This design comes from an exercise in tuning for small area on the open sky130 flow, not from production work. Where RTL was checked, it was by simulation tests only, not by an equivalence proof against the original. Not every run is shown, and edits may drop behaviour that the tests do not exercise. The RTL of runs 2 and 3 was laid out without a check of its function. Power is estimated from default activity; no workload was simulated. The clock port is modelled as an ideal driver; clocking choices that lean on that would not hold on a real chip.

===== run.sh =====
#!/bin/bash
# synth_recipe.tcl (not shown) runs the flow's synth.tcl, then flattens the netlist and writes it again
# the make line also repeats each setting of config.mk as NAME=value (left out here)
make -C /OpenROAD-flow-scripts/flow DESIGN_CONFIG=/design/flow/config.mk WORK_HOME=/design/flow/orfs CLKGATE_MAP_FILE= SYNTH_SCRIPT=/design/flow/synth_recipe.tcl finish

===== config.mk =====
export PLATFORM = sky130hd
export DESIGN_NAME = GoBang
export DESIGN_NICKNAME = GoBang
export VERILOG_FILES = /design/flow/design.v
export SDC_FILE = /design/flow/constraint.sdc
export NUM_CORES = 4
export LEC_CHECK = 0
export CAP_MARGIN = 20
export CORE_MARGIN = 2
export CORE_UTILIZATION = 40
export SLEW_MARGIN = 20

===== constraint.sdc =====
create_clock -name core_clock -period 10.0 [get_ports {CLOCK_50}]
set_input_delay 2.0000 -clock core_clock [delete_from_list [all_inputs] [get_ports {CLOCK_50}]]
set_output_delay 2.0000 -clock core_clock [all_outputs]
set_load 0.01 [all_outputs]

===== design.v =====
module Hexdisplay(out, in);
    input [3:0] in;
    output [6:0] out;
    reg [6:0] num;
    always @ (*)
    begin
        case (in[3:0])
            4'b0000: num[6:0] = 7'b1000000;  
            4'b0001: num[6:0] = 7'b1111001;  
            4'b0010: num[6:0] = 7'b0100100;  
            4'b0011: num[6:0] = 7'b0110000;  
            4'b0100: num[6:0] = 7'b0011001;  
            4'b0101: num[6:0] = 7'b0010010;  
            4'b0110: num[6:0] = 7'b0000010;  
            4'b0111: num[6:0] = 7'b1111000;  
            4'b1000: num[6:0] = 7'b0000000;  
            4'b1001: num[6:0] = 7'b0010000;  
            4'b1010: num[6:0] = 7'b0001000;  
            4'b1011: num[6:0] = 7'b0000011;  
            4'b1100: num[6:0] = 7'b1000110;  
            4'b1101: num[6:0] = 7'b0100001;  
            4'b1110: num[6:0] = 7'b0000110;  
            4'b1111: num[6:0] = 7'b0001110;  
            default: num[6:0] = 7'b1111111;
       endcase
    end
    assign out[6:0] = num[6:0];
endmodule
module D_Flip_Flop(d, clock, write_enable, reset, q);
    input d, clock, reset, write_enable;
    output reg q;
    always@(posedge clock, negedge reset) begin
        if (reset == 1'b0)
            q <= 0;
        else if (write_enable)
            q <= d;
    end
endmodule
module PointInfor(d, clock, reset, write_enable, q);
    input [1:0] d;  
    input clock, reset, write_enable;  
    output [1:0] q;  
    D_Flip_Flop first_bit(.d(d[1]), .clock(clock), .write_enable(write_enable), .reset(reset), .q(q[1]));
    D_Flip_Flop second_bit(.d(d[0]), .clock(clock), .write_enable(write_enable), .reset(reset), .q(q[0]));
endmodule
module Enable_control(current_state, out);
    input [1:0] current_state;  
    output reg out;  
    always@(*)
    begin
        if(current_state[1:0] != 2'b00) out <= 0;
        else out <= 1;
    end
endmodule
module Enable_select(enable, select, out);
    input [3:0] select;  
    input enable;
    output [15:0] out;
    reg [15:0] reg_out;
    always @ (*)
    begin
        case (select[3:0])
            4'd0: reg_out[15:0] <= enable ? 16'b0000_0000_0000_0001 : 16'd0;  
            4'd1: reg_out[15:0] <= enable ? 16'b0000_0000_0000_0010 : 16'd0;  
            4'd2: reg_out[15:0] <= enable ? 16'b0000_0000_0000_0100 : 16'd0;  
            4'd3: reg_out[15:0] <= enable ? 16'b0000_0000_0000_1000 : 16'd0;  
            4'd4: reg_out[15:0] <= enable ? 16'b0000_0000_0001_0000 : 16'd0;  
            4'd5: reg_out[15:0] <= enable ? 16'b0000_0000_0010_0000 : 16'd0;  
            4'd6: reg_out[15:0] <= enable ? 16'b0000_0000_0100_0000 : 16'd0;  
            4'd7: reg_out[15:0] <= enable ? 16'b0000_0000_1000_0000 : 16'd0;  
            4'd8: reg_out[15:0] <= enable ? 16'b0000_0001_0000_0000 : 16'd0;  
            4'd9: reg_out[15:0] <= enable ? 16'b0000_0010_0000_0000 : 16'd0;  
            4'd10: reg_out[15:0] <= enable ? 16'b0000_0100_0000_0000 : 16'd0;  
            4'd11: reg_out[15:0] <= enable ? 16'b0000_1000_0000_0000 : 16'd0;  
            4'd12: reg_out[15:0] <= enable ? 16'b0001_0000_0000_0000 : 16'd0;  
            4'd13: reg_out[15:0] <= enable ? 16'b0010_0000_0000_0000 : 16'd0;  
            4'd14: reg_out[15:0] <= enable ? 16'b0100_0000_0000_0000 : 16'd0;  
            4'd15: reg_out[15:0] <= enable ? 16'b1000_0000_0000_0000 : 16'd0;  
       endcase
    end
    assign out[15:0] = reg_out[15:0];
endmodule
module Select16to1(in, select, out);
    input [31:0] in;  
    input [3:0] select;  
    output [1:0] out;  
    reg [1:0] reg_out;
    always @ (*)
    begin
        case (select[3:0])
            4'd0: reg_out[1:0] <= in[1:0];  
            4'd1: reg_out[1:0] <= in[3:2];  
            4'd2: reg_out[1:0] <= in[5:4];  
            4'd3: reg_out[1:0] <= in[7:6];  
            4'd4: reg_out[1:0] <= in[9:8];  
            4'd5: reg_out[1:0] <= in[11:10];  
            4'd6: reg_out[1:0] <= in[13:12];  
            4'd7: reg_out[1:0] <= in[15:14];  
            4'd8: reg_out[1:0] <= in[17:16];  
            4'd9: reg_out[1:0] <= in[19:18];  
            4'd10: reg_out[1:0] <= in[21:20];  
            4'd11: reg_out[1:0] <= in[23:22];  
            4'd12: reg_out[1:0] <= in[25:24];  
            4'd13: reg_out[1:0] <= in[27:26];  
            4'd14: reg_out[1:0] <= in[29:28];  
            4'd15: reg_out[1:0] <= in[31:30];  
       endcase
    end
    assign out[1:0] = reg_out[1:0];
endmodule
module Select1to16(in, select, out);
    input [1:0] in;  
    input [3:0] select;  
    output [31:0] out;
	 reg [31:0] reg_out;
    always @ (*)
    begin
        reg_out[31:0] <= 32'd0;  
        case (select[3:0])
            4'd0: reg_out[1:0] <= in[1:0];  
            4'd1: reg_out[3:2] <= in[1:0];  
            4'd2: reg_out[5:4] <= in[1:0];  
            4'd3: reg_out[7:6] <= in[1:0];  
            4'd4: reg_out[9:8] <= in[1:0];  
            4'd5: reg_out[11:10] <= in[1:0];  
            4'd6: reg_out[13:12] <= in[1:0];  
            4'd7: reg_out[15:14] <= in[1:0];  
            4'd8: reg_out[17:16] <= in[1:0];  
            4'd9: reg_out[19:18] <= in[1:0];  
            4'd10: reg_out[21:20] <= in[1:0];  
            4'd11: reg_out[23:22] <= in[1:0];  
            4'd12: reg_out[25:24] <= in[1:0];  
            4'd13: reg_out[27:26] <= in[1:0];  
            4'd14: reg_out[29:28] <= in[1:0];  
            4'd15: reg_out[31:30] <= in[1:0];  
       endcase
    end
    assign out[31:0] = reg_out[31:0];
endmodule
module Y_Coordinate_Select_Read(in, select, out);
    input [31:0] in;  
    input [3:0] select;  
    output [1:0] out;  
    Select16to1 getDataFromPoint(.in(in), .select(select), .out(out));
endmodule
module Y_Coordinate_Select_Write(in, select, out, clock, reset, write_enable);
    input [1:0] in;  
    input [3:0] select;  
    input clock, reset;  
    input write_enable;
    output [31:0] out;
    wire [31:0] data_out;
    wire [31:0] point_in;
    wire [15:0] enable;
    Select1to16 transDataToPoint(.in(in[1:0]), .select(select[3:0]), .out(point_in[31:0]));
    Enable_select enableEachPoint(.enable(write_enable), .select(select[3:0]), .out(enable[15:0]));
    PointInfor point0(.d(point_in[1:0]), .clock(clock), .reset(reset), .write_enable(enable[0]), .q(data_out[1:0]));
    PointInfor point1(.d(point_in[3:2]), .clock(clock), .reset(reset), .write_enable(enable[1]), .q(data_out[3:2]));
    PointInfor point2(.d(point_in[5:4]), .clock(clock), .reset(reset), .write_enable(enable[2]), .q(data_out[5:4]));
    PointInfor point3(.d(point_in[7:6]), .clock(clock), .reset(reset), .write_enable(enable[3]), .q(data_out[7:6]));
    PointInfor point4(.d(point_in[9:8]), .clock(clock), .reset(reset), .write_enable(enable[4]), .q(data_out[9:8]));
    PointInfor point5(.d(point_in[11:10]), .clock(clock), .reset(reset), .write_enable(enable[5]), .q(data_out[11:10]));
    PointInfor point6(.d(point_in[13:12]), .clock(clock), .reset(reset), .write_enable(enable[6]), .q(data_out[13:12]));
    PointInfor point7(.d(point_in[15:14]), .clock(clock), .reset(reset), .write_enable(enable[7]), .q(data_out[15:14]));
    PointInfor point8(.d(point_in[17:16]), .clock(clock), .reset(reset), .write_enable(enable[8]), .q(data_out[17:16]));
    PointInfor point9(.d(point_in[19:18]), .clock(clock), .reset(reset), .write_enable(enable[9]), .q(data_out[19:18]));
    PointInfor point10(.d(point_in[21:20]), .clock(clock), .reset(reset), .write_enable(enable[10]), .q(data_out[21:20]));
    PointInfor point11(.d(point_in[23:22]), .clock(clock), .reset(reset), .write_enable(enable[11]), .q(data_out[23:22]));
    PointInfor point12(.d(point_in[25:24]), .clock(clock), .reset(reset), .write_enable(enable[12]), .q(data_out[25:24]));
    PointInfor point13(.d(point_in[27:26]), .clock(clock), .reset(reset), .write_enable(enable[13]), .q(data_out[27:26]));
    PointInfor point14(.d(point_in[29:28]), .clock(clock), .reset(reset), .write_enable(enable[14]), .q(data_out[29:28]));
    PointInfor point15(.d(point_in[31:30]), .clock(clock), .reset(reset), .write_enable(enable[15]), .q(data_out[31:30]));
    assign out[31:0] = data_out[31:0];
endmodule
module Memory_Read(in, select, out);
    output [1:0] out; 
    input [7:0] select;
    input [511:0] in;
    wire [31:0] row_out;
    Y_Coordinate_Select_Read rowout0(.in(in[31:0]), .select(select[3:0]), .out(row_out[1:0]));
    Y_Coordinate_Select_Read rowout1(.in(in[63:32]), .select(select[3:0]), .out(row_out[3:2]));
    Y_Coordinate_Select_Read rowout2(.in(in[95:64]), .select(select[3:0]), .out(row_out[5:4]));
    Y_Coordinate_Select_Read rowout3(.in(in[127:96]), .select(select[3:0]), .out(row_out[7:6]));
    Y_Coordinate_Select_Read rowout4(.in(in[159:128]), .select(select[3:0]), .out(row_out[9:8]));
    Y_Coordinate_Select_Read rowout5(.in(in[191:160]), .select(select[3:0]), .out(row_out[11:10]));
    Y_Coordinate_Select_Read rowout6(.in(in[223:192]), .select(select[3:0]), .out(row_out[13:12]));
    Y_Coordinate_Select_Read rowout7(.in(in[255:224]), .select(select[3:0]), .out(row_out[15:14]));
    Y_Coordinate_Select_Read rowout8(.in(in[287:256]), .select(select[3:0]), .out(row_out[17:16]));
    Y_Coordinate_Select_Read rowout9(.in(in[319:288]), .select(select[3:0]), .out(row_out[19:18]));
    Y_Coordinate_Select_Read rowout10(.in(in[351:320]), .select(select[3:0]), .out(row_out[21:20]));
    Y_Coordinate_Select_Read rowout11(.in(in[383:352]), .select(select[3:0]), .out(row_out[23:22]));
    Y_Coordinate_Select_Read rowout12(.in(in[415:384]), .select(select[3:0]), .out(row_out[25:24]));
    Y_Coordinate_Select_Read rowout13(.in(in[447:416]), .select(select[3:0]), .out(row_out[27:26]));
    Y_Coordinate_Select_Read rowout14(.in(in[479:448]), .select(select[3:0]), .out(row_out[29:28]));
    Y_Coordinate_Select_Read rowout15(.in(in[511:480]), .select(select[3:0]), .out(row_out[31:30]));
    Select16to1 getDataFromRow(.in(row_out[31:0]), .select(select[7:4]), .out(out[1:0]));
endmodule
module Memory_Write(in, select, out, clock, reset, write_enable);
    input [1:0] in;
    input [7:0] select;
    input clock, reset, write_enable; 
    output [511:0] out;
    wire [511:0] data_out;
    wire [31:0] row_in;
    wire [15:0] enable;
    Select1to16 transDataToRow(.in(in[1:0]), .select(select[7:4]), .out(row_in[31:0]));
    Enable_select enableEachRow(.enable(write_enable), .select(select[7:4]), .out(enable[15:0]));
    Y_Coordinate_Select_Write rowin0(.in(row_in[1:0]), .select(select[3:0]), .out(data_out[31:0]), .clock(clock), .reset(reset), .write_enable(enable[0]));
    Y_Coordinate_Select_Write rowin1(.in(row_in[3:2]), .select(select[3:0]), .out(data_out[63:32]), .clock(clock), .reset(reset), .write_enable(enable[1]));
    Y_Coordinate_Select_Write rowin2(.in(row_in[5:4]), .select(select[3:0]), .out(data_out[95:64]), .clock(clock), .reset(reset), .write_enable(enable[2]));
    Y_Coordinate_Select_Write rowin3(.in(row_in[7:6]), .select(select[3:0]), .out(data_out[127:96]), .clock(clock), .reset(reset), .write_enable(enable[3]));
    Y_Coordinate_Select_Write rowin4(.in(row_in[9:8]), .select(select[3:0]), .out(data_out[159:128]), .clock(clock), .reset(reset), .write_enable(enable[4]));
    Y_Coordinate_Select_Write rowin5(.in(row_in[11:10]), .select(select[3:0]), .out(data_out[191:160]), .clock(clock), .reset(reset), .write_enable(enable[5]));
    Y_Coordinate_Select_Write rowin6(.in(row_in[13:12]), .select(select[3:0]), .out(data_out[223:192]), .clock(clock), .reset(reset), .write_enable(enable[6]));
    Y_Coordinate_Select_Write rowin7(.in(row_in[15:14]), .select(select[3:0]), .out(data_out[255:224]), .clock(clock), .reset(reset), .write_enable(enable[7]));
    Y_Coordinate_Select_Write rowin8(.in(row_in[17:16]), .select(select[3:0]), .out(data_out[287:256]), .clock(clock), .reset(reset), .write_enable(enable[8]));
    Y_Coordinate_Select_Write rowin9(.in(row_in[19:18]), .select(select[3:0]), .out(data_out[319:288]), .clock(clock), .reset(reset), .write_enable(enable[9]));
    Y_Coordinate_Select_Write rowin10(.in(row_in[21:20]), .select(select[3:0]), .out(data_out[351:320]), .clock(clock), .reset(reset), .write_enable(enable[10]));
    Y_Coordinate_Select_Write rowin11(.in(row_in[23:22]), .select(select[3:0]), .out(data_out[383:352]), .clock(clock), .reset(reset), .write_enable(enable[11]));
    Y_Coordinate_Select_Write rowin12(.in(row_in[25:24]), .select(select[3:0]), .out(data_out[415:384]), .clock(clock), .reset(reset), .write_enable(enable[12]));
    Y_Coordinate_Select_Write rowin13(.in(row_in[27:26]), .select(select[3:0]), .out(data_out[447:416]), .clock(clock), .reset(reset), .write_enable(enable[13]));
    Y_Coordinate_Select_Write rowin14(.in(row_in[29:28]), .select(select[3:0]), .out(data_out[479:448]), .clock(clock), .reset(reset), .write_enable(enable[14]));
    Y_Coordinate_Select_Write rowin15(.in(row_in[31:30]), .select(select[3:0]), .out(data_out[511:480]), .clock(clock), .reset(reset), .write_enable(enable[15]));
    assign out[511:0] = data_out[511:0];
endmodule
module Checker(a, b, c, d, e, ans);
    input [1:0] a,b,c,d,e;  
    output reg [1:0] ans;  
    always@(*)
    begin
        if((a==2'b01) && (b==2'b01) && (c==2'b01) && (d==2'b01) && (e==2'b01)) ans = 2'b01;
        else if ((a==2'b10) && (b==2'b10) && (c==2'b10) && (d==2'b10) && (e==2'b10)) ans = 2'b10;
        else ans = 2'b00;
    end
endmodule
module Summarize12(check_ans, out);
    input [23:0] check_ans;
    output reg [1:0] out;
    always@(*)
    begin
        if((check_ans[1:0] == 2'b00) && (check_ans[3:2] == 2'b00)  && (check_ans[5:4] == 2'b00) && (check_ans[7:6] == 2'b00)
           && (check_ans[9:8] == 2'b00) && (check_ans[11:10] == 2'b00) && (check_ans[13:12] == 2'b00) && (check_ans[15:14] == 2'b00)
           && (check_ans[17:16] == 2'b00) && (check_ans[19:18] == 2'b00) && (check_ans[21:20] == 2'b00) && (check_ans[23:22] == 2'b00))
            out = 2'b00;
        else if((check_ans[1:0] == 2'b01) || (check_ans[3:2] == 2'b01)  || (check_ans[5:4] == 2'b01) || (check_ans[7:6] == 2'b01)
            || (check_ans[9:8] == 2'b01) || (check_ans[11:10] == 2'b01) || (check_ans[13:12] == 2'b01) || (check_ans[15:14] == 2'b01)
            || (check_ans[17:16] == 2'b01) || (check_ans[19:18] == 2'b01) || (check_ans[21:20] == 2'b01) || (check_ans[23:22] == 2'b01))
           out = 2'b01;
        else 
           out = 2'b10;
    end
endmodule
module Summarize16(check_ans, out);
    input [31:0] check_ans;
    output reg [1:0] out;
    always@(*)
    begin
        if((check_ans[1:0] == 2'b00) && (check_ans[3:2] == 2'b00)  && (check_ans[5:4] == 2'b00) && (check_ans[7:6] == 2'b00)
            && (check_ans[9:8] == 2'b00) && (check_ans[11:10] == 2'b00) && (check_ans[13:12] == 2'b00) && (check_ans[15:14] == 2'b00)
            && (check_ans[17:16] == 2'b00) && (check_ans[19:18] == 2'b00) && (check_ans[21:20] == 2'b00) && (check_ans[23:22] == 2'b00)
            && (check_ans[25:24] == 2'b00) && (check_ans[27:26] == 2'b00) && (check_ans[29:28] == 2'b00) && (check_ans[31:30] == 2'b00))
           out = 2'b00;
        else if((check_ans[1:0] == 2'b10) || (check_ans[3:2] == 2'b10)  || (check_ans[5:4] == 2'b10) || (check_ans[7:6] == 2'b10)
                || (check_ans[9:8] == 2'b10) || (check_ans[11:10] == 2'b10) || (check_ans[13:12] == 2'b10) || (check_ans[15:14] == 2'b10)
                || (check_ans[17:16] == 2'b10) || (check_ans[19:18] == 2'b10) || (check_ans[21:20] == 2'b10) || (check_ans[23:22] == 2'b10)
                || (check_ans[25:24] == 2'b10) || (check_ans[27:26] == 2'b10) || (check_ans[29:28] == 2'b10) || (check_ans[31:30] == 2'b10))
           out = 2'b10;
        else out = 2'b01;
    end
endmodule
module All_Check(memory, ans);
    input [511:0] memory;  
    output reg [1:0] ans;  
    wire [383:0] row_ans, col_ans; 
    wire [31:0] row_sum, col_sum; 
    localparam  ROW_0 = 9'd0, ROW_1 = 9'd32, ROW_2 = 9'd64, ROW_3 = 9'd96, ROW_4 = 9'd128, 
                ROW_5 = 9'd160, ROW_6 = 9'd192, ROW_7 = 9'd224, ROW_8 = 9'd256, ROW_9  = 9'd288,
                ROW_10 = 9'd320, ROW_11 = 9'd352, ROW_12 = 9'd384, ROW_13 = 9'd416,
                ROW_14 = 9'd448, ROW_15   = 9'd480;
    localparam  COL_0 = 9'd0, COL_1 = 9'd2, COL_2 = 9'd4, COL_3 = 9'd6, COL_4 = 9'd8, 
                COL_5 = 9'd10, COL_6 = 9'd12, COL_7 = 9'd14, COL_8 = 9'd16, COL_9  = 9'd18,
                COL_10 = 9'd20, COL_11 = 9'd22, COL_12 = 9'd24, COL_13 = 9'd26,
                COL_14 = 9'd28, COL_15   = 9'd30;
    Checker row0_1(.a(memory[ROW_0+9'd1:ROW_0+9'd0]), .b(memory[ROW_0+9'd3:ROW_0+9'd2]), .c(memory[ROW_0+9'd5:ROW_0+9'd4]),
                   .d(memory[ROW_0+9'd7:ROW_0+9'd6]), .e(memory[ROW_0+9'd9:ROW_0+9'd8]), .ans(row_ans[1:0]));
    Checker row0_2(.a(memory[ROW_0+9'd11:ROW_0+9'd10]), .b(memory[ROW_0+9'd3:ROW_0+9'd2]), .c(memory[ROW_0+9'd5:ROW_0+9'd4]),
                   .d(memory[ROW_0+9'd7:ROW_0+9'd6]), .e(memory[ROW_0+9'd9:ROW_0+9'd8]), .ans(row_ans[3:2]));
    Checker row0_3(.a(memory[ROW_0+9'd11:ROW_0+9'd10]), .b(memory[ROW_0+9'd13:ROW_0+9'd12]), .c(memory[ROW_0+9'd5:ROW_0+9'd4]),
                   .d(memory[ROW_0+9'd7:ROW_0+9'd6]), .e(memory[ROW_0+9'd9:ROW_0+9'd8]), .ans(row_ans[5:4]));
    Checker row0_4(.a(memory[ROW_0+9'd11:ROW_0+9'd10]), .b(memory[ROW_0+9'd13:ROW_0+9'd12]), .c(memory[ROW_0+9'd15:ROW_0+9'd14]),
                   .d(memory[ROW_0+9'd7:ROW_0+9'd6]), .e(memory[ROW_0+9'd9:ROW_0+9'd8]), .ans(row_ans[7:6]));
    Checker row0_5(.a(memory[ROW_0+9'd11:ROW_0+9'd10]), .b(memory[ROW_0+9'd13:ROW_0+9'd12]), .c(memory[ROW_0+9'd15:ROW_0+9'd14]),
                   .d(memory[ROW_0+9'd17:ROW_0+9'd16]), .e(memory[ROW_0+9'd9:ROW_0+9'd8]), .ans(row_ans[9:8]));
    Checker row0_6(.a(memory[ROW_0+9'd11:ROW_0+9'd10]), .b(memory[ROW_0+9'd13:ROW_0+9'd12]), .c(memory[ROW_0+9'd15:ROW_0+9'd14]),
                   .d(memory[ROW_0+9'd17:ROW_0+9'd16]), .e(memory[ROW_0+9'd19:ROW_0+9'd18]), .ans(row_ans[11:10]));
    Checker row0_7(.a(memory[ROW_0+9'd21:ROW_0+9'd20]), .b(memory[ROW_0+9'd13:ROW_0+9'd12]), .c(memory[ROW_0+9'd15:ROW_0+9'd14]),
                   .d(memory[ROW_0+9'd17:ROW_0+9'd16]), .e(memory[ROW_0+9'd19:ROW_0+9'd18]), .ans(row_ans[13:12]));
    Checker row0_8(.a(memory[ROW_0+9'd21:ROW_0+9'd20]), .b(memory[ROW_0+9'd23:ROW_0+9'd22]), .c(memory[ROW_0+9'd15:ROW_0+9'd14]),
                   .d(memory[ROW_0+9'd17:ROW_0+9'd16]), .e(memory[ROW_0+9'd19:ROW_0+9'd18]), .ans(row_ans[15:14]));
    Checker row0_9(.a(memory[ROW_0+9'd21:ROW_0+9'd20]), .b(memory[ROW_0+9'd23:ROW_0+9'd22]), .c(memory[ROW_0+9'd25:ROW_0+9'd24]),
                   .d(memory[ROW_0+9'd17:ROW_0+9'd16]), .e(memory[ROW_0+9'd19:ROW_0+9'd18]), .ans(row_ans[17:16]));
    Checker row0_10(.a(memory[ROW_0+9'd21:ROW_0+9'd20]), .b(memory[ROW_0+9'd23:ROW_0+9'd22]), .c(memory[ROW_0+9'd25:ROW_0+9'd24]),
                   .d(memory[ROW_0+9'd27:ROW_0+9'd26]), .e(memory[ROW_0+9'd19:ROW_0+9'd18]), .ans(row_ans[19:18]));
    Checker row0_11(.a(memory[ROW_0+9'd21:ROW_0+9'd20]), .b(memory[ROW_0+9'd23:ROW_0+9'd22]), .c(memory[ROW_0+9'd25:ROW_0+9'd24]),
                   .d(memory[ROW_0+9'd27:ROW_0+9'd26]), .e(memory[ROW_0+9'd29:ROW_0+9'd28]), .ans(row_ans[21:20]));
    Checker row0_12(.a(memory[ROW_0+9'd31:ROW_0+9'd30]), .b(memory[ROW_0+9'd23:ROW_0+9'd22]), .c(memory[ROW_0+9'd25:ROW_0+9'd24]),
                   .d(memory[ROW_0+9'd27:ROW_0+9'd26]), .e(memory[ROW_0+9'd29:ROW_0+9'd28]), .ans(row_ans[23:22]));
    Summarize12 row0_sum(.check_ans(row_ans[23:0]), .out(row_sum[1:0]));
    Checker row1_1(.a(memory[ROW_1+9'd1:ROW_1+9'd0]), .b(memory[ROW_1+9'd3:ROW_1+9'd2]), .c(memory[ROW_1+9'd5:ROW_1+9'd4]),
                   .d(memory[ROW_1+9'd7:ROW_1+9'd6]), .e(memory[ROW_1+9'd9:ROW_1+9'd8]), .ans(row_ans[25:24]));
    Checker row1_2(.a(memory[ROW_1+9'd11:ROW_1+9'd10]), .b(memory[ROW_1+9'd3:ROW_1+9'd2]), .c(memory[ROW_1+9'd5:ROW_1+9'd4]),
                   .d(memory[ROW_1+9'd7:ROW_1+9'd6]), .e(memory[ROW_1+9'd9:ROW_1+9'd8]), .ans(row_ans[27:26]));
    Checker row1_3(.a(memory[ROW_1+9'd11:ROW_1+9'd10]), .b(memory[ROW_1+9'd13:ROW_1+9'd12]), .c(memory[ROW_1+9'd5:ROW_1+9'd4]),
                   .d(memory[ROW_1+9'd7:ROW_1+9'd6]), .e(memory[ROW_1+9'd9:ROW_1+9'd8]), .ans(row_ans[29:28]));
    Checker row1_4(.a(memory[ROW_1+9'd11:ROW_1+9'd10]), .b(memory[ROW_1+9'd13:ROW_1+9'd12]), .c(memory[ROW_1+9'd15:ROW_1+9'd14]),
                   .d(memory[ROW_1+9'd7:ROW_1+9'd6]), .e(memory[ROW_1+9'd9:ROW_1+9'd8]), .ans(row_ans[31:30]));
    Checker row1_5(.a(memory[ROW_1+9'd11:ROW_1+9'd10]), .b(memory[ROW_1+9'd13:ROW_1+9'd12]), .c(memory[ROW_1+9'd15:ROW_1+9'd14]),
                   .d(memory[ROW_1+9'd17:ROW_1+9'd16]), .e(memory[ROW_1+9'd9:ROW_1+9'd8]), .ans(row_ans[33:32]));
    Checker row1_6(.a(memory[ROW_1+9'd11:ROW_1+9'd10]), .b(memory[ROW_1+9'd13:ROW_1+9'd12]), .c(memory[ROW_1+9'd15:ROW_1+9'd14]),
                   .d(memory[ROW_1+9'd17:ROW_1+9'd16]), .e(memory[ROW_1+9'd19:ROW_1+9'd18]), .ans(row_ans[35:34]));
    Checker row1_7(.a(memory[ROW_1+9'd21:ROW_1+9'd20]), .b(memory[ROW_1+9'd13:ROW_1+9'd12]), .c(memory[ROW_1+9'd15:ROW_1+9'd14]),
                   .d(memory[ROW_1+9'd17:ROW_1+9'd16]), .e(memory[ROW_1+9'd19:ROW_1+9'd18]), .ans(row_ans[37:36]));
    Checker row1_8(.a(memory[ROW_1+9'd21:ROW_1+9'd20]), .b(memory[ROW_1+9'd23:ROW_1+9'd22]), .c(memory[ROW_1+9'd15:ROW_1+9'd14]),
                   .d(memory[ROW_1+9'd17:ROW_1+9'd16]), .e(memory[ROW_1+9'd19:ROW_1+9'd18]), .ans(row_ans[39:38]));
    Checker row1_9(.a(memory[ROW_1+9'd21:ROW_1+9'd20]), .b(memory[ROW_1+9'd23:ROW_1+9'd22]), .c(memory[ROW_1+9'd25:ROW_1+9'd24]),
                   .d(memory[ROW_1+9'd17:ROW_1+9'd16]), .e(memory[ROW_1+9'd19:ROW_1+9'd18]), .ans(row_ans[41:40]));
    Checker row1_10(.a(memory[ROW_1+9'd21:ROW_1+9'd20]), .b(memory[ROW_1+9'd23:ROW_1+9'd22]), .c(memory[ROW_1+9'd25:ROW_1+9'd24]),
                   .d(memory[ROW_1+9'd27:ROW_1+9'd26]), .e(memory[ROW_1+9'd19:ROW_1+9'd18]), .ans(row_ans[43:42]));
    Checker row1_11(.a(memory[ROW_1+9'd21:ROW_1+9'd20]), .b(memory[ROW_1+9'd23:ROW_1+9'd22]), .c(memory[ROW_1+9'd25:ROW_1+9'd24]),
                   .d(memory[ROW_1+9'd27:ROW_1+9'd26]), .e(memory[ROW_1+9'd29:ROW_1+9'd28]), .ans(row_ans[45:44]));
    Checker row1_12(.a(memory[ROW_1+9'd31:ROW_1+9'd30]), .b(memory[ROW_1+9'd23:ROW_1+9'd22]), .c(memory[ROW_1+9'd25:ROW_1+9'd24]),
                   .d(memory[ROW_1+9'd27:ROW_1+9'd26]), .e(memory[ROW_1+9'd29:ROW_1+9'd28]), .ans(row_ans[47:46]));
    Summarize12 row1_sum(.check_ans(row_ans[47:24]), .out(row_sum[3:2]));
    Checker row2_1(.a(memory[ROW_2+9'd1:ROW_2+9'd0]), .b(memory[ROW_2+9'd3:ROW_2+9'd2]), .c(memory[ROW_2+9'd5:ROW_2+9'd4]),
                   .d(memory[ROW_2+9'd7:ROW_2+9'd6]), .e(memory[ROW_2+9'd9:ROW_2+9'd8]), .ans(row_ans[49:48]));
    Checker row2_2(.a(memory[ROW_2+9'd11:ROW_2+9'd10]), .b(memory[ROW_2+9'd3:ROW_2+9'd2]), .c(memory[ROW_2+9'd5:ROW_2+9'd4]),
                   .d(memory[ROW_2+9'd7:ROW_2+9'd6]), .e(memory[ROW_2+9'd9:ROW_2+9'd8]), .ans(row_ans[51:50]));
    Checker row2_3(.a(memory[ROW_2+9'd11:ROW_2+9'd10]), .b(memory[ROW_2+9'd13:ROW_2+9'd12]), .c(memory[ROW_2+9'd5:ROW_2+9'd4]),
                   .d(memory[ROW_2+9'd7:ROW_2+9'd6]), .e(memory[ROW_2+9'd9:ROW_2+9'd8]), .ans(row_ans[53:52]));
    Checker row2_4(.a(memory[ROW_2+9'd11:ROW_2+9'd10]), .b(memory[ROW_2+9'd13:ROW_2+9'd12]), .c(memory[ROW_2+9'd15:ROW_2+9'd14]),
                   .d(memory[ROW_2+9'd7:ROW_2+9'd6]), .e(memory[ROW_2+9'd9:ROW_2+9'd8]), .ans(row_ans[55:54]));
    Checker row2_5(.a(memory[ROW_2+9'd11:ROW_2+9'd10]), .b(memory[ROW_2+9'd13:ROW_2+9'd12]), .c(memory[ROW_2+9'd15:ROW_2+9'd14]),
                   .d(memory[ROW_2+9'd17:ROW_2+9'd16]), .e(memory[ROW_2+9'd9:ROW_2+9'd8]), .ans(row_ans[57:56]));
    Checker row2_6(.a(memory[ROW_2+9'd11:ROW_2+9'd10]), .b(memory[ROW_2+9'd13:ROW_2+9'd12]), .c(memory[ROW_2+9'd15:ROW_2+9'd14]),
                   .d(memory[ROW_2+9'd17:ROW_2+9'd16]), .e(memory[ROW_2+9'd19:ROW_2+9'd18]), .ans(row_ans[59:58]));
    Checker row2_7(.a(memory[ROW_2+9'd21:ROW_2+9'd20]), .b(memory[ROW_2+9'd13:ROW_2+9'd12]), .c(memory[ROW_2+9'd15:ROW_2+9'd14]),
                   .d(memory[ROW_2+9'd17:ROW_2+9'd16]), .e(memory[ROW_2+9'd19:ROW_2+9'd18]), .ans(row_ans[61:60]));
    Checker row2_8(.a(memory[ROW_2+9'd21:ROW_2+9'd20]), .b(memory[ROW_2+9'd23:ROW_2+9'd22]), .c(memory[ROW_2+9'd15:ROW_2+9'd14]),
                   .d(memory[ROW_2+9'd17:ROW_2+9'd16]), .e(memory[ROW_2+9'd19:ROW_2+9'd18]), .ans(row_ans[63:62]));
    Checker row2_9(.a(memory[ROW_2+9'd21:ROW_2+9'd20]), .b(memory[ROW_2+9'd23:ROW_2+9'd22]), .c(memory[ROW_2+9'd25:ROW_2+9'd24]),
                   .d(memory[ROW_2+9'd17:ROW_2+9'd16]), .e(memory[ROW_2+9'd19:ROW_2+9'd18]), .ans(row_ans[65:64]));
    Checker row2_10(.a(memory[ROW_2+9'd21:ROW_2+9'd20]), .b(memory[ROW_2+9'd23:ROW_2+9'd22]), .c(memory[ROW_2+9'd25:ROW_2+9'd24]),
                   .d(memory[ROW_2+9'd27:ROW_2+9'd26]), .e(memory[ROW_2+9'd19:ROW_2+9'd18]), .ans(row_ans[67:66]));
    Checker row2_11(.a(memory[ROW_2+9'd21:ROW_2+9'd20]), .b(memory[ROW_2+9'd23:ROW_2+9'd22]), .c(memory[ROW_2+9'd25:ROW_2+9'd24]),
                   .d(memory[ROW_2+9'd27:ROW_2+9'd26]), .e(memory[ROW_2+9'd29:ROW_2+9'd28]), .ans(row_ans[69:68]));
    Checker row2_12(.a(memory[ROW_2+9'd31:ROW_2+9'd30]), .b(memory[ROW_2+9'd23:ROW_2+9'd22]), .c(memory[ROW_2+9'd25:ROW_2+9'd24]),
                   .d(memory[ROW_2+9'd27:ROW_2+9'd26]), .e(memory[ROW_2+9'd29:ROW_2+9'd28]), .ans(row_ans[71:70]));
    Summarize12 row2_sum(.check_ans(row_ans[71:48]), .out(row_sum[5:4]));
    Checker row3_1(.a(memory[ROW_3+9'd1:ROW_3+9'd0]), .b(memory[ROW_3+9'd3:ROW_3+9'd2]), .c(memory[ROW_3+9'd5:ROW_3+9'd4]),
                   .d(memory[ROW_3+9'd7:ROW_3+9'd6]), .e(memory[ROW_3+9'd9:ROW_3+9'd8]), .ans(row_ans[73:72]));
    Checker row3_2(.a(memory[ROW_3+9'd11:ROW_3+9'd10]), .b(memory[ROW_3+9'd3:ROW_3+9'd2]), .c(memory[ROW_3+9'd5:ROW_3+9'd4]),
                   .d(memory[ROW_3+9'd7:ROW_3+9'd6]), .e(memory[ROW_3+9'd9:ROW_3+9'd8]), .ans(row_ans[75:74]));
    Checker row3_3(.a(memory[ROW_3+9'd11:ROW_3+9'd10]), .b(memory[ROW_3+9'd13:ROW_3+9'd12]), .c(memory[ROW_3+9'd5:ROW_3+9'd4]),
                   .d(memory[ROW_3+9'd7:ROW_3+9'd6]), .e(memory[ROW_3+9'd9:ROW_3+9'd8]), .ans(row_ans[77:76]));
    Checker row3_4(.a(memory[ROW_3+9'd11:ROW_3+9'd10]), .b(memory[ROW_3+9'd13:ROW_3+9'd12]), .c(memory[ROW_3+9'd15:ROW_3+9'd14]),
                   .d(memory[ROW_3+9'd7:ROW_3+9'd6]), .e(memory[ROW_3+9'd9:ROW_3+9'd8]), .ans(row_ans[79:78]));
    Checker row3_5(.a(memory[ROW_3+9'd11:ROW_3+9'd10]), .b(memory[ROW_3+9'd13:ROW_3+9'd12]), .c(memory[ROW_3+9'd15:ROW_3+9'd14]),
                   .d(memory[ROW_3+9'd17:ROW_3+9'd16]), .e(memory[ROW_3+9'd9:ROW_3+9'd8]), .ans(row_ans[81:80]));
    Checker row3_6(.a(memory[ROW_3+9'd11:ROW_3+9'd10]), .b(memory[ROW_3+9'd13:ROW_3+9'd12]), .c(memory[ROW_3+9'd15:ROW_3+9'd14]),
                   .d(memory[ROW_3+9'd17:ROW_3+9'd16]), .e(memory[ROW_3+9'd19:ROW_3+9'd18]), .ans(row_ans[83:82]));
    Checker row3_7(.a(memory[ROW_3+9'd21:ROW_3+9'd20]), .b(memory[ROW_3+9'd13:ROW_3+9'd12]), .c(memory[ROW_3+9'd15:ROW_3+9'd14]),
                   .d(memory[ROW_3+9'd17:ROW_3+9'd16]), .e(memory[ROW_3+9'd19:ROW_3+9'd18]), .ans(row_ans[85:84]));
    Checker row3_8(.a(memory[ROW_3+9'd21:ROW_3+9'd20]), .b(memory[ROW_3+9'd23:ROW_3+9'd22]), .c(memory[ROW_3+9'd15:ROW_3+9'd14]),
                   .d(memory[ROW_3+9'd17:ROW_3+9'd16]), .e(memory[ROW_3+9'd19:ROW_3+9'd18]), .ans(row_ans[87:86]));
    Checker row3_9(.a(memory[ROW_3+9'd21:ROW_3+9'd20]), .b(memory[ROW_3+9'd23:ROW_3+9'd22]), .c(memory[ROW_3+9'd25:ROW_3+9'd24]),
                   .d(memory[ROW_3+9'd17:ROW_3+9'd16]), .e(memory[ROW_3+9'd19:ROW_3+9'd18]), .ans(row_ans[89:88]));
    Checker row3_10(.a(memory[ROW_3+9'd21:ROW_3+9'd20]), .b(memory[ROW_3+9'd23:ROW_3+9'd22]), .c(memory[ROW_3+9'd25:ROW_3+9'd24]),
                   .d(memory[ROW_3+9'd27:ROW_3+9'd26]), .e(memory[ROW_3+9'd19:ROW_3+9'd18]), .ans(row_ans[91:90]));
    Checker row3_11(.a(memory[ROW_3+9'd21:ROW_3+9'd20]), .b(memory[ROW_3+9'd23:ROW_3+9'd22]), .c(memory[ROW_3+9'd25:ROW_3+9'd24]),
                   .d(memory[ROW_3+9'd27:ROW_3+9'd26]), .e(memory[ROW_3+9'd29:ROW_3+9'd28]), .ans(row_ans[93:92]));
    Checker row3_12(.a(memory[ROW_3+9'd31:ROW_3+9'd30]), .b(memory[ROW_3+9'd23:ROW_3+9'd22]), .c(memory[ROW_3+9'd25:ROW_3+9'd24]),
                   .d(memory[ROW_3+9'd27:ROW_3+9'd26]), .e(memory[ROW_3+9'd29:ROW_3+9'd28]), .ans(row_ans[95:94]));
    Summarize12 row3_sum(.check_ans(row_ans[95:72]), .out(row_sum[7:6]));
    Checker row4_1(.a(memory[ROW_4+9'd1:ROW_4+9'd0]), .b(memory[ROW_4+9'd3:ROW_4+9'd2]), .c(memory[ROW_4+9'd5:ROW_4+9'd4]),
                   .d(memory[ROW_4+9'd7:ROW_4+9'd6]), .e(memory[ROW_4+9'd9:ROW_4+9'd8]), .ans(row_ans[97:96]));
    Checker row4_2(.a(memory[ROW_4+9'd11:ROW_4+9'd10]), .b(memory[ROW_4+9'd3:ROW_4+9'd2]), .c(memory[ROW_4+9'd5:ROW_4+9'd4]),
                   .d(memory[ROW_4+9'd7:ROW_4+9'd6]), .e(memory[ROW_4+9'd9:ROW_4+9'd8]), .ans(row_ans[99:98]));
    Checker row4_3(.a(memory[ROW_4+9'd11:ROW_4+9'd10]), .b(memory[ROW_4+9'd13:ROW_4+9'd12]), .c(memory[ROW_4+9'd5:ROW_4+9'd4]),
                   .d(memory[ROW_4+9'd7:ROW_4+9'd6]), .e(memory[ROW_4+9'd9:ROW_4+9'd8]), .ans(row_ans[101:100]));
    Checker row4_4(.a(memory[ROW_4+9'd11:ROW_4+9'd10]), .b(memory[ROW_4+9'd13:ROW_4+9'd12]), .c(memory[ROW_4+9'd15:ROW_4+9'd14]),
                   .d(memory[ROW_4+9'd7:ROW_4+9'd6]), .e(memory[ROW_4+9'd9:ROW_4+9'd8]), .ans(row_ans[103:102]));
    Checker row4_5(.a(memory[ROW_4+9'd11:ROW_4+9'd10]), .b(memory[ROW_4+9'd13:ROW_4+9'd12]), .c(memory[ROW_4+9'd15:ROW_4+9'd14]),
                   .d(memory[ROW_4+9'd17:ROW_4+9'd16]), .e(memory[ROW_4+9'd9:ROW_4+9'd8]), .ans(row_ans[105:104]));
    Checker row4_6(.a(memory[ROW_4+9'd11:ROW_4+9'd10]), .b(memory[ROW_4+9'd13:ROW_4+9'd12]), .c(memory[ROW_4+9'd15:ROW_4+9'd14]),
                   .d(memory[ROW_4+9'd17:ROW_4+9'd16]), .e(memory[ROW_4+9'd19:ROW_4+9'd18]), .ans(row_ans[107:106]));
    Checker row4_7(.a(memory[ROW_4+9'd21:ROW_4+9'd20]), .b(memory[ROW_4+9'd13:ROW_4+9'd12]), .c(memory[ROW_4+9'd15:ROW_4+9'd14]),
                   .d(memory[ROW_4+9'd17:ROW_4+9'd16]), .e(memory[ROW_4+9'd19:ROW_4+9'd18]), .ans(row_ans[109:108]));
    Checker row4_8(.a(memory[ROW_4+9'd21:ROW_4+9'd20]), .b(memory[ROW_4+9'd23:ROW_4+9'd22]), .c(memory[ROW_4+9'd15:ROW_4+9'd14]),
                   .d(memory[ROW_4+9'd17:ROW_4+9'd16]), .e(memory[ROW_4+9'd19:ROW_4+9'd18]), .ans(row_ans[111:110]));
    Checker row4_9(.a(memory[ROW_4+9'd21:ROW_4+9'd20]), .b(memory[ROW_4+9'd23:ROW_4+9'd22]), .c(memory[ROW_4+9'd25:ROW_4+9'd24]),
                   .d(memory[ROW_4+9'd17:ROW_4+9'd16]), .e(memory[ROW_4+9'd19:ROW_4+9'd18]), .ans(row_ans[113:112]));
    Checker row4_10(.a(memory[ROW_4+9'd21:ROW_4+9'd20]), .b(memory[ROW_4+9'd23:ROW_4+9'd22]), .c(memory[ROW_4+9'd25:ROW_4+9'd24]),
                   .d(memory[ROW_4+9'd27:ROW_4+9'd26]), .e(memory[ROW_4+9'd19:ROW_4+9'd18]), .ans(row_ans[115:114]));
    Checker row4_11(.a(memory[ROW_4+9'd21:ROW_4+9'd20]), .b(memory[ROW_4+9'd23:ROW_4+9'd22]), .c(memory[ROW_4+9'd25:ROW_4+9'd24]),
                   .d(memory[ROW_4+9'd27:ROW_4+9'd26]), .e(memory[ROW_4+9'd29:ROW_4+9'd28]), .ans(row_ans[117:116]));
    Checker row4_12(.a(memory[ROW_4+9'd31:ROW_4+9'd30]), .b(memory[ROW_4+9'd23:ROW_4+9'd22]), .c(memory[ROW_4+9'd25:ROW_4+9'd24]),
                   .d(memory[ROW_4+9'd27:ROW_4+9'd26]), .e(memory[ROW_4+9'd29:ROW_4+9'd28]), .ans(row_ans[119:118]));
    Summarize12 row4_sum(.check_ans(row_ans[119:96]), .out(row_sum[9:8]));
    Checker row5_1(.a(memory[ROW_5+9'd1:ROW_5+9'd0]), .b(memory[ROW_5+9'd3:ROW_5+9'd2]), .c(memory[ROW_5+9'd5:ROW_5+9'd4]),
                   .d(memory[ROW_5+9'd7:ROW_5+9'd6]), .e(memory[ROW_5+9'd9:ROW_5+9'd8]), .ans(row_ans[121:120]));
    Checker row5_2(.a(memory[ROW_5+9'd11:ROW_5+9'd10]), .b(memory[ROW_5+9'd3:ROW_5+9'd2]), .c(memory[ROW_5+9'd5:ROW_5+9'd4]),
                   .d(memory[ROW_5+9'd7:ROW_5+9'd6]), .e(memory[ROW_5+9'd9:ROW_5+9'd8]), .ans(row_ans[123:122]));
    Checker row5_3(.a(memory[ROW_5+9'd11:ROW_5+9'd10]), .b(memory[ROW_5+9'd13:ROW_5+9'd12]), .c(memory[ROW_5+9'd5:ROW_5+9'd4]),
                   .d(memory[ROW_5+9'd7:ROW_5+9'd6]), .e(memory[ROW_5+9'd9:ROW_5+9'd8]), .ans(row_ans[125:124]));
    Checker row5_4(.a(memory[ROW_5+9'd11:ROW_5+9'd10]), .b(memory[ROW_5+9'd13:ROW_5+9'd12]), .c(memory[ROW_5+9'd15:ROW_5+9'd14]),
                   .d(memory[ROW_5+9'd7:ROW_5+9'd6]), .e(memory[ROW_5+9'd9:ROW_5+9'd8]), .ans(row_ans[127:126]));
    Checker row5_5(.a(memory[ROW_5+9'd11:ROW_5+9'd10]), .b(memory[ROW_5+9'd13:ROW_5+9'd12]), .c(memory[ROW_5+9'd15:ROW_5+9'd14]),
                   .d(memory[ROW_5+9'd17:ROW_5+9'd16]), .e(memory[ROW_5+9'd9:ROW_5+9'd8]), .ans(row_ans[129:128]));
    Checker row5_6(.a(memory[ROW_5+9'd11:ROW_5+9'd10]), .b(memory[ROW_5+9'd13:ROW_5+9'd12]), .c(memory[ROW_5+9'd15:ROW_5+9'd14]),
                   .d(memory[ROW_5+9'd17:ROW_5+9'd16]), .e(memory[ROW_5+9'd19:ROW_5+9'd18]), .ans(row_ans[131:130]));
    Checker row5_7(.a(memory[ROW_5+9'd21:ROW_5+9'd20]), .b(memory[ROW_5+9'd13:ROW_5+9'd12]), .c(memory[ROW_5+9'd15:ROW_5+9'd14]),
                   .d(memory[ROW_5+9'd17:ROW_5+9'd16]), .e(memory[ROW_5+9'd19:ROW_5+9'd18]), .ans(row_ans[133:132]));
    Checker row5_8(.a(memory[ROW_5+9'd21:ROW_5+9'd20]), .b(memory[ROW_5+9'd23:ROW_5+9'd22]), .c(memory[ROW_5+9'd15:ROW_5+9'd14]),
                   .d(memory[ROW_5+9'd17:ROW_5+9'd16]), .e(memory[ROW_5+9'd19:ROW_5+9'd18]), .ans(row_ans[135:134]));
    Checker row5_9(.a(memory[ROW_5+9'd21:ROW_5+9'd20]), .b(memory[ROW_5+9'd23:ROW_5+9'd22]), .c(memory[ROW_5+9'd25:ROW_5+9'd24]),
                   .d(memory[ROW_5+9'd17:ROW_5+9'd16]), .e(memory[ROW_5+9'd19:ROW_5+9'd18]), .ans(row_ans[137:136]));
    Checker row5_10(.a(memory[ROW_5+9'd21:ROW_5+9'd20]), .b(memory[ROW_5+9'd23:ROW_5+9'd22]), .c(memory[ROW_5+9'd25:ROW_5+9'd24]),
                   .d(memory[ROW_5+9'd27:ROW_5+9'd26]), .e(memory[ROW_5+9'd19:ROW_5+9'd18]), .ans(row_ans[139:138]));
    Checker row5_11(.a(memory[ROW_5+9'd21:ROW_5+9'd20]), .b(memory[ROW_5+9'd23:ROW_5+9'd22]), .c(memory[ROW_5+9'd25:ROW_5+9'd24]),
                   .d(memory[ROW_5+9'd27:ROW_5+9'd26]), .e(memory[ROW_5+9'd29:ROW_5+9'd28]), .ans(row_ans[141:140]));
    Checker row5_12(.a(memory[ROW_5+9'd31:ROW_5+9'd30]), .b(memory[ROW_5+9'd23:ROW_5+9'd22]), .c(memory[ROW_5+9'd25:ROW_5+9'd24]),
                   .d(memory[ROW_5+9'd27:ROW_5+9'd26]), .e(memory[ROW_5+9'd29:ROW_5+9'd28]), .ans(row_ans[143:142]));
    Summarize12 row5_sum(.check_ans(row_ans[143:120]), .out(row_sum[11:10]));
    Checker row6_1(.a(memory[ROW_6+9'd1:ROW_6+9'd0]), .b(memory[ROW_6+9'd3:ROW_6+9'd2]), .c(memory[ROW_6+9'd5:ROW_6+9'd4]),
                   .d(memory[ROW_6+9'd7:ROW_6+9'd6]), .e(memory[ROW_6+9'd9:ROW_6+9'd8]), .ans(row_ans[145:144]));
    Checker row6_2(.a(memory[ROW_6+9'd11:ROW_6+9'd10]), .b(memory[ROW_6+9'd3:ROW_6+9'd2]), .c(memory[ROW_6+9'd5:ROW_6+9'd4]),
                   .d(memory[ROW_6+9'd7:ROW_6+9'd6]), .e(memory[ROW_6+9'd9:ROW_6+9'd8]), .ans(row_ans[147:146]));
    Checker row6_3(.a(memory[ROW_6+9'd11:ROW_6+9'd10]), .b(memory[ROW_6+9'd13:ROW_6+9'd12]), .c(memory[ROW_6+9'd5:ROW_6+9'd4]),
                   .d(memory[ROW_6+9'd7:ROW_6+9'd6]), .e(memory[ROW_6+9'd9:ROW_6+9'd8]), .ans(row_ans[149:148]));
    Checker row6_4(.a(memory[ROW_6+9'd11:ROW_6+9'd10]), .b(memory[ROW_6+9'd13:ROW_6+9'd12]), .c(memory[ROW_6+9'd15:ROW_6+9'd14]),
                   .d(memory[ROW_6+9'd7:ROW_6+9'd6]), .e(memory[ROW_6+9'd9:ROW_6+9'd8]), .ans(row_ans[151:150]));
    Checker row6_5(.a(memory[ROW_6+9'd11:ROW_6+9'd10]), .b(memory[ROW_6+9'd13:ROW_6+9'd12]), .c(memory[ROW_6+9'd15:ROW_6+9'd14]),
                   .d(memory[ROW_6+9'd17:ROW_6+9'd16]), .e(memory[ROW_6+9'd9:ROW_6+9'd8]), .ans(row_ans[153:152]));
    Checker row6_6(.a(memory[ROW_6+9'd11:ROW_6+9'd10]), .b(memory[ROW_6+9'd13:ROW_6+9'd12]), .c(memory[ROW_6+9'd15:ROW_6+9'd14]),
                   .d(memory[ROW_6+9'd17:ROW_6+9'd16]), .e(memory[ROW_6+9'd19:ROW_6+9'd18]), .ans(row_ans[155:154]));
    Checker row6_7(.a(memory[ROW_6+9'd21:ROW_6+9'd20]), .b(memory[ROW_6+9'd13:ROW_6+9'd12]), .c(memory[ROW_6+9'd15:ROW_6+9'd14]),
                   .d(memory[ROW_6+9'd17:ROW_6+9'd16]), .e(memory[ROW_6+9'd19:ROW_6+9'd18]), .ans(row_ans[157:156]));
    Checker row6_8(.a(memory[ROW_6+9'd21:ROW_6+9'd20]), .b(memory[ROW_6+9'd23:ROW_6+9'd22]), .c(memory[ROW_6+9'd15:ROW_6+9'd14]),
                   .d(memory[ROW_6+9'd17:ROW_6+9'd16]), .e(memory[ROW_6+9'd19:ROW_6+9'd18]), .ans(row_ans[159:158]));
    Checker row6_9(.a(memory[ROW_6+9'd21:ROW_6+9'd20]), .b(memory[ROW_6+9'd23:ROW_6+9'd22]), .c(memory[ROW_6+9'd25:ROW_6+9'd24]),
                   .d(memory[ROW_6+9'd17:ROW_6+9'd16]), .e(memory[ROW_6+9'd19:ROW_6+9'd18]), .ans(row_ans[161:160]));
    Checker row6_10(.a(memory[ROW_6+9'd21:ROW_6+9'd20]), .b(memory[ROW_6+9'd23:ROW_6+9'd22]), .c(memory[ROW_6+9'd25:ROW_6+9'd24]),
                   .d(memory[ROW_6+9'd27:ROW_6+9'd26]), .e(memory[ROW_6+9'd19:ROW_6+9'd18]), .ans(row_ans[163:162]));
    Checker row6_11(.a(memory[ROW_6+9'd21:ROW_6+9'd20]), .b(memory[ROW_6+9'd23:ROW_6+9'd22]), .c(memory[ROW_6+9'd25:ROW_6+9'd24]),
                   .d(memory[ROW_6+9'd27:ROW_6+9'd26]), .e(memory[ROW_6+9'd29:ROW_6+9'd28]), .ans(row_ans[165:164]));
    Checker row6_12(.a(memory[ROW_6+9'd31:ROW_6+9'd30]), .b(memory[ROW_6+9'd23:ROW_6+9'd22]), .c(memory[ROW_6+9'd25:ROW_6+9'd24]),
                   .d(memory[ROW_6+9'd27:ROW_6+9'd26]), .e(memory[ROW_6+9'd29:ROW_6+9'd28]), .ans(row_ans[167:166]));
    Summarize12 row6_sum(.check_ans(row_ans[167:144]), .out(row_sum[13:12]));
    Checker row7_1(.a(memory[ROW_7+9'd1:ROW_7+9'd0]), .b(memory[ROW_7+9'd3:ROW_7+9'd2]), .c(memory[ROW_7+9'd5:ROW_7+9'd4]),
                   .d(memory[ROW_7+9'd7:ROW_7+9'd6]), .e(memory[ROW_7+9'd9:ROW_7+9'd8]), .ans(row_ans[169:168]));
    Checker row7_2(.a(memory[ROW_7+9'd11:ROW_7+9'd10]), .b(memory[ROW_7+9'd3:ROW_7+9'd2]), .c(memory[ROW_7+9'd5:ROW_7+9'd4]),
                   .d(memory[ROW_7+9'd7:ROW_7+9'd6]), .e(memory[ROW_7+9'd9:ROW_7+9'd8]), .ans(row_ans[171:170]));
    Checker row7_3(.a(memory[ROW_7+9'd11:ROW_7+9'd10]), .b(memory[ROW_7+9'd13:ROW_7+9'd12]), .c(memory[ROW_7+9'd5:ROW_7+9'd4]),
                   .d(memory[ROW_7+9'd7:ROW_7+9'd6]), .e(memory[ROW_7+9'd9:ROW_7+9'd8]), .ans(row_ans[173:172]));
    Checker row7_4(.a(memory[ROW_7+9'd11:ROW_7+9'd10]), .b(memory[ROW_7+9'd13:ROW_7+9'd12]), .c(memory[ROW_7+9'd15:ROW_7+9'd14]),
                   .d(memory[ROW_7+9'd7:ROW_7+9'd6]), .e(memory[ROW_7+9'd9:ROW_7+9'd8]), .ans(row_ans[175:174]));
    Checker row7_5(.a(memory[ROW_7+9'd11:ROW_7+9'd10]), .b(memory[ROW_7+9'd13:ROW_7+9'd12]), .c(memory[ROW_7+9'd15:ROW_7+9'd14]),
                   .d(memory[ROW_7+9'd17:ROW_7+9'd16]), .e(memory[ROW_7+9'd9:ROW_7+9'd8]), .ans(row_ans[177:176]));
    Checker row7_6(.a(memory[ROW_7+9'd11:ROW_7+9'd10]), .b(memory[ROW_7+9'd13:ROW_7+9'd12]), .c(memory[ROW_7+9'd15:ROW_7+9'd14]),
                   .d(memory[ROW_7+9'd17:ROW_7+9'd16]), .e(memory[ROW_7+9'd19:ROW_7+9'd18]), .ans(row_ans[179:178]));
    Checker row7_7(.a(memory[ROW_7+9'd21:ROW_7+9'd20]), .b(memory[ROW_7+9'd13:ROW_7+9'd12]), .c(memory[ROW_7+9'd15:ROW_7+9'd14]),
                   .d(memory[ROW_7+9'd17:ROW_7+9'd16]), .e(memory[ROW_7+9'd19:ROW_7+9'd18]), .ans(row_ans[181:180]));
    Checker row7_8(.a(memory[ROW_7+9'd21:ROW_7+9'd20]), .b(memory[ROW_7+9'd23:ROW_7+9'd22]), .c(memory[ROW_7+9'd15:ROW_7+9'd14]),
                   .d(memory[ROW_7+9'd17:ROW_7+9'd16]), .e(memory[ROW_7+9'd19:ROW_7+9'd18]), .ans(row_ans[183:182]));
    Checker row7_9(.a(memory[ROW_7+9'd21:ROW_7+9'd20]), .b(memory[ROW_7+9'd23:ROW_7+9'd22]), .c(memory[ROW_7+9'd25:ROW_7+9'd24]),
                   .d(memory[ROW_7+9'd17:ROW_7+9'd16]), .e(memory[ROW_7+9'd19:ROW_7+9'd18]), .ans(row_ans[185:184]));
    Checker row7_10(.a(memory[ROW_7+9'd21:ROW_7+9'd20]), .b(memory[ROW_7+9'd23:ROW_7+9'd22]), .c(memory[ROW_7+9'd25:ROW_7+9'd24]),
                   .d(memory[ROW_7+9'd27:ROW_7+9'd26]), .e(memory[ROW_7+9'd19:ROW_7+9'd18]), .ans(row_ans[187:186]));
    Checker row7_11(.a(memory[ROW_7+9'd21:ROW_7+9'd20]), .b(memory[ROW_7+9'd23:ROW_7+9'd22]), .c(memory[ROW_7+9'd25:ROW_7+9'd24]),
                   .d(memory[ROW_7+9'd27:ROW_7+9'd26]), .e(memory[ROW_7+9'd29:ROW_7+9'd28]), .ans(row_ans[189:188]));
    Checker row7_12(.a(memory[ROW_7+9'd31:ROW_7+9'd30]), .b(memory[ROW_7+9'd23:ROW_7+9'd22]), .c(memory[ROW_7+9'd25:ROW_7+9'd24]),
                   .d(memory[ROW_7+9'd27:ROW_7+9'd26]), .e(memory[ROW_7+9'd29:ROW_7+9'd28]), .ans(row_ans[191:190]));
    Summarize12 row7_sum(.check_ans(row_ans[191:168]), .out(row_sum[15:14]));
    Checker row8_1(.a(memory[ROW_8+9'd1:ROW_8+9'd0]), .b(memory[ROW_8+9'd3:ROW_8+9'd2]), .c(memory[ROW_8+9'd5:ROW_8+9'd4]),
                   .d(memory[ROW_8+9'd7:ROW_8+9'd6]), .e(memory[ROW_8+9'd9:ROW_8+9'd8]), .ans(row_ans[193:192]));
    Checker row8_2(.a(memory[ROW_8+9'd11:ROW_8+9'd10]), .b(memory[ROW_8+9'd3:ROW_8+9'd2]), .c(memory[ROW_8+9'd5:ROW_8+9'd4]),
                   .d(memory[ROW_8+9'd7:ROW_8+9'd6]), .e(memory[ROW_8+9'd9:ROW_8+9'd8]), .ans(row_ans[195:194]));
    Checker row8_3(.a(memory[ROW_8+9'd11:ROW_8+9'd10]), .b(memory[ROW_8+9'd13:ROW_8+9'd12]), .c(memory[ROW_8+9'd5:ROW_8+9'd4]),
                   .d(memory[ROW_8+9'd7:ROW_8+9'd6]), .e(memory[ROW_8+9'd9:ROW_8+9'd8]), .ans(row_ans[197:196]));
    Checker row8_4(.a(memory[ROW_8+9'd11:ROW_8+9'd10]), .b(memory[ROW_8+9'd13:ROW_8+9'd12]), .c(memory[ROW_8+9'd15:ROW_8+9'd14]),
                   .d(memory[ROW_8+9'd7:ROW_8+9'd6]), .e(memory[ROW_8+9'd9:ROW_8+9'd8]), .ans(row_ans[199:198]));
    Checker row8_5(.a(memory[ROW_8+9'd11:ROW_8+9'd10]), .b(memory[ROW_8+9'd13:ROW_8+9'd12]), .c(memory[ROW_8+9'd15:ROW_8+9'd14]),
                   .d(memory[ROW_8+9'd17:ROW_8+9'd16]), .e(memory[ROW_8+9'd9:ROW_8+9'd8]), .ans(row_ans[201:200]));
    Checker row8_6(.a(memory[ROW_8+9'd11:ROW_8+9'd10]), .b(memory[ROW_8+9'd13:ROW_8+9'd12]), .c(memory[ROW_8+9'd15:ROW_8+9'd14]),
                   .d(memory[ROW_8+9'd17:ROW_8+9'd16]), .e(memory[ROW_8+9'd19:ROW_8+9'd18]), .ans(row_ans[203:202]));
    Checker row8_7(.a(memory[ROW_8+9'd21:ROW_8+9'd20]), .b(memory[ROW_8+9'd13:ROW_8+9'd12]), .c(memory[ROW_8+9'd15:ROW_8+9'd14]),
                   .d(memory[ROW_8+9'd17:ROW_8+9'd16]), .e(memory[ROW_8+9'd19:ROW_8+9'd18]), .ans(row_ans[205:204]));
    Checker row8_8(.a(memory[ROW_8+9'd21:ROW_8+9'd20]), .b(memory[ROW_8+9'd23:ROW_8+9'd22]), .c(memory[ROW_8+9'd15:ROW_8+9'd14]),
                   .d(memory[ROW_8+9'd17:ROW_8+9'd16]), .e(memory[ROW_8+9'd19:ROW_8+9'd18]), .ans(row_ans[207:206]));
    Checker row8_9(.a(memory[ROW_8+9'd21:ROW_8+9'd20]), .b(memory[ROW_8+9'd23:ROW_8+9'd22]), .c(memory[ROW_8+9'd25:ROW_8+9'd24]),
                   .d(memory[ROW_8+9'd17:ROW_8+9'd16]), .e(memory[ROW_8+9'd19:ROW_8+9'd18]), .ans(row_ans[209:208]));
    Checker row8_10(.a(memory[ROW_8+9'd21:ROW_8+9'd20]), .b(memory[ROW_8+9'd23:ROW_8+9'd22]), .c(memory[ROW_8+9'd25:ROW_8+9'd24]),
                   .d(memory[ROW_8+9'd27:ROW_8+9'd26]), .e(memory[ROW_8+9'd19:ROW_8+9'd18]), .ans(row_ans[211:210]));
    Checker row8_11(.a(memory[ROW_8+9'd21:ROW_8+9'd20]), .b(memory[ROW_8+9'd23:ROW_8+9'd22]), .c(memory[ROW_8+9'd25:ROW_8+9'd24]),
                   .d(memory[ROW_8+9'd27:ROW_8+9'd26]), .e(memory[ROW_8+9'd29:ROW_8+9'd28]), .ans(row_ans[213:212]));
    Checker row8_12(.a(memory[ROW_8+9'd31:ROW_8+9'd30]), .b(memory[ROW_8+9'd23:ROW_8+9'd22]), .c(memory[ROW_8+9'd25:ROW_8+9'd24]),
                   .d(memory[ROW_8+9'd27:ROW_8+9'd26]), .e(memory[ROW_8+9'd29:ROW_8+9'd28]), .ans(row_ans[215:214]));
    Summarize12 row8_sum(.check_ans(row_ans[215:192]), .out(row_sum[17:16]));
    Checker row9_1(.a(memory[ROW_9+9'd1:ROW_9+9'd0]), .b(memory[ROW_9+9'd3:ROW_9+9'd2]), .c(memory[ROW_9+9'd5:ROW_9+9'd4]),
                   .d(memory[ROW_9+9'd7:ROW_9+9'd6]), .e(memory[ROW_9+9'd9:ROW_9+9'd8]), .ans(row_ans[217:216]));
    Checker row9_2(.a(memory[ROW_9+9'd11:ROW_9+9'd10]), .b(memory[ROW_9+9'd3:ROW_9+9'd2]), .c(memory[ROW_9+9'd5:ROW_9+9'd4]),
                   .d(memory[ROW_9+9'd7:ROW_9+9'd6]), .e(memory[ROW_9+9'd9:ROW_9+9'd8]), .ans(row_ans[219:218]));
    Checker row9_3(.a(memory[ROW_9+9'd11:ROW_9+9'd10]), .b(memory[ROW_9+9'd13:ROW_9+9'd12]), .c(memory[ROW_9+9'd5:ROW_9+9'd4]),
                   .d(memory[ROW_9+9'd7:ROW_9+9'd6]), .e(memory[ROW_9+9'd9:ROW_9+9'd8]), .ans(row_ans[221:220]));
    Checker row9_4(.a(memory[ROW_9+9'd11:ROW_9+9'd10]), .b(memory[ROW_9+9'd13:ROW_9+9'd12]), .c(memory[ROW_9+9'd15:ROW_9+9'd14]),
                   .d(memory[ROW_9+9'd7:ROW_9+9'd6]), .e(memory[ROW_9+9'd9:ROW_9+9'd8]), .ans(row_ans[223:222]));
    Checker row9_5(.a(memory[ROW_9+9'd11:ROW_9+9'd10]), .b(memory[ROW_9+9'd13:ROW_9+9'd12]), .c(memory[ROW_9+9'd15:ROW_9+9'd14]),
                   .d(memory[ROW_9+9'd17:ROW_9+9'd16]), .e(memory[ROW_9+9'd9:ROW_9+9'd8]), .ans(row_ans[225:224]));
    Checker row9_6(.a(memory[ROW_9+9'd11:ROW_9+9'd10]), .b(memory[ROW_9+9'd13:ROW_9+9'd12]), .c(memory[ROW_9+9'd15:ROW_9+9'd14]),
                   .d(memory[ROW_9+9'd17:ROW_9+9'd16]), .e(memory[ROW_9+9'd19:ROW_9+9'd18]), .ans(row_ans[227:226]));
    Checker row9_7(.a(memory[ROW_9+9'd21:ROW_9+9'd20]), .b(memory[ROW_9+9'd13:ROW_9+9'd12]), .c(memory[ROW_9+9'd15:ROW_9+9'd14]),
                   .d(memory[ROW_9+9'd17:ROW_9+9'd16]), .e(memory[ROW_9+9'd19:ROW_9+9'd18]), .ans(row_ans[229:228]));
    Checker row9_8(.a(memory[ROW_9+9'd21:ROW_9+9'd20]), .b(memory[ROW_9+9'd23:ROW_9+9'd22]), .c(memory[ROW_9+9'd15:ROW_9+9'd14]),
                   .d(memory[ROW_9+9'd17:ROW_9+9'd16]), .e(memory[ROW_9+9'd19:ROW_9+9'd18]), .ans(row_ans[231:230]));
    Checker row9_9(.a(memory[ROW_9+9'd21:ROW_9+9'd20]), .b(memory[ROW_9+9'd23:ROW_9+9'd22]), .c(memory[ROW_9+9'd25:ROW_9+9'd24]),
                   .d(memory[ROW_9+9'd17:ROW_9+9'd16]), .e(memory[ROW_9+9'd19:ROW_9+9'd18]), .ans(row_ans[233:232]));
    Checker row9_10(.a(memory[ROW_9+9'd21:ROW_9+9'd20]), .b(memory[ROW_9+9'd23:ROW_9+9'd22]), .c(memory[ROW_9+9'd25:ROW_9+9'd24]),
                   .d(memory[ROW_9+9'd27:ROW_9+9'd26]), .e(memory[ROW_9+9'd19:ROW_9+9'd18]), .ans(row_ans[235:234]));
    Checker row9_11(.a(memory[ROW_9+9'd21:ROW_9+9'd20]), .b(memory[ROW_9+9'd23:ROW_9+9'd22]), .c(memory[ROW_9+9'd25:ROW_9+9'd24]),
                   .d(memory[ROW_9+9'd27:ROW_9+9'd26]), .e(memory[ROW_9+9'd29:ROW_9+9'd28]), .ans(row_ans[237:236]));
    Checker row9_12(.a(memory[ROW_9+9'd31:ROW_9+9'd30]), .b(memory[ROW_9+9'd23:ROW_9+9'd22]), .c(memory[ROW_9+9'd25:ROW_9+9'd24]),
                   .d(memory[ROW_9+9'd27:ROW_9+9'd26]), .e(memory[ROW_9+9'd29:ROW_9+9'd28]), .ans(row_ans[239:238]));
    Summarize12 row9_sum(.check_ans(row_ans[239:216]), .out(row_sum[19:18]));
    Checker row10_1(.a(memory[ROW_10+9'd1:ROW_10+9'd0]), .b(memory[ROW_10+9'd3:ROW_10+9'd2]), .c(memory[ROW_10+9'd5:ROW_10+9'd4]),
                   .d(memory[ROW_10+9'd7:ROW_10+9'd6]), .e(memory[ROW_10+9'd9:ROW_10+9'd8]), .ans(row_ans[241:240]));
    Checker row10_2(.a(memory[ROW_10+9'd11:ROW_10+9'd10]), .b(memory[ROW_10+9'd3:ROW_10+9'd2]), .c(memory[ROW_10+9'd5:ROW_10+9'd4]),
                   .d(memory[ROW_10+9'd7:ROW_10+9'd6]), .e(memory[ROW_10+9'd9:ROW_10+9'd8]), .ans(row_ans[243:242]));
    Checker row10_3(.a(memory[ROW_10+9'd11:ROW_10+9'd10]), .b(memory[ROW_10+9'd13:ROW_10+9'd12]), .c(memory[ROW_10+9'd5:ROW_10+9'd4]),
                   .d(memory[ROW_10+9'd7:ROW_10+9'd6]), .e(memory[ROW_10+9'd9:ROW_10+9'd8]), .ans(row_ans[245:244]));
    Checker row10_4(.a(memory[ROW_10+9'd11:ROW_10+9'd10]), .b(memory[ROW_10+9'd13:ROW_10+9'd12]), .c(memory[ROW_10+9'd15:ROW_10+9'd14]),
                   .d(memory[ROW_10+9'd7:ROW_10+9'd6]), .e(memory[ROW_10+9'd9:ROW_10+9'd8]), .ans(row_ans[247:246]));
    Checker row10_5(.a(memory[ROW_10+9'd11:ROW_10+9'd10]), .b(memory[ROW_10+9'd13:ROW_10+9'd12]), .c(memory[ROW_10+9'd15:ROW_10+9'd14]),
                   .d(memory[ROW_10+9'd17:ROW_10+9'd16]), .e(memory[ROW_10+9'd9:ROW_10+9'd8]), .ans(row_ans[249:248]));
    Checker row10_6(.a(memory[ROW_10+9'd11:ROW_10+9'd10]), .b(memory[ROW_10+9'd13:ROW_10+9'd12]), .c(memory[ROW_10+9'd15:ROW_10+9'd14]),
                   .d(memory[ROW_10+9'd17:ROW_10+9'd16]), .e(memory[ROW_10+9'd19:ROW_10+9'd18]), .ans(row_ans[251:250]));
    Checker row10_7(.a(memory[ROW_10+9'd21:ROW_10+9'd20]), .b(memory[ROW_10+9'd13:ROW_10+9'd12]), .c(memory[ROW_10+9'd15:ROW_10+9'd14]),
                   .d(memory[ROW_10+9'd17:ROW_10+9'd16]), .e(memory[ROW_10+9'd19:ROW_10+9'd18]), .ans(row_ans[253:252]));
    Checker row10_8(.a(memory[ROW_10+9'd21:ROW_10+9'd20]), .b(memory[ROW_10+9'd23:ROW_10+9'd22]), .c(memory[ROW_10+9'd15:ROW_10+9'd14]),
                   .d(memory[ROW_10+9'd17:ROW_10+9'd16]), .e(memory[ROW_10+9'd19:ROW_10+9'd18]), .ans(row_ans[255:254]));
    Checker row10_9(.a(memory[ROW_10+9'd21:ROW_10+9'd20]), .b(memory[ROW_10+9'd23:ROW_10+9'd22]), .c(memory[ROW_10+9'd25:ROW_10+9'd24]),
                   .d(memory[ROW_10+9'd17:ROW_10+9'd16]), .e(memory[ROW_10+9'd19:ROW_10+9'd18]), .ans(row_ans[257:256]));
    Checker row10_10(.a(memory[ROW_10+9'd21:ROW_10+9'd20]), .b(memory[ROW_10+9'd23:ROW_10+9'd22]), .c(memory[ROW_10+9'd25:ROW_10+9'd24]),
                   .d(memory[ROW_10+9'd27:ROW_10+9'd26]), .e(memory[ROW_10+9'd19:ROW_10+9'd18]), .ans(row_ans[259:258]));
    Checker row10_11(.a(memory[ROW_10+9'd21:ROW_10+9'd20]), .b(memory[ROW_10+9'd23:ROW_10+9'd22]), .c(memory[ROW_10+9'd25:ROW_10+9'd24]),
                   .d(memory[ROW_10+9'd27:ROW_10+9'd26]), .e(memory[ROW_10+9'd29:ROW_10+9'd28]), .ans(row_ans[261:260]));
    Checker row10_12(.a(memory[ROW_10+9'd31:ROW_10+9'd30]), .b(memory[ROW_10+9'd23:ROW_10+9'd22]), .c(memory[ROW_10+9'd25:ROW_10+9'd24]),
                   .d(memory[ROW_10+9'd27:ROW_10+9'd26]), .e(memory[ROW_10+9'd29:ROW_10+9'd28]), .ans(row_ans[263:262]));
    Summarize12 row10_sum(.check_ans(row_ans[263:240]), .out(row_sum[21:20]));
    Checker row11_1(.a(memory[ROW_11+9'd1:ROW_11+9'd0]), .b(memory[ROW_11+9'd3:ROW_11+9'd2]), .c(memory[ROW_11+9'd5:ROW_11+9'd4]),
                   .d(memory[ROW_11+9'd7:ROW_11+9'd6]), .e(memory[ROW_11+9'd9:ROW_11+9'd8]), .ans(row_ans[265:264]));
    Checker row11_2(.a(memory[ROW_11+9'd11:ROW_11+9'd10]), .b(memory[ROW_11+9'd3:ROW_11+9'd2]), .c(memory[ROW_11+9'd5:ROW_11+9'd4]),
                   .d(memory[ROW_11+9'd7:ROW_11+9'd6]), .e(memory[ROW_11+9'd9:ROW_11+9'd8]), .ans(row_ans[267:266]));
    Checker row11_3(.a(memory[ROW_11+9'd11:ROW_11+9'd10]), .b(memory[ROW_11+9'd13:ROW_11+9'd12]), .c(memory[ROW_11+9'd5:ROW_11+9'd4]),
                   .d(memory[ROW_11+9'd7:ROW_11+9'd6]), .e(memory[ROW_11+9'd9:ROW_11+9'd8]), .ans(row_ans[269:268]));
    Checker row11_4(.a(memory[ROW_11+9'd11:ROW_11+9'd10]), .b(memory[ROW_11+9'd13:ROW_11+9'd12]), .c(memory[ROW_11+9'd15:ROW_11+9'd14]),
                   .d(memory[ROW_11+9'd7:ROW_11+9'd6]), .e(memory[ROW_11+9'd9:ROW_11+9'd8]), .ans(row_ans[271:270]));
    Checker row11_5(.a(memory[ROW_11+9'd11:ROW_11+9'd10]), .b(memory[ROW_11+9'd13:ROW_11+9'd12]), .c(memory[ROW_11+9'd15:ROW_11+9'd14]),
                   .d(memory[ROW_11+9'd17:ROW_11+9'd16]), .e(memory[ROW_11+9'd9:ROW_11+9'd8]), .ans(row_ans[273:272]));
    Checker row11_6(.a(memory[ROW_11+9'd11:ROW_11+9'd10]), .b(memory[ROW_11+9'd13:ROW_11+9'd12]), .c(memory[ROW_11+9'd15:ROW_11+9'd14]),
                   .d(memory[ROW_11+9'd17:ROW_11+9'd16]), .e(memory[ROW_11+9'd19:ROW_11+9'd18]), .ans(row_ans[275:274]));
    Checker row11_7(.a(memory[ROW_11+9'd21:ROW_11+9'd20]), .b(memory[ROW_11+9'd13:ROW_11+9'd12]), .c(memory[ROW_11+9'd15:ROW_11+9'd14]),
                   .d(memory[ROW_11+9'd17:ROW_11+9'd16]), .e(memory[ROW_11+9'd19:ROW_11+9'd18]), .ans(row_ans[277:276]));
    Checker row11_8(.a(memory[ROW_11+9'd21:ROW_11+9'd20]), .b(memory[ROW_11+9'd23:ROW_11+9'd22]), .c(memory[ROW_11+9'd15:ROW_11+9'd14]),
                   .d(memory[ROW_11+9'd17:ROW_11+9'd16]), .e(memory[ROW_11+9'd19:ROW_11+9'd18]), .ans(row_ans[279:278]));
    Checker row11_9(.a(memory[ROW_11+9'd21:ROW_11+9'd20]), .b(memory[ROW_11+9'd23:ROW_11+9'd22]), .c(memory[ROW_11+9'd25:ROW_11+9'd24]),
                   .d(memory[ROW_11+9'd17:ROW_11+9'd16]), .e(memory[ROW_11+9'd19:ROW_11+9'd18]), .ans(row_ans[281:280]));
    Checker row11_10(.a(memory[ROW_11+9'd21:ROW_11+9'd20]), .b(memory[ROW_11+9'd23:ROW_11+9'd22]), .c(memory[ROW_11+9'd25:ROW_11+9'd24]),
                   .d(memory[ROW_11+9'd27:ROW_11+9'd26]), .e(memory[ROW_11+9'd19:ROW_11+9'd18]), .ans(row_ans[283:282]));
    Checker row11_11(.a(memory[ROW_11+9'd21:ROW_11+9'd20]), .b(memory[ROW_11+9'd23:ROW_11+9'd22]), .c(memory[ROW_11+9'd25:ROW_11+9'd24]),
                   .d(memory[ROW_11+9'd27:ROW_11+9'd26]), .e(memory[ROW_11+9'd29:ROW_11+9'd28]), .ans(row_ans[285:284]));
    Checker row11_12(.a(memory[ROW_11+9'd31:ROW_11+9'd30]), .b(memory[ROW_11+9'd23:ROW_11+9'd22]), .c(memory[ROW_11+9'd25:ROW_11+9'd24]),
                   .d(memory[ROW_11+9'd27:ROW_11+9'd26]), .e(memory[ROW_11+9'd29:ROW_11+9'd28]), .ans(row_ans[287:286]));
    Summarize12 row11_sum(.check_ans(row_ans[287:264]), .out(row_sum[23:22]));
    Checker row12_1(.a(memory[ROW_12+9'd1:ROW_12+9'd0]), .b(memory[ROW_12+9'd3:ROW_12+9'd2]), .c(memory[ROW_12+9'd5:ROW_12+9'd4]),
                   .d(memory[ROW_12+9'd7:ROW_12+9'd6]), .e(memory[ROW_12+9'd9:ROW_12+9'd8]), .ans(row_ans[289:288]));
    Checker row12_2(.a(memory[ROW_12+9'd11:ROW_12+9'd10]), .b(memory[ROW_12+9'd3:ROW_12+9'd2]), .c(memory[ROW_12+9'd5:ROW_12+9'd4]),
                   .d(memory[ROW_12+9'd7:ROW_12+9'd6]), .e(memory[ROW_12+9'd9:ROW_12+9'd8]), .ans(row_ans[291:290]));
    Checker row12_3(.a(memory[ROW_12+9'd11:ROW_12+9'd10]), .b(memory[ROW_12+9'd13:ROW_12+9'd12]), .c(memory[ROW_12+9'd5:ROW_12+9'd4]),
                   .d(memory[ROW_12+9'd7:ROW_12+9'd6]), .e(memory[ROW_12+9'd9:ROW_12+9'd8]), .ans(row_ans[293:292]));
    Checker row12_4(.a(memory[ROW_12+9'd11:ROW_12+9'd10]), .b(memory[ROW_12+9'd13:ROW_12+9'd12]), .c(memory[ROW_12+9'd15:ROW_12+9'd14]),
                   .d(memory[ROW_12+9'd7:ROW_12+9'd6]), .e(memory[ROW_12+9'd9:ROW_12+9'd8]), .ans(row_ans[295:294]));
    Checker row12_5(.a(memory[ROW_12+9'd11:ROW_12+9'd10]), .b(memory[ROW_12+9'd13:ROW_12+9'd12]), .c(memory[ROW_12+9'd15:ROW_12+9'd14]),
                   .d(memory[ROW_12+9'd17:ROW_12+9'd16]), .e(memory[ROW_12+9'd9:ROW_12+9'd8]), .ans(row_ans[297:296]));
    Checker row12_6(.a(memory[ROW_12+9'd11:ROW_12+9'd10]), .b(memory[ROW_12+9'd13:ROW_12+9'd12]), .c(memory[ROW_12+9'd15:ROW_12+9'd14]),
                   .d(memory[ROW_12+9'd17:ROW_12+9'd16]), .e(memory[ROW_12+9'd19:ROW_12+9'd18]), .ans(row_ans[299:298]));
    Checker row12_7(.a(memory[ROW_12+9'd21:ROW_12+9'd20]), .b(memory[ROW_12+9'd13:ROW_12+9'd12]), .c(memory[ROW_12+9'd15:ROW_12+9'd14]),
                   .d(memory[ROW_12+9'd17:ROW_12+9'd16]), .e(memory[ROW_12+9'd19:ROW_12+9'd18]), .ans(row_ans[301:300]));
    Checker row12_8(.a(memory[ROW_12+9'd21:ROW_12+9'd20]), .b(memory[ROW_12+9'd23:ROW_12+9'd22]), .c(memory[ROW_12+9'd15:ROW_12+9'd14]),
                   .d(memory[ROW_12+9'd17:ROW_12+9'd16]), .e(memory[ROW_12+9'd19:ROW_12+9'd18]), .ans(row_ans[303:302]));
    Checker row12_9(.a(memory[ROW_12+9'd21:ROW_12+9'd20]), .b(memory[ROW_12+9'd23:ROW_12+9'd22]), .c(memory[ROW_12+9'd25:ROW_12+9'd24]),
                   .d(memory[ROW_12+9'd17:ROW_12+9'd16]), .e(memory[ROW_12+9'd19:ROW_12+9'd18]), .ans(row_ans[305:304]));
    Checker row12_10(.a(memory[ROW_12+9'd21:ROW_12+9'd20]), .b(memory[ROW_12+9'd23:ROW_12+9'd22]), .c(memory[ROW_12+9'd25:ROW_12+9'd24]),
                   .d(memory[ROW_12+9'd27:ROW_12+9'd26]), .e(memory[ROW_12+9'd19:ROW_12+9'd18]), .ans(row_ans[307:306]));
    Checker row12_11(.a(memory[ROW_12+9'd21:ROW_12+9'd20]), .b(memory[ROW_12+9'd23:ROW_12+9'd22]), .c(memory[ROW_12+9'd25:ROW_12+9'd24]),
                   .d(memory[ROW_12+9'd27:ROW_12+9'd26]), .e(memory[ROW_12+9'd29:ROW_12+9'd28]), .ans(row_ans[309:308]));
    Checker row12_12(.a(memory[ROW_12+9'd31:ROW_12+9'd30]), .b(memory[ROW_12+9'd23:ROW_12+9'd22]), .c(memory[ROW_12+9'd25:ROW_12+9'd24]),
                   .d(memory[ROW_12+9'd27:ROW_12+9'd26]), .e(memory[ROW_12+9'd29:ROW_12+9'd28]), .ans(row_ans[311:310]));
    Summarize12 row12_sum(.check_ans(row_ans[311:288]), .out(row_sum[25:24]));
    Checker row13_1(.a(memory[ROW_13+9'd1:ROW_13+9'd0]), .b(memory[ROW_13+9'd3:ROW_13+9'd2]), .c(memory[ROW_13+9'd5:ROW_13+9'd4]),
                   .d(memory[ROW_13+9'd7:ROW_13+9'd6]), .e(memory[ROW_13+9'd9:ROW_13+9'd8]), .ans(row_ans[313:312]));
    Checker row13_2(.a(memory[ROW_13+9'd11:ROW_13+9'd10]), .b(memory[ROW_13+9'd3:ROW_13+9'd2]), .c(memory[ROW_13+9'd5:ROW_13+9'd4]),
                   .d(memory[ROW_13+9'd7:ROW_13+9'd6]), .e(memory[ROW_13+9'd9:ROW_13+9'd8]), .ans(row_ans[315:314]));
    Checker row13_3(.a(memory[ROW_13+9'd11:ROW_13+9'd10]), .b(memory[ROW_13+9'd13:ROW_13+9'd12]), .c(memory[ROW_13+9'd5:ROW_13+9'd4]),
                   .d(memory[ROW_13+9'd7:ROW_13+9'd6]), .e(memory[ROW_13+9'd9:ROW_13+9'd8]), .ans(row_ans[317:316]));
    Checker row13_4(.a(memory[ROW_13+9'd11:ROW_13+9'd10]), .b(memory[ROW_13+9'd13:ROW_13+9'd12]), .c(memory[ROW_13+9'd15:ROW_13+9'd14]),
                   .d(memory[ROW_13+9'd7:ROW_13+9'd6]), .e(memory[ROW_13+9'd9:ROW_13+9'd8]), .ans(row_ans[319:318]));
    Checker row13_5(.a(memory[ROW_13+9'd11:ROW_13+9'd10]), .b(memory[ROW_13+9'd13:ROW_13+9'd12]), .c(memory[ROW_13+9'd15:ROW_13+9'd14]),
                   .d(memory[ROW_13+9'd17:ROW_13+9'd16]), .e(memory[ROW_13+9'd9:ROW_13+9'd8]), .ans(row_ans[321:320]));
    Checker row13_6(.a(memory[ROW_13+9'd11:ROW_13+9'd10]), .b(memory[ROW_13+9'd13:ROW_13+9'd12]), .c(memory[ROW_13+9'd15:ROW_13+9'd14]),
                   .d(memory[ROW_13+9'd17:ROW_13+9'd16]), .e(memory[ROW_13+9'd19:ROW_13+9'd18]), .ans(row_ans[323:322]));
    Checker row13_7(.a(memory[ROW_13+9'd21:ROW_13+9'd20]), .b(memory[ROW_13+9'd13:ROW_13+9'd12]), .c(memory[ROW_13+9'd15:ROW_13+9'd14]),
                   .d(memory[ROW_13+9'd17:ROW_13+9'd16]), .e(memory[ROW_13+9'd19:ROW_13+9'd18]), .ans(row_ans[325:324]));
    Checker row13_8(.a(memory[ROW_13+9'd21:ROW_13+9'd20]), .b(memory[ROW_13+9'd23:ROW_13+9'd22]), .c(memory[ROW_13+9'd15:ROW_13+9'd14]),
                   .d(memory[ROW_13+9'd17:ROW_13+9'd16]), .e(memory[ROW_13+9'd19:ROW_13+9'd18]), .ans(row_ans[327:326]));
    Checker row13_9(.a(memory[ROW_13+9'd21:ROW_13+9'd20]), .b(memory[ROW_13+9'd23:ROW_13+9'd22]), .c(memory[ROW_13+9'd25:ROW_13+9'd24]),
                   .d(memory[ROW_13+9'd17:ROW_13+9'd16]), .e(memory[ROW_13+9'd19:ROW_13+9'd18]), .ans(row_ans[329:328]));
    Checker row13_10(.a(memory[ROW_13+9'd21:ROW_13+9'd20]), .b(memory[ROW_13+9'd23:ROW_13+9'd22]), .c(memory[ROW_13+9'd25:ROW_13+9'd24]),
                   .d(memory[ROW_13+9'd27:ROW_13+9'd26]), .e(memory[ROW_13+9'd19:ROW_13+9'd18]), .ans(row_ans[331:330]));
    Checker row13_11(.a(memory[ROW_13+9'd21:ROW_13+9'd20]), .b(memory[ROW_13+9'd23:ROW_13+9'd22]), .c(memory[ROW_13+9'd25:ROW_13+9'd24]),
                   .d(memory[ROW_13+9'd27:ROW_13+9'd26]), .e(memory[ROW_13+9'd29:ROW_13+9'd28]), .ans(row_ans[333:332]));
    Checker row13_12(.a(memory[ROW_13+9'd31:ROW_13+9'd30]), .b(memory[ROW_13+9'd23:ROW_13+9'd22]), .c(memory[ROW_13+9'd25:ROW_13+9'd24]),
                   .d(memory[ROW_13+9'd27:ROW_13+9'd26]), .e(memory[ROW_13+9'd29:ROW_13+9'd28]), .ans(row_ans[335:334]));
    Summarize12 row13_sum(.check_ans(row_ans[335:312]), .out(row_sum[27:26]));
    Checker row14_1(.a(memory[ROW_14+9'd1:ROW_14+9'd0]), .b(memory[ROW_14+9'd3:ROW_14+9'd2]), .c(memory[ROW_14+9'd5:ROW_14+9'd4]),
                   .d(memory[ROW_14+9'd7:ROW_14+9'd6]), .e(memory[ROW_14+9'd9:ROW_14+9'd8]), .ans(row_ans[337:336]));
    Checker row14_2(.a(memory[ROW_14+9'd11:ROW_14+9'd10]), .b(memory[ROW_14+9'd3:ROW_14+9'd2]), .c(memory[ROW_14+9'd5:ROW_14+9'd4]),
                   .d(memory[ROW_14+9'd7:ROW_14+9'd6]), .e(memory[ROW_14+9'd9:ROW_14+9'd8]), .ans(row_ans[339:338]));
    Checker row14_3(.a(memory[ROW_14+9'd11:ROW_14+9'd10]), .b(memory[ROW_14+9'd13:ROW_14+9'd12]), .c(memory[ROW_14+9'd5:ROW_14+9'd4]),
                   .d(memory[ROW_14+9'd7:ROW_14+9'd6]), .e(memory[ROW_14+9'd9:ROW_14+9'd8]), .ans(row_ans[341:340]));
    Checker row14_4(.a(memory[ROW_14+9'd11:ROW_14+9'd10]), .b(memory[ROW_14+9'd13:ROW_14+9'd12]), .c(memory[ROW_14+9'd15:ROW_14+9'd14]),
                   .d(memory[ROW_14+9'd7:ROW_14+9'd6]), .e(memory[ROW_14+9'd9:ROW_14+9'd8]), .ans(row_ans[343:342]));
    Checker row14_5(.a(memory[ROW_14+9'd11:ROW_14+9'd10]), .b(memory[ROW_14+9'd13:ROW_14+9'd12]), .c(memory[ROW_14+9'd15:ROW_14+9'd14]),
                   .d(memory[ROW_14+9'd17:ROW_14+9'd16]), .e(memory[ROW_14+9'd9:ROW_14+9'd8]), .ans(row_ans[345:344]));
    Checker row14_6(.a(memory[ROW_14+9'd11:ROW_14+9'd10]), .b(memory[ROW_14+9'd13:ROW_14+9'd12]), .c(memory[ROW_14+9'd15:ROW_14+9'd14]),
                   .d(memory[ROW_14+9'd17:ROW_14+9'd16]), .e(memory[ROW_14+9'd19:ROW_14+9'd18]), .ans(row_ans[347:346]));
    Checker row14_7(.a(memory[ROW_14+9'd21:ROW_14+9'd20]), .b(memory[ROW_14+9'd13:ROW_14+9'd12]), .c(memory[ROW_14+9'd15:ROW_14+9'd14]),
                   .d(memory[ROW_14+9'd17:ROW_14+9'd16]), .e(memory[ROW_14+9'd19:ROW_14+9'd18]), .ans(row_ans[349:348]));
    Checker row14_8(.a(memory[ROW_14+9'd21:ROW_14+9'd20]), .b(memory[ROW_14+9'd23:ROW_14+9'd22]), .c(memory[ROW_14+9'd15:ROW_14+9'd14]),
                   .d(memory[ROW_14+9'd17:ROW_14+9'd16]), .e(memory[ROW_14+9'd19:ROW_14+9'd18]), .ans(row_ans[351:350]));
    Checker row14_9(.a(memory[ROW_14+9'd21:ROW_14+9'd20]), .b(memory[ROW_14+9'd23:ROW_14+9'd22]), .c(memory[ROW_14+9'd25:ROW_14+9'd24]),
                   .d(memory[ROW_14+9'd17:ROW_14+9'd16]), .e(memory[ROW_14+9'd19:ROW_14+9'd18]), .ans(row_ans[353:352]));
    Checker row14_10(.a(memory[ROW_14+9'd21:ROW_14+9'd20]), .b(memory[ROW_14+9'd23:ROW_14+9'd22]), .c(memory[ROW_14+9'd25:ROW_14+9'd24]),
                   .d(memory[ROW_14+9'd27:ROW_14+9'd26]), .e(memory[ROW_14+9'd19:ROW_14+9'd18]), .ans(row_ans[355:354]));
    Checker row14_11(.a(memory[ROW_14+9'd21:ROW_14+9'd20]), .b(memory[ROW_14+9'd23:ROW_14+9'd22]), .c(memory[ROW_14+9'd25:ROW_14+9'd24]),
                   .d(memory[ROW_14+9'd27:ROW_14+9'd26]), .e(memory[ROW_14+9'd29:ROW_14+9'd28]), .ans(row_ans[357:356]));
    Checker row14_12(.a(memory[ROW_14+9'd31:ROW_14+9'd30]), .b(memory[ROW_14+9'd23:ROW_14+9'd22]), .c(memory[ROW_14+9'd25:ROW_14+9'd24]),
                   .d(memory[ROW_14+9'd27:ROW_14+9'd26]), .e(memory[ROW_14+9'd29:ROW_14+9'd28]), .ans(row_ans[359:358]));
    Summarize12 row14_sum(.check_ans(row_ans[359:336]), .out(row_sum[29:28]));
    Checker row15_1(.a(memory[ROW_15+9'd1:ROW_15+9'd0]), .b(memory[ROW_15+9'd3:ROW_15+9'd2]), .c(memory[ROW_15+9'd5:ROW_15+9'd4]),
                   .d(memory[ROW_15+9'd7:ROW_15+9'd6]), .e(memory[ROW_15+9'd9:ROW_15+9'd8]), .ans(row_ans[361:360]));
    Checker row15_2(.a(memory[ROW_15+9'd11:ROW_15+9'd10]), .b(memory[ROW_15+9'd3:ROW_15+9'd2]), .c(memory[ROW_15+9'd5:ROW_15+9'd4]),
                   .d(memory[ROW_15+9'd7:ROW_15+9'd6]), .e(memory[ROW_15+9'd9:ROW_15+9'd8]), .ans(row_ans[363:362]));
    Checker row15_3(.a(memory[ROW_15+9'd11:ROW_15+9'd10]), .b(memory[ROW_15+9'd13:ROW_15+9'd12]), .c(memory[ROW_15+9'd5:ROW_15+9'd4]),
                   .d(memory[ROW_15+9'd7:ROW_15+9'd6]), .e(memory[ROW_15+9'd9:ROW_15+9'd8]), .ans(row_ans[365:364]));
    Checker row15_4(.a(memory[ROW_15+9'd11:ROW_15+9'd10]), .b(memory[ROW_15+9'd13:ROW_15+9'd12]), .c(memory[ROW_15+9'd15:ROW_15+9'd14]),
                   .d(memory[ROW_15+9'd7:ROW_15+9'd6]), .e(memory[ROW_15+9'd9:ROW_15+9'd8]), .ans(row_ans[367:366]));
    Checker row15_5(.a(memory[ROW_15+9'd11:ROW_15+9'd10]), .b(memory[ROW_15+9'd13:ROW_15+9'd12]), .c(memory[ROW_15+9'd15:ROW_15+9'd14]),
                   .d(memory[ROW_15+9'd17:ROW_15+9'd16]), .e(memory[ROW_15+9'd9:ROW_15+9'd8]), .ans(row_ans[369:368]));
    Checker row15_6(.a(memory[ROW_15+9'd11:ROW_15+9'd10]), .b(memory[ROW_15+9'd13:ROW_15+9'd12]), .c(memory[ROW_15+9'd15:ROW_15+9'd14]),
                   .d(memory[ROW_15+9'd17:ROW_15+9'd16]), .e(memory[ROW_15+9'd19:ROW_15+9'd18]), .ans(row_ans[371:370]));
    Checker row15_7(.a(memory[ROW_15+9'd21:ROW_15+9'd20]), .b(memory[ROW_15+9'd13:ROW_15+9'd12]), .c(memory[ROW_15+9'd15:ROW_15+9'd14]),
                   .d(memory[ROW_15+9'd17:ROW_15+9'd16]), .e(memory[ROW_15+9'd19:ROW_15+9'd18]), .ans(row_ans[373:372]));
    Checker row15_8(.a(memory[ROW_15+9'd21:ROW_15+9'd20]), .b(memory[ROW_15+9'd23:ROW_15+9'd22]), .c(memory[ROW_15+9'd15:ROW_15+9'd14]),
                   .d(memory[ROW_15+9'd17:ROW_15+9'd16]), .e(memory[ROW_15+9'd19:ROW_15+9'd18]), .ans(row_ans[375:374]));
    Checker row15_9(.a(memory[ROW_15+9'd21:ROW_15+9'd20]), .b(memory[ROW_15+9'd23:ROW_15+9'd22]), .c(memory[ROW_15+9'd25:ROW_15+9'd24]),
                   .d(memory[ROW_15+9'd17:ROW_15+9'd16]), .e(memory[ROW_15+9'd19:ROW_15+9'd18]), .ans(row_ans[377:376]));
    Checker row15_10(.a(memory[ROW_15+9'd21:ROW_15+9'd20]), .b(memory[ROW_15+9'd23:ROW_15+9'd22]), .c(memory[ROW_15+9'd25:ROW_15+9'd24]),
                   .d(memory[ROW_15+9'd27:ROW_15+9'd26]), .e(memory[ROW_15+9'd19:ROW_15+9'd18]), .ans(row_ans[379:378]));
    Checker row15_11(.a(memory[ROW_15+9'd21:ROW_15+9'd20]), .b(memory[ROW_15+9'd23:ROW_15+9'd22]), .c(memory[ROW_15+9'd25:ROW_15+9'd24]),
                   .d(memory[ROW_15+9'd27:ROW_15+9'd26]), .e(memory[ROW_15+9'd29:ROW_15+9'd28]), .ans(row_ans[381:380]));
    Checker row15_12(.a(memory[ROW_15+9'd31:ROW_15+9'd30]), .b(memory[ROW_15+9'd23:ROW_15+9'd22]), .c(memory[ROW_15+9'd25:ROW_15+9'd24]),
                   .d(memory[ROW_15+9'd27:ROW_15+9'd26]), .e(memory[ROW_15+9'd29:ROW_15+9'd28]), .ans(row_ans[383:382]));
    Summarize12 row15_sum(.check_ans(row_ans[383:360]), .out(row_sum[31:30]));
    Checker col0_1(.a(memory[COL_0+9'd1:COL_0+9'd0]), .b(memory[COL_0+9'd33:COL_0+9'd32]), .c(memory[COL_0+9'd65:COL_0+9'd64]),
                   .d(memory[COL_0+9'd97:COL_0+9'd96]), .e(memory[COL_0+9'd129:COL_0+9'd128]), .ans(col_ans[1:0]));
    Checker col0_2(.a(memory[COL_0+9'd161:COL_0+9'd160]), .b(memory[COL_0+9'd33:COL_0+9'd32]), .c(memory[COL_0+9'd65:COL_0+9'd64]),
                   .d(memory[COL_0+9'd97:COL_0+9'd96]), .e(memory[COL_0+9'd129:COL_0+9'd128]), .ans(col_ans[3:2]));
    Checker col0_3(.a(memory[COL_0+9'd161:COL_0+9'd160]), .b(memory[COL_0+9'd193:COL_0+9'd192]), .c(memory[COL_0+9'd65:COL_0+9'd64]),
                   .d(memory[COL_0+9'd97:COL_0+9'd96]), .e(memory[COL_0+9'd129:COL_0+9'd128]), .ans(col_ans[5:4]));
    Checker col0_4(.a(memory[COL_0+9'd161:COL_0+9'd160]), .b(memory[COL_0+9'd193:COL_0+9'd192]), .c(memory[COL_0+9'd225:COL_0+9'd224]),
                   .d(memory[COL_0+9'd97:COL_0+9'd96]), .e(memory[COL_0+9'd129:COL_0+9'd128]), .ans(col_ans[7:6]));
    Checker col0_5(.a(memory[COL_0+9'd161:COL_0+9'd160]), .b(memory[COL_0+9'd193:COL_0+9'd192]), .c(memory[COL_0+9'd225:COL_0+9'd224]),
                   .d(memory[COL_0+9'd257:COL_0+9'd256]), .e(memory[COL_0+9'd129:COL_0+9'd128]), .ans(col_ans[9:8]));
    Checker col0_6(.a(memory[COL_0+9'd161:COL_0+9'd160]), .b(memory[COL_0+9'd193:COL_0+9'd192]), .c(memory[COL_0+9'd225:COL_0+9'd224]),
                   .d(memory[COL_0+9'd257:COL_0+9'd256]), .e(memory[COL_0+9'd289:COL_0+9'd288]), .ans(col_ans[11:10]));
    Checker col0_7(.a(memory[COL_0+9'd321:COL_0+9'd320]), .b(memory[COL_0+9'd193:COL_0+9'd192]), .c(memory[COL_0+9'd225:COL_0+9'd224]),
                   .d(memory[COL_0+9'd257:COL_0+9'd256]), .e(memory[COL_0+9'd289:COL_0+9'd288]), .ans(col_ans[13:12]));
    Checker col0_8(.a(memory[COL_0+9'd321:COL_0+9'd320]), .b(memory[COL_0+9'd353:COL_0+9'd352]), .c(memory[COL_0+9'd225:COL_0+9'd224]),
                   .d(memory[COL_0+9'd257:COL_0+9'd256]), .e(memory[COL_0+9'd289:COL_0+9'd288]), .ans(col_ans[15:14]));
    Checker col0_9(.a(memory[COL_0+9'd321:COL_0+9'd320]), .b(memory[COL_0+9'd353:COL_0+9'd352]), .c(memory[COL_0+9'd385:COL_0+9'd384]),
                   .d(memory[COL_0+9'd257:COL_0+9'd256]), .e(memory[COL_0+9'd289:COL_0+9'd288]), .ans(col_ans[17:16]));
    Checker col0_10(.a(memory[COL_0+9'd321:COL_0+9'd320]), .b(memory[COL_0+9'd353:COL_0+9'd352]), .c(memory[COL_0+9'd385:COL_0+9'd384]),
                   .d(memory[COL_0+9'd417:COL_0+9'd416]), .e(memory[COL_0+9'd289:COL_0+9'd288]), .ans(col_ans[19:18]));
    Checker col0_11(.a(memory[COL_0+9'd321:COL_0+9'd320]), .b(memory[COL_0+9'd353:COL_0+9'd352]), .c(memory[COL_0+9'd385:COL_0+9'd384]),
                   .d(memory[COL_0+9'd417:COL_0+9'd416]), .e(memory[COL_0+9'd449:COL_0+9'd448]), .ans(col_ans[21:20]));
    Checker col0_12(.a(memory[COL_0+9'd481:COL_0+9'd480]), .b(memory[COL_0+9'd353:COL_0+9'd352]), .c(memory[COL_0+9'd385:COL_0+9'd384]),
                   .d(memory[COL_0+9'd417:COL_0+9'd416]), .e(memory[COL_0+9'd449:COL_0+9'd448]), .ans(col_ans[23:22]));
    Summarize12 col0_sum(.check_ans(col_ans[23:0]), .out(col_sum[1:0]));
    Checker col1_1(.a(memory[COL_1+9'd1:COL_1+9'd0]), .b(memory[COL_1+9'd33:COL_1+9'd32]), .c(memory[COL_1+9'd65:COL_1+9'd64]),
                   .d(memory[COL_1+9'd97:COL_1+9'd96]), .e(memory[COL_1+9'd129:COL_1+9'd128]), .ans(col_ans[25:24]));
    Checker col1_2(.a(memory[COL_1+9'd161:COL_1+9'd160]), .b(memory[COL_1+9'd33:COL_1+9'd32]), .c(memory[COL_1+9'd65:COL_1+9'd64]),
                   .d(memory[COL_1+9'd97:COL_1+9'd96]), .e(memory[COL_1+9'd129:COL_1+9'd128]), .ans(col_ans[27:26]));
    Checker col1_3(.a(memory[COL_1+9'd161:COL_1+9'd160]), .b(memory[COL_1+9'd193:COL_1+9'd192]), .c(memory[COL_1+9'd65:COL_1+9'd64]),
                   .d(memory[COL_1+9'd97:COL_1+9'd96]), .e(memory[COL_1+9'd129:COL_1+9'd128]), .ans(col_ans[29:28]));
    Checker col1_4(.a(memory[COL_1+9'd161:COL_1+9'd160]), .b(memory[COL_1+9'd193:COL_1+9'd192]), .c(memory[COL_1+9'd225:COL_1+9'd224]),
                   .d(memory[COL_1+9'd97:COL_1+9'd96]), .e(memory[COL_1+9'd129:COL_1+9'd128]), .ans(col_ans[31:30]));
    Checker col1_5(.a(memory[COL_1+9'd161:COL_1+9'd160]), .b(memory[COL_1+9'd193:COL_1+9'd192]), .c(memory[COL_1+9'd225:COL_1+9'd224]),
                   .d(memory[COL_1+9'd257:COL_1+9'd256]), .e(memory[COL_1+9'd129:COL_1+9'd128]), .ans(col_ans[33:32]));
    Checker col1_6(.a(memory[COL_1+9'd161:COL_1+9'd160]), .b(memory[COL_1+9'd193:COL_1+9'd192]), .c(memory[COL_1+9'd225:COL_1+9'd224]),
                   .d(memory[COL_1+9'd257:COL_1+9'd256]), .e(memory[COL_1+9'd289:COL_1+9'd288]), .ans(col_ans[35:34]));
    Checker col1_7(.a(memory[COL_1+9'd321:COL_1+9'd320]), .b(memory[COL_1+9'd193:COL_1+9'd192]), .c(memory[COL_1+9'd225:COL_1+9'd224]),
                   .d(memory[COL_1+9'd257:COL_1+9'd256]), .e(memory[COL_1+9'd289:COL_1+9'd288]), .ans(col_ans[37:36]));
    Checker col1_8(.a(memory[COL_1+9'd321:COL_1+9'd320]), .b(memory[COL_1+9'd353:COL_1+9'd352]), .c(memory[COL_1+9'd225:COL_1+9'd224]),
                   .d(memory[COL_1+9'd257:COL_1+9'd256]), .e(memory[COL_1+9'd289:COL_1+9'd288]), .ans(col_ans[39:38]));
    Checker col1_9(.a(memory[COL_1+9'd321:COL_1+9'd320]), .b(memory[COL_1+9'd353:COL_1+9'd352]), .c(memory[COL_1+9'd385:COL_1+9'd384]),
                   .d(memory[COL_1+9'd257:COL_1+9'd256]), .e(memory[COL_1+9'd289:COL_1+9'd288]), .ans(col_ans[41:40]));
    Checker col1_10(.a(memory[COL_1+9'd321:COL_1+9'd320]), .b(memory[COL_1+9'd353:COL_1+9'd352]), .c(memory[COL_1+9'd385:COL_1+9'd384]),
                   .d(memory[COL_1+9'd417:COL_1+9'd416]), .e(memory[COL_1+9'd289:COL_1+9'd288]), .ans(col_ans[43:42]));
    Checker col1_11(.a(memory[COL_1+9'd321:COL_1+9'd320]), .b(memory[COL_1+9'd353:COL_1+9'd352]), .c(memory[COL_1+9'd385:COL_1+9'd384]),
                   .d(memory[COL_1+9'd417:COL_1+9'd416]), .e(memory[COL_1+9'd449:COL_1+9'd448]), .ans(col_ans[45:44]));
    Checker col1_12(.a(memory[COL_1+9'd481:COL_1+9'd480]), .b(memory[COL_1+9'd353:COL_1+9'd352]), .c(memory[COL_1+9'd385:COL_1+9'd384]),
                   .d(memory[COL_1+9'd417:COL_1+9'd416]), .e(memory[COL_1+9'd449:COL_1+9'd448]), .ans(col_ans[47:46]));
    Summarize12 col1_sum(.check_ans(col_ans[47:24]), .out(col_sum[3:2]));
    Checker col2_1(.a(memory[COL_2+9'd1:COL_2+9'd0]), .b(memory[COL_2+9'd33:COL_2+9'd32]), .c(memory[COL_2+9'd65:COL_2+9'd64]),
                   .d(memory[COL_2+9'd97:COL_2+9'd96]), .e(memory[COL_2+9'd129:COL_2+9'd128]), .ans(col_ans[49:48]));
    Checker col2_2(.a(memory[COL_2+9'd161:COL_2+9'd160]), .b(memory[COL_2+9'd33:COL_2+9'd32]), .c(memory[COL_2+9'd65:COL_2+9'd64]),
                   .d(memory[COL_2+9'd97:COL_2+9'd96]), .e(memory[COL_2+9'd129:COL_2+9'd128]), .ans(col_ans[51:50]));
    Checker col2_3(.a(memory[COL_2+9'd161:COL_2+9'd160]), .b(memory[COL_2+9'd193:COL_2+9'd192]), .c(memory[COL_2+9'd65:COL_2+9'd64]),
                   .d(memory[COL_2+9'd97:COL_2+9'd96]), .e(memory[COL_2+9'd129:COL_2+9'd128]), .ans(col_ans[53:52]));
    Checker col2_4(.a(memory[COL_2+9'd161:COL_2+9'd160]), .b(memory[COL_2+9'd193:COL_2+9'd192]), .c(memory[COL_2+9'd225:COL_2+9'd224]),
                   .d(memory[COL_2+9'd97:COL_2+9'd96]), .e(memory[COL_2+9'd129:COL_2+9'd128]), .ans(col_ans[55:54]));
    Checker col2_5(.a(memory[COL_2+9'd161:COL_2+9'd160]), .b(memory[COL_2+9'd193:COL_2+9'd192]), .c(memory[COL_2+9'd225:COL_2+9'd224]),
                   .d(memory[COL_2+9'd257:COL_2+9'd256]), .e(memory[COL_2+9'd129:COL_2+9'd128]), .ans(col_ans[57:56]));
    Checker col2_6(.a(memory[COL_2+9'd161:COL_2+9'd160]), .b(memory[COL_2+9'd193:COL_2+9'd192]), .c(memory[COL_2+9'd225:COL_2+9'd224]),
                   .d(memory[COL_2+9'd257:COL_2+9'd256]), .e(memory[COL_2+9'd289:COL_2+9'd288]), .ans(col_ans[59:58]));
    Checker col2_7(.a(memory[COL_2+9'd321:COL_2+9'd320]), .b(memory[COL_2+9'd193:COL_2+9'd192]), .c(memory[COL_2+9'd225:COL_2+9'd224]),
                   .d(memory[COL_2+9'd257:COL_2+9'd256]), .e(memory[COL_2+9'd289:COL_2+9'd288]), .ans(col_ans[61:60]));
    Checker col2_8(.a(memory[COL_2+9'd321:COL_2+9'd320]), .b(memory[COL_2+9'd353:COL_2+9'd352]), .c(memory[COL_2+9'd225:COL_2+9'd224]),
                   .d(memory[COL_2+9'd257:COL_2+9'd256]), .e(memory[COL_2+9'd289:COL_2+9'd288]), .ans(col_ans[63:62]));
    Checker col2_9(.a(memory[COL_2+9'd321:COL_2+9'd320]), .b(memory[COL_2+9'd353:COL_2+9'd352]), .c(memory[COL_2+9'd385:COL_2+9'd384]),
                   .d(memory[COL_2+9'd257:COL_2+9'd256]), .e(memory[COL_2+9'd289:COL_2+9'd288]), .ans(col_ans[65:64]));
    Checker col2_10(.a(memory[COL_2+9'd321:COL_2+9'd320]), .b(memory[COL_2+9'd353:COL_2+9'd352]), .c(memory[COL_2+9'd385:COL_2+9'd384]),
                   .d(memory[COL_2+9'd417:COL_2+9'd416]), .e(memory[COL_2+9'd289:COL_2+9'd288]), .ans(col_ans[67:66]));
    Checker col2_11(.a(memory[COL_2+9'd321:COL_2+9'd320]), .b(memory[COL_2+9'd353:COL_2+9'd352]), .c(memory[COL_2+9'd385:COL_2+9'd384]),
                   .d(memory[COL_2+9'd417:COL_2+9'd416]), .e(memory[COL_2+9'd449:COL_2+9'd448]), .ans(col_ans[69:68]));
    Checker col2_12(.a(memory[COL_2+9'd481:COL_2+9'd480]), .b(memory[COL_2+9'd353:COL_2+9'd352]), .c(memory[COL_2+9'd385:COL_2+9'd384]),
                   .d(memory[COL_2+9'd417:COL_2+9'd416]), .e(memory[COL_2+9'd449:COL_2+9'd448]), .ans(col_ans[71:70]));
    Summarize12 col2_sum(.check_ans(col_ans[71:48]), .out(col_sum[5:4]));
    Checker col3_1(.a(memory[COL_3+9'd1:COL_3+9'd0]), .b(memory[COL_3+9'd33:COL_3+9'd32]), .c(memory[COL_3+9'd65:COL_3+9'd64]),
                   .d(memory[COL_3+9'd97:COL_3+9'd96]), .e(memory[COL_3+9'd129:COL_3+9'd128]), .ans(col_ans[73:72]));
    Checker col3_2(.a(memory[COL_3+9'd161:COL_3+9'd160]), .b(memory[COL_3+9'd33:COL_3+9'd32]), .c(memory[COL_3+9'd65:COL_3+9'd64]),
                   .d(memory[COL_3+9'd97:COL_3+9'd96]), .e(memory[COL_3+9'd129:COL_3+9'd128]), .ans(col_ans[75:74]));
    Checker col3_3(.a(memory[COL_3+9'd161:COL_3+9'd160]), .b(memory[COL_3+9'd193:COL_3+9'd192]), .c(memory[COL_3+9'd65:COL_3+9'd64]),
                   .d(memory[COL_3+9'd97:COL_3+9'd96]), .e(memory[COL_3+9'd129:COL_3+9'd128]), .ans(col_ans[77:76]));
    Checker col3_4(.a(memory[COL_3+9'd161:COL_3+9'd160]), .b(memory[COL_3+9'd193:COL_3+9'd192]), .c(memory[COL_3+9'd225:COL_3+9'd224]),
                   .d(memory[COL_3+9'd97:COL_3+9'd96]), .e(memory[COL_3+9'd129:COL_3+9'd128]), .ans(col_ans[79:78]));
    Checker col3_5(.a(memory[COL_3+9'd161:COL_3+9'd160]), .b(memory[COL_3+9'd193:COL_3+9'd192]), .c(memory[COL_3+9'd225:COL_3+9'd224]),
                   .d(memory[COL_3+9'd257:COL_3+9'd256]), .e(memory[COL_3+9'd129:COL_3+9'd128]), .ans(col_ans[81:80]));
    Checker col3_6(.a(memory[COL_3+9'd161:COL_3+9'd160]), .b(memory[COL_3+9'd193:COL_3+9'd192]), .c(memory[COL_3+9'd225:COL_3+9'd224]),
                   .d(memory[COL_3+9'd257:COL_3+9'd256]), .e(memory[COL_3+9'd289:COL_3+9'd288]), .ans(col_ans[83:82]));
    Checker col3_7(.a(memory[COL_3+9'd321:COL_3+9'd320]), .b(memory[COL_3+9'd193:COL_3+9'd192]), .c(memory[COL_3+9'd225:COL_3+9'd224]),
                   .d(memory[COL_3+9'd257:COL_3+9'd256]), .e(memory[COL_3+9'd289:COL_3+9'd288]), .ans(col_ans[85:84]));
    Checker col3_8(.a(memory[COL_3+9'd321:COL_3+9'd320]), .b(memory[COL_3+9'd353:COL_3+9'd352]), .c(memory[COL_3+9'd225:COL_3+9'd224]),
                   .d(memory[COL_3+9'd257:COL_3+9'd256]), .e(memory[COL_3+9'd289:COL_3+9'd288]), .ans(col_ans[87:86]));
    Checker col3_9(.a(memory[COL_3+9'd321:COL_3+9'd320]), .b(memory[COL_3+9'd353:COL_3+9'd352]), .c(memory[COL_3+9'd385:COL_3+9'd384]),
                   .d(memory[COL_3+9'd257:COL_3+9'd256]), .e(memory[COL_3+9'd289:COL_3+9'd288]), .ans(col_ans[89:88]));
    Checker col3_10(.a(memory[COL_3+9'd321:COL_3+9'd320]), .b(memory[COL_3+9'd353:COL_3+9'd352]), .c(memory[COL_3+9'd385:COL_3+9'd384]),
                   .d(memory[COL_3+9'd417:COL_3+9'd416]), .e(memory[COL_3+9'd289:COL_3+9'd288]), .ans(col_ans[91:90]));
    Checker col3_11(.a(memory[COL_3+9'd321:COL_3+9'd320]), .b(memory[COL_3+9'd353:COL_3+9'd352]), .c(memory[COL_3+9'd385:COL_3+9'd384]),
                   .d(memory[COL_3+9'd417:COL_3+9'd416]), .e(memory[COL_3+9'd449:COL_3+9'd448]), .ans(col_ans[93:92]));
    Checker col3_12(.a(memory[COL_3+9'd481:COL_3+9'd480]), .b(memory[COL_3+9'd353:COL_3+9'd352]), .c(memory[COL_3+9'd385:COL_3+9'd384]),
                   .d(memory[COL_3+9'd417:COL_3+9'd416]), .e(memory[COL_3+9'd449:COL_3+9'd448]), .ans(col_ans[95:94]));
    Summarize12 col3_sum(.check_ans(col_ans[95:72]), .out(col_sum[7:6]));
    Checker col4_1(.a(memory[COL_4+9'd1:COL_4+9'd0]), .b(memory[COL_4+9'd33:COL_4+9'd32]), .c(memory[COL_4+9'd65:COL_4+9'd64]),
                   .d(memory[COL_4+9'd97:COL_4+9'd96]), .e(memory[COL_4+9'd129:COL_4+9'd128]), .ans(col_ans[97:96]));
    Checker col4_2(.a(memory[COL_4+9'd161:COL_4+9'd160]), .b(memory[COL_4+9'd33:COL_4+9'd32]), .c(memory[COL_4+9'd65:COL_4+9'd64]),
                   .d(memory[COL_4+9'd97:COL_4+9'd96]), .e(memory[COL_4+9'd129:COL_4+9'd128]), .ans(col_ans[99:98]));
    Checker col4_3(.a(memory[COL_4+9'd161:COL_4+9'd160]), .b(memory[COL_4+9'd193:COL_4+9'd192]), .c(memory[COL_4+9'd65:COL_4+9'd64]),
                   .d(memory[COL_4+9'd97:COL_4+9'd96]), .e(memory[COL_4+9'd129:COL_4+9'd128]), .ans(col_ans[101:100]));
    Checker col4_4(.a(memory[COL_4+9'd161:COL_4+9'd160]), .b(memory[COL_4+9'd193:COL_4+9'd192]), .c(memory[COL_4+9'd225:COL_4+9'd224]),
                   .d(memory[COL_4+9'd97:COL_4+9'd96]), .e(memory[COL_4+9'd129:COL_4+9'd128]), .ans(col_ans[103:102]));
    Checker col4_5(.a(memory[COL_4+9'd161:COL_4+9'd160]), .b(memory[COL_4+9'd193:COL_4+9'd192]), .c(memory[COL_4+9'd225:COL_4+9'd224]),
                   .d(memory[COL_4+9'd257:COL_4+9'd256]), .e(memory[COL_4+9'd129:COL_4+9'd128]), .ans(col_ans[105:104]));
    Checker col4_6(.a(memory[COL_4+9'd161:COL_4+9'd160]), .b(memory[COL_4+9'd193:COL_4+9'd192]), .c(memory[COL_4+9'd225:COL_4+9'd224]),
                   .d(memory[COL_4+9'd257:COL_4+9'd256]), .e(memory[COL_4+9'd289:COL_4+9'd288]), .ans(col_ans[107:106]));
    Checker col4_7(.a(memory[COL_4+9'd321:COL_4+9'd320]), .b(memory[COL_4+9'd193:COL_4+9'd192]), .c(memory[COL_4+9'd225:COL_4+9'd224]),
                   .d(memory[COL_4+9'd257:COL_4+9'd256]), .e(memory[COL_4+9'd289:COL_4+9'd288]), .ans(col_ans[109:108]));
    Checker col4_8(.a(memory[COL_4+9'd321:COL_4+9'd320]), .b(memory[COL_4+9'd353:COL_4+9'd352]), .c(memory[COL_4+9'd225:COL_4+9'd224]),
                   .d(memory[COL_4+9'd257:COL_4+9'd256]), .e(memory[COL_4+9'd289:COL_4+9'd288]), .ans(col_ans[111:110]));
    Checker col4_9(.a(memory[COL_4+9'd321:COL_4+9'd320]), .b(memory[COL_4+9'd353:COL_4+9'd352]), .c(memory[COL_4+9'd385:COL_4+9'd384]),
                   .d(memory[COL_4+9'd257:COL_4+9'd256]), .e(memory[COL_4+9'd289:COL_4+9'd288]), .ans(col_ans[113:112]));
    Checker col4_10(.a(memory[COL_4+9'd321:COL_4+9'd320]), .b(memory[COL_4+9'd353:COL_4+9'd352]), .c(memory[COL_4+9'd385:COL_4+9'd384]),
                   .d(memory[COL_4+9'd417:COL_4+9'd416]), .e(memory[COL_4+9'd289:COL_4+9'd288]), .ans(col_ans[115:114]));
    Checker col4_11(.a(memory[COL_4+9'd321:COL_4+9'd320]), .b(memory[COL_4+9'd353:COL_4+9'd352]), .c(memory[COL_4+9'd385:COL_4+9'd384]),
                   .d(memory[COL_4+9'd417:COL_4+9'd416]), .e(memory[COL_4+9'd449:COL_4+9'd448]), .ans(col_ans[117:116]));
    Checker col4_12(.a(memory[COL_4+9'd481:COL_4+9'd480]), .b(memory[COL_4+9'd353:COL_4+9'd352]), .c(memory[COL_4+9'd385:COL_4+9'd384]),
                   .d(memory[COL_4+9'd417:COL_4+9'd416]), .e(memory[COL_4+9'd449:COL_4+9'd448]), .ans(col_ans[119:118]));
    Summarize12 col4_sum(.check_ans(col_ans[119:96]), .out(col_sum[9:8]));
    Checker col5_1(.a(memory[COL_5+9'd1:COL_5+9'd0]), .b(memory[COL_5+9'd33:COL_5+9'd32]), .c(memory[COL_5+9'd65:COL_5+9'd64]),
                   .d(memory[COL_5+9'd97:COL_5+9'd96]), .e(memory[COL_5+9'd129:COL_5+9'd128]), .ans(col_ans[121:120]));
    Checker col5_2(.a(memory[COL_5+9'd161:COL_5+9'd160]), .b(memory[COL_5+9'd33:COL_5+9'd32]), .c(memory[COL_5+9'd65:COL_5+9'd64]),
                   .d(memory[COL_5+9'd97:COL_5+9'd96]), .e(memory[COL_5+9'd129:COL_5+9'd128]), .ans(col_ans[123:122]));
    Checker col5_3(.a(memory[COL_5+9'd161:COL_5+9'd160]), .b(memory[COL_5+9'd193:COL_5+9'd192]), .c(memory[COL_5+9'd65:COL_5+9'd64]),
                   .d(memory[COL_5+9'd97:COL_5+9'd96]), .e(memory[COL_5+9'd129:COL_5+9'd128]), .ans(col_ans[125:124]));
    Checker col5_4(.a(memory[COL_5+9'd161:COL_5+9'd160]), .b(memory[COL_5+9'd193:COL_5+9'd192]), .c(memory[COL_5+9'd225:COL_5+9'd224]),
                   .d(memory[COL_5+9'd97:COL_5+9'd96]), .e(memory[COL_5+9'd129:COL_5+9'd128]), .ans(col_ans[127:126]));
    Checker col5_5(.a(memory[COL_5+9'd161:COL_5+9'd160]), .b(memory[COL_5+9'd193:COL_5+9'd192]), .c(memory[COL_5+9'd225:COL_5+9'd224]),
                   .d(memory[COL_5+9'd257:COL_5+9'd256]), .e(memory[COL_5+9'd129:COL_5+9'd128]), .ans(col_ans[129:128]));
    Checker col5_6(.a(memory[COL_5+9'd161:COL_5+9'd160]), .b(memory[COL_5+9'd193:COL_5+9'd192]), .c(memory[COL_5+9'd225:COL_5+9'd224]),
                   .d(memory[COL_5+9'd257:COL_5+9'd256]), .e(memory[COL_5+9'd289:COL_5+9'd288]), .ans(col_ans[131:130]));
    Checker col5_7(.a(memory[COL_5+9'd321:COL_5+9'd320]), .b(memory[COL_5+9'd193:COL_5+9'd192]), .c(memory[COL_5+9'd225:COL_5+9'd224]),
                   .d(memory[COL_5+9'd257:COL_5+9'd256]), .e(memory[COL_5+9'd289:COL_5+9'd288]), .ans(col_ans[133:132]));
    Checker col5_8(.a(memory[COL_5+9'd321:COL_5+9'd320]), .b(memory[COL_5+9'd353:COL_5+9'd352]), .c(memory[COL_5+9'd225:COL_5+9'd224]),
                   .d(memory[COL_5+9'd257:COL_5+9'd256]), .e(memory[COL_5+9'd289:COL_5+9'd288]), .ans(col_ans[135:134]));
    Checker col5_9(.a(memory[COL_5+9'd321:COL_5+9'd320]), .b(memory[COL_5+9'd353:COL_5+9'd352]), .c(memory[COL_5+9'd385:COL_5+9'd384]),
                   .d(memory[COL_5+9'd257:COL_5+9'd256]), .e(memory[COL_5+9'd289:COL_5+9'd288]), .ans(col_ans[137:136]));
    Checker col5_10(.a(memory[COL_5+9'd321:COL_5+9'd320]), .b(memory[COL_5+9'd353:COL_5+9'd352]), .c(memory[COL_5+9'd385:COL_5+9'd384]),
                   .d(memory[COL_5+9'd417:COL_5+9'd416]), .e(memory[COL_5+9'd289:COL_5+9'd288]), .ans(col_ans[139:138]));
    Checker col5_11(.a(memory[COL_5+9'd321:COL_5+9'd320]), .b(memory[COL_5+9'd353:COL_5+9'd352]), .c(memory[COL_5+9'd385:COL_5+9'd384]),
                   .d(memory[COL_5+9'd417:COL_5+9'd416]), .e(memory[COL_5+9'd449:COL_5+9'd448]), .ans(col_ans[141:140]));
    Checker col5_12(.a(memory[COL_5+9'd481:COL_5+9'd480]), .b(memory[COL_5+9'd353:COL_5+9'd352]), .c(memory[COL_5+9'd385:COL_5+9'd384]),
                   .d(memory[COL_5+9'd417:COL_5+9'd416]), .e(memory[COL_5+9'd449:COL_5+9'd448]), .ans(col_ans[143:142]));
    Summarize12 col5_sum(.check_ans(col_ans[143:120]), .out(col_sum[11:10]));
    Checker col6_1(.a(memory[COL_6+9'd1:COL_6+9'd0]), .b(memory[COL_6+9'd33:COL_6+9'd32]), .c(memory[COL_6+9'd65:COL_6+9'd64]),
                   .d(memory[COL_6+9'd97:COL_6+9'd96]), .e(memory[COL_6+9'd129:COL_6+9'd128]), .ans(col_ans[145:144]));
    Checker col6_2(.a(memory[COL_6+9'd161:COL_6+9'd160]), .b(memory[COL_6+9'd33:COL_6+9'd32]), .c(memory[COL_6+9'd65:COL_6+9'd64]),
                   .d(memory[COL_6+9'd97:COL_6+9'd96]), .e(memory[COL_6+9'd129:COL_6+9'd128]), .ans(col_ans[147:146]));
    Checker col6_3(.a(memory[COL_6+9'd161:COL_6+9'd160]), .b(memory[COL_6+9'd193:COL_6+9'd192]), .c(memory[COL_6+9'd65:COL_6+9'd64]),
                   .d(memory[COL_6+9'd97:COL_6+9'd96]), .e(memory[COL_6+9'd129:COL_6+9'd128]), .ans(col_ans[149:148]));
    Checker col6_4(.a(memory[COL_6+9'd161:COL_6+9'd160]), .b(memory[COL_6+9'd193:COL_6+9'd192]), .c(memory[COL_6+9'd225:COL_6+9'd224]),
                   .d(memory[COL_6+9'd97:COL_6+9'd96]), .e(memory[COL_6+9'd129:COL_6+9'd128]), .ans(col_ans[151:150]));
    Checker col6_5(.a(memory[COL_6+9'd161:COL_6+9'd160]), .b(memory[COL_6+9'd193:COL_6+9'd192]), .c(memory[COL_6+9'd225:COL_6+9'd224]),
                   .d(memory[COL_6+9'd257:COL_6+9'd256]), .e(memory[COL_6+9'd129:COL_6+9'd128]), .ans(col_ans[153:152]));
    Checker col6_6(.a(memory[COL_6+9'd161:COL_6+9'd160]), .b(memory[COL_6+9'd193:COL_6+9'd192]), .c(memory[COL_6+9'd225:COL_6+9'd224]),
                   .d(memory[COL_6+9'd257:COL_6+9'd256]), .e(memory[COL_6+9'd289:COL_6+9'd288]), .ans(col_ans[155:154]));
    Checker col6_7(.a(memory[COL_6+9'd321:COL_6+9'd320]), .b(memory[COL_6+9'd193:COL_6+9'd192]), .c(memory[COL_6+9'd225:COL_6+9'd224]),
                   .d(memory[COL_6+9'd257:COL_6+9'd256]), .e(memory[COL_6+9'd289:COL_6+9'd288]), .ans(col_ans[157:156]));
    Checker col6_8(.a(memory[COL_6+9'd321:COL_6+9'd320]), .b(memory[COL_6+9'd353:COL_6+9'd352]), .c(memory[COL_6+9'd225:COL_6+9'd224]),
                   .d(memory[COL_6+9'd257:COL_6+9'd256]), .e(memory[COL_6+9'd289:COL_6+9'd288]), .ans(col_ans[159:158]));
    Checker col6_9(.a(memory[COL_6+9'd321:COL_6+9'd320]), .b(memory[COL_6+9'd353:COL_6+9'd352]), .c(memory[COL_6+9'd385:COL_6+9'd384]),
                   .d(memory[COL_6+9'd257:COL_6+9'd256]), .e(memory[COL_6+9'd289:COL_6+9'd288]), .ans(col_ans[161:160]));
    Checker col6_10(.a(memory[COL_6+9'd321:COL_6+9'd320]), .b(memory[COL_6+9'd353:COL_6+9'd352]), .c(memory[COL_6+9'd385:COL_6+9'd384]),
                   .d(memory[COL_6+9'd417:COL_6+9'd416]), .e(memory[COL_6+9'd289:COL_6+9'd288]), .ans(col_ans[163:162]));
    Checker col6_11(.a(memory[COL_6+9'd321:COL_6+9'd320]), .b(memory[COL_6+9'd353:COL_6+9'd352]), .c(memory[COL_6+9'd385:COL_6+9'd384]),
                   .d(memory[COL_6+9'd417:COL_6+9'd416]), .e(memory[COL_6+9'd449:COL_6+9'd448]), .ans(col_ans[165:164]));
    Checker col6_12(.a(memory[COL_6+9'd481:COL_6+9'd480]), .b(memory[COL_6+9'd353:COL_6+9'd352]), .c(memory[COL_6+9'd385:COL_6+9'd384]),
                   .d(memory[COL_6+9'd417:COL_6+9'd416]), .e(memory[COL_6+9'd449:COL_6+9'd448]), .ans(col_ans[167:166]));
    Summarize12 col6_sum(.check_ans(col_ans[167:144]), .out(col_sum[13:12]));
    Checker col7_1(.a(memory[COL_7+9'd1:COL_7+9'd0]), .b(memory[COL_7+9'd33:COL_7+9'd32]), .c(memory[COL_7+9'd65:COL_7+9'd64]),
                   .d(memory[COL_7+9'd97:COL_7+9'd96]), .e(memory[COL_7+9'd129:COL_7+9'd128]), .ans(col_ans[169:168]));
    Checker col7_2(.a(memory[COL_7+9'd161:COL_7+9'd160]), .b(memory[COL_7+9'd33:COL_7+9'd32]), .c(memory[COL_7+9'd65:COL_7+9'd64]),
                   .d(memory[COL_7+9'd97:COL_7+9'd96]), .e(memory[COL_7+9'd129:COL_7+9'd128]), .ans(col_ans[171:170]));
    Checker col7_3(.a(memory[COL_7+9'd161:COL_7+9'd160]), .b(memory[COL_7+9'd193:COL_7+9'd192]), .c(memory[COL_7+9'd65:COL_7+9'd64]),
                   .d(memory[COL_7+9'd97:COL_7+9'd96]), .e(memory[COL_7+9'd129:COL_7+9'd128]), .ans(col_ans[173:172]));
    Checker col7_4(.a(memory[COL_7+9'd161:COL_7+9'd160]), .b(memory[COL_7+9'd193:COL_7+9'd192]), .c(memory[COL_7+9'd225:COL_7+9'd224]),
                   .d(memory[COL_7+9'd97:COL_7+9'd96]), .e(memory[COL_7+9'd129:COL_7+9'd128]), .ans(col_ans[175:174]));
    Checker col7_5(.a(memory[COL_7+9'd161:COL_7+9'd160]), .b(memory[COL_7+9'd193:COL_7+9'd192]), .c(memory[COL_7+9'd225:COL_7+9'd224]),
                   .d(memory[COL_7+9'd257:COL_7+9'd256]), .e(memory[COL_7+9'd129:COL_7+9'd128]), .ans(col_ans[177:176]));
    Checker col7_6(.a(memory[COL_7+9'd161:COL_7+9'd160]), .b(memory[COL_7+9'd193:COL_7+9'd192]), .c(memory[COL_7+9'd225:COL_7+9'd224]),
                   .d(memory[COL_7+9'd257:COL_7+9'd256]), .e(memory[COL_7+9'd289:COL_7+9'd288]), .ans(col_ans[179:178]));
    Checker col7_7(.a(memory[COL_7+9'd321:COL_7+9'd320]), .b(memory[COL_7+9'd193:COL_7+9'd192]), .c(memory[COL_7+9'd225:COL_7+9'd224]),
                   .d(memory[COL_7+9'd257:COL_7+9'd256]), .e(memory[COL_7+9'd289:COL_7+9'd288]), .ans(col_ans[181:180]));
    Checker col7_8(.a(memory[COL_7+9'd321:COL_7+9'd320]), .b(memory[COL_7+9'd353:COL_7+9'd352]), .c(memory[COL_7+9'd225:COL_7+9'd224]),
                   .d(memory[COL_7+9'd257:COL_7+9'd256]), .e(memory[COL_7+9'd289:COL_7+9'd288]), .ans(col_ans[183:182]));
    Checker col7_9(.a(memory[COL_7+9'd321:COL_7+9'd320]), .b(memory[COL_7+9'd353:COL_7+9'd352]), .c(memory[COL_7+9'd385:COL_7+9'd384]),
                   .d(memory[COL_7+9'd257:COL_7+9'd256]), .e(memory[COL_7+9'd289:COL_7+9'd288]), .ans(col_ans[185:184]));
    Checker col7_10(.a(memory[COL_7+9'd321:COL_7+9'd320]), .b(memory[COL_7+9'd353:COL_7+9'd352]), .c(memory[COL_7+9'd385:COL_7+9'd384]),
                   .d(memory[COL_7+9'd417:COL_7+9'd416]), .e(memory[COL_7+9'd289:COL_7+9'd288]), .ans(col_ans[187:186]));
    Checker col7_11(.a(memory[COL_7+9'd321:COL_7+9'd320]), .b(memory[COL_7+9'd353:COL_7+9'd352]), .c(memory[COL_7+9'd385:COL_7+9'd384]),
                   .d(memory[COL_7+9'd417:COL_7+9'd416]), .e(memory[COL_7+9'd449:COL_7+9'd448]), .ans(col_ans[189:188]));
    Checker col7_12(.a(memory[COL_7+9'd481:COL_7+9'd480]), .b(memory[COL_7+9'd353:COL_7+9'd352]), .c(memory[COL_7+9'd385:COL_7+9'd384]),
                   .d(memory[COL_7+9'd417:COL_7+9'd416]), .e(memory[COL_7+9'd449:COL_7+9'd448]), .ans(col_ans[191:190]));
    Summarize12 col7_sum(.check_ans(col_ans[191:168]), .out(col_sum[15:14]));
    Checker col8_1(.a(memory[COL_8+9'd1:COL_8+9'd0]), .b(memory[COL_8+9'd33:COL_8+9'd32]), .c(memory[COL_8+9'd65:COL_8+9'd64]),
                   .d(memory[COL_8+9'd97:COL_8+9'd96]), .e(memory[COL_8+9'd129:COL_8+9'd128]), .ans(col_ans[193:192]));
    Checker col8_2(.a(memory[COL_8+9'd161:COL_8+9'd160]), .b(memory[COL_8+9'd33:COL_8+9'd32]), .c(memory[COL_8+9'd65:COL_8+9'd64]),
                   .d(memory[COL_8+9'd97:COL_8+9'd96]), .e(memory[COL_8+9'd129:COL_8+9'd128]), .ans(col_ans[195:194]));
    Checker col8_3(.a(memory[COL_8+9'd161:COL_8+9'd160]), .b(memory[COL_8+9'd193:COL_8+9'd192]), .c(memory[COL_8+9'd65:COL_8+9'd64]),
                   .d(memory[COL_8+9'd97:COL_8+9'd96]), .e(memory[COL_8+9'd129:COL_8+9'd128]), .ans(col_ans[197:196]));
    Checker col8_4(.a(memory[COL_8+9'd161:COL_8+9'd160]), .b(memory[COL_8+9'd193:COL_8+9'd192]), .c(memory[COL_8+9'd225:COL_8+9'd224]),
                   .d(memory[COL_8+9'd97:COL_8+9'd96]), .e(memory[COL_8+9'd129:COL_8+9'd128]), .ans(col_ans[199:198]));
    Checker col8_5(.a(memory[COL_8+9'd161:COL_8+9'd160]), .b(memory[COL_8+9'd193:COL_8+9'd192]), .c(memory[COL_8+9'd225:COL_8+9'd224]),
                   .d(memory[COL_8+9'd257:COL_8+9'd256]), .e(memory[COL_8+9'd129:COL_8+9'd128]), .ans(col_ans[201:200]));
    Checker col8_6(.a(memory[COL_8+9'd161:COL_8+9'd160]), .b(memory[COL_8+9'd193:COL_8+9'd192]), .c(memory[COL_8+9'd225:COL_8+9'd224]),
                   .d(memory[COL_8+9'd257:COL_8+9'd256]), .e(memory[COL_8+9'd289:COL_8+9'd288]), .ans(col_ans[203:202]));
    Checker col8_7(.a(memory[COL_8+9'd321:COL_8+9'd320]), .b(memory[COL_8+9'd193:COL_8+9'd192]), .c(memory[COL_8+9'd225:COL_8+9'd224]),
                   .d(memory[COL_8+9'd257:COL_8+9'd256]), .e(memory[COL_8+9'd289:COL_8+9'd288]), .ans(col_ans[205:204]));
    Checker col8_8(.a(memory[COL_8+9'd321:COL_8+9'd320]), .b(memory[COL_8+9'd353:COL_8+9'd352]), .c(memory[COL_8+9'd225:COL_8+9'd224]),
                   .d(memory[COL_8+9'd257:COL_8+9'd256]), .e(memory[COL_8+9'd289:COL_8+9'd288]), .ans(col_ans[207:206]));
    Checker col8_9(.a(memory[COL_8+9'd321:COL_8+9'd320]), .b(memory[COL_8+9'd353:COL_8+9'd352]), .c(memory[COL_8+9'd385:COL_8+9'd384]),
                   .d(memory[COL_8+9'd257:COL_8+9'd256]), .e(memory[COL_8+9'd289:COL_8+9'd288]), .ans(col_ans[209:208]));
    Checker col8_10(.a(memory[COL_8+9'd321:COL_8+9'd320]), .b(memory[COL_8+9'd353:COL_8+9'd352]), .c(memory[COL_8+9'd385:COL_8+9'd384]),
                   .d(memory[COL_8+9'd417:COL_8+9'd416]), .e(memory[COL_8+9'd289:COL_8+9'd288]), .ans(col_ans[211:210]));
    Checker col8_11(.a(memory[COL_8+9'd321:COL_8+9'd320]), .b(memory[COL_8+9'd353:COL_8+9'd352]), .c(memory[COL_8+9'd385:COL_8+9'd384]),
                   .d(memory[COL_8+9'd417:COL_8+9'd416]), .e(memory[COL_8+9'd449:COL_8+9'd448]), .ans(col_ans[213:212]));
    Checker col8_12(.a(memory[COL_8+9'd481:COL_8+9'd480]), .b(memory[COL_8+9'd353:COL_8+9'd352]), .c(memory[COL_8+9'd385:COL_8+9'd384]),
                   .d(memory[COL_8+9'd417:COL_8+9'd416]), .e(memory[COL_8+9'd449:COL_8+9'd448]), .ans(col_ans[215:214]));
    Summarize12 col8_sum(.check_ans(col_ans[215:192]), .out(col_sum[17:16]));
    Checker col9_1(.a(memory[COL_9+9'd1:COL_9+9'd0]), .b(memory[COL_9+9'd33:COL_9+9'd32]), .c(memory[COL_9+9'd65:COL_9+9'd64]),
                   .d(memory[COL_9+9'd97:COL_9+9'd96]), .e(memory[COL_9+9'd129:COL_9+9'd128]), .ans(col_ans[217:216]));
    Checker col9_2(.a(memory[COL_9+9'd161:COL_9+9'd160]), .b(memory[COL_9+9'd33:COL_9+9'd32]), .c(memory[COL_9+9'd65:COL_9+9'd64]),
                   .d(memory[COL_9+9'd97:COL_9+9'd96]), .e(memory[COL_9+9'd129:COL_9+9'd128]), .ans(col_ans[219:218]));
    Checker col9_3(.a(memory[COL_9+9'd161:COL_9+9'd160]), .b(memory[COL_9+9'd193:COL_9+9'd192]), .c(memory[COL_9+9'd65:COL_9+9'd64]),
                   .d(memory[COL_9+9'd97:COL_9+9'd96]), .e(memory[COL_9+9'd129:COL_9+9'd128]), .ans(col_ans[221:220]));
    Checker col9_4(.a(memory[COL_9+9'd161:COL_9+9'd160]), .b(memory[COL_9+9'd193:COL_9+9'd192]), .c(memory[COL_9+9'd225:COL_9+9'd224]),
                   .d(memory[COL_9+9'd97:COL_9+9'd96]), .e(memory[COL_9+9'd129:COL_9+9'd128]), .ans(col_ans[223:222]));
    Checker col9_5(.a(memory[COL_9+9'd161:COL_9+9'd160]), .b(memory[COL_9+9'd193:COL_9+9'd192]), .c(memory[COL_9+9'd225:COL_9+9'd224]),
                   .d(memory[COL_9+9'd257:COL_9+9'd256]), .e(memory[COL_9+9'd129:COL_9+9'd128]), .ans(col_ans[225:224]));
    Checker col9_6(.a(memory[COL_9+9'd161:COL_9+9'd160]), .b(memory[COL_9+9'd193:COL_9+9'd192]), .c(memory[COL_9+9'd225:COL_9+9'd224]),
                   .d(memory[COL_9+9'd257:COL_9+9'd256]), .e(memory[COL_9+9'd289:COL_9+9'd288]), .ans(col_ans[227:226]));
    Checker col9_7(.a(memory[COL_9+9'd321:COL_9+9'd320]), .b(memory[COL_9+9'd193:COL_9+9'd192]), .c(memory[COL_9+9'd225:COL_9+9'd224]),
                   .d(memory[COL_9+9'd257:COL_9+9'd256]), .e(memory[COL_9+9'd289:COL_9+9'd288]), .ans(col_ans[229:228]));
    Checker col9_8(.a(memory[COL_9+9'd321:COL_9+9'd320]), .b(memory[COL_9+9'd353:COL_9+9'd352]), .c(memory[COL_9+9'd225:COL_9+9'd224]),
                   .d(memory[COL_9+9'd257:COL_9+9'd256]), .e(memory[COL_9+9'd289:COL_9+9'd288]), .ans(col_ans[231:230]));
    Checker col9_9(.a(memory[COL_9+9'd321:COL_9+9'd320]), .b(memory[COL_9+9'd353:COL_9+9'd352]), .c(memory[COL_9+9'd385:COL_9+9'd384]),
                   .d(memory[COL_9+9'd257:COL_9+9'd256]), .e(memory[COL_9+9'd289:COL_9+9'd288]), .ans(col_ans[233:232]));
    Checker col9_10(.a(memory[COL_9+9'd321:COL_9+9'd320]), .b(memory[COL_9+9'd353:COL_9+9'd352]), .c(memory[COL_9+9'd385:COL_9+9'd384]),
                   .d(memory[COL_9+9'd417:COL_9+9'd416]), .e(memory[COL_9+9'd289:COL_9+9'd288]), .ans(col_ans[235:234]));
    Checker col9_11(.a(memory[COL_9+9'd321:COL_9+9'd320]), .b(memory[COL_9+9'd353:COL_9+9'd352]), .c(memory[COL_9+9'd385:COL_9+9'd384]),
                   .d(memory[COL_9+9'd417:COL_9+9'd416]), .e(memory[COL_9+9'd449:COL_9+9'd448]), .ans(col_ans[237:236]));
    Checker col9_12(.a(memory[COL_9+9'd481:COL_9+9'd480]), .b(memory[COL_9+9'd353:COL_9+9'd352]), .c(memory[COL_9+9'd385:COL_9+9'd384]),
                   .d(memory[COL_9+9'd417:COL_9+9'd416]), .e(memory[COL_9+9'd449:COL_9+9'd448]), .ans(col_ans[239:238]));
    Summarize12 col9_sum(.check_ans(col_ans[239:216]), .out(col_sum[19:18]));
    Checker col10_1(.a(memory[COL_10+9'd1:COL_10+9'd0]), .b(memory[COL_10+9'd33:COL_10+9'd32]), .c(memory[COL_10+9'd65:COL_10+9'd64]),
                    .d(memory[COL_10+9'd97:COL_10+9'd96]), .e(memory[COL_10+9'd129:COL_10+9'd128]), .ans(col_ans[241:240]));
    Checker col10_2(.a(memory[COL_10+9'd161:COL_10+9'd160]), .b(memory[COL_10+9'd33:COL_10+9'd32]), .c(memory[COL_10+9'd65:COL_10+9'd64]),
                    .d(memory[COL_10+9'd97:COL_10+9'd96]), .e(memory[COL_10+9'd129:COL_10+9'd128]), .ans(col_ans[243:242]));
    Checker col10_3(.a(memory[COL_10+9'd161:COL_10+9'd160]), .b(memory[COL_10+9'd193:COL_10+9'd192]), .c(memory[COL_10+9'd65:COL_10+9'd64]),
                    .d(memory[COL_10+9'd97:COL_10+9'd96]), .e(memory[COL_10+9'd129:COL_10+9'd128]), .ans(col_ans[245:244]));
    Checker col10_4(.a(memory[COL_10+9'd161:COL_10+9'd160]), .b(memory[COL_10+9'd193:COL_10+9'd192]), .c(memory[COL_10+9'd225:COL_10+9'd224]),
                    .d(memory[COL_10+9'd97:COL_10+9'd96]), .e(memory[COL_10+9'd129:COL_10+9'd128]), .ans(col_ans[247:246]));
    Checker col10_5(.a(memory[COL_10+9'd161:COL_10+9'd160]), .b(memory[COL_10+9'd193:COL_10+9'd192]), .c(memory[COL_10+9'd225:COL_10+9'd224]),
                    .d(memory[COL_10+9'd257:COL_10+9'd256]), .e(memory[COL_10+9'd129:COL_10+9'd128]), .ans(col_ans[249:248]));
    Checker col10_6(.a(memory[COL_10+9'd161:COL_10+9'd160]), .b(memory[COL_10+9'd193:COL_10+9'd192]), .c(memory[COL_10+9'd225:COL_10+9'd224]),
                    .d(memory[COL_10+9'd257:COL_10+9'd256]), .e(memory[COL_10+9'd289:COL_10+9'd288]), .ans(col_ans[251:250]));
    Checker col10_7(.a(memory[COL_10+9'd321:COL_10+9'd320]), .b(memory[COL_10+9'd193:COL_10+9'd192]), .c(memory[COL_10+9'd225:COL_10+9'd224]),
                    .d(memory[COL_10+9'd257:COL_10+9'd256]), .e(memory[COL_10+9'd289:COL_10+9'd288]), .ans(col_ans[253:252]));
    Checker col10_8(.a(memory[COL_10+9'd321:COL_10+9'd320]), .b(memory[COL_10+9'd353:COL_10+9'd352]), .c(memory[COL_10+9'd225:COL_10+9'd224]),
                    .d(memory[COL_10+9'd257:COL_10+9'd256]), .e(memory[COL_10+9'd289:COL_10+9'd288]), .ans(col_ans[255:254]));
    Checker col10_9(.a(memory[COL_10+9'd321:COL_10+9'd320]), .b(memory[COL_10+9'd353:COL_10+9'd352]), .c(memory[COL_10+9'd385:COL_10+9'd384]),
                    .d(memory[COL_10+9'd257:COL_10+9'd256]), .e(memory[COL_10+9'd289:COL_10+9'd288]), .ans(col_ans[257:256]));
    Checker col10_10(.a(memory[COL_10+9'd321:COL_10+9'd320]), .b(memory[COL_10+9'd353:COL_10+9'd352]), .c(memory[COL_10+9'd385:COL_10+9'd384]),
                     .d(memory[COL_10+9'd417:COL_10+9'd416]), .e(memory[COL_10+9'd289:COL_10+9'd288]), .ans(col_ans[259:258]));
    Checker col10_11(.a(memory[COL_10+9'd321:COL_10+9'd320]), .b(memory[COL_10+9'd353:COL_10+9'd352]), .c(memory[COL_10+9'd385:COL_10+9'd384]),
                     .d(memory[COL_10+9'd417:COL_10+9'd416]), .e(memory[COL_10+9'd449:COL_10+9'd448]), .ans(col_ans[261:260]));
    Checker col10_12(.a(memory[COL_10+9'd481:COL_10+9'd480]), .b(memory[COL_10+9'd353:COL_10+9'd352]), .c(memory[COL_10+9'd385:COL_10+9'd384]),
                     .d(memory[COL_10+9'd417:COL_10+9'd416]), .e(memory[COL_10+9'd449:COL_10+9'd448]), .ans(col_ans[263:262]));
    Summarize12 col10_sum(.check_ans(col_ans[263:240]), .out(col_sum[21:20]));
    Checker col11_1(.a(memory[COL_11+9'd1:COL_11+9'd0]), .b(memory[COL_11+9'd33:COL_11+9'd32]), .c(memory[COL_11+9'd65:COL_11+9'd64]),
                    .d(memory[COL_11+9'd97:COL_11+9'd96]), .e(memory[COL_11+9'd129:COL_11+9'd128]), .ans(col_ans[265:264]));
    Checker col11_2(.a(memory[COL_11+9'd161:COL_11+9'd160]), .b(memory[COL_11+9'd33:COL_11+9'd32]), .c(memory[COL_11+9'd65:COL_11+9'd64]),
                    .d(memory[COL_11+9'd97:COL_11+9'd96]), .e(memory[COL_11+9'd129:COL_11+9'd128]), .ans(col_ans[267:266]));
    Checker col11_3(.a(memory[COL_11+9'd161:COL_11+9'd160]), .b(memory[COL_11+9'd193:COL_11+9'd192]), .c(memory[COL_11+9'd65:COL_11+9'd64]),
                    .d(memory[COL_11+9'd97:COL_11+9'd96]), .e(memory[COL_11+9'd129:COL_11+9'd128]), .ans(col_ans[269:268]));
    Checker col11_4(.a(memory[COL_11+9'd161:COL_11+9'd160]), .b(memory[COL_11+9'd193:COL_11+9'd192]), .c(memory[COL_11+9'd225:COL_11+9'd224]),
                    .d(memory[COL_11+9'd97:COL_11+9'd96]), .e(memory[COL_11+9'd129:COL_11+9'd128]), .ans(col_ans[271:270]));
    Checker col11_5(.a(memory[COL_11+9'd161:COL_11+9'd160]), .b(memory[COL_11+9'd193:COL_11+9'd192]), .c(memory[COL_11+9'd225:COL_11+9'd224]),
                    .d(memory[COL_11+9'd257:COL_11+9'd256]), .e(memory[COL_11+9'd129:COL_11+9'd128]), .ans(col_ans[273:272]));
    Checker col11_6(.a(memory[COL_11+9'd161:COL_11+9'd160]), .b(memory[COL_11+9'd193:COL_11+9'd192]), .c(memory[COL_11+9'd225:COL_11+9'd224]),
                    .d(memory[COL_11+9'd257:COL_11+9'd256]), .e(memory[COL_11+9'd289:COL_11+9'd288]), .ans(col_ans[275:274]));
    Checker col11_7(.a(memory[COL_11+9'd321:COL_11+9'd320]), .b(memory[COL_11+9'd193:COL_11+9'd192]), .c(memory[COL_11+9'd225:COL_11+9'd224]),
                    .d(memory[COL_11+9'd257:COL_11+9'd256]), .e(memory[COL_11+9'd289:COL_11+9'd288]), .ans(col_ans[277:276]));
    Checker col11_8(.a(memory[COL_11+9'd321:COL_11+9'd320]), .b(memory[COL_11+9'd353:COL_11+9'd352]), .c(memory[COL_11+9'd225:COL_11+9'd224]),
                    .d(memory[COL_11+9'd257:COL_11+9'd256]), .e(memory[COL_11+9'd289:COL_11+9'd288]), .ans(col_ans[279:278]));
    Checker col11_9(.a(memory[COL_11+9'd321:COL_11+9'd320]), .b(memory[COL_11+9'd353:COL_11+9'd352]), .c(memory[COL_11+9'd385:COL_11+9'd384]),
                    .d(memory[COL_11+9'd257:COL_11+9'd256]), .e(memory[COL_11+9'd289:COL_11+9'd288]), .ans(col_ans[281:280]));
    Checker col11_10(.a(memory[COL_11+9'd321:COL_11+9'd320]), .b(memory[COL_11+9'd353:COL_11+9'd352]), .c(memory[COL_11+9'd385:COL_11+9'd384]),
                     .d(memory[COL_11+9'd417:COL_11+9'd416]), .e(memory[COL_11+9'd289:COL_11+9'd288]), .ans(col_ans[283:282]));
    Checker col11_11(.a(memory[COL_11+9'd321:COL_11+9'd320]), .b(memory[COL_11+9'd353:COL_11+9'd352]), .c(memory[COL_11+9'd385:COL_11+9'd384]),
                     .d(memory[COL_11+9'd417:COL_11+9'd416]), .e(memory[COL_11+9'd449:COL_11+9'd448]), .ans(col_ans[285:284]));
    Checker col11_12(.a(memory[COL_11+9'd481:COL_11+9'd480]), .b(memory[COL_11+9'd353:COL_11+9'd352]), .c(memory[COL_11+9'd385:COL_11+9'd384]),
                     .d(memory[COL_11+9'd417:COL_11+9'd416]), .e(memory[COL_11+9'd449:COL_11+9'd448]), .ans(col_ans[287:286]));
    Summarize12 col11_sum(.check_ans(col_ans[287:264]), .out(col_sum[23:22]));
    Checker col12_1(.a(memory[COL_12+9'd1:COL_12+9'd0]), .b(memory[COL_12+9'd33:COL_12+9'd32]), .c(memory[COL_12+9'd65:COL_12+9'd64]),
                    .d(memory[COL_12+9'd97:COL_12+9'd96]), .e(memory[COL_12+9'd129:COL_12+9'd128]), .ans(col_ans[289:288]));
    Checker col12_2(.a(memory[COL_12+9'd161:COL_12+9'd160]), .b(memory[COL_12+9'd33:COL_12+9'd32]), .c(memory[COL_12+9'd65:COL_12+9'd64]),
                    .d(memory[COL_12+9'd97:COL_12+9'd96]), .e(memory[COL_12+9'd129:COL_12+9'd128]), .ans(col_ans[291:290]));
    Checker col12_3(.a(memory[COL_12+9'd161:COL_12+9'd160]), .b(memory[COL_12+9'd193:COL_12+9'd192]), .c(memory[COL_12+9'd65:COL_12+9'd64]),
                    .d(memory[COL_12+9'd97:COL_12+9'd96]), .e(memory[COL_12+9'd129:COL_12+9'd128]), .ans(col_ans[293:292]));
    Checker col12_4(.a(memory[COL_12+9'd161:COL_12+9'd160]), .b(memory[COL_12+9'd193:COL_12+9'd192]), .c(memory[COL_12+9'd225:COL_12+9'd224]),
                    .d(memory[COL_12+9'd97:COL_12+9'd96]), .e(memory[COL_12+9'd129:COL_12+9'd128]), .ans(col_ans[295:294]));
    Checker col12_5(.a(memory[COL_12+9'd161:COL_12+9'd160]), .b(memory[COL_12+9'd193:COL_12+9'd192]), .c(memory[COL_12+9'd225:COL_12+9'd224]),
                    .d(memory[COL_12+9'd257:COL_12+9'd256]), .e(memory[COL_12+9'd129:COL_12+9'd128]), .ans(col_ans[297:296]));
    Checker col12_6(.a(memory[COL_12+9'd161:COL_12+9'd160]), .b(memory[COL_12+9'd193:COL_12+9'd192]), .c(memory[COL_12+9'd225:COL_12+9'd224]),
                    .d(memory[COL_12+9'd257:COL_12+9'd256]), .e(memory[COL_12+9'd289:COL_12+9'd288]), .ans(col_ans[299:298]));
    Checker col12_7(.a(memory[COL_12+9'd321:COL_12+9'd320]), .b(memory[COL_12+9'd193:COL_12+9'd192]), .c(memory[COL_12+9'd225:COL_12+9'd224]),
                    .d(memory[COL_12+9'd257:COL_12+9'd256]), .e(memory[COL_12+9'd289:COL_12+9'd288]), .ans(col_ans[301:300]));
    Checker col12_8(.a(memory[COL_12+9'd321:COL_12+9'd320]), .b(memory[COL_12+9'd353:COL_12+9'd352]), .c(memory[COL_12+9'd225:COL_12+9'd224]),
                    .d(memory[COL_12+9'd257:COL_12+9'd256]), .e(memory[COL_12+9'd289:COL_12+9'd288]), .ans(col_ans[303:302]));
    Checker col12_9(.a(memory[COL_12+9'd321:COL_12+9'd320]), .b(memory[COL_12+9'd353:COL_12+9'd352]), .c(memory[COL_12+9'd385:COL_12+9'd384]),
                    .d(memory[COL_12+9'd257:COL_12+9'd256]), .e(memory[COL_12+9'd289:COL_12+9'd288]), .ans(col_ans[305:304]));
    Checker col12_10(.a(memory[COL_12+9'd321:COL_12+9'd320]), .b(memory[COL_12+9'd353:COL_12+9'd352]), .c(memory[COL_12+9'd385:COL_12+9'd384]),
                     .d(memory[COL_12+9'd417:COL_12+9'd416]), .e(memory[COL_12+9'd289:COL_12+9'd288]), .ans(col_ans[307:306]));
    Checker col12_11(.a(memory[COL_12+9'd321:COL_12+9'd320]), .b(memory[COL_12+9'd353:COL_12+9'd352]), .c(memory[COL_12+9'd385:COL_12+9'd384]),
                     .d(memory[COL_12+9'd417:COL_12+9'd416]), .e(memory[COL_12+9'd449:COL_12+9'd448]), .ans(col_ans[309:308]));
    Checker col12_12(.a(memory[COL_12+9'd481:COL_12+9'd480]), .b(memory[COL_12+9'd353:COL_12+9'd352]), .c(memory[COL_12+9'd385:COL_12+9'd384]),
                     .d(memory[COL_12+9'd417:COL_12+9'd416]), .e(memory[COL_12+9'd449:COL_12+9'd448]), .ans(col_ans[311:310]));
    Summarize12 col12_sum(.check_ans(col_ans[311:288]), .out(col_sum[25:24]));
    Checker col13_1(.a(memory[COL_13+9'd1:COL_13+9'd0]), .b(memory[COL_13+9'd33:COL_13+9'd32]), .c(memory[COL_13+9'd65:COL_13+9'd64]),
                    .d(memory[COL_13+9'd97:COL_13+9'd96]), .e(memory[COL_13+9'd129:COL_13+9'd128]), .ans(col_ans[313:312]));
    Checker col13_2(.a(memory[COL_13+9'd161:COL_13+9'd160]), .b(memory[COL_13+9'd33:COL_13+9'd32]), .c(memory[COL_13+9'd65:COL_13+9'd64]),
                    .d(memory[COL_13+9'd97:COL_13+9'd96]), .e(memory[COL_13+9'd129:COL_13+9'd128]), .ans(col_ans[315:314]));
    Checker col13_3(.a(memory[COL_13+9'd161:COL_13+9'd160]), .b(memory[COL_13+9'd193:COL_13+9'd192]), .c(memory[COL_13+9'd65:COL_13+9'd64]),
                    .d(memory[COL_13+9'd97:COL_13+9'd96]), .e(memory[COL_13+9'd129:COL_13+9'd128]), .ans(col_ans[317:316]));
    Checker col13_4(.a(memory[COL_13+9'd161:COL_13+9'd160]), .b(memory[COL_13+9'd193:COL_13+9'd192]), .c(memory[COL_13+9'd225:COL_13+9'd224]),
                    .d(memory[COL_13+9'd97:COL_13+9'd96]), .e(memory[COL_13+9'd129:COL_13+9'd128]), .ans(col_ans[319:318]));
    Checker col13_5(.a(memory[COL_13+9'd161:COL_13+9'd160]), .b(memory[COL_13+9'd193:COL_13+9'd192]), .c(memory[COL_13+9'd225:COL_13+9'd224]),
                    .d(memory[COL_13+9'd257:COL_13+9'd256]), .e(memory[COL_13+9'd129:COL_13+9'd128]), .ans(col_ans[321:320]));
    Checker col13_6(.a(memory[COL_13+9'd161:COL_13+9'd160]), .b(memory[COL_13+9'd193:COL_13+9'd192]), .c(memory[COL_13+9'd225:COL_13+9'd224]),
                    .d(memory[COL_13+9'd257:COL_13+9'd256]), .e(memory[COL_13+9'd289:COL_13+9'd288]), .ans(col_ans[323:322]));
    Checker col13_7(.a(memory[COL_13+9'd321:COL_13+9'd320]), .b(memory[COL_13+9'd193:COL_13+9'd192]), .c(memory[COL_13+9'd225:COL_13+9'd224]),
                    .d(memory[COL_13+9'd257:COL_13+9'd256]), .e(memory[COL_13+9'd289:COL_13+9'd288]), .ans(col_ans[325:324]));
    Checker col13_8(.a(memory[COL_13+9'd321:COL_13+9'd320]), .b(memory[COL_13+9'd353:COL_13+9'd352]), .c(memory[COL_13+9'd225:COL_13+9'd224]),
                    .d(memory[COL_13+9'd257:COL_13+9'd256]), .e(memory[COL_13+9'd289:COL_13+9'd288]), .ans(col_ans[327:326]));
    Checker col13_9(.a(memory[COL_13+9'd321:COL_13+9'd320]), .b(memory[COL_13+9'd353:COL_13+9'd352]), .c(memory[COL_13+9'd385:COL_13+9'd384]),
                    .d(memory[COL_13+9'd257:COL_13+9'd256]), .e(memory[COL_13+9'd289:COL_13+9'd288]), .ans(col_ans[329:328]));
    Checker col13_10(.a(memory[COL_13+9'd321:COL_13+9'd320]), .b(memory[COL_13+9'd353:COL_13+9'd352]), .c(memory[COL_13+9'd385:COL_13+9'd384]),
                     .d(memory[COL_13+9'd417:COL_13+9'd416]), .e(memory[COL_13+9'd289:COL_13+9'd288]), .ans(col_ans[331:330]));
    Checker col13_11(.a(memory[COL_13+9'd321:COL_13+9'd320]), .b(memory[COL_13+9'd353:COL_13+9'd352]), .c(memory[COL_13+9'd385:COL_13+9'd384]),
                     .d(memory[COL_13+9'd417:COL_13+9'd416]), .e(memory[COL_13+9'd449:COL_13+9'd448]), .ans(col_ans[333:332]));
    Checker col13_12(.a(memory[COL_13+9'd481:COL_13+9'd480]), .b(memory[COL_13+9'd353:COL_13+9'd352]), .c(memory[COL_13+9'd385:COL_13+9'd384]),
                     .d(memory[COL_13+9'd417:COL_13+9'd416]), .e(memory[COL_13+9'd449:COL_13+9'd448]), .ans(col_ans[335:334]));
    Summarize12 col13_sum(.check_ans(col_ans[335:312]), .out(col_sum[27:26]));
    Checker col14_1(.a(memory[COL_14+9'd1:COL_14+9'd0]), .b(memory[COL_14+9'd33:COL_14+9'd32]), .c(memory[COL_14+9'd65:COL_14+9'd64]),
                    .d(memory[COL_14+9'd97:COL_14+9'd96]), .e(memory[COL_14+9'd129:COL_14+9'd128]), .ans(col_ans[337:336]));
    Checker col14_2(.a(memory[COL_14+9'd161:COL_14+9'd160]), .b(memory[COL_14+9'd33:COL_14+9'd32]), .c(memory[COL_14+9'd65:COL_14+9'd64]),
                    .d(memory[COL_14+9'd97:COL_14+9'd96]), .e(memory[COL_14+9'd129:COL_14+9'd128]), .ans(col_ans[339:338]));
    Checker col14_3(.a(memory[COL_14+9'd161:COL_14+9'd160]), .b(memory[COL_14+9'd193:COL_14+9'd192]), .c(memory[COL_14+9'd65:COL_14+9'd64]),
                    .d(memory[COL_14+9'd97:COL_14+9'd96]), .e(memory[COL_14+9'd129:COL_14+9'd128]), .ans(col_ans[341:340]));
    Checker col14_4(.a(memory[COL_14+9'd161:COL_14+9'd160]), .b(memory[COL_14+9'd193:COL_14+9'd192]), .c(memory[COL_14+9'd225:COL_14+9'd224]),
                    .d(memory[COL_14+9'd97:COL_14+9'd96]), .e(memory[COL_14+9'd129:COL_14+9'd128]), .ans(col_ans[343:342]));
    Checker col14_5(.a(memory[COL_14+9'd161:COL_14+9'd160]), .b(memory[COL_14+9'd193:COL_14+9'd192]), .c(memory[COL_14+9'd225:COL_14+9'd224]),
                    .d(memory[COL_14+9'd257:COL_14+9'd256]), .e(memory[COL_14+9'd129:COL_14+9'd128]), .ans(col_ans[345:344]));
    Checker col14_6(.a(memory[COL_14+9'd161:COL_14+9'd160]), .b(memory[COL_14+9'd193:COL_14+9'd192]), .c(memory[COL_14+9'd225:COL_14+9'd224]),
                    .d(memory[COL_14+9'd257:COL_14+9'd256]), .e(memory[COL_14+9'd289:COL_14+9'd288]), .ans(col_ans[347:346]));
    Checker col14_7(.a(memory[COL_14+9'd321:COL_14+9'd320]), .b(memory[COL_14+9'd193:COL_14+9'd192]), .c(memory[COL_14+9'd225:COL_14+9'd224]),
                    .d(memory[COL_14+9'd257:COL_14+9'd256]), .e(memory[COL_14+9'd289:COL_14+9'd288]), .ans(col_ans[349:348]));
    Checker col14_8(.a(memory[COL_14+9'd321:COL_14+9'd320]), .b(memory[COL_14+9'd353:COL_14+9'd352]), .c(memory[COL_14+9'd225:COL_14+9'd224]),
                    .d(memory[COL_14+9'd257:COL_14+9'd256]), .e(memory[COL_14+9'd289:COL_14+9'd288]), .ans(col_ans[351:350]));
    Checker col14_9(.a(memory[COL_14+9'd321:COL_14+9'd320]), .b(memory[COL_14+9'd353:COL_14+9'd352]), .c(memory[COL_14+9'd385:COL_14+9'd384]),
                    .d(memory[COL_14+9'd257:COL_14+9'd256]), .e(memory[COL_14+9'd289:COL_14+9'd288]), .ans(col_ans[353:352]));
    Checker col14_10(.a(memory[COL_14+9'd321:COL_14+9'd320]), .b(memory[COL_14+9'd353:COL_14+9'd352]), .c(memory[COL_14+9'd385:COL_14+9'd384]),
                     .d(memory[COL_14+9'd417:COL_14+9'd416]), .e(memory[COL_14+9'd289:COL_14+9'd288]), .ans(col_ans[355:354]));
    Checker col14_11(.a(memory[COL_14+9'd321:COL_14+9'd320]), .b(memory[COL_14+9'd353:COL_14+9'd352]), .c(memory[COL_14+9'd385:COL_14+9'd384]),
                     .d(memory[COL_14+9'd417:COL_14+9'd416]), .e(memory[COL_14+9'd449:COL_14+9'd448]), .ans(col_ans[357:356]));
    Checker col14_12(.a(memory[COL_14+9'd481:COL_14+9'd480]), .b(memory[COL_14+9'd353:COL_14+9'd352]), .c(memory[COL_14+9'd385:COL_14+9'd384]),
                     .d(memory[COL_14+9'd417:COL_14+9'd416]), .e(memory[COL_14+9'd449:COL_14+9'd448]), .ans(col_ans[359:358]));
    Summarize12 col14_sum(.check_ans(col_ans[359:336]), .out(col_sum[29:28]));
    Checker col15_1(.a(memory[COL_15+9'd1:COL_15+9'd0]), .b(memory[COL_15+9'd33:COL_15+9'd32]), .c(memory[COL_15+9'd65:COL_15+9'd64]),
                    .d(memory[COL_15+9'd97:COL_15+9'd96]), .e(memory[COL_15+9'd129:COL_15+9'd128]), .ans(col_ans[361:360]));
    Checker col15_2(.a(memory[COL_15+9'd161:COL_15+9'd160]), .b(memory[COL_15+9'd33:COL_15+9'd32]), .c(memory[COL_15+9'd65:COL_15+9'd64]),
                    .d(memory[COL_15+9'd97:COL_15+9'd96]), .e(memory[COL_15+9'd129:COL_15+9'd128]), .ans(col_ans[363:362]));
    Checker col15_3(.a(memory[COL_15+9'd161:COL_15+9'd160]), .b(memory[COL_15+9'd193:COL_15+9'd192]), .c(memory[COL_15+9'd65:COL_15+9'd64]),
                    .d(memory[COL_15+9'd97:COL_15+9'd96]), .e(memory[COL_15+9'd129:COL_15+9'd128]), .ans(col_ans[365:364]));
    Checker col15_4(.a(memory[COL_15+9'd161:COL_15+9'd160]), .b(memory[COL_15+9'd193:COL_15+9'd192]), .c(memory[COL_15+9'd225:COL_15+9'd224]),
                    .d(memory[COL_15+9'd97:COL_15+9'd96]), .e(memory[COL_15+9'd129:COL_15+9'd128]), .ans(col_ans[367:366]));
    Checker col15_5(.a(memory[COL_15+9'd161:COL_15+9'd160]), .b(memory[COL_15+9'd193:COL_15+9'd192]), .c(memory[COL_15+9'd225:COL_15+9'd224]),
                    .d(memory[COL_15+9'd257:COL_15+9'd256]), .e(memory[COL_15+9'd129:COL_15+9'd128]), .ans(col_ans[369:368]));
    Checker col15_6(.a(memory[COL_15+9'd161:COL_15+9'd160]), .b(memory[COL_15+9'd193:COL_15+9'd192]), .c(memory[COL_15+9'd225:COL_15+9'd224]),
                    .d(memory[COL_15+9'd257:COL_15+9'd256]), .e(memory[COL_15+9'd289:COL_15+9'd288]), .ans(col_ans[371:370]));
    Checker col15_7(.a(memory[COL_15+9'd321:COL_15+9'd320]), .b(memory[COL_15+9'd193:COL_15+9'd192]), .c(memory[COL_15+9'd225:COL_15+9'd224]),
                    .d(memory[COL_15+9'd257:COL_15+9'd256]), .e(memory[COL_15+9'd289:COL_15+9'd288]), .ans(col_ans[373:372]));
    Checker col15_8(.a(memory[COL_15+9'd321:COL_15+9'd320]), .b(memory[COL_15+9'd353:COL_15+9'd352]), .c(memory[COL_15+9'd225:COL_15+9'd224]),
                    .d(memory[COL_15+9'd257:COL_15+9'd256]), .e(memory[COL_15+9'd289:COL_15+9'd288]), .ans(col_ans[375:374]));
    Checker col15_9(.a(memory[COL_15+9'd321:COL_15+9'd320]), .b(memory[COL_15+9'd353:COL_15+9'd352]), .c(memory[COL_15+9'd385:COL_15+9'd384]),
                    .d(memory[COL_15+9'd257:COL_15+9'd256]), .e(memory[COL_15+9'd289:COL_15+9'd288]), .ans(col_ans[377:376]));
    Checker col15_10(.a(memory[COL_15+9'd321:COL_15+9'd320]), .b(memory[COL_15+9'd353:COL_15+9'd352]), .c(memory[COL_15+9'd385:COL_15+9'd384]),
                     .d(memory[COL_15+9'd417:COL_15+9'd416]), .e(memory[COL_15+9'd289:COL_15+9'd288]), .ans(col_ans[379:378]));
    Checker col15_11(.a(memory[COL_15+9'd321:COL_15+9'd320]), .b(memory[COL_15+9'd353:COL_15+9'd352]), .c(memory[COL_15+9'd385:COL_15+9'd384]),
                     .d(memory[COL_15+9'd417:COL_15+9'd416]), .e(memory[COL_15+9'd449:COL_15+9'd448]), .ans(col_ans[381:380]));
    Checker col15_12(.a(memory[COL_15+9'd481:COL_15+9'd480]), .b(memory[COL_15+9'd353:COL_15+9'd352]), .c(memory[COL_15+9'd385:COL_15+9'd384]),
                     .d(memory[COL_15+9'd417:COL_15+9'd416]), .e(memory[COL_15+9'd449:COL_15+9'd448]), .ans(col_ans[383:382]));
    Summarize12 col15_sum(.check_ans(col_ans[383:360]), .out(col_sum[31:30]));
    wire [3:0] sum_board;
    Summarize16 sum_rows(.check_ans(row_sum[31:0]), .out(sum_board[1:0]));
    Summarize16 sum_cols(.check_ans(col_sum[31:0]), .out(sum_board[3:2]));
    always@(*)
    begin
        if((sum_board[1:0] == 2'b00) && (sum_board[3:2] == 2'b00)) ans[1:0]=2'b00;
        else if((sum_board[1:0] == 2'b10) || (sum_board[3:2] == 2'b10)) ans[1:0]=2'b10;
        else ans[1:0]=2'b01;
    end
endmodule
module Color(clock, turn, resetn, out, change_enable);
    input clock;  
    input turn, change_enable;  
    input resetn;  
    output [1:0] out;  
    reg [1:0] color;
    always@(posedge clock, negedge resetn)
    begin
       if(!resetn) color <= 2'b01;
       else if (turn && color == 2'b01 && change_enable) color <= 2'b10;
       else if (turn && color == 2'b10 && change_enable) color <= 2'b01;
    end
    assign out = color;
endmodule
module control(clock, resetn, put, change_turn, change_able_read);
    input clock;  
    input resetn;  
    input put;  
    output reg change_turn;  
    output reg change_able_read; 
    localparam  INITIAL     = 3'd0,  
                CHOICE      = 3'd1,  
                PUT_WAIT    = 3'd2,  
                CHECK       = 3'd3,  
                CHANGE      = 3'd4;  
    reg [2:0] current_state, next_state; 
    always@(*)
    begin
        case (current_state)
            INITIAL: next_state = CHOICE;
            CHOICE: next_state = (put == 1'b0) ? PUT_WAIT : CHOICE;
            PUT_WAIT: next_state = (put == 1'b0) ? PUT_WAIT : CHECK;
            CHECK: next_state = CHANGE;
            CHANGE: next_state = CHOICE;
            default: next_state = INITIAL;
        endcase
    end  
    always @(*)
    begin
        case (current_state)
            CHOICE: begin
                change_turn = 1'b0;
                change_able_read = 1'b1;
            end
            CHANGE: begin
                change_turn = 1'b1;
                change_able_read = 1'b0;
            end
            default: begin
                change_turn = 1'b0;
                change_able_read = 1'b0;
            end
        endcase
    end
    always@(posedge clock, negedge resetn)
    begin
        if(!resetn)
            current_state <= INITIAL;
        else
            current_state <= next_state;
    end  
endmodule
module DataPath(coordi, resetn, put, turn_control, change_able_read, ledr, ledg, hex0, hex1, clock, point_out);
    input [7:0] coordi;  
    input resetn;  
    input put;  
    input turn_control;  
    input change_able_read;   
    input clock;  
    output [6:0] hex0, hex1;  
    output [7:0] ledg, ledr; 
    output [1:0] point_out;
    Hexdisplay row_display(.out(hex1), .in(coordi[7:4]));
    Hexdisplay col_display(.out(hex0), .in(coordi[3:0]));
    wire [511:0] memory;
    wire [1:0] current_state;
    wire write_enable;
    wire [1:0] color;  
    reg put_q;
    always@(posedge clock, negedge resetn)
    begin
       if(!resetn) put_q <= 1'b1;
       else put_q <= put;
    end
    wire put_rise = put & ~put_q;
    Memory_Write dataIn(.in(color[1:0]), .select(coordi[7:0]), .out(memory[511:0]), .clock(clock), .reset(resetn), .write_enable(write_enable & put_rise));
    Memory_Read dataOut(.in(memory[511:0]), .select(coordi[7:0]), .out(current_state[1:0]));
    Enable_control able(.current_state(current_state[1:0]), .out(write_enable));
    wire change_enable;  
    reg record;
    always@(posedge clock)
    begin
       if(change_able_read) record <= write_enable;
    end
    assign change_enable = record;
    Color getcolor(.clock(clock), .turn(turn_control), .resetn(resetn), .out(color), .change_enable(change_enable));
    wire [1:0] check_ans;
    All_Check checkBoard(.memory(memory[511:0]), .ans(check_ans[1:0]));
    reg dis_choice;
    always@(*)
    begin
        if(check_ans[1:0] != 2'b00) dis_choice = 1'b1;
        else dis_choice = 1'b0;
    end
    reg [7:0] lg, lr;
    always@(*)
    begin
        if(dis_choice) begin
            if(check_ans[1:0] == 2'b01) begin  
                lr[7] = 1'b1;
                lr[0] = 1'b0;
                lg[0] = 1'b0;
                lg[7] = 1'b0;
            end
            else begin   
                lr[7] = 1'b0;
                lr[0] = 1'b0;
                lg[0] = 1'b1;
                lg[7] = 1'b0;
            end
        end
        else begin
            if(color[1:0] == 2'b01) begin  
                lr[7] = 1'b0;
                lr[0] = 1'b1;
                lg[0] = 1'b0;
                lg[7] = 1'b0;
            end
            else begin   
                lr[7] = 1'b0;
                lr[0] = 1'b0;
                lg[0] = 1'b0;
                lg[7] = 1'b1;
            end
        end
    end
    assign point_out = current_state;
    assign ledr[7] = lr[7];
    assign ledr[0] = lr[0];
    assign ledg[7] = lg[7];
    assign ledg[0] = lg[0];
    assign ledr[5] = write_enable;
    assign ledr[6] = 1'b0;
    assign ledr[4:1] = 4'd0;
    assign ledg[6:1] = 6'd0;
endmodule
module GoBang(SW, RESETN, LEDR, LEDG, HEX0, HEX1, CELL, CLOCK_50);
    input [12:0] SW;  
    input RESETN;  
    input CLOCK_50;  
    output [6:0] HEX0, HEX1;  
    output [7:0] LEDG;  
    output [7:0] LEDR;
    output [1:0] CELL;  
    wire turn_control, change_able_read;  
    control ct(.clock(CLOCK_50), .resetn(RESETN), .put(SW[12]), .change_turn(turn_control), .change_able_read(change_able_read));
    DataPath board(.coordi(SW[7:0]), .resetn(RESETN), .put(SW[12]),
	           .turn_control(turn_control), .change_able_read(change_able_read), .ledr(LEDR[7:0]), .ledg(LEDG[7:0]),
		   .hex0(HEX0[6:0]), .hex1(HEX1[6:0]), .clock(CLOCK_50), .point_out(CELL[1:0]));
endmodule

Figure 1. The metal 4 layer (run 1).
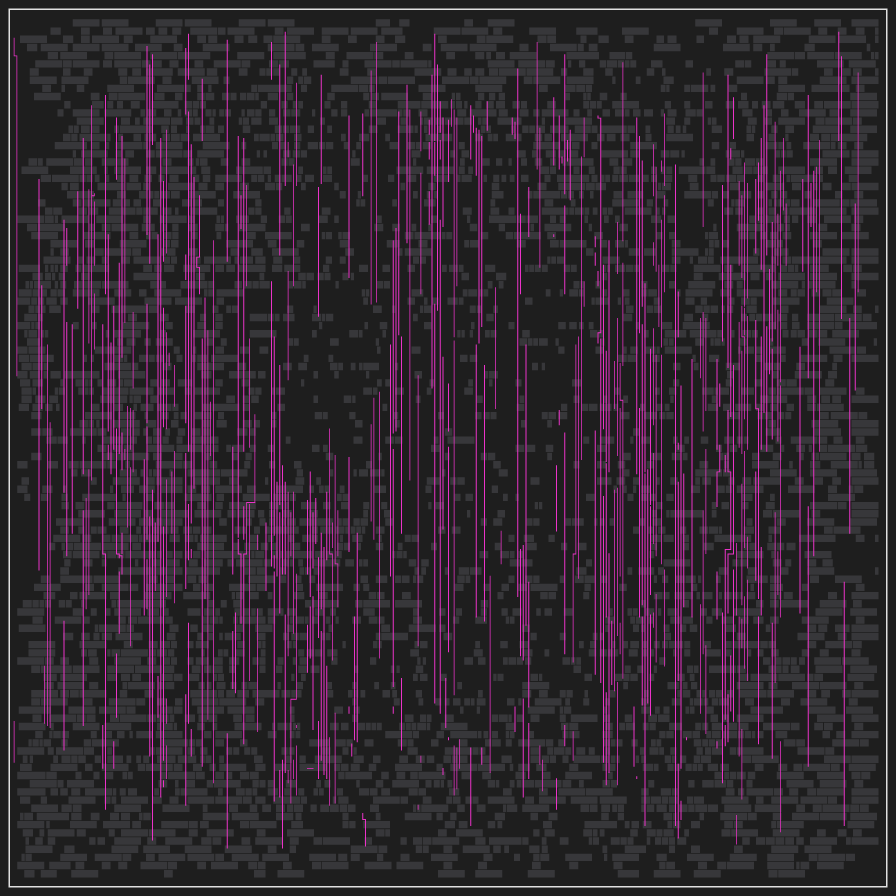
The layer holds 7.7% of the routed length. The wires run mostly vertical.

Figure 2. Sizing map (run 1).
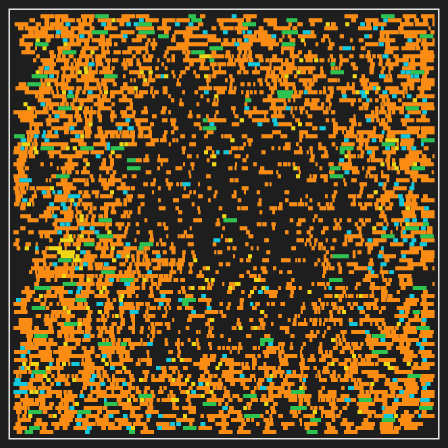
Key: orange = x1 and smaller [cells 3,012, share 85%, most used dfrtp_1]; green = x6 and larger [cells 98, share 2.8%, most used clkbuf_16]; yellow = x3 and x4 [cells 179, share 5.1%, most used buf_4]; cyan = x2 [cells 248, share 7.0%, most used a31o_2]

Figure 3. Signal wires by layer (run 1).
Bar = 100 um.
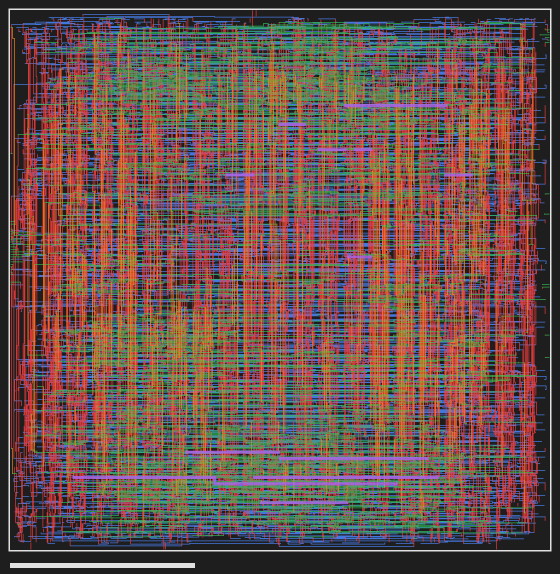
Key: orange = M4 [wire length 17,900 um]; purple = M5 [wire length 579 um]; red = M2 [wire length 88.1 mm]; green = M3 [wire length 37.1 mm]; blue = M1 [wire length 88.5 mm]

Figure 4. A small window of the routed layout (run 1).
Window x 206 to 231, y 206 to 231 um. Cells in grey, sequential cells in the stronger grey; small squares are vias.
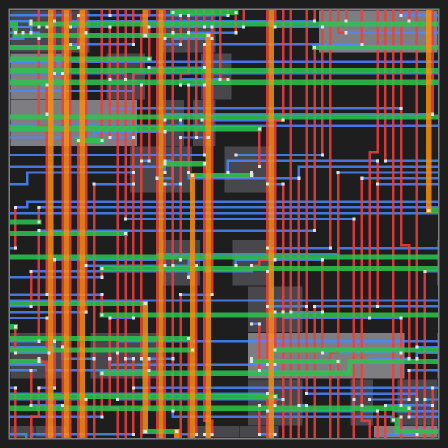
Key: green = M3; blue = M1; red = M2; orange = M4
Sequential cells in the window: 3. 21 logic cells have their middle in the window. Most frequent: nor2b_1 (3), a31o_1 (3), dfrtp_1 (3).

==> summary.txt, run 1 <==
Run status:
- The run finished with no timing, DRC or antenna violations.

Synth:
- The netlist uses just over 90 different library cells.
- Counting flops with a built-in enable in the synthesized netlist gives 1.
- The fraction of registers with async set/reset is between 90% and 100%.
- The post-synthesis cell count is around 3.5k.
- The biggest area contributor in the post-synthesis netlist is dfrtp_1.
- The top-area cell type share of the netlist area is between 30% and 40%.
- The post-synthesis area per instance is 9.499 um2.
- The most used flip-flop cell after synthesis is dfrtp_1.
- Ranked by total cell area, the synthesized netlist is headed by dfrtp_1, a31o_1, nor2b_1.
- The part of the Yosys area used for sequential elements is approximately two fifths.
- In the synthesized netlist, the cells that appear most often are dfrtp_1, nor2b_1, a31o_1.
- The leading cell type by number of instances after synthesis is dfrtp_1.
- The post-synthesis instance area is 33,010 um2.
- Counting flops and latches in the post-synthesis netlist gives 519.
- Yosys printed 13 warnings.

Pwr:
- Internal power comes to about 3.6 mW.
- In this run the power density over the cells is 140.0 nW/um2.
- Per report_power, the combinational group accounts for a little under an eighth of the total.
- The analysis attributes to net switching a power of 1.552 mW.
- The power of the sequential group is 2.12 mW.
- In this run, power in combinational logic comes to between 500 and 600 uW.
- The power of the clock network is between 2 and 2.5 mW.
- The net switching fraction of the power is 29.93%.
- The register share of total power is between 40% and 50%.
- The group drawing the most power is the clock network.
- In this run the static leakage power is 14.78 nW.
- The worst-case vdd ir drop is about 310 uV.
- Per report_power, the clock group accounts for 47.9% of the total.

Route:
- The number of design-rule violations left by the first detailed-router iteration is 6,808.
- After detailed routing, the average wire length per cell comes to ~50 um.
- The DRC violation count after routing is 0.
- Using the TritonRoute via totals, the vias-per-cell ratio works out to about 7.9.
- Before antenna repair, the detailed router went through 12 iterations.
- The wire length after detailed routing is ~230,000 um.
- The count of nets left with antenna violations once routing finished came out at 0.
- The total number of vias is around 37k.

Setup path:
- The worst flop-to-flop path startpoint is board.dataIn.rowin3.point8.first_bit.q$_DFFE_PN0P_.
- The slowest stage of the critical path belongs to the cell nor2b_1.
- The kind of cell adding the most delay to the critical path is buffers and inverters.
- Traced cell by cell, the critical path runs through clkdlybuf4s50_1 > inv_1 > ha_4 > nor2b_1 > buf_4 > o2bb2ai_1 > a21oi_1 > a21oi_1 > buf_4 > nor4_1 > o2111a_1 > buf_12 > a31oi_4 > nor2_8 > clkdlybuf4s50_1.
- The depth of the worst register-to-register path is 14.
- For this run, the slowest stage of the critical path takes a little over 0.9 ns.
- The critical path is of the in2out type.
- In this run the register-to-register setup slack is slightly below 5 ns.
- The capturing element of the worst setup path is LEDR[5].
- The worst setup path is launched from a primary input.
- The count of buffering cells on the critical path with inverters included is 6.
- Data on the critical path arrives at its endpoint at a little over 7 ns.
- The launching element of the worst setup path is SW[0].
- In this run the worst path has a maximum fanout of 15.
- The end of the worst register-to-register path is board.dataIn.rowin8.point6.first_bit.q$_DFFE_PN0P_.
- The type of element capturing the critical path is an output pin.
- For the worst setup path, the data required time is 8.00 ns.
- In this run the number of cells on the critical path is 15.

STA:
- Clock skew on the completed layout was measured at just over 0.03 ns.
- The final sum of negative setup slack is 0 ns.
- After layout, the worst path uses around nine tenths of the clock period.
- The final-report max-slew violation count came to 0.
- The final hold violation count is 0.
- Setup violations remaining at the end of the flow were counted as 0.
- Setup repair after global routing left no endpoint under its margin.
- The post-route worst setup slack is around 0.86 ns.
- Timing would allow up to about 110 MHz.
- At the pin with the least slew margin, the transition time is 1.311 ns.
- The minimum clock period is 9.140 ns.
- Headroom to the max-slew limit came out at roughly 11%.

Global route:
- The number of antenna violations at the first check in global routing came to 20.
- The maximum number of pins on one net before global-route repair is ~190.
- The number of global-route vias before repair is between 30k and 40k.
- The total global routing overflow is 0.
- The first global-routing pass estimated just over 300,000 um of wire.
- The combined global-route utilization of all metal layers is a little over half.

Cells and area:
- The fraction of layout cells with a size suffix above 1 is about 15%.
- The register with the most flip-flops in the layout has 3 of them.
- The area growth from synthesis to layout is 12.23%.
- The commonest non-fill, non-tap cell in the layout is dfrtp_1.
- The largest registers in the layout are ct.current_state (3), board.getcolor.color (2).
- The top register by number of flip-flops is ct.current_state.
- The top cell types in the final layout, fill and taps aside, are dfrtp_1, nor2b_1, a31o_1.
- In the final design database the tool counted about 3.5k nets.
- Cells fill a little under half of the core in the end.
- For this run, the number of standard cells in the final layout without fillers is 4,636.

CTS:
- TritonCTS built the clock tree.
- CTS built an H-tree with a depth of 2.
- The number of sinks handled by clock tree synthesis is ~520.
- The number of buffers created by CTS is between 60 and 70.
- In this run, post-CTS repair resized a total of 0 instances.
- In this run, post-CTS hold repair placed 0 buffers.
- The clock passes through at most 3 buffers.
- The clock latency at the later pin of the worst-skew pair is 0.69 ns.
- The root buffer selected by CTS is clkbuf_16.
- After clock tree synthesis, the clock-pin slew on the worst setup and hold paths is ~0.060 ns.
- The post-CTS setup repair buffer count is 0.

Run:
- Max-cap violations in this run came to 0.

Place:
- During placement, the flow inserted port buffers numbering 31.
- The number of placed instances, taps included is about 4.5k.
- Routability-driven placement finished with a final weighted congestion of 1.157.
- The setup slack at placement is around 1.2 ns.
- Summed over all nets, the half-perimeter wirelength after detailed placement is between 150,000 and 200,000 um.

Floorplan:
- The placeable core region is ~80,000 um2.
- The vertical extent of the die is slightly below 300 um.
- The floorplan step set the die width to 291.3 um.
- For this design the top-level I/O count stands at between 40 and 50.
- The area enclosed by the die boundary is 84,830 um2.
- The number of standard-cell rows in the floorplan is 105.
- For this configuration, the core starts out at a cell density of roughly two fifths.

Min path:
- The count of cells along the worst hold path is 1.
- In this run the worst hold path is classified as reg2reg.
- The startpoint identified for the worst hold timing path is board.dataIn.rowin4.point14.second_bit.q$_DFFE_PN0P_.
- The worst hold path terminates at board.dataIn.rowin4.point14.second_bit.q$_DFFE_PN0P_.
[run 1: metrics by stage]
step	cell area, um2	total power, mW	hold slack (ns)
after floorplan	33050	2.526	0.4385
after global placement	34670	2.704	0.4489
after detailed placement	34740	2.704	0.4572
after CTS	36940	5.139	0.4709
after global routing	36980	5.256	0.4999
final	37040	5.187	0.4753
[run 1: metal layers]
| layer | up-vias | GRT usage (%) | routed length [um] |
|---|---|---|---|
| met3 | 890 | 27.19 | 37130 |
| li1 | 13593 | - | - |
| met2 | 3496 | 69.85 | 88110 |
| met1 | 18539 | 67.97 | 88460 |
| met4 | 24 | 33.01 | 17890 |
| met5 | - | 3.063 | 579 |
[run 1: final cells by class]
type	count	area, um2
antenna	29	72.57
sequential	519	13000
multi-input combinational	2638	18530
timing repair buffer	194	1649
inverter	71	266.5
clock inverter	50	623.1
fill	8114	44800
clock buffer	65	1572
tap	1070	1339
[run 1: cell families after synthesis]
family,after synthesis,synth area share [%]
AOI/OAI and AO/OA,1427,33.41
and+or+nand+nor,1149,20.07
buffers and inverters,328,5.333
muxes,38,1.315
DFF,519,39.37
other,1,0.01136
adders and majority gates,13,0.4852
## Run 2: files that changed since run 1, shown whole
==> design.v <==
module GoBang(SW, RESETN, LEDR, LEDG, HEX0, HEX1, CELL, CLOCK_50);
    input [12:0] SW;
    input RESETN;
    input CLOCK_50;
    output [6:0] HEX0, HEX1;
    output [7:0] LEDG;
    output [7:0] LEDR;
    output [1:0] CELL;
    wire clk = CLOCK_50;
    wire [3:0] x = SW[7:4];
    wire [3:0] y = SW[3:0];
    wire put = SW[12];
    localparam INITIAL = 3'd0, CHOICE = 3'd1, PUT_WAIT = 3'd2, CHECK = 3'd3, CHANGE = 3'd4;
    reg [2:0] state;
    reg put_q;
    reg col1;       
    reg record;
    reg [255:0] pa, pb;
    reg [15:0] rflag;
    reg any01;
    wire [15:0] rsel = 16'd1 << x;
    wire [15:0] csel = 16'd1 << y;
    reg [15:0] rowa, rowb;
    integer k;
    always @(*) begin
        rowa = 16'd0; rowb = 16'd0;
        for (k = 0; k < 16; k = k + 1) begin
            rowa = rowa | (pa[k*16 +: 16] & {16{rsel[k]}});
            rowb = rowb | (pb[k*16 +: 16] & {16{rsel[k]}});
        end
    end
    wire cella = |(rowa & csel);
    wire cellb = |(rowb & csel);
    wire empty = ~(cella | cellb);
    wire wr = empty & put & ~put_q;
    wire wa = wr & ~col1;
    wire wb = wr & col1;
    wire [15:0] ca = csel & {16{wa}};
    wire [15:0] cb = csel & {16{wb}};
    wire [15:0] nrowa = rowa | ca;
    wire [15:0] nrowb = rowb | cb;
    function five(input [15:0] v);
        reg [14:0] p;
        reg [12:0] q;
        begin
            p = v[14:0] & v[15:1];
            q = p[12:0] & p[14:2];
            five = |(q[11:0] & v[15:4]);
        end
    endfunction
    wire row5a = five(nrowa);
    wire row5b = five(nrowb);
    reg [15:0] c5a, c5b, va, vb;
    integer i, j;
    always @(*) begin
        for (i = 0; i < 16; i = i + 1) begin
            for (j = 0; j < 16; j = j + 1) begin
                va[j] = pa[j*16+i];
                vb[j] = pb[j*16+i];
            end
            c5a[i] = five(va);
            c5b[i] = five(vb);
        end
    end
    genvar gi, gj;
    generate
        for (gi = 0; gi < 16; gi = gi + 1) begin : row
            for (gj = 0; gj < 16; gj = gj + 1) begin : pt
                always @(posedge clk, negedge RESETN) begin
                    if (!RESETN) begin
                        pa[gi*16+gj] <= 1'b0;
                        pb[gi*16+gj] <= 1'b0;
                    end else begin
                        pa[gi*16+gj] <= pa[gi*16+gj] | (rsel[gi] & ca[gj]);
                        pb[gi*16+gj] <= pb[gi*16+gj] | (rsel[gi] & cb[gj]);
                    end
                end
            end
        end
    endgenerate
    always @(posedge clk, negedge RESETN) begin
        if (!RESETN) begin
            rflag <= 16'd0;
            any01 <= 1'b0;
        end else begin
            for (k = 0; k < 16; k = k + 1) begin
                if (rsel[k]) rflag[k] <= row5b & ~row5a;
            end
            any01 <= any01 | row5a;
        end
    end
    always @(posedge clk, negedge RESETN) begin
        if (!RESETN) begin
            state <= INITIAL;
            put_q <= 1'b1;
            col1 <= 1'b0;
        end else begin
            put_q <= put;
            case (state)
                INITIAL:  state <= CHOICE;
                CHOICE:   state <= put ? CHOICE : PUT_WAIT;
                PUT_WAIT: state <= put ? CHECK : PUT_WAIT;
                CHECK:    state <= CHANGE;
                CHANGE:   state <= CHOICE;
                default:  state <= INITIAL;
            endcase
            if (state == CHANGE && record) col1 <= ~col1;
        end
    end
    always @(posedge clk) begin
        if (state == CHOICE) record <= empty;
    end
    wire s10 = |{rflag, c5b & ~c5a};
    wire s01 = any01 | (|c5a);
    wire idle = ~s10 & ~s01;
    assign LEDR = {~s10 & s01, 1'b0, empty, 4'd0, idle & ~col1};
    assign LEDG = {idle & col1, 6'd0, s10};
    assign CELL = {cellb, cella};
    function [6:0] seg(input [3:0] d);
        case (d)
            4'h0: seg = 7'b1000000;
            4'h1: seg = 7'b1111001;
            4'h2: seg = 7'b0100100;
            4'h3: seg = 7'b0110000;
            4'h4: seg = 7'b0011001;
            4'h5: seg = 7'b0010010;
            4'h6: seg = 7'b0000010;
            4'h7: seg = 7'b1111000;
            4'h8: seg = 7'b0000000;
            4'h9: seg = 7'b0010000;
            4'hA: seg = 7'b0001000;
            4'hB: seg = 7'b0000011;
            4'hC: seg = 7'b1000110;
            4'hD: seg = 7'b0100001;
            4'hE: seg = 7'b0000110;
            default: seg = 7'b0001110;
        endcase
    endfunction
    assign HEX0 = seg(y);
    assign HEX1 = seg(x);
endmodule
==> config.mk <==
export PLATFORM = sky130hd
export DESIGN_NAME = GoBang
export DESIGN_NICKNAME = GoBang
export VERILOG_FILES = /design/flow/design.v
export SDC_FILE = /design/flow/constraint.sdc
export NUM_CORES = 4
export LEC_CHECK = 0
export CAP_MARGIN = 10
export CORE_MARGIN = 2
export CORE_UTILIZATION = 40
export CTS_BUF_LIST = sky130_fd_sc_hd__clkbuf_8
export SLEW_MARGIN = 10
==> summary.txt, run 2 <==
CTS:
- The H-tree level count was 3 (+1).
- The number of buffers on the longest clock path was 3 (unchanged).
- The clock latency at the later pin of the worst-skew pair came to 0.72 ns (+0.03 ns).
- The number of buffers inserted by hold repair at cts is 0 (unchanged).
- The clock transition time at the flip-flop clock pins of the worst setup and hold paths was 0.06 ns (about the same).
- The root buffer selected by CTS is clkbuf_8.
- TritonCTS built the clock tree.
- The post-CTS setup repair buffer count is 0 (unchanged).
- The number of buffers created by CTS came to 94 (+54%).
- The number of cells upsized or downsized after cts is 0 (unchanged).
- The number of sinks handled by clock tree synthesis came to 535 (+3.1%).

Floorplan:
- The vertical extent of the die is 260.0 um (-11%).
- The initial cell density of the core came to 40.59% (+0.26 points).
- The I/O pin count came to 47 (unchanged).
- The horizontal die dimension is 260.0 um (-11%).
- The placeable core region was 64,580 um2 (-21%).
- The area enclosed by the die boundary is 67,600 um2 (-20%).
- The tapcell count was 855 (-20%).
- The number of standard-cell rows in the floorplan is 93 (-11%).

STA:
- The transition time of the tightest slew-check pin is 1.315 ns (+0.004336 ns).
- The final sum of negative setup slack was 0 ns (unchanged).
- The final-report max-slew violation count came to 0 (unchanged).
- The number of setup violations in the final report is 0 (unchanged).
- The final hold violation count is 0 (unchanged).
- The final-layout worst hold slack came to 0.4830 ns (+0.007713 ns).
- The post-route worst setup slack is 1.067 ns (+0.2071 ns).
- Setup repair after global routing left no endpoint under its margin.
- The final cycle utilization of the critical path came to 89.33% (-2.1 points).
- The setup skew after layout came to 0.04148 ns (+0.01100 ns).
- The maximum achievable frequency was 111.9 MHz (+2.3%).

Pwr:
- The worst-case vdd ir drop is 79.83 uV (-74%).
- The power of the sequential group is 2.33 mW (+9.9%).
- The power per cell area came to 169.7 nW/um2 (+21%).
- The reported combinational group power is 474 uW (-19%).
- The reported net switching power is 1.350 mW (-13%).
- The portion of total power attributed to combinational logic is 9.6% (-1.7 points).
- The leakage dissipation is 12.17 nW (-18%).
- The net switching fraction of the power is 27.25% (-2.7 points).
- The register share of total power is 47.1% (+6.3 points).
- The power of the clock network is 2.15 mW (-13%).
- The sum of internal, switching and leakage power came to 4.953 mW (-4.5%).

Synth:
- The dominant synthesized flop cell is dfrtp_1.
- The post-synthesis area per instance is 10.56 um2 (+11%).
- The cell type with the largest total area after synthesis is dfrtp_1.
- The number of synthesized register bits is 535 (+3.1%).
- The number of different library cells in the post-synthesis netlist came to 89 (-3.3%).
- The fraction of registers with async set/reset is 99.81% (about the same).
- The post-synthesis cell count is 2,483 (-29%).
- Sorting the synthesized cells by how often they occur yields dfrtp_1, o21bai_1, nand2_1.
- The leading cell type by number of instances after synthesis is dfrtp_1.
- The post-synthesis instance area came to 26,210 um2 (-21%).
- The top-area cell type share of the netlist area is 50.88% (+12 points).
- The part of the Yosys area used for sequential elements came to 51.10% (+12 points).
- The number of enable flip-flop cells after synthesis is 1 (unchanged).
- After synthesis, the cell types taking the most area are dfrtp_1, o21bai_1, a22oi_1.
- The number of warnings issued by yosys came to 1 (-12).

Cells and area:
- The top cell types in the final layout, fill and taps aside, are dfrtp_1, o21bai_1, nand2_1.
- The share of the core filled with cells in the final layout is 45.19% (-0.072 points).
- The number of clock buffers in the layout is 118 (+82%).
- The register fraction of the total cell area is 45.90% (+11 points).
- The multi-input logic cell count is 1,735 (-34%).
- The biggest area consumer among cell classes is sequential cells.
- The non-clock buffer contribution to total cell area is 2.984% (-1.5 points).
- The non-filler instance count after layout is 3,417 (-26%).
- The fraction of layout cells with a size suffix above 1 is 10.20% (-4.6 points).
- The flip-flop and latch count is 535 (+3.1%).
- The commonest non-fill, non-tap cell in the layout is dfrtp_1.
- The fraction of area in clock buffers and inverters was 6.740% (+0.82 points).
- The sequential standard cell area is 13,390 um2 (+3.1%).
- The non-clock inverter count in the final layout is 27 (-62%).
- The multi-input gate area in the final layout is 11,780 um2 (-36%).
- In the final layout, the registers with the most flip-flops are pa (256), pb (256), rflag (16).
- The count of fill cells added during filler insertion was 6,046 (-25%).
- Compared with the post-synthesis result, the final layout area differs by 11.33%.
- The antenna cell count is 2 (-93%).
- The non-clock buffer instance count of the final layout is 99 (-49%).
- The count of nets after finishing came to 2,518 (-28%).
- The final standard cell area without fillers is 29,180 um2 (-21%).
- The multi-input gate share of total cell area was 40.35% (-9.7 points).

Min path:
- The type of the tightest min-delay check is reg2reg.
- The beginning of the worst hold path is rflag[11]$_DFFE_PN0P_.
- The count of cells along the worst hold path is 2 (+1).
- The path with the worst hold slack has its endpoint at rflag[11]$_DFFE_PN0P_.

Place:
- The instance area at placement is 27,210 um2 (-22%).
- The count of input and output buffers is 31 (unchanged).
- The placer's final routability congestion estimate is 1.022 (-12%).
- The post-detailed-placement half-perimeter wirelength is 63,280 um (-65%).
- The setup slack at placement is 1.222 ns (+0.01059 ns).
- The number of placed instances, taps included came to 3,251 (-28%).

Route:
- The number of design-rule violations left by the first detailed-router iteration is 3,490 (-49%).
- The DRC violation count after routing is 0 (unchanged).
- The total number of vias was 23.12k (-37%).
- The routed wire length on met2 was 43,500 um (-51%).
- The total met3 wirelength after detailed routing is 10,190 um (-73%).
- The number of routed nets with antenna violations is 0 (unchanged).
- The detail-routed net length per standard cell is 29.87 um (-40%).
- The total routed wire length on the met1 layer is 43,030 um (-51%).
- Routed signal wires occupy layers up through met5.
- The via density per instance is 6.767 (-14%).

Setup path:
- The required time of the critical path was 8.00 ns (about the same).
- In this run the worst setup path begins at SW[4].
- The register-to-register path setup slack is 4.84 ns (about the same).
- The type of the worst setup path is in2out.
- The data arrival time of the critical path is 6.93 ns (-0.21 ns).
- The depth of the worst register-to-register path came to 13 (-1).
- The end of the worst register-to-register path is rflag[9]$_DFFE_PN0P_.
- In this run the worst setup path terminates at LEDR[5].
- STA classifies the critical path endpoint as an output pin.
- The startpoint class of the critical path is a primary input.
- The largest fanout on the critical path is 56 (+41).

Global route:
- The met1 demand-to-capacity share in global routing is 43.26% (-25 points).
- The layer flagged by global routing as most heavily used is met2.
- The combined global-route utilization of all metal layers is 30.22% (-23 points).
- The maximum number of pins on one net before global-route repair is 174 (-7.9%).
- The number of global-route vias before repair is 22.13k (-33%).
- The total global routing overflow is 0 (unchanged).
- The first-pass GRT wire length is 151,900 um (-50%).
- The number of antenna violations at the first check in global routing is 3 (-85%).
- The met2 global-route usage came to 43.57% (-26 points).
- The met3 capacity usage during global routing is 5.643% (-22 points).

Run status:
- The run finished with no timing, DRC or antenna violations.
run 2: cell count changes after synthesis, sizes merged, moves of 30 or more:
cell,change
nand2b,-122
nor2,-79
nor4bb,-57
clkbuf,-31
a2111oi,-36
o211ai,-38
nor2b,-403
a31o,-499
o221ai,-31
buf,-30
o21bai,+507
inv,-43
run 2: kinds of logic (layout without fill, tap and decap cells):
| kind of cell | count (synthesis) | after routing | synth area share [%] |
|---|---|---|---|
| AOI/OAI and AO/OA | 1255 | 1255 | 34.99 |
| other | 1 | 13 | 0.01431 |
| DFF | 535 | 535 | 51.10 |
| buffers and inverters | 223 | 290 | 4.425 |
| and+or+nand+nor | 438 | 438 | 8.138 |
| xor gates and xnor gates | 1 | 1 | 0.03342 |
| adders and majority gates | 12 | 12 | 0.5632 |
| muxes | 18 | 18 | 0.7446 |
run 2: worst max-delay path: stages:
cell             delay (ns)
clkdlybuf4s50_1        0.69
inv_1                  0.19
ha_4                   0.48
and3b_1                0.78
nand2_1                0.21
o21ai_0                0.13
a2111oi_2              0.78
o22a_1                 0.25
nand3_1                0.10
nor2_2                 0.16
inv_1                  0.07
nor2_1                 0.40
clkdlybuf4s50_1        0.64
Figure 5. Signal wires by layer (run 2).
Bar = 100 um.
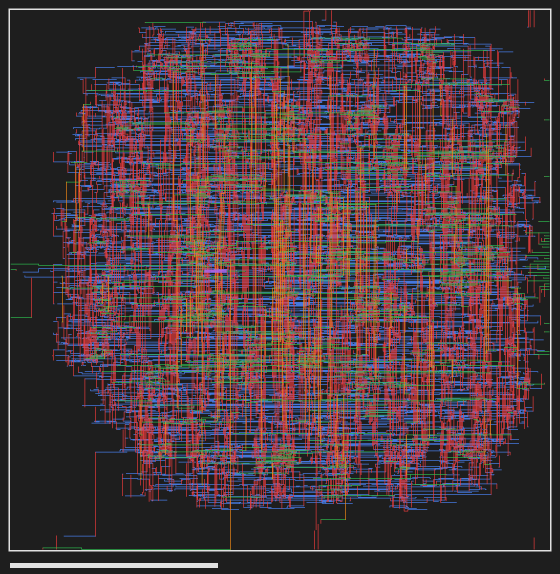
Key: red = M2 [wire length 43.5 mm]; green = M3 [wire length 10,200 um]; purple = M5 [wire length 9.20 um]; blue = M1 [wire length 43.0 mm]; orange = M4 [wire length 5,320 um]

Figure 6. A small window of the routed layout (run 2).
Window x 182 to 207, y 182 to 207 um. Cells in grey, sequential cells in the stronger grey; small squares are vias.
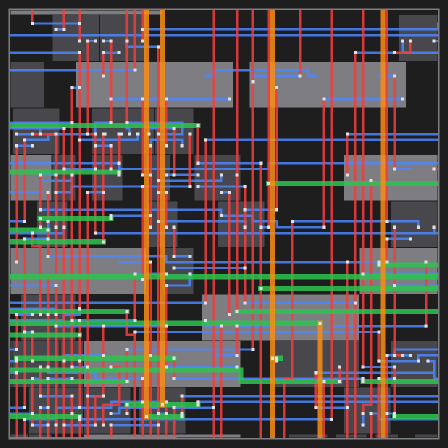
Key: orange = M4; green = M3; blue = M1; red = M2
Netlist names of flops here include pb (5), pa (1). Most frequent: o21bai_1 (9), dfrtp_1 (6), nand2_1 (3). 30 logic cells have their middle in the window. Sequential cells in the window: 6.

==> run 3: changes to the inputs <==
==> config.mk (replaced) <==
export PLATFORM = sky130hd
export DESIGN_NAME = GoBang
export DESIGN_NICKNAME = GoBang
export VERILOG_FILES = /design/flow/design.v
export SDC_FILE = /design/flow/constraint.sdc
export NUM_CORES = 4
export LEC_CHECK = 0
export CAP_MARGIN = 20
export CORE_MARGIN = 2
export CORE_UTILIZATION = 60
export CTS_BUF_LIST = sky130_fd_sc_hd__clkbuf_4
export CTS_CLUSTER_SIZE = 20
export PLACE_DENSITY = 0.7
export SLEW_MARGIN = 20
==> summary.txt, run 3 <==
Synth:
- The post-synthesis cell count is 2,483 (unchanged).
- In the synthesized netlist the dominant register cell turns out to be dfrtp_1.
- After synthesis, the largest family of logic cells by area is compound AO/OA/AOI/OAI gates.
- The share of the synthesized netlist area taken by xor and xnor gates is 0.03341% (unchanged).
- The part of the Yosys area used for sequential elements is 51.10% (unchanged).
- The number of warnings issued by yosys is 1 (unchanged).
- The fraction of registers with async set/reset is 99.81% (unchanged).
- The post-synthesis area per instance is 10.56 um2 (unchanged).
- By count the netlist is led by dfrtp_1, o21bai_1, nand2_1.
- The simple-gate share of the synthesized area is 8.138% (unchanged).
- Ranked by total cell area, the synthesized netlist is headed by dfrtp_1, o21bai_1, a22oi_1.
- The post-synthesis instance area is 26,210 um2 (unchanged).
- The adder and majority gate portion of the synthesized area is 0.5632% (unchanged).

CTS:
- The number of buffers inserted by hold repair at cts was 0 (unchanged).
- The H-tree level count came to 4 (+1).
- The number of buffers created by CTS was 138 (+47%).
- The clock transition time at the flip-flop clock pins of the worst setup and hold paths is 0.07 ns (about the same).
- The clock latency at the later pin of the worst-skew pair was 1.02 ns (+0.30 ns).
- The cell sitting at the root of the clock tree is a clkbuf_4.
- The number of sinks handled by clock tree synthesis is 535 (unchanged).
- The post-CTS setup repair buffer count is 0 (unchanged).

Global route:
- The met3 capacity usage during global routing was 14.72% (+9.1 points).
- The number of antenna violations at the first check in global routing is 3 (unchanged).
- The met2 global-route usage is 61.31% (+18 points).
- The combined global-route utilization of all metal layers is 44.63% (+14 points).
- The first-pass GRT wire length is 146,600 um (-3.5%).
- The met1 demand-to-capacity share in global routing is 61.95% (+19 points).

Run status:
- The flow ran to the end and the layout has no timing, DRC or antenna violations.

Setup path:
- The largest stage delay on the critical path is 0.68 ns (-0.10 ns).
- The slowest stage cell on the critical path is clkdlybuf4s50_1.
- STA classifies the critical path startpoint as a primary input.
- The type of the worst setup path is in2out.
- STA classifies the critical path endpoint as an output pin.
- The capturing element of the worst setup path is LEDR[5].
- The register-to-register path setup slack is 4.60 ns (-0.24 ns).

Cells and area:
- The synthesis-to-finish area growth is 9.050%.
- The top cell types in the final layout, fill and taps aside, are dfrtp_1, o21bai_1, clkbuf_4.
- The share of the core filled with cells in the final layout is 66.36% (+21 points).
- The count of nets after finishing is 2,567 (+1.9%).
- The commonest non-fill, non-tap cell in the layout is dfrtp_1.
- The non-filler instance count after layout is 3,221 (-5.7%).

Floorplan:
- The initial cell density of the core is 60.85% (+20 points).
- The area enclosed by the die boundary was 45,380 um2 (-33%).
- The vertical extent of the die was 213.0 um (-18%).
- The I/O pin count came to 47 (unchanged).
- The horizontal die dimension is 213.0 um (-18%).

STA:
- The transition time of the tightest slew-check pin is 1.247 ns (-0.06885 ns).
- The final cycle utilization of the critical path is 90.57% (+1.2 points).
- The setup skew after layout is 0.04083 ns (-0.0006539 ns).
- The final hold violation count is 0 (unchanged).

Place:
- The number of placed instances, taps included is 2,986 (-8.2%).
- The placer's final routability congestion estimate is 1.015 (-0.73%).
- The count of input and output buffers is 31 (unchanged).
- The post-detailed-placement half-perimeter wirelength is 60,910 um (-3.8%).

Pwr:
- The power per cell area is 163.4 nW/um2 (-3.7%).

Min path:
- The count of cells along the worst hold path was 1 (-1).
- The type of the tightest min-delay check is reg2reg.

Route:
- The total met3 wirelength after detailed routing is 13,620 um (+34%).
- The top layer used by detailed routing is met5.
- The total routed wire length on the met1 layer is 38,730 um (-10%).
- The total number of vias is 23.87k (+3.2%).
- The via density per instance is 7.411 (+9.5%).
- The number of routed nets with antenna violations is 0 (unchanged).
- The routed wire length on met2 was 41,210 um (-5.3%).
- The detail-routed net length per standard cell is 30.79 um (+3.1%).
[run 3: final cells by class]
type                            count  area (um2)
Clock buffer                      194        1456
Tap cell                          585       732.0
Antenna cell                        3       7.507
Multi-Input combinational cell   1735       11780
Inverter                           27       101.3
Timing Repair Buffer              104       918.4
Clock inverter                     38       201.4
Sequential cell                   535       13390
Fill cell                        3489       14490
[run 3: cell families after synthesis]
logic type / after synthesis
compound gates: 1255
xor+xnor: 1
fa+ha+maj: 12
buf+inv: 223
flops: 535
mux: 18
other cells: 1
simple gates: 438
[run 3: worst max-delay path, delay by kind of cell]
| kind | cells | cell delay, ns |
|---|---|---|
| buf+inv | 5 | 1.96 |
| simple gates | 3 | 1.52 |
| compound gates | 4 | 1.16 |
| fa+ha+maj | 1 | 0.36 |
[run 3: report_power, final]
part           internal, mW  switching (mW)  total [mW]
clock                 0.942           0.929        1.87
combinational         0.147           0.323       0.470
sequential             2.25          0.0850        2.33
[run 3: per-stage QoR]
stage               area (um2)  setup WS, ns  hold slack, ns
global route             28590        0.8749          0.5021
CTS                      28580         1.190          0.4742
finish                   28590        0.9431          0.4818
global placement         26920         1.203          0.4534
detailed placement       26920         1.208          0.4574
floorplan                26250         3.449          0.4406
Figure 7. The metal 4 layer (run 3).
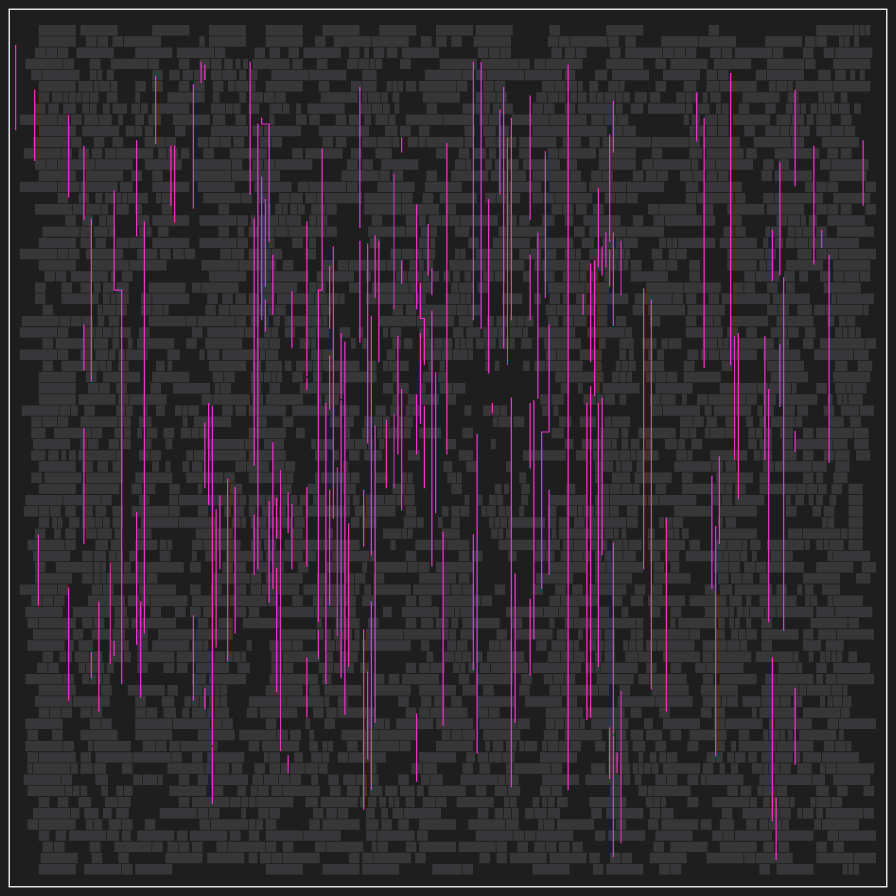
The layer holds 5.6% of the routed length. The wires run mostly vertical.

Figure 8. Signal wires by layer (run 3).
Bar = 50 um.
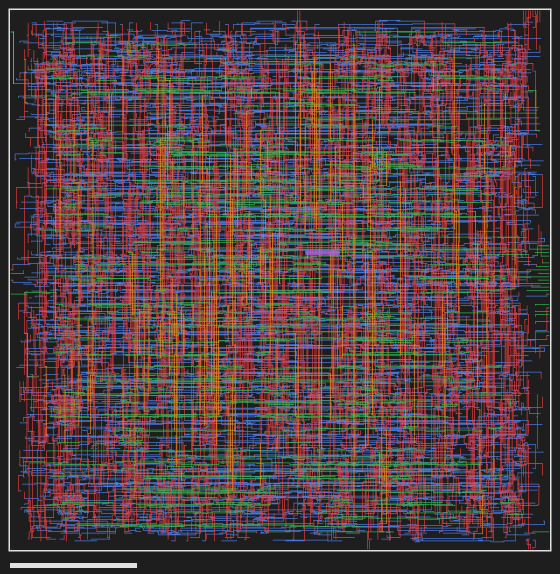
Key: green = M3 [wire length 13,600 um]; blue = M1 [wire length 38.7 mm]; purple = M5 [wire length 12.0 um]; red = M2 [wire length 41.2 mm]; orange = M4 [wire length 5,590 um]

==> run 4: changes to the inputs <==
--- a/design.v
+++ b/design.v
@@ -17,9 +17,9 @@
     reg record;
     reg [255:0] pa, pb;
-    reg [15:0] rflag;
+    reg [15:0] rflag, cflag;
     reg any01;
     wire [15:0] rsel = 16'd1 << x;
     wire [15:0] csel = 16'd1 << y;
-    reg [15:0] rowa, rowb;
+    reg [15:0] rowa, rowb, cola, colb;
     integer k;
     always @(*) begin
@@ -28,4 +28,8 @@
             rowa = rowa | (pa[k*16 +: 16] & {16{rsel[k]}});
             rowb = rowb | (pb[k*16 +: 16] & {16{rsel[k]}});
+        end
+        for (k = 0; k < 16; k = k + 1) begin
+            cola[k] = |(pa[k*16 +: 16] & csel);
+            colb[k] = |(pb[k*16 +: 16] & csel);
         end
     end
@@ -38,6 +42,10 @@
     wire [15:0] ca = csel & {16{wa}};
     wire [15:0] cb = csel & {16{wb}};
+    wire [15:0] ra = rsel & {16{wa}};
+    wire [15:0] rb = rsel & {16{wb}};
     wire [15:0] nrowa = rowa | ca;
     wire [15:0] nrowb = rowb | cb;
+    wire [15:0] ncola = cola | ra;
+    wire [15:0] ncolb = colb | rb;
     function five(input [15:0] v);
         reg [14:0] p;
@@ -51,16 +59,6 @@
     wire row5a = five(nrowa);
     wire row5b = five(nrowb);
-    reg [15:0] c5a, c5b, va, vb;
-    integer i, j;
-    always @(*) begin
-        for (i = 0; i < 16; i = i + 1) begin
-            for (j = 0; j < 16; j = j + 1) begin
-                va[j] = pa[j*16+i];
-                vb[j] = pb[j*16+i];
-            end
-            c5a[i] = five(va);
-            c5b[i] = five(vb);
-        end
-    end
+    wire col5a = five(ncola);
+    wire col5b = five(ncolb);
     genvar gi, gj;
     generate
@@ -82,10 +80,12 @@
         if (!RESETN) begin
             rflag <= 16'd0;
+            cflag <= 16'd0;
             any01 <= 1'b0;
         end else begin
             for (k = 0; k < 16; k = k + 1) begin
                 if (rsel[k]) rflag[k] <= row5b & ~row5a;
+                if (csel[k]) cflag[k] <= col5b & ~col5a;
             end
-            any01 <= any01 | row5a;
+            any01 <= any01 | row5a | col5a;
         end
     end
@@ -111,6 +111,6 @@
         if (state == CHOICE) record <= empty;
     end
-    wire s10 = |{rflag, c5b & ~c5a};
-    wire s01 = any01 | (|c5a);
+    wire s10 = |{rflag, cflag};
+    wire s01 = any01;
     wire idle = ~s10 & ~s01;
     assign LEDR = {~s10 & s01, 1'b0, empty, 4'd0, idle & ~col1};
--- a/config.mk
+++ b/config.mk
@@ -8,7 +8,4 @@
 export CAP_MARGIN = 20
 export CORE_MARGIN = 2
-export CORE_UTILIZATION = 60
-export CTS_BUF_LIST = sky130_fd_sc_hd__clkbuf_4
-export CTS_CLUSTER_SIZE = 20
-export PLACE_DENSITY = 0.7
+export CORE_UTILIZATION = 40
 export SLEW_MARGIN = 20
==> summary.txt, run 4 <==
Run status:
- The flow ran to the end and the layout has no timing, DRC or antenna violations.

Route:
- The first routing iteration left just under 5k violations.
- The total routed wire length on the met1 layer is 47,710 um (+23%).
- The wire length after detailed routing is roughly 130,000 um.
- The via density per instance came to 7.456 (+0.61%).
- The first detailed-routing pass ran for 8 iterations.
- In the routed design, unresolved DRC markers number 0.
- The total met3 wirelength after detailed routing is 18,490 um (+36%).
- The routed wire length on met2 is 51,040 um (+24%).
- The number of routed nets with antenna violations is 0 (unchanged).
- The total number of vias was 25.43k (+6.5%).
- The detail-routed net length per standard cell was 37.15 um (+21%).
- In this run the top signal layer used is met5.

STA:
- For the finished layout, the period the worst path requires is roughly 9.1 ns.
- The maximum achievable frequency is about 110 MHz.
- The number of setup violations in the final report is 0.
- The post-route worst setup slack is 0.9045 ns (-0.03858 ns).
- The final sum of negative setup slack is 0 ns.
- The final hold violation count was 0 (unchanged).
- The final-layout worst hold slack came to 0.4826 ns (+0.0007660 ns).
- The final cycle utilization of the critical path is 90.96% (+0.39 points).
- The final-report max-slew violation count is 0.
- Setup repair after global routing left no endpoint under its margin.
- The setup skew after layout came to 0.02873 ns (-0.01210 ns).
- The transition time of the tightest slew-check pin is 1.039 ns (-0.2077 ns).
- The worst slew margin relative to its limit is a little under a third.

Global route:
- Global routing finished with a remaining overflow of 0.
- The maximum number of pins on one net before global-route repair is about 160.
- The met3 capacity usage during global routing came to 11.92% (-2.8 points).
- The number of antenna violations at the first check in global routing was 3 (unchanged).
- The routing layer with the top usage in global route is met2.
- The met2 global-route usage is 48.62% (-13 points).
- The number of global-route vias before repair is about 24k.
- The first-pass GRT wire length is 180,800 um (+23%).
- The combined global-route utilization of all metal layers is 35.28% (-9.4 points).
- The met1 demand-to-capacity share in global routing came to 47.61% (-14 points).

Min path:
- In this run the worst hold path is classified as reg2reg.
- The count of cells along the worst hold path is 2 (+1).
- The startpoint identified for the worst hold timing path is cflag[3]$_DFFE_PN0P_.
- For hold timing, the worst endpoint is cflag[3]$_DFFE_PN0P_.

Synth:
- Synthesis inferred about 550 register bits.
- The number of warnings issued by yosys is 1 (unchanged).
- The post-synthesis instance area is 27,400 um2 (+4.5%).
- After synthesis, the netlist uses 83 different library cells.
- The synthesized netlist devotes about a third of its cell area to compound gates.
- The simple-gate share of the synthesized area came to 7.325% (-0.81 points).
- dfrtp_1 takes more of the synthesized area than any other cell.
- The most used flip-flop cell after synthesis is dfrtp_1.
- The number of enable flip-flop cells after synthesis is 1.
- The part of the Yosys area used for sequential elements is 50.35% (-0.75 points).
- By area, the combinational part of the netlist is dominated by compound AO/OA/AOI/OAI gates.
- The fraction of registers with async set/reset is 99.82% (about the same).
- The adder and majority gate portion of the synthesized area is 0.5389% (-0.024 points).
- In the post-synthesis netlist, the cell with the most instances is dfrtp_1.
- In the post-synthesis netlist, the biggest area contributors are dfrtp_1, o21bai_1, a22oi_1.
- The share of the synthesized netlist area taken by xor and xnor gates is 0.03197% (-0.0014 points).
- The mux share of post-synthesis cell area is between 2 and 2.5%.
- The post-synthesis area per instance is 10.68 um2 (+1.1%).
- The post-synthesis cell count is 2,566 (+3.3%).
- By count the netlist is led by dfrtp_1, o21bai_1, a22oi_1.
- The top-area cell type share of the netlist area is 50.14%.

Cells and area:
- The final standard cell area without fillers is 30,610 um2 (+7.1%).
- The non-filler instance count after layout is 3,411 (+5.9%).
- The post-route netlist has a little under an eighth of its cells at a drive strength greater than 1.
- Leaving out fill and tap cells, the most frequent cell in the layout is dfrtp_1.
- The count of nets after finishing is 2,513 (-2.1%).
- The largest registers in the layout are pa (256), pb (256).
- The area growth from synthesis to layout is 11.71%.
- The count of fill cells added during filler insertion came to 6,185 (+77%).
- The share of the core filled with cells in the final layout was 45.34% (-21 points).
- In the layout the commonest cells are dfrtp_1, o21bai_1, a22oi_1.

CTS:
- The number of buffers created by CTS is 58 (-58%).
- The number of cells upsized or downsized after cts is 0.
- The cell sitting at the root of the clock tree is a clkbuf_16.
- The H-tree level count is 2 (-2).
- The clock transition time at the flip-flop clock pins of the worst setup and hold paths is 0.06 ns (about the same).
- The number of buffers inserted by hold repair at cts is 0 (unchanged).
- TritonCTS built the clock tree.
- The post-CTS setup repair buffer count is 0 (unchanged).
- The clock latency at the later pin of the worst-skew pair is 0.66 ns (-0.36 ns).
- The clock passes through at most 3 buffers.
- The number of sinks handled by clock tree synthesis is 551 (+3.0%).

Setup path:
- The largest stage delay on the critical path was 0.66 ns (-0.02 ns).
- By startpoint and endpoint, the worst setup path is classified as in2out.
- STA puts the critical path data arrival time at just over 7 ns.
- The cell that appears most often on the critical path is clkdlybuf4s50_1.
- The worst register-to-register path has a depth of 13.
- In this run the critical register-to-register path is launched from pa[73]$_DFF_PN0_.
- The largest fanout on the critical path is 50.
- The type of element capturing the critical path is an output pin.
- The critical path goes through clkdlybuf4s50_1 > inv_1 > ha_4 > buf_4 > a222oi_1 > nor2_1 > a2111oi_0 > o21ai_1 > a22o_1 > a221o_1 > nor4_4 > clkdlybuf4s50_1.
- The startpoint class of the critical path is a primary input.
- In this run the critical register-to-register path is captured at rflag[5]$_DFFE_PN0N_.
- The register-to-register path setup slack is 4.19 ns (-0.41 ns).
- The slowest stage cell on the critical path is a2111oi_0.
- The required time of the critical path is about 8 ns.

Pwr:
- The power of the sequential group was 2.40 mW (+3%).
- The worst-case vdd ir drop is around 140 uV.
- The portion of total power attributed to combinational logic is 10.7% (+0.6 points).
- The register share of total power is 44.9% (-5.0 points).
- The group drawing the most power is registers.
- The power of the clock network was 2.38 mW (+27%).
- Power comes to roughly 5.3 mW.
- The share of power burned in the clock network is 44.5% (+4.5 points).
- The power per cell area is 174.7 nW/um2 (+6.9%).
- The net switching fraction of the power is 27.33% (-1.3 points).
- The reported combinational group power is 572 uW (+22%).
- The internal power is 3.887 mW (+17%).
- For this design the static power due to leakage is ~13 nW.
- The reported net switching power is 1.461 mW (+9.3%).

Place:
- The setup slack at placement is 1.176 ns (-0.03268 ns).
- The placer's final routability congestion estimate is 1.018 (+0.35%).
- The number of placed instances, taps included is 3,300 (+11%).
- The count of input and output buffers is 31 (unchanged).
- The instance area at placement is 28,520 um2 (+5.9%).
- The post-detailed-placement half-perimeter wirelength came to 79,800 um (+31%).

Floorplan:
- The initial cell density of the core is 40.58% (-20 points).
- The area enclosed by the die boundary is 70,610 um2 (+56%).
- The vertical extent of the die was 265.7 um (+25%).
- The horizontal die dimension is 265.7 um (+25%).
- The floorplan has 95 rows.
- The I/O pin count is 47 (unchanged).
- The total area inside the core boundary comes to 67,510 um2.

Run:
- The reported max-cap violation count is 0.
## run 4: cell count changes after synthesis, sizes merged, moves of 28 or more
cell and change:
o21ai -87, clkbuf +78, nand2 -36, a221oi +28
a222oi +31, a22oi +121, a21oi -78
## run 4: cell type report
type                       count  area (um2)  area share, %
clock buffer                  74        1633          5.335
sequential                   551       13790          45.07
inverter                      18       67.56         0.2207
antenna                        3       7.507        0.02453
tap                          873        1092          3.569
clock inverter                34       445.4          1.455
timing repair buffer         131        1101          3.597
multi-input combinational   1727       12470          40.73
## run 4: worst max path at each step
stage / startpoint / endpoint / slack, ns / cells after the start
floorplan: SW[5] / LEDR[5] / 3.17 / 15
global placement: SW[4] / LEDR[5] / 1.20 / 12
detailed placement: SW[4] / LEDR[5] / 1.18 / 12
CTS: SW[4] / LEDR[5] / 1.15 / 12
global route: SW[4] / LEDR[5] / 0.79 / 12
finish: SW[5] / LEDR[5] / 0.90 / 12
## run 4: worst max-delay path, delay by kind of cell
kind                     cells  cell delay (ns)
AO/OA/AOI/OAI                5             2.09
buffers and inverters        4             1.82
AND/OR/NAND/NOR              2             0.71
adder cells (fa/ha/maj)      1             0.42
Figure 9. Sizing map (run 4).
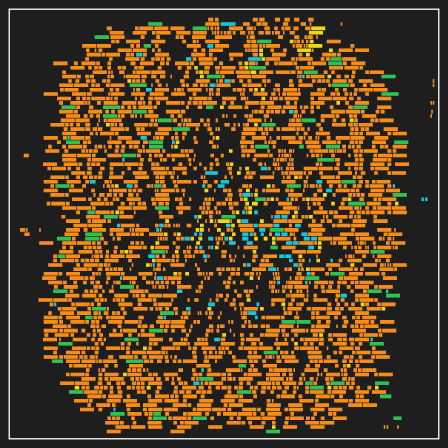
Key: green = x6 and larger [cells 85, share 3.4%, most used clkbuf_16]; orange = x1 and smaller [cells 2,243, share 88%, most used dfrtp_1]; cyan = x2 [cells 94, share 3.7%, most used mux2_2]; yellow = x3 and x4 [cells 113, share 4.5%, most used buf_4]

Figure 10. The metal 4 layer (run 4).
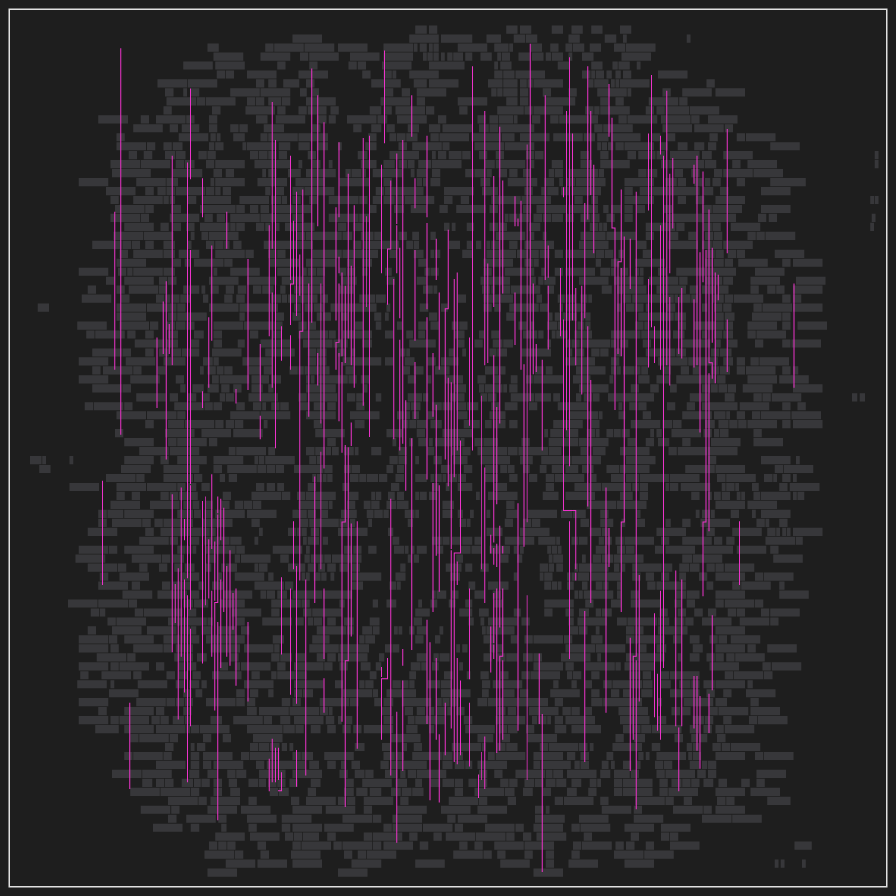
The longest straight run is 155 um. The layer carries 9,460 um of wire.

--- run 5 (changed files replaced; the others as in run 4) ---
removed: run.sh
==> design.v <==
module GoBang(SW, RESETN, LEDR, LEDG, HEX0, HEX1, CELL, CLOCK_50);
    input [12:0] SW;
    input RESETN;
    input CLOCK_50;
    output [6:0] HEX0, HEX1;
    output [7:0] LEDG;
    output [7:0] LEDR;
    output [1:0] CELL;
    wire clk = CLOCK_50;
    wire [3:0] x = SW[7:4];
    wire [3:0] y = SW[3:0];
    wire put = SW[12];
    localparam INITIAL = 3'd0, CHOICE = 3'd1, PUT_WAIT = 3'd2, CHECK = 3'd3, CHANGE = 3'd4;
    reg [2:0] state;
    reg put_q;
    reg col1;       
    reg record;
    reg [255:0] pa, pb;
    reg [15:0] rflag;
    reg any01;
    wire [15:0] rsel = 16'd1 << x;
    wire [15:0] csel = 16'd1 << y;
    wire [15:0] rowa, rowb;
    genvar gm, gn;
    generate
        for (gm = 0; gm < 16; gm = gm + 1) begin : rmux
            wire [15:0] da, db;
            for (gn = 0; gn < 16; gn = gn + 1) begin : c
                assign da[gn] = pa[gn*16+gm];
                assign db[gn] = pb[gn*16+gm];
            end
            Mux16 ma(.d(da), .s(rsel), .y(rowa[gm]));
            Mux16 mb(.d(db), .s(rsel), .y(rowb[gm]));
        end
    endgenerate
    wire cella, cellb;
    Mux16 mca(.d(rowa), .s(csel), .y(cella));
    Mux16 mcb(.d(rowb), .s(csel), .y(cellb));
    wire empty = ~(cella | cellb);
    wire wr = empty & put & ~put_q;
    wire wa = wr & ~col1;
    wire wb = wr & col1;
    wire [15:0] ca = csel & {16{wa}};
    wire [15:0] cb = csel & {16{wb}};
    wire [15:0] nrowa = rowa | ca;
    wire [15:0] nrowb = rowb | cb;
    wire row5a, row5b;
    Five16 fra(.v(nrowa), .f(row5a));
    Five16 frb(.v(nrowb), .f(row5b));
    wire [15:0] c5a, c5b;
    generate
        for (gm = 0; gm < 16; gm = gm + 1) begin : ccol
            wire [15:0] va, vb;
            for (gn = 0; gn < 16; gn = gn + 1) begin : c
                assign va[gn] = pa[gn*16+gm];
                assign vb[gn] = pb[gn*16+gm];
            end
            Five16 fa(.v(va), .f(c5a[gm]));
            Five16 fb(.v(vb), .f(c5b[gm]));
        end
    endgenerate
    integer k;
    genvar gi, gj;
    generate
        for (gi = 0; gi < 16; gi = gi + 1) begin : row
            for (gj = 0; gj < 16; gj = gj + 1) begin : pt
                always @(posedge clk, negedge RESETN) begin
                    if (!RESETN) begin
                        pa[gi*16+gj] <= 1'b0;
                        pb[gi*16+gj] <= 1'b0;
                    end else begin
                        pa[gi*16+gj] <= pa[gi*16+gj] | (rsel[gi] & ca[gj]);
                        pb[gi*16+gj] <= pb[gi*16+gj] | (rsel[gi] & cb[gj]);
                    end
                end
            end
        end
    endgenerate
    always @(posedge clk, negedge RESETN) begin
        if (!RESETN) begin
            rflag <= 16'd0;
            any01 <= 1'b0;
        end else begin
            for (k = 0; k < 16; k = k + 1) begin
                if (rsel[k]) rflag[k] <= row5b & ~row5a;
            end
            any01 <= any01 | row5a;
        end
    end
    always @(posedge clk, negedge RESETN) begin
        if (!RESETN) begin
            state <= INITIAL;
            put_q <= 1'b1;
            col1 <= 1'b0;
        end else begin
            put_q <= put;
            case (state)
                INITIAL:  state <= CHOICE;
                CHOICE:   state <= put ? CHOICE : PUT_WAIT;
                PUT_WAIT: state <= put ? CHECK : PUT_WAIT;
                CHECK:    state <= CHANGE;
                CHANGE:   state <= CHOICE;
                default:  state <= INITIAL;
            endcase
            if (state == CHANGE && record) col1 <= ~col1;
        end
    end
    always @(posedge clk) begin
        if (state == CHOICE) record <= empty;
    end
    wire s10 = |{rflag, c5b & ~c5a};
    wire s01 = any01 | (|c5a);
    wire idle = ~s10 & ~s01;
    assign LEDR = {~s10 & s01, 1'b0, empty, 4'd0, idle & ~col1};
    assign LEDG = {idle & col1, 6'd0, s10};
    assign CELL = {cellb, cella};
    function [6:0] seg(input [3:0] d);
        case (d)
            4'h0: seg = 7'b1000000;
            4'h1: seg = 7'b1111001;
            4'h2: seg = 7'b0100100;
            4'h3: seg = 7'b0110000;
            4'h4: seg = 7'b0011001;
            4'h5: seg = 7'b0010010;
            4'h6: seg = 7'b0000010;
            4'h7: seg = 7'b1111000;
            4'h8: seg = 7'b0000000;
            4'h9: seg = 7'b0010000;
            4'hA: seg = 7'b0001000;
            4'hB: seg = 7'b0000011;
            4'hC: seg = 7'b1000110;
            4'hD: seg = 7'b0100001;
            4'hE: seg = 7'b0000110;
            default: seg = 7'b0001110;
        endcase
    endfunction
    assign HEX0 = seg(y);
    assign HEX1 = seg(x);
endmodule
module Mux16(d, s, y);
    input [15:0] d, s;
    output y;
    wire [5:0] n;
    Aoi222 g0(.a0(d[0]), .s0(s[0]), .a1(d[1]), .s1(s[1]), .a2(d[2]), .s2(s[2]), .y(n[0]));
    Aoi222 g1(.a0(d[3]), .s0(s[3]), .a1(d[4]), .s1(s[4]), .a2(d[5]), .s2(s[5]), .y(n[1]));
    Aoi222 g2(.a0(d[6]), .s0(s[6]), .a1(d[7]), .s1(s[7]), .a2(d[8]), .s2(s[8]), .y(n[2]));
    Aoi222 g3(.a0(d[9]), .s0(s[9]), .a1(d[10]), .s1(s[10]), .a2(d[11]), .s2(s[11]), .y(n[3]));
    Aoi222 g4(.a0(d[12]), .s0(s[12]), .a1(d[13]), .s1(s[13]), .a2(d[14]), .s2(s[14]), .y(n[4]));
    Nand2 g5(.a(d[15]), .b(s[15]), .y(n[5]));
    Nand6 g6(.a(n), .y(y));
endmodule
module Aoi222(a0, s0, a1, s1, a2, s2, y);
    input a0, s0, a1, s1, a2, s2;
    output y;
    assign y = ~((a0 & s0) | (a1 & s1) | (a2 & s2));
endmodule
module Nand2(a, b, y);
    input a, b;
    output y;
    assign y = ~(a & b);
endmodule
module Nand6(a, y);
    input [5:0] a;
    output y;
    assign y = ~(&a);
endmodule
module Five16(v, f);
    input [15:0] v;
    output f;
    wire [14:0] p = v[14:0] & v[15:1];
    wire [12:0] q = p[12:0] & p[14:2];
    assign f = |(q[11:0] & v[15:4]);
endmodule
==> flow/run.sh <==
#!/bin/bash
# The standard layout (standard.sh), with two changes: clock tree synthesis without dummy
# loads, and plain buf_1 cells as the port buffers.
set -euo pipefail
export CTS_ARGS="-sink_clustering_enable -repair_clock_nets -sink_clustering_size 28 -sink_clustering_max_diameter 60 -buf_list sky130_fd_sc_hd__clkbuf_16 -dont_use_dummy_load"
export BUFFER_PORTS_ARGS="-buffer_cell sky130_fd_sc_hd__buf_1"
bash standard.sh > standard_make.log 2>&1
==> standard.sh <==
#!/bin/bash
# synth_recipe.tcl (not shown) runs the flow's synth.tcl, then flattens the netlist and writes it again
# the make line also repeats each setting of config.mk as NAME=value (left out here)
make -C /OpenROAD-flow-scripts/flow DESIGN_CONFIG=/design/flow/config.mk WORK_HOME=/design/flow/orfs CLKGATE_MAP_FILE= SYNTH_SCRIPT=/design/flow/synth_recipe.tcl "${@:-finish}"
==> config.mk <==
export PLATFORM = sky130hd
export DESIGN_NAME = GoBang
export DESIGN_NICKNAME = GoBang
export VERILOG_FILES = /design/flow/design.v
export SDC_FILE = /design/flow/constraint.sdc
export NUM_CORES = 4
export LEC_CHECK = 0
export CAP_MARGIN = 20
export CORE_MARGIN = 2
export CORE_UTILIZATION = 60
export CTS_BUF_LIST = sky130_fd_sc_hd__clkbuf_16
export CTS_CLUSTER_DIAMETER = 60
export CTS_CLUSTER_SIZE = 28
export PLACE_DENSITY = 0.7
export SLEW_MARGIN = 20
export SYNTH_HIERARCHICAL = 1
export SYNTH_MINIMUM_KEEP_SIZE = 0
==> summary.txt, run 5 <==
Pwr:
- The reported combinational group power was 310 uW (-46%).
- The net switching fraction of the power is 25.49% (-1.8 points).
- The worst-case vdd ir drop is 163.2 uV (+15%).
- The group drawing the most power is registers.
- The power of the sequential group is 2.37 mW (about the same).
- The power per cell area came to 157.2 nW/um2 (-10%).
- The sum of internal, switching and leakage power is 4.124 mW (-23%).
- The power of the clock network is 1.44 mW (-39%).
- The internal power is 3.073 mW (-21%).
- The portion of total power attributed to combinational logic is 7.5% (-3.2 points).
- The register share of total power came to 57.6% (+13 points).
- The share of power burned in the clock network is 34.9% (-9.6 points).
- The reported net switching power was 1.051 mW (-28%).
- The leakage dissipation is 14.09 nW (+9.7%).

CTS:
- The number of buffers on the longest clock path is 3 (unchanged).
- The post-CTS setup repair buffer count came to 0 (unchanged).
- The clock tree from TritonCTS is built.
- The H-tree level count is 2 (unchanged).
- The clock transition time at the flip-flop clock pins of the worst setup and hold paths is 0.08 ns (+0.02 ns).
- The clock latency at the later pin of the worst-skew pair is 0.60 ns (-0.06 ns).
- The number of buffers created by CTS is 40 (-31%).
- Clock tree synthesis selected as its root buffer the cell clkbuf_16.
- The number of cells upsized or downsized after cts is 0 (unchanged).
- The number of buffers inserted by hold repair at cts is 0 (unchanged).
- The number of sinks handled by clock tree synthesis is 535 (-2.9%).

Synth:
- By instance count, the leading cell after synthesis is dfrtp_1.
- The post-synthesis cell count is 2,163 (-16%).
- The fraction of registers with async set/reset is 99.81% (about the same).
- The adder and majority gate portion of the synthesized area is 0.5508% (+0.012 points).
- The post-synthesis instance area is 24,530 um2 (-10%).
- The number of synthesized register bits is 535 (-2.9%).
- The number of warnings issued by yosys is 7 (+6).
- The post-synthesis area per instance is 11.34 um2 (+6.2%).
- By area, the combinational part of the netlist is dominated by compound AO/OA/AOI/OAI gates.
- The cell type with the largest total area after synthesis is dfrtp_1.
- The commonest cells after synthesis are dfrtp_1, nand2_1, a21o_1, o21bai_1, a222oi_1.
- The top-area cell type share of the netlist area is 54.36% (+4.2 points).
- The part of the Yosys area used for sequential elements is 54.59% (+4.2 points).
- The number of different library cells in the post-synthesis netlist is 48 (-42%).
- The number of enable flip-flop cells after synthesis was 1 (unchanged).
- In the synthesized netlist the dominant register cell turns out to be dfrtp_1.
- Yosys attributes the largest share of cell area to dfrtp_1, a21o_1, o21bai_1.
- The mux share of post-synthesis cell area is 0.3060% (-2.0 points).
- The area fraction in compound gates after synthesis is 32.32% (-2.3 points).
- The share of the synthesized netlist area taken by xor and xnor gates is 0.03570% (+0.0037 points).
- The simple-gate share of the synthesized area was 9.378% (+2.1 points).

STA:
- The worst slew margin relative to its limit is 26.61% (-4.0 points).
- The number of setup violations in the final report is 0 (unchanged).
- The setup skew after layout was 0.07118 ns (+0.04245 ns).
- The final-report max-slew violation count came to 0 (unchanged).
- The final-layout worst hold slack is 0.4803 ns (-0.002315 ns).
- The minimum clock period was 8.400 ns (-0.6955 ns).
- The final hold violation count came to 0 (unchanged).
- The transition time of the tightest slew-check pin is 1.099 ns (+0.06043 ns).
- The final sum of negative setup slack is 0 ns (unchanged).
- The final cycle utilization of the critical path was 84.00% (-7.0 points).
- Setup repair after global routing left no endpoint under its margin.
- The post-route worst setup slack is 1.600 ns (+0.6955 ns).
- The maximum achievable frequency is 119.0 MHz (+8.3%).

Floorplan:
- The vertical extent of the die is 206.2 um (-22%).
- The initial cell density of the core is 60.50% (+20 points).
- The area enclosed by the die boundary came to 42,520 um2 (-40%).
- The horizontal die dimension is 206.2 um (-22%).
- The I/O pin count came to 47 (unchanged).
- The placeable core region came to 40,550 um2 (-40%).
- The number of standard-cell rows in the floorplan was 74 (-22%).

Setup path:
- STA classifies the critical path endpoint as a flop.
- The startpoint class of the critical path is a primary input.
- The critical path goes through buf_1 > nor2b_1 > nand2_1 > buf_4 > inv_2 > a222oi_1 > and4_1 > nand3_1 > a222oi_1 > and4_1 > nand3_1 > nor4b_4 > and2_1 > buf_4 > nand3_1 > nand2b_1 > nand2_1 > a211oi_1 > a31oi_1 > o21ai_1 > nand2b_1 > o21ai_0.
- The required time of the critical path is 10.46 ns (+2.46 ns).
- The endpoint identified for the worst register-to-register timing path is rflag[11]$_DFFE_PN0N_.
- The data arrival time of the critical path is 8.86 ns (+1.76 ns).
- The slowest stage cell on the critical path is nor4b_4.
- The largest stage delay on the critical path is 0.61 ns (-0.05 ns).
- By startpoint and endpoint, the worst setup path is classified as in2reg.
- Among the stages of the critical path, the cell type that occurs most often is nand3_1.
- The register-to-register path setup slack came to 4.44 ns (+0.25 ns).
- The largest fanout on the critical path is 33 (-34%).
- The launching element of the worst setup path is SW[6].
- The capturing element of the worst setup path is rflag[11]$_DFFE_PN0N_.
- The depth of the worst register-to-register path is 17 (+4).
- The startpoint identified for the worst register-to-register timing path is pb[110]$_DFF_PN0_.

Place:
- The count of input and output buffers is 31 (unchanged).
- The placer's final routability congestion estimate is 0.9389 (-7.8%).
- The number of placed instances, taps included is 2,679 (-19%).
- The instance area at placement is 25,220 um2 (-12%).
- The post-detailed-placement half-perimeter wirelength is 44,720 um (-44%).
- The setup slack at placement is 1.198 ns (+0.02202 ns).

Route:
- The DRC violation count after routing is 0 (unchanged).
- The first-pass iteration count of the detailed router is 10 (+2).
- The detail-routed net length per standard cell is 26.92 um (-28%).
- The via density per instance is 7.212 (-3.3%).
- The total number of vias is 19.63k (-23%).
- The wire length after detailed routing came to 73,290 um (-42%).
- The number of routed nets with antenna violations is 0 (unchanged).
- The number of design-rule violations left by the first detailed-router iteration is 2,949 (-40%).

Global route:
- The number of global-route vias before repair is 18.72k (-23%).
- The total global routing overflow is 0 (unchanged).
- The combined global-route utilization of all metal layers is 35.00% (-0.28 points).
- The number of antenna violations at the first check in global routing came to 1 (-2).
- The first-pass GRT wire length is 112,000 um (-38%).
- The maximum number of pins on one net before global-route repair is 183 (+16%).

Cells and area:
- The count of nets after finishing is 2,214 (-12%).
- Leaving out fill and tap cells, the most frequent cells in the layout are dfrtp_1, nand2_1, a21o_1, o21bai_1, a222oi_1.
- The largest registers in the layout are pa (256), pb (256), rflag (16).
- The non-filler instance count after layout is 2,722 (-20%).
- The final standard cell area without fillers is 26,230 um2 (-14%).
- The fraction of layout cells with a size suffix above 1 is 9.419% (-2.1 points).
- The share of the core filled with cells in the final layout is 64.68% (+19 points).
- The synthesis-to-finish area growth is 6.910%.
- The library cell used most frequently in the layout, excluding fill and tap cells, is dfrtp_1.

Run status:
- The flow ran to the end and the layout has no timing, DRC or antenna violations.

Min path:
- The count of cells along the worst hold path is 1 (-1).
- The type of the tightest min-delay check is reg2reg.
- In this run the most critical hold path is launched from any01$_DFF_PN0_.
- The path with the worst hold slack has its endpoint at any01$_DFF_PN0_.

Run:
- The reported max-cap violation count is 0 (unchanged).
-- run 5: critical path: cells and delay by family --
family	cells	cell delay, ns
compound gates	6	1.59
simple gates	12	3.52
buf+inv	4	1.70
-- run 5: Yosys stat by module, one instance, submodules excluded, a selection --
module | flip-flops and latches | cells inside
GoBang | 535 | 1415
Five16 | 0 | 14
Nand6 | 0 | 2
Aoi222 | 0 | 1
Nand2 | 0 | 1
-- run 5: cells by family after synthesis --
group	after synthesis
other	1
xor gates and xnor gates	1
buffers and inverters	146
AOI/OAI and AO/OA	994
and+or+nand+nor	470
muxes	5
adders and majority gates	11
DFF	535
-- run 5: area by class of cell --
| class | count | area (um2) |
|---|---|---|
| fillers | 3265 | 14320 |
| flip-flops and latches | 535 | 13390 |
| multi-input cells | 1492 | 10490 |
| clock buffers | 40 | 1001 |
| well taps | 532 | 665.6 |
| repair buffers | 79 | 518.0 |
| inverters | 41 | 153.9 |
| diodes | 3 | 7.507 |
-- run 5: metal layers --
layer  share of wire, %  track usage (%)
met3                9.3            5.881
met2                 45            53.73
met5                  0                0
met1                 41            50.11
met4                3.8            13.67
Figure 11. A small window of the routed layout (run 5).
Window x 142 to 167, y 142 to 167 um. Cells in grey, sequential cells in the stronger grey; small squares are vias.
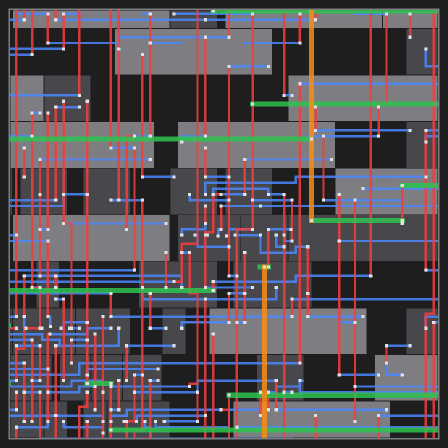
Key: blue = M1; orange = M4; green = M3; red = M2
34 logic cells have their middle in the window. Sequential cells in the window: 8. Most frequent: a21o_1 (9), dfrtp_1 (8), nand2_1 (4). Netlist names of flops here include pa (8).

Figure 12. Signal wires by layer (run 5).
Bar = 50 um.
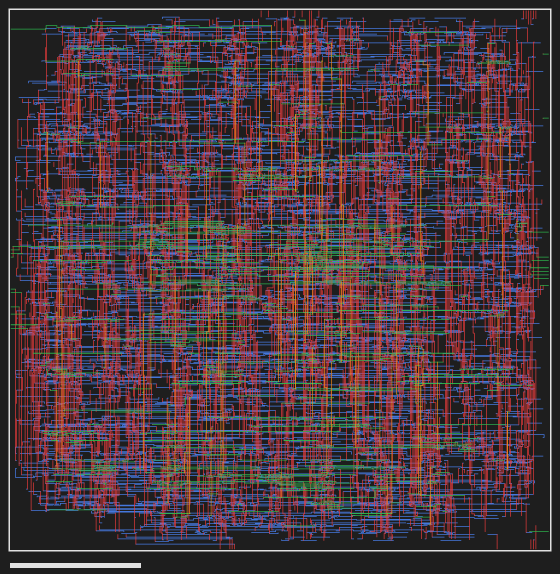
Key: orange = M4 [wire length 2,820 um]; red = M2 [wire length 33.3 mm]; green = M3 [wire length 6,840 um]; blue = M1 [wire length 30.4 mm]

==> run 6: changes to the inputs <==
==> run.sh (new file) <==
#!/bin/bash
# synth_recipe.tcl (not shown) runs the flow's synth.tcl, then flattens the netlist and writes it again
# the make line also repeats each setting of config.mk as NAME=value (left out here)
make -C /OpenROAD-flow-scripts/flow DESIGN_CONFIG=/design/flow/config.mk WORK_HOME=/design/flow/orfs CLKGATE_MAP_FILE= SYNTH_SCRIPT=/design/flow/synth_recipe.tcl finish
removed: flow/run.sh
removed: standard.sh
==> summary.txt, run 6 <==
Run status:
- The flow ran to the end and the layout has no timing, DRC or antenna violations.

Floorplan:
- The initial cell density of the core is 60.50% (unchanged).
- The placeable core region is 40,550 um2 (unchanged).
- The I/O pin count was 47 (unchanged).
- The horizontal die dimension is 206.2 um (unchanged).
- The area enclosed by the die boundary is 42,520 um2 (unchanged).
- The vertical extent of the die is 206.2 um (unchanged).
- The number of standard-cell rows in the floorplan is 74 (unchanged).

Synth:
- The number of enable flip-flop cells after synthesis is 1 (unchanged).
- The number of different library cells in the post-synthesis netlist came to 48 (unchanged).
- The cell type with the largest total area after synthesis is dfrtp_1.
- The adder and majority gate portion of the synthesized area is 0.5508% (unchanged).
- The post-synthesis area per instance was 11.34 um2 (unchanged).
- Among all flip-flop cells after synthesis, the most frequent one is dfrtp_1.
- The combinational family with the most area after synthesis is compound AO/OA/AOI/OAI gates.
- Ranked by instance count, the synthesized netlist is headed by dfrtp_1, nand2_1, a21o_1, o21bai_1, a222oi_1.
- The mux share of post-synthesis cell area is 0.3060% (unchanged).
- The post-synthesis instance area is 24,530 um2 (unchanged).
- The top-area cell type share of the netlist area is 54.36% (unchanged).
- Sorting the synthesized cells by area gives the leading types as dfrtp_1, a21o_1, o21bai_1.
- The fraction of registers with async set/reset is 99.81% (unchanged).
- The number of synthesized register bits came to 535 (unchanged).
- The area fraction in compound gates after synthesis was 32.32% (unchanged).
- The number of warnings issued by yosys is 7 (unchanged).
- The post-synthesis cell count came to 2,163 (unchanged).
- The simple-gate share of the synthesized area is 9.378% (unchanged).
- The share of the synthesized netlist area taken by xor and xnor gates is 0.03570% (unchanged).
- The part of the Yosys area used for sequential elements is 54.59% (unchanged).
- In the post-synthesis netlist, the cell with the most instances is dfrtp_1.

STA:
- The final-report max-slew violation count is 0 (unchanged).
- The final hold violation count is 0 (unchanged).
- Setup repair after global routing left no endpoint under its margin.
- The final cycle utilization of the critical path is 88.57% (+4.6 points).
- The final-layout worst hold slack came to 0.4817 ns (+0.001434 ns).
- The minimum clock period is 8.857 ns (+0.4571 ns).
- The setup skew after layout is 0.03738 ns (-0.03380 ns).
- The final sum of negative setup slack is 0 ns (unchanged).
- The transition time of the tightest slew-check pin came to 1.122 ns (+0.02286 ns).
- The post-route worst setup slack came to 1.143 ns (-0.4571 ns).
- The number of setup violations in the final report is 0 (unchanged).
- The maximum achievable frequency was 112.9 MHz (-5.2%).
- The worst slew margin relative to its limit is 25.08% (-1.5 points).

Cells and area:
- The sequential standard cell area was 13,390 um2 (unchanged).
- In the layout the commonest cells are dfrtp_1, nand2_1, a21o_1, o21bai_1, a222oi_1.
- The fraction of layout cells with a size suffix above 1 is 10.72% (+1.3 points).
- The synthesis-to-finish area growth is 9.434%.
- The non-filler instance count after layout is 2,752 (+1.1%).
- The library cell used most frequently in the layout, excluding fill and tap cells, is dfrtp_1.
- The share of the core filled with cells in the final layout is 66.21% (+1.5 points).
- The final standard cell area without fillers is 26,850 um2 (+2.4%).
- The antenna cell count is 0 (-3).
- The largest registers in the layout are pa (256), pb (256), rflag (16).
- The multi-input gate area in the final layout is 10,490 um2 (unchanged).
- The count of fill cells added during filler insertion was 3,152 (-3.5%).
- The count of nets after finishing is 2,215 (+0.045%).

CTS:
- The H-tree level count came to 2 (unchanged).
- TritonCTS built the clock tree.
- The clock transition time at the flip-flop clock pins of the worst setup and hold paths is 0.08 ns (about the same).
- The number of cells upsized or downsized after cts is 0 (unchanged).
- The root buffer selected by CTS is clkbuf_16.
- The number of buffers on the longest clock path is 3 (unchanged).
- The number of buffers created by CTS was 39 (-2.5%).
- The number of sinks handled by clock tree synthesis is 535 (unchanged).
- The number of buffers inserted by hold repair at cts is 0 (unchanged).
- The post-CTS setup repair buffer count is 0 (unchanged).
- The clock latency at the later pin of the worst-skew pair is 0.60 ns (about the same).

Route:
- The number of design-rule violations left by the first detailed-router iteration came to 3,213 (+9.0%).
- The total number of vias is 19.79k (+0.79%).
- The DRC violation count after routing is 0 (unchanged).
- The detail-routed net length per standard cell is 26.98 um (+0.20%).
- The wire length after detailed routing is 74,250 um (+1.3%).
- The first-pass iteration count of the detailed router is 7 (-3).
- The number of routed nets with antenna violations is 0 (unchanged).
- The via density per instance came to 7.189 (-0.31%).

Place:
- The setup slack at placement came to 0.8641 ns (-0.3335 ns).
- The instance area at placement is 25,430 um2 (+0.83%).
- The post-detailed-placement half-perimeter wirelength was 44,680 um (-0.11%).
- The placer's final routability congestion estimate is 0.9298 (-0.97%).
- The number of placed instances, taps included was 2,681 (+0.075%).
- The count of input and output buffers is 31 (unchanged).

Global route:
- The number of global-route vias before repair is 18.76k (+0.19%).
- The maximum number of pins on one net before global-route repair is 174 (-4.9%).
- The first-pass GRT wire length is 112,300 um (+0.28%).
- The number of antenna violations at the first check in global routing was 0 (-1).
- The total global routing overflow is 0 (unchanged).
- The combined global-route utilization of all metal layers is 35.30% (+0.30 points).

Setup path:
- The required time of the critical path came to 8.00 ns (-2.46 ns).
- The worst register-to-register path begins at pa[105]$_DFF_PN0_.
- The data arrival time of the critical path was 6.86 ns (-2.00 ns).
- The type of the worst setup path is in2out.
- The capturing element of the worst setup path is LEDR[5].
- The endpoint identified for the worst register-to-register timing path is rflag[14]$_DFFE_PN0N_.
- In this run the worst setup path begins at SW[6].
- The largest fanout on the critical path came to 30 (-9.1%).
- The register-to-register path setup slack is 4.36 ns (-0.08 ns).
- The depth of the worst register-to-register path is 16 (-1).
- STA classifies the critical path endpoint as an output pin.
- The worst setup path is launched from a primary input.

Pwr:
- The net switching fraction of the power is 27.40% (+1.9 points).
- The dominant power group in this design is registers.
- The power of the sequential group is 2.37 mW (about the same).
- The leakage dissipation came to 14.37 nW (+2.0%).
- The power of the clock network was 1.76 mW (+22%).
- The internal power is 3.238 mW (+5.4%).
- The reported net switching power is 1.222 mW (+16%).
- The power per cell area is 166.1 nW/um2 (+5.7%).
- The portion of total power attributed to combinational logic is 7.4% (about the same).
- The sum of internal, switching and leakage power is 4.460 mW (+8.1%).
- The worst-case vdd ir drop is 163.3 uV (about the same).
- The reported combinational group power was 328 uW (+6%).
- The register share of total power is 53.2% (-4.4 points).
- The share of power burned in the clock network is 39.4% (+4.5 points).

Min path:
- The beginning of the worst hold path is pa[249]$_DFF_PN0_.
- The path with the worst hold slack has its endpoint at pa[249]$_DFF_PN0_.
- The worst hold path belongs to the class reg2reg.
- The count of cells along the worst hold path is 1 (unchanged).

Run:
- The reported max-cap violation count is 0 (unchanged).
[run 6: cell counts after synthesis]
No cell type changed its count.
[run 6: area by class of cell]
cell class	instances	share of cell area (%)
Timing Repair Buffer	81	2.726
Sequential cell	535	49.89
Multi-Input combinational cell	1492	39.07
Inverter	41	0.5732
Clock inverter	30	1.445
Clock buffer	41	3.821
Tap cell	532	2.479
[run 6: routing by layer]
metal	part of all wire, %	routed length, um	track usage (%)
met5	0	0	0
met4	4.2	3150	15.31
met3	12	8885	9.114
met2	42	31510	49.70
met1	41	30710	51.72
[run 6: worst max-delay path: stages]
cell	delay, ns
clkdlybuf4s50_1	0.81
nor2b_1	0.18
nand2_1	0.12
buf_4	0.38
inv_2	0.46
buf_12	0.33
a222oi_1	0.36
and4_1	0.25
nand3_1	0.16
a222oi_1	0.41
and4_1	0.27
nand3_1	0.28
nor2_1	0.25
clkdlybuf4s50_1	0.57
[run 6: cell families (layout without fill, tap and decap cells)]
| group | Yosys count | count (layout) |
|---|---|---|
| xor+xnor | 1 | 1 |
| flops | 535 | 535 |
| mux | 5 | 5 |
| simple gates | 470 | 470 |
| compound gates | 994 | 994 |
| buf+inv | 146 | 193 |
| other cells | 1 | 11 |
| fa+ha+maj | 11 | 11 |
Figure 13. Signal wires by layer (run 6).
Bar = 50 um.
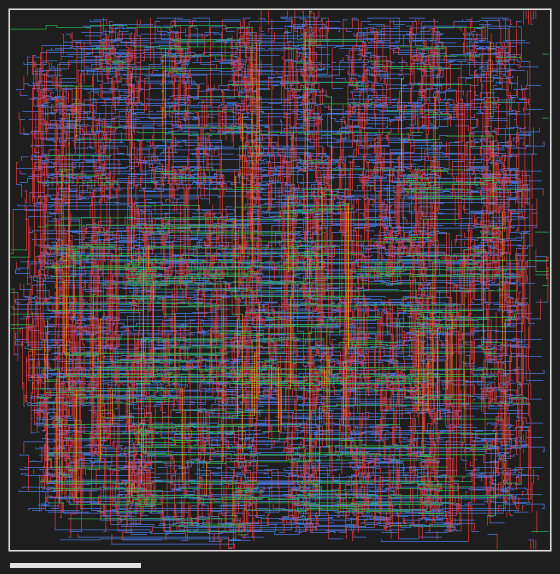
Key: green = M3 [wire length 8,890 um]; orange = M4 [wire length 3,150 um]; blue = M1 [wire length 30.7 mm]; red = M2 [wire length 31.5 mm]

Figure 14. Sizing map (run 6).
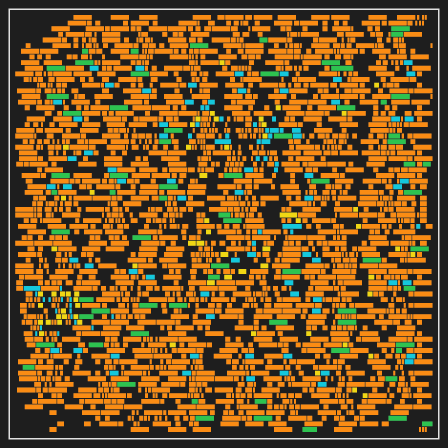
Key: cyan = x2 [cells 108, share 4.9%, most used o211ai_2]; orange = x1 and smaller [cells 1,982, share 89%, most used dfrtp_1]; yellow = x3 and x4 [cells 62, share 2.8%, most used buf_4]; green = x6 and larger [cells 68, share 3.1%, most used clkbuf_16]

==> run 7: changes to the inputs <==
==> flow/run.sh (new file) <==
#!/bin/bash
# The standard layout (standard.sh), with two changes: clock tree synthesis without dummy
# loads, and plain buf_1 cells as the port buffers.
set -euo pipefail
export CTS_ARGS="-sink_clustering_enable -repair_clock_nets -sink_clustering_size 30 -sink_clustering_max_diameter 150 -buf_list sky130_fd_sc_hd__clkbuf_16 -dont_use_dummy_load"
export BUFFER_PORTS_ARGS="-buffer_cell sky130_fd_sc_hd__buf_1"
bash standard.sh > standard_make.log 2>&1
==> standard.sh (new file) <==
#!/bin/bash
# synth_recipe.tcl (not shown) runs the flow's synth.tcl, then flattens the netlist and writes it again
# the make line also repeats each setting of config.mk as NAME=value (left out here)
make -C /OpenROAD-flow-scripts/flow DESIGN_CONFIG=/design/flow/config.mk WORK_HOME=/design/flow/orfs CLKGATE_MAP_FILE= SYNTH_SCRIPT=/design/flow/synth_recipe.tcl "${@:-finish}"
--- a/config.mk
+++ b/config.mk
@@ -8,9 +8,6 @@
 export CAP_MARGIN = 20
 export CORE_MARGIN = 2
-export CORE_UTILIZATION = 60
-export CTS_BUF_LIST = sky130_fd_sc_hd__clkbuf_16
-export CTS_CLUSTER_DIAMETER = 60
-export CTS_CLUSTER_SIZE = 28
-export PLACE_DENSITY = 0.7
+export CORE_UTILIZATION = 70
+export PLACE_DENSITY = 0.8
 export SLEW_MARGIN = 20
 export SYNTH_HIERARCHICAL = 1
removed: run.sh
==> summary.txt, run 7 <==
Run status:
- The run finished with no timing, DRC or antenna violations.

Cells and area:
- The multi-input logic cell count was 1,492 (unchanged).
- The multi-input gate share of total cell area is 40.77% (+1.7 points).
- The sequential standard cell area was 13,390 um2 (unchanged).
- The fraction of layout cells with a size suffix above 1 is 8.794% (-1.9 points).
- The multi-input gate area in the final layout is 10,490 um2 (unchanged).
- In the final design, more cell area goes to sequential cells than to any other class.
- The non-clock buffer contribution to total cell area came to 2.324% (-0.40 points).
- The count of fill cells added during filler insertion is 2,411 (-24%).
- The library cells used most frequently in the layout, excluding fill and tap cells, are dfrtp_1, nand2_1, a21o_1, o21bai_1, a222oi_1.
- The register fraction of the total cell area came to 52.05% (+2.2 points).
- The number of clock buffers in the layout is 21 (-49%).
- Relative to the synthesized area, the layout overhead comes to 4.875%.
- The non-clock buffer instance count of the final layout is 83 (+2.5%).
- The final standard cell area without fillers is 25,730 um2 (-4.2%).
- The flip-flop and latch count is 535 (unchanged).
- The antenna cell count is 0 (unchanged).
- The commonest non-fill, non-tap cell in the layout is dfrtp_1.
- The fraction of area in clock buffers and inverters is 2.042% (-3.2 points).
- The non-filler instance count after layout is 2,627 (-4.5%).
- The largest registers in the layout are pa (256), pb (256), rflag (16).

Global route:
- The combined global-route utilization of all metal layers is 39.55% (+4.3 points).
- The total global routing overflow is 0 (unchanged).
- The number of antenna violations at the first check in global routing is 2 (+2).

Pwr:
- The worst-case vdd ir drop is 140.8 uV (-14%).
- The power of the clock network came to 1.02 mW (-42%).
- The leakage dissipation is 13.88 nW (-3.4%).
- The reported net switching power came to 965.4 uW (-21%).
- The internal power is 2.747 mW (-15%).
- The power of the sequential group is 2.37 mW (about the same).
- The power per cell area came to 144.3 nW/um2 (-13%).
- The share of power burned in the clock network is 27.6% (-12 points).
- The sum of internal, switching and leakage power is 3.712 mW (-17%).
- The register share of total power is 64.0% (+11 points).

Setup path:
- The required time of the critical path came to 10.49 ns (+2.49 ns).
- The signal on the critical path passes through buf_1 > nor2_1 > nand2_1 > buf_4 > inv_2 > buf_4 > a222oi_1 > nand3_1 > a222oi_1 > and4_1 > nand3_1 > nor4b_4 > and2_1 > nand3_1 > nand2b_1 > nand2_1 > a211oi_1 > a31oi_1 > o21ai_1 > nand2b_1 > o21ai_0.
- The depth of the worst register-to-register path is 16 (unchanged).
- The slowest stage of the critical path is the and2_1 cell.
- The launching element of the worst setup path is SW[6].
- The most common cell type on the critical path is nand3_1.
- STA classifies the critical path endpoint as a flop.
- The capturing element of the worst setup path is rflag[1]$_DFFE_PN0N_.
- The data arrival time of the critical path is 9.18 ns (+2.32 ns).
- The count of buffering cells on the critical path with inverters included is 4 (-1).
- The largest stage delay on the critical path is 0.77 ns (-0.04 ns).
- The startpoint identified for the worst register-to-register timing path is pb[156]$_DFF_PN0_.
- Broken down by cell family, the worst path's largest delay share belongs to simple AND/OR/NAND/NOR gates.
- The endpoint identified for the worst register-to-register timing path is rflag[1]$_DFFE_PN0N_.

Place:
- The count of input and output buffers is 31 (unchanged).
- The post-detailed-placement half-perimeter wirelength came to 44,230 um (-0.99%).
- The setup slack at placement came to 1.056 ns (+0.1917 ns).
- The number of placed instances, taps included came to 2,606 (-2.8%).
- The instance area at placement is 25,210 um2 (-0.89%).
- The placer's final routability congestion estimate is 1.027 (+10%).

STA:
- The minimum clock period is 8.690 ns (-0.1675 ns).
- The maximum achievable frequency is 115.1 MHz (+1.9%).
- The post-route worst setup slack is 1.310 ns (+0.1675 ns).
- Setup repair after global routing left no endpoint under its margin.
- The final-report max-slew violation count was 0 (unchanged).
- The setup skew after layout is 0.03554 ns (-0.001837 ns).
- The final-layout worst hold slack is 0.4907 ns (+0.008967 ns).
- The transition time of the tightest slew-check pin is 0.9844 ns (-0.1377 ns).
- The worst slew margin relative to its limit is 34.37% (+9.3 points).
- The final hold violation count is 0 (unchanged).
- The number of setup violations in the final report came to 0 (unchanged).
- The final sum of negative setup slack is 0 ns (unchanged).

CTS:
- The number of sinks handled by clock tree synthesis was 535 (unchanged).
- The number of buffers on the longest clock path is 3 (unchanged).
- The number of cells upsized or downsized after cts is 0 (unchanged).
- The clock transition time at the flip-flop clock pins of the worst setup and hold paths is 0.11 ns (+0.03 ns).
- The number of buffers created by CTS is 21 (-46%).
- The root buffer selected by CTS is clkbuf_16.
- The number of buffers inserted by hold repair at cts came to 0 (unchanged).
- TritonCTS built the clock tree.
- The H-tree level count is 1 (-1).

Floorplan:
- The placeable core region was 34,540 um2 (-15%).
- The number of standard-cell rows in the floorplan came to 68 (-8.1%).
- The tapcell count is 455 (-14%).
- The I/O pin count is 47 (unchanged).
- The initial cell density of the core is 71.03% (+11 points).
- The vertical extent of the die was 191.2 um (-7.3%).
- The horizontal die dimension is 191.2 um (-7.3%).

Synth:
- The leading cell type by number of instances after synthesis is dfrtp_1.
- The fraction of registers with async set/reset is 99.81% (unchanged).
- The post-synthesis instance area came to 24,530 um2 (unchanged).
- Sorting the synthesized cells by how often they occur yields dfrtp_1, nand2_1, a21o_1, o21bai_1, a222oi_1.
- The number of enable flip-flop cells after synthesis is 1 (unchanged).
- The number of warnings issued by yosys is 7 (unchanged).
- The number of different library cells in the post-synthesis netlist was 48 (unchanged).
- The part of the Yosys area used for sequential elements is 54.59% (unchanged).
- The number of synthesized register bits was 535 (unchanged).
- The post-synthesis cell count is 2,163 (unchanged).

Route:
- The number of routed nets with antenna violations came to 0 (unchanged).
- The number of design-rule violations left by the first detailed-router iteration is 2,729 (-15%).
- The detail-routed net length per standard cell is 26.93 um (-0.16%).
- The DRC violation count after routing is 0 (unchanged).
- The first-pass iteration count of the detailed router came to 10 (+3).

Run:
- The reported max-cap violation count is 0 (unchanged).

Min path:
- The worst hold path begins at rflag[0]$_DFFE_PN0N_.
- The worst hold path terminates at rflag[0]$_DFFE_PN0N_.
- The count of cells along the worst hold path is 2 (+1).
- The type of the tightest min-delay check is reg2reg.
[run 7: cell types whose count changed in the layout (fill, tap and decap cells not counted), moves of 2 or more]
cell / previous run / this run
buf_1: 0 / 30
buf_12: 3 / 7
bufinv_16: 2 / 0
clkbuf_16: 41 / 21
clkdlybuf4s50_1: 30 / 0
clkinv_4: 4 / 0
clkinv_8: 6 / 0
clkinvlp_4: 2 / 0
inv_12: 4 / 0
inv_6: 6 / 0
inv_8: 3 / 0
[run 7: per-layer routing]
| layer | vias to the layer above | wire length [um] | global-route usage, % | part of all wire (%) |
|---|---|---|---|---|
| met1 | 9914 | 27460 | 55.38 | 39 |
| met3 | 240 | 7627 | 6.609 | 11 |
| met5 | - | 23 | 0 | 0.033 |
| li1 | 8403 | - | - | - |
| met4 | 4 | 3315 | 16.72 | 4.7 |
| met2 | 1166 | 32330 | 61.87 | 46 |
[run 7: logic make-up after synthesis]
kind of cell,after synthesis,share of synthesized area [%]
compound gates,994,32.32
xor+xnor,1,0.03570
fa+ha+maj,11,0.5508
buf+inv,146,2.805
flops,535,54.59
mux,5,0.3060
other cells,1,0.01528
simple gates,470,9.378
Figure 15. Signal wires by layer (run 7).
Bar = 50 um.
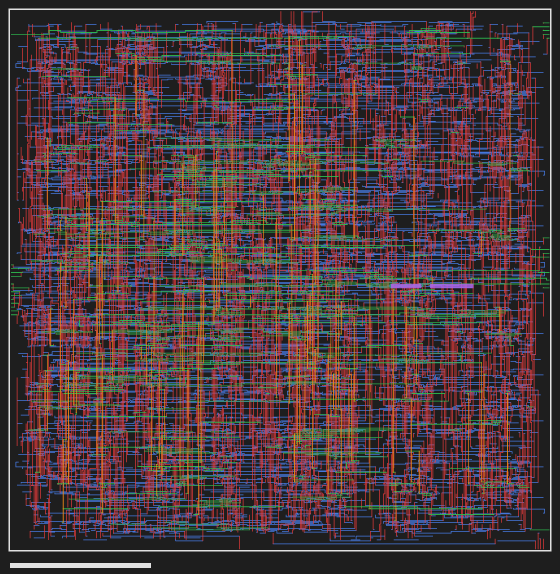
Key: orange = M4 [wire length 3,320 um]; purple = M5 [wire length 23.0 um]; red = M2 [wire length 32.3 mm]; blue = M1 [wire length 27.5 mm]; green = M3 [wire length 7,630 um]

Figure 16. The metal 4 layer (run 7).
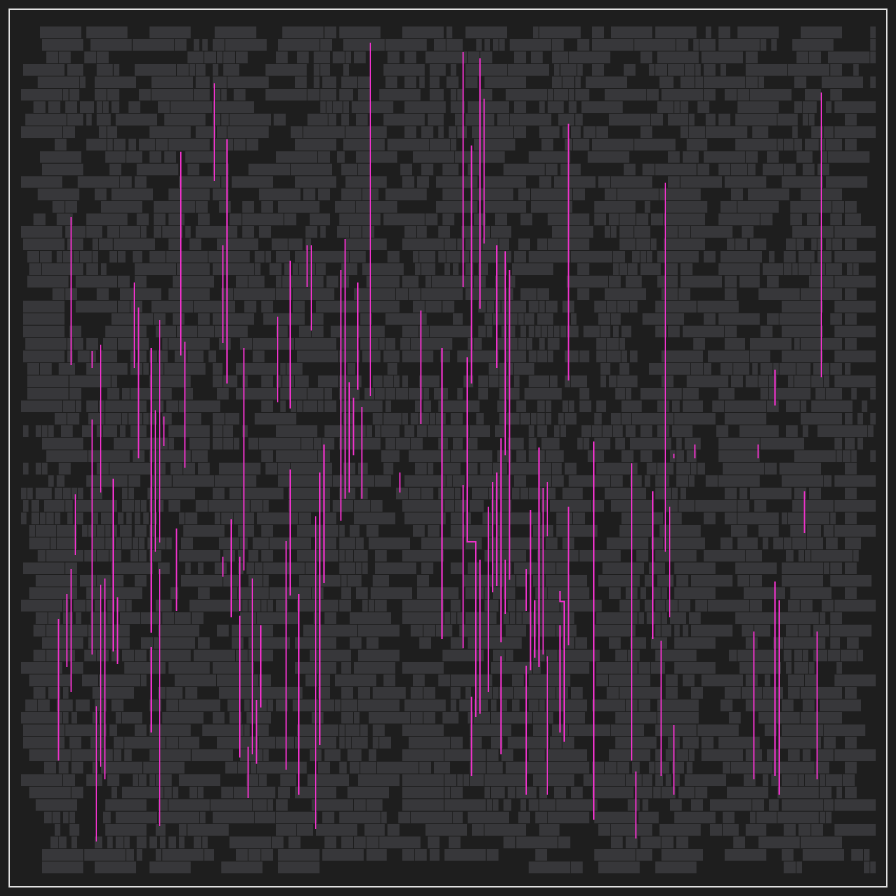
The layer carries 3,320 um of wire. The wires run mostly vertical. The longest straight run is 82.3 um.

==> run 8: changes to the inputs <==
==> flow/run.sh (replaced) <==
#!/bin/bash
# The standard layout (standard.sh), with two changes: clock tree synthesis without dummy
# loads, and plain buf_1 cells as the port buffers.
set -euo pipefail
export CTS_ARGS="-sink_clustering_enable -repair_clock_nets -sink_clustering_size 24 -sink_clustering_max_diameter 150 -buf_list sky130_fd_sc_hd__clkbuf_16 -dont_use_dummy_load"
export BUFFER_PORTS_ARGS="-buffer_cell sky130_fd_sc_hd__buf_1"
bash standard.sh > standard_make.log 2>&1
--- a/config.mk
+++ b/config.mk
@@ -9,4 +9,5 @@
 export CORE_MARGIN = 2
 export CORE_UTILIZATION = 70
+export GPL_TIMING_DRIVEN = 0
 export PLACE_DENSITY = 0.8
 export SLEW_MARGIN = 20
==> summary.txt, run 8 <==
Place:
- The setup slack at placement is 0.1673 ns (-0.8885 ns).
- The placer's final routability congestion estimate is 0.9457 (-7.9%).
- The number of placed instances, taps included came to 2,677 (+2.7%).
- The post-detailed-placement half-perimeter wirelength is 46,930 um (+6.1%).
- The count of input and output buffers is 30 (-3.2%).

Pwr:
- The power of the clock network is 1.13 mW (+11%).
- The share of power burned in the clock network is 29.4% (+1.8 points).
- The internal power is 2.847 mW (+3.7%).
- The sum of internal, switching and leakage power is 3.851 mW (+3.7%).
- The power of the sequential group is 2.38 mW (about the same).
- The reported net switching power came to 1.004 mW (+4.0%).

Synth:
- The number of enable flip-flop cells after synthesis is 1 (unchanged).
- The post-synthesis instance area is 24,530 um2 (unchanged).
- The number of warnings issued by yosys is 7 (unchanged).
- The part of the Yosys area used for sequential elements came to 54.59% (unchanged).
- The commonest cells after synthesis are dfrtp_1, nand2_1, a21o_1, o21bai_1, a222oi_1.
- Among all cell types in the netlist, the one instantiated most often is dfrtp_1.

Cells and area:
- The flip-flop and latch count was 535 (unchanged).
- The antenna cell count is 2 (+2).
- The biggest area consumer among cell classes is sequential cells.
- The register fraction of the total cell area is 50.79% (-1.3 points).
- The multi-input logic cell count is 1,492 (unchanged).
- In the layout the commonest cells are dfrtp_1, nand2_1, a21o_1, o21bai_1, a222oi_1.
- The multi-input gate area in the final layout is 10,490 um2 (unchanged).
- The non-clock buffer instance count of the final layout is 154 (+86%).
- The synthesis-to-finish area growth is 7.496%.
- The count of fill cells added during filler insertion is 2,280 (-5.4%).
- The final standard cell area without fillers was 26,370 um2 (+2.5%).

STA:
- The final-report max-slew violation count is 0 (unchanged).
- The final-layout worst hold slack is 0.4874 ns (-0.003242 ns).
- The number of setup violations in the final report is 0 (unchanged).
- The worst slew margin relative to its limit is 25.28% (-9.1 points).
- The minimum clock period came to 9.628 ns (+0.9382 ns).
- The final hold violation count was 0 (unchanged).
- The transition time of the tightest slew-check pin was 1.121 ns (+0.1364 ns).

CTS:
- The root buffer selected by CTS is clkbuf_16.
- The H-tree level count was 1 (unchanged).
- The clock transition time at the flip-flop clock pins of the worst setup and hold paths is 0.09 ns (-0.02 ns).
- The number of sinks handled by clock tree synthesis is 535 (unchanged).
- The number of cells upsized or downsized after cts is 0 (unchanged).
- The number of buffers on the longest clock path was 3 (unchanged).
- TritonCTS built the clock tree.

Setup path:
- The capturing element of the worst setup path is rflag[4]$_DFFE_PN0N_.
- The worst setup path is captured at a flop.
- In this run the worst setup path begins at SW[4].
- The required time of the critical path is 10.43 ns (-0.06 ns).
- The data arrival time of the critical path is 10.06 ns (+0.88 ns).

Global route:
- The number of antenna violations at the first check in global routing is 3 (+1).
- The met3 capacity usage during global routing came to 10.06% (+3.5 points).
- The combined global-route utilization of all metal layers is 42.18% (+2.6 points).
- The met2 global-route usage came to 60.97% (-0.90 points).
- The met1 demand-to-capacity share in global routing is 61.15% (+5.8 points).
- After global routing, the most crowded layer is met1.

Route:
- The number of design-rule violations left by the first detailed-router iteration came to 3,616 (+33%).
- The number of routed nets with antenna violations is 0 (unchanged).
- The first-pass iteration count of the detailed router was 12 (+2).
- The routed wire length on met2 came to 32,110 um (-0.69%).

Floorplan:
- The tapcell count is 455 (unchanged).
- The number of standard-cell rows in the floorplan came to 68 (unchanged).
- The initial cell density of the core was 71.03% (unchanged).

Min path:
- The min-delay analysis places its worst path in the category reg2reg.
- The beginning of the worst hold path is any01$_DFF_PN0_.

Run status:
- The run finished with no timing, DRC or antenna violations.
## run 8: cell counts after synthesis
Identical to the previous run, type by type.
## run 8: worst max-delay path, stage by stage
cell and delay [ns]:
buf_1 0.24, inv_1 0.12, ha_1 0.22, clkbuf_1 0.17, nand3_1 0.56, clkinv_1 0.62, clkbuf_4 0.68, a222oi_1 0.49
and4_1 0.26, nand3_1 0.24, a222oi_1 0.40, and4_1 0.31, nand3_1 0.25, nor4b_4 0.67, nand2_1 0.40, nor2_1 0.65
or2_2 0.24, nand2_1 0.07, a211oi_1 0.27, a31oi_1 0.07, o21ai_1 0.23, nand2b_1 0.40, clkbuf_1 0.34, o21ai_0 0.14
## run 8: cells by family (layout without fill, tap and decap cells)
family	Yosys count	after routing	share of synthesized area (%)
buf+inv	146	221	2.805
fa+ha+maj	11	11	0.5508
other cells	1	13	0.01528
flops	535	535	54.59
compound gates	994	994	32.32
xor+xnor	1	1	0.03570
simple gates	470	470	9.378
mux	5	5	0.3060
Figure 17. Signal wires by layer (run 8).
Bar = 50 um.
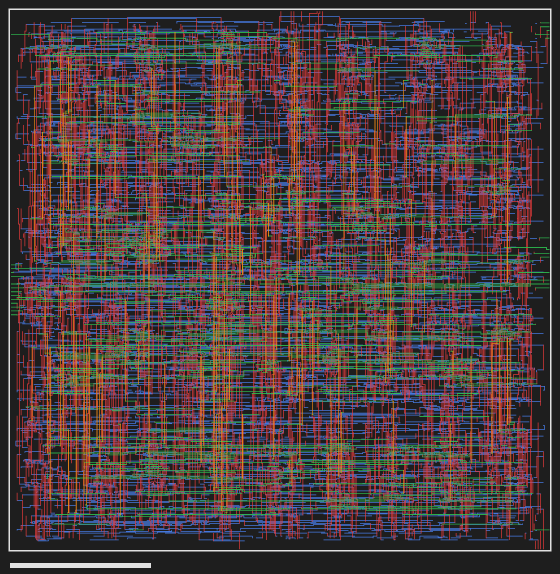
Key: orange = M4 [wire length 4,250 um]; red = M2 [wire length 32.1 mm]; green = M3 [wire length 10,800 um]; blue = M1 [wire length 28.6 mm]

Figure 18. Sizing map (run 8).
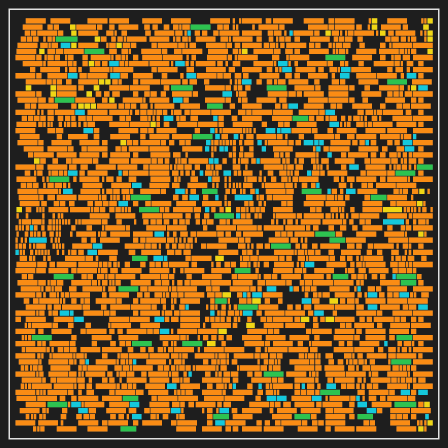
Key: yellow = x3 and x4 [cells 50, share 2.2%, most used buf_4]; green = x6 and larger [cells 46, share 2.0%, most used clkbuf_16]; cyan = x2 [cells 123, share 5.5%, most used o211ai_2]; orange = x1 and smaller [cells 2,029, share 90%, most used dfrtp_1]


==> gallery <==
A small window of the routed layout.
Plate I
Window x 142 to 167, y 142 to 167 um. Cells in grey, sequential cells in the stronger grey; small squares are vias.
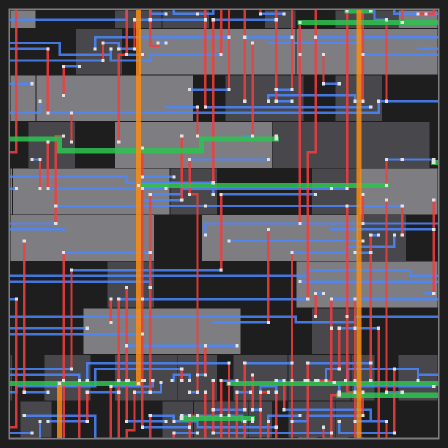
Plate II
Window x 131 to 156, y 131 to 156 um. Cells in grey, sequential cells in the stronger grey; small squares are vias.
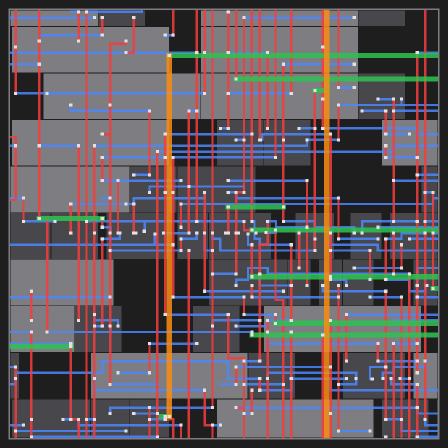
Plate III
Window x 187 to 212, y 187 to 212 um. Cells in grey, sequential cells in the stronger grey; small squares are vias.
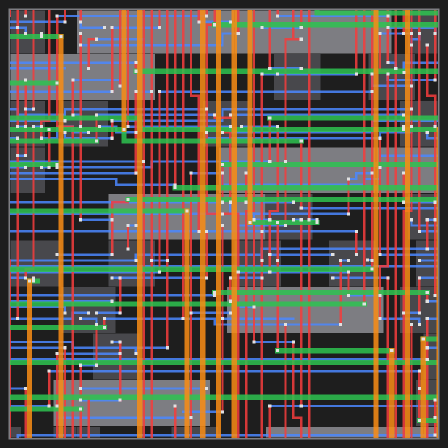
Plate IV
Window x 147 to 172, y 147 to 172 um. Cells in grey, sequential cells in the stronger grey; small squares are vias.
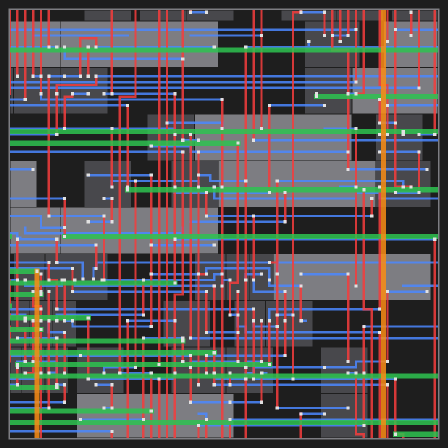
Plate V
Window x 131 to 156, y 131 to 156 um. Cells in grey, sequential cells in the stronger grey; small squares are vias.
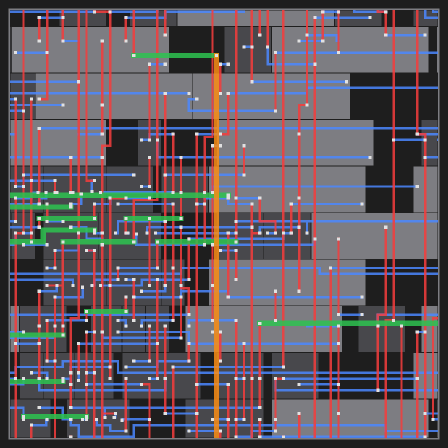
run 3: Plate IV
run 7: Plate V
run 6: Plate I
run 8: Plate II
run 4: Plate III

Key to Plate II:
Key: orange = M4; red = M2; blue = M1; green = M3
34 logic cells have their middle in the window. Netlist names of flops here include pa (10). Most frequent: dfrtp_1 (10), a21o_1 (9). Sequential cells in the window: 10.


==> layout pictures side by side <==
Sizing map.
panel A
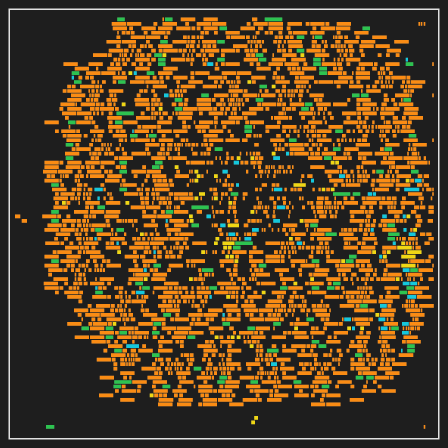
panel B
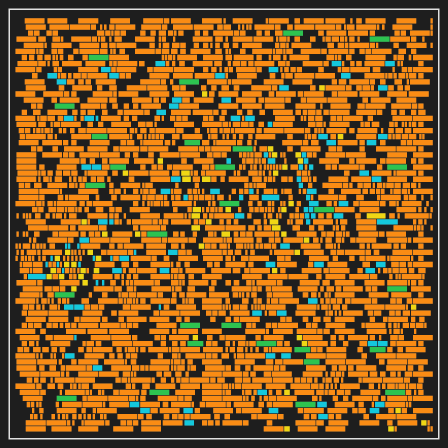
panel C
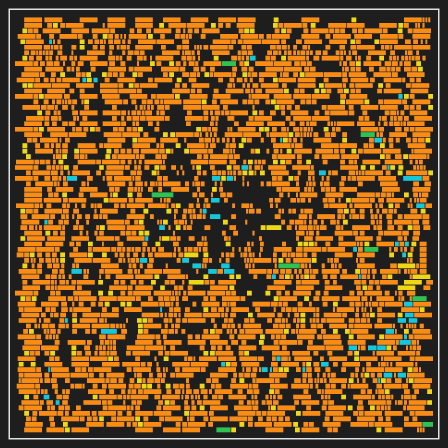
panel D
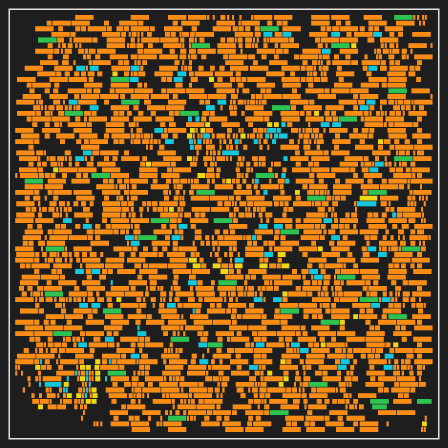
- panel D = run 5
- panel B = run 7
- panel C = run 3
- panel A = run 2

[afterwards: timing with drivers on the ports]
The flow's constraints put no driver on any port. The routed layouts listed below were extracted and timed again, unchanged, in two steps. Step 1, drivers: a clkbuf_16 drives CLOCK_50 and a buf_2 each remaining input, both assumed. Step 2 moves the port delays by t, midway between the first and last clock arrival at a register: inputs arrive t later, outputs are due t later. That takes back most of the time a late clock gives input paths. Slacks: ideal / step 1 / step 2; pairs: ideal / step 1.
run	t, ns	slack for setup (ns)	worst setup path at the end
run 1	0.748	0.860 / 0.834 / 0.834	input to output
run 2	0.761	1.067 / 1.035 / 1.035	input to output
run 3	1.055	0.943 / 0.916 / 0.916	input to output
run 4	0.708	0.904 / 0.879 / 0.879	input to output
run 5	0.621	1.600 / 1.591 / 0.970	input to register
run 6	0.641	1.143 / 1.102 / 0.627	input to register
run 7	0.623	1.310 / 1.341 / 0.718	input to register
run 8	0.627	0.372 / 0.404 / -0.224	input to register
Met with ideal ports but missed after step 2: setup timing in run 8. For run 5, which loses most, drivers alone change the setup slack by -0.009 ns; drivers and shift together by -0.630 ns.
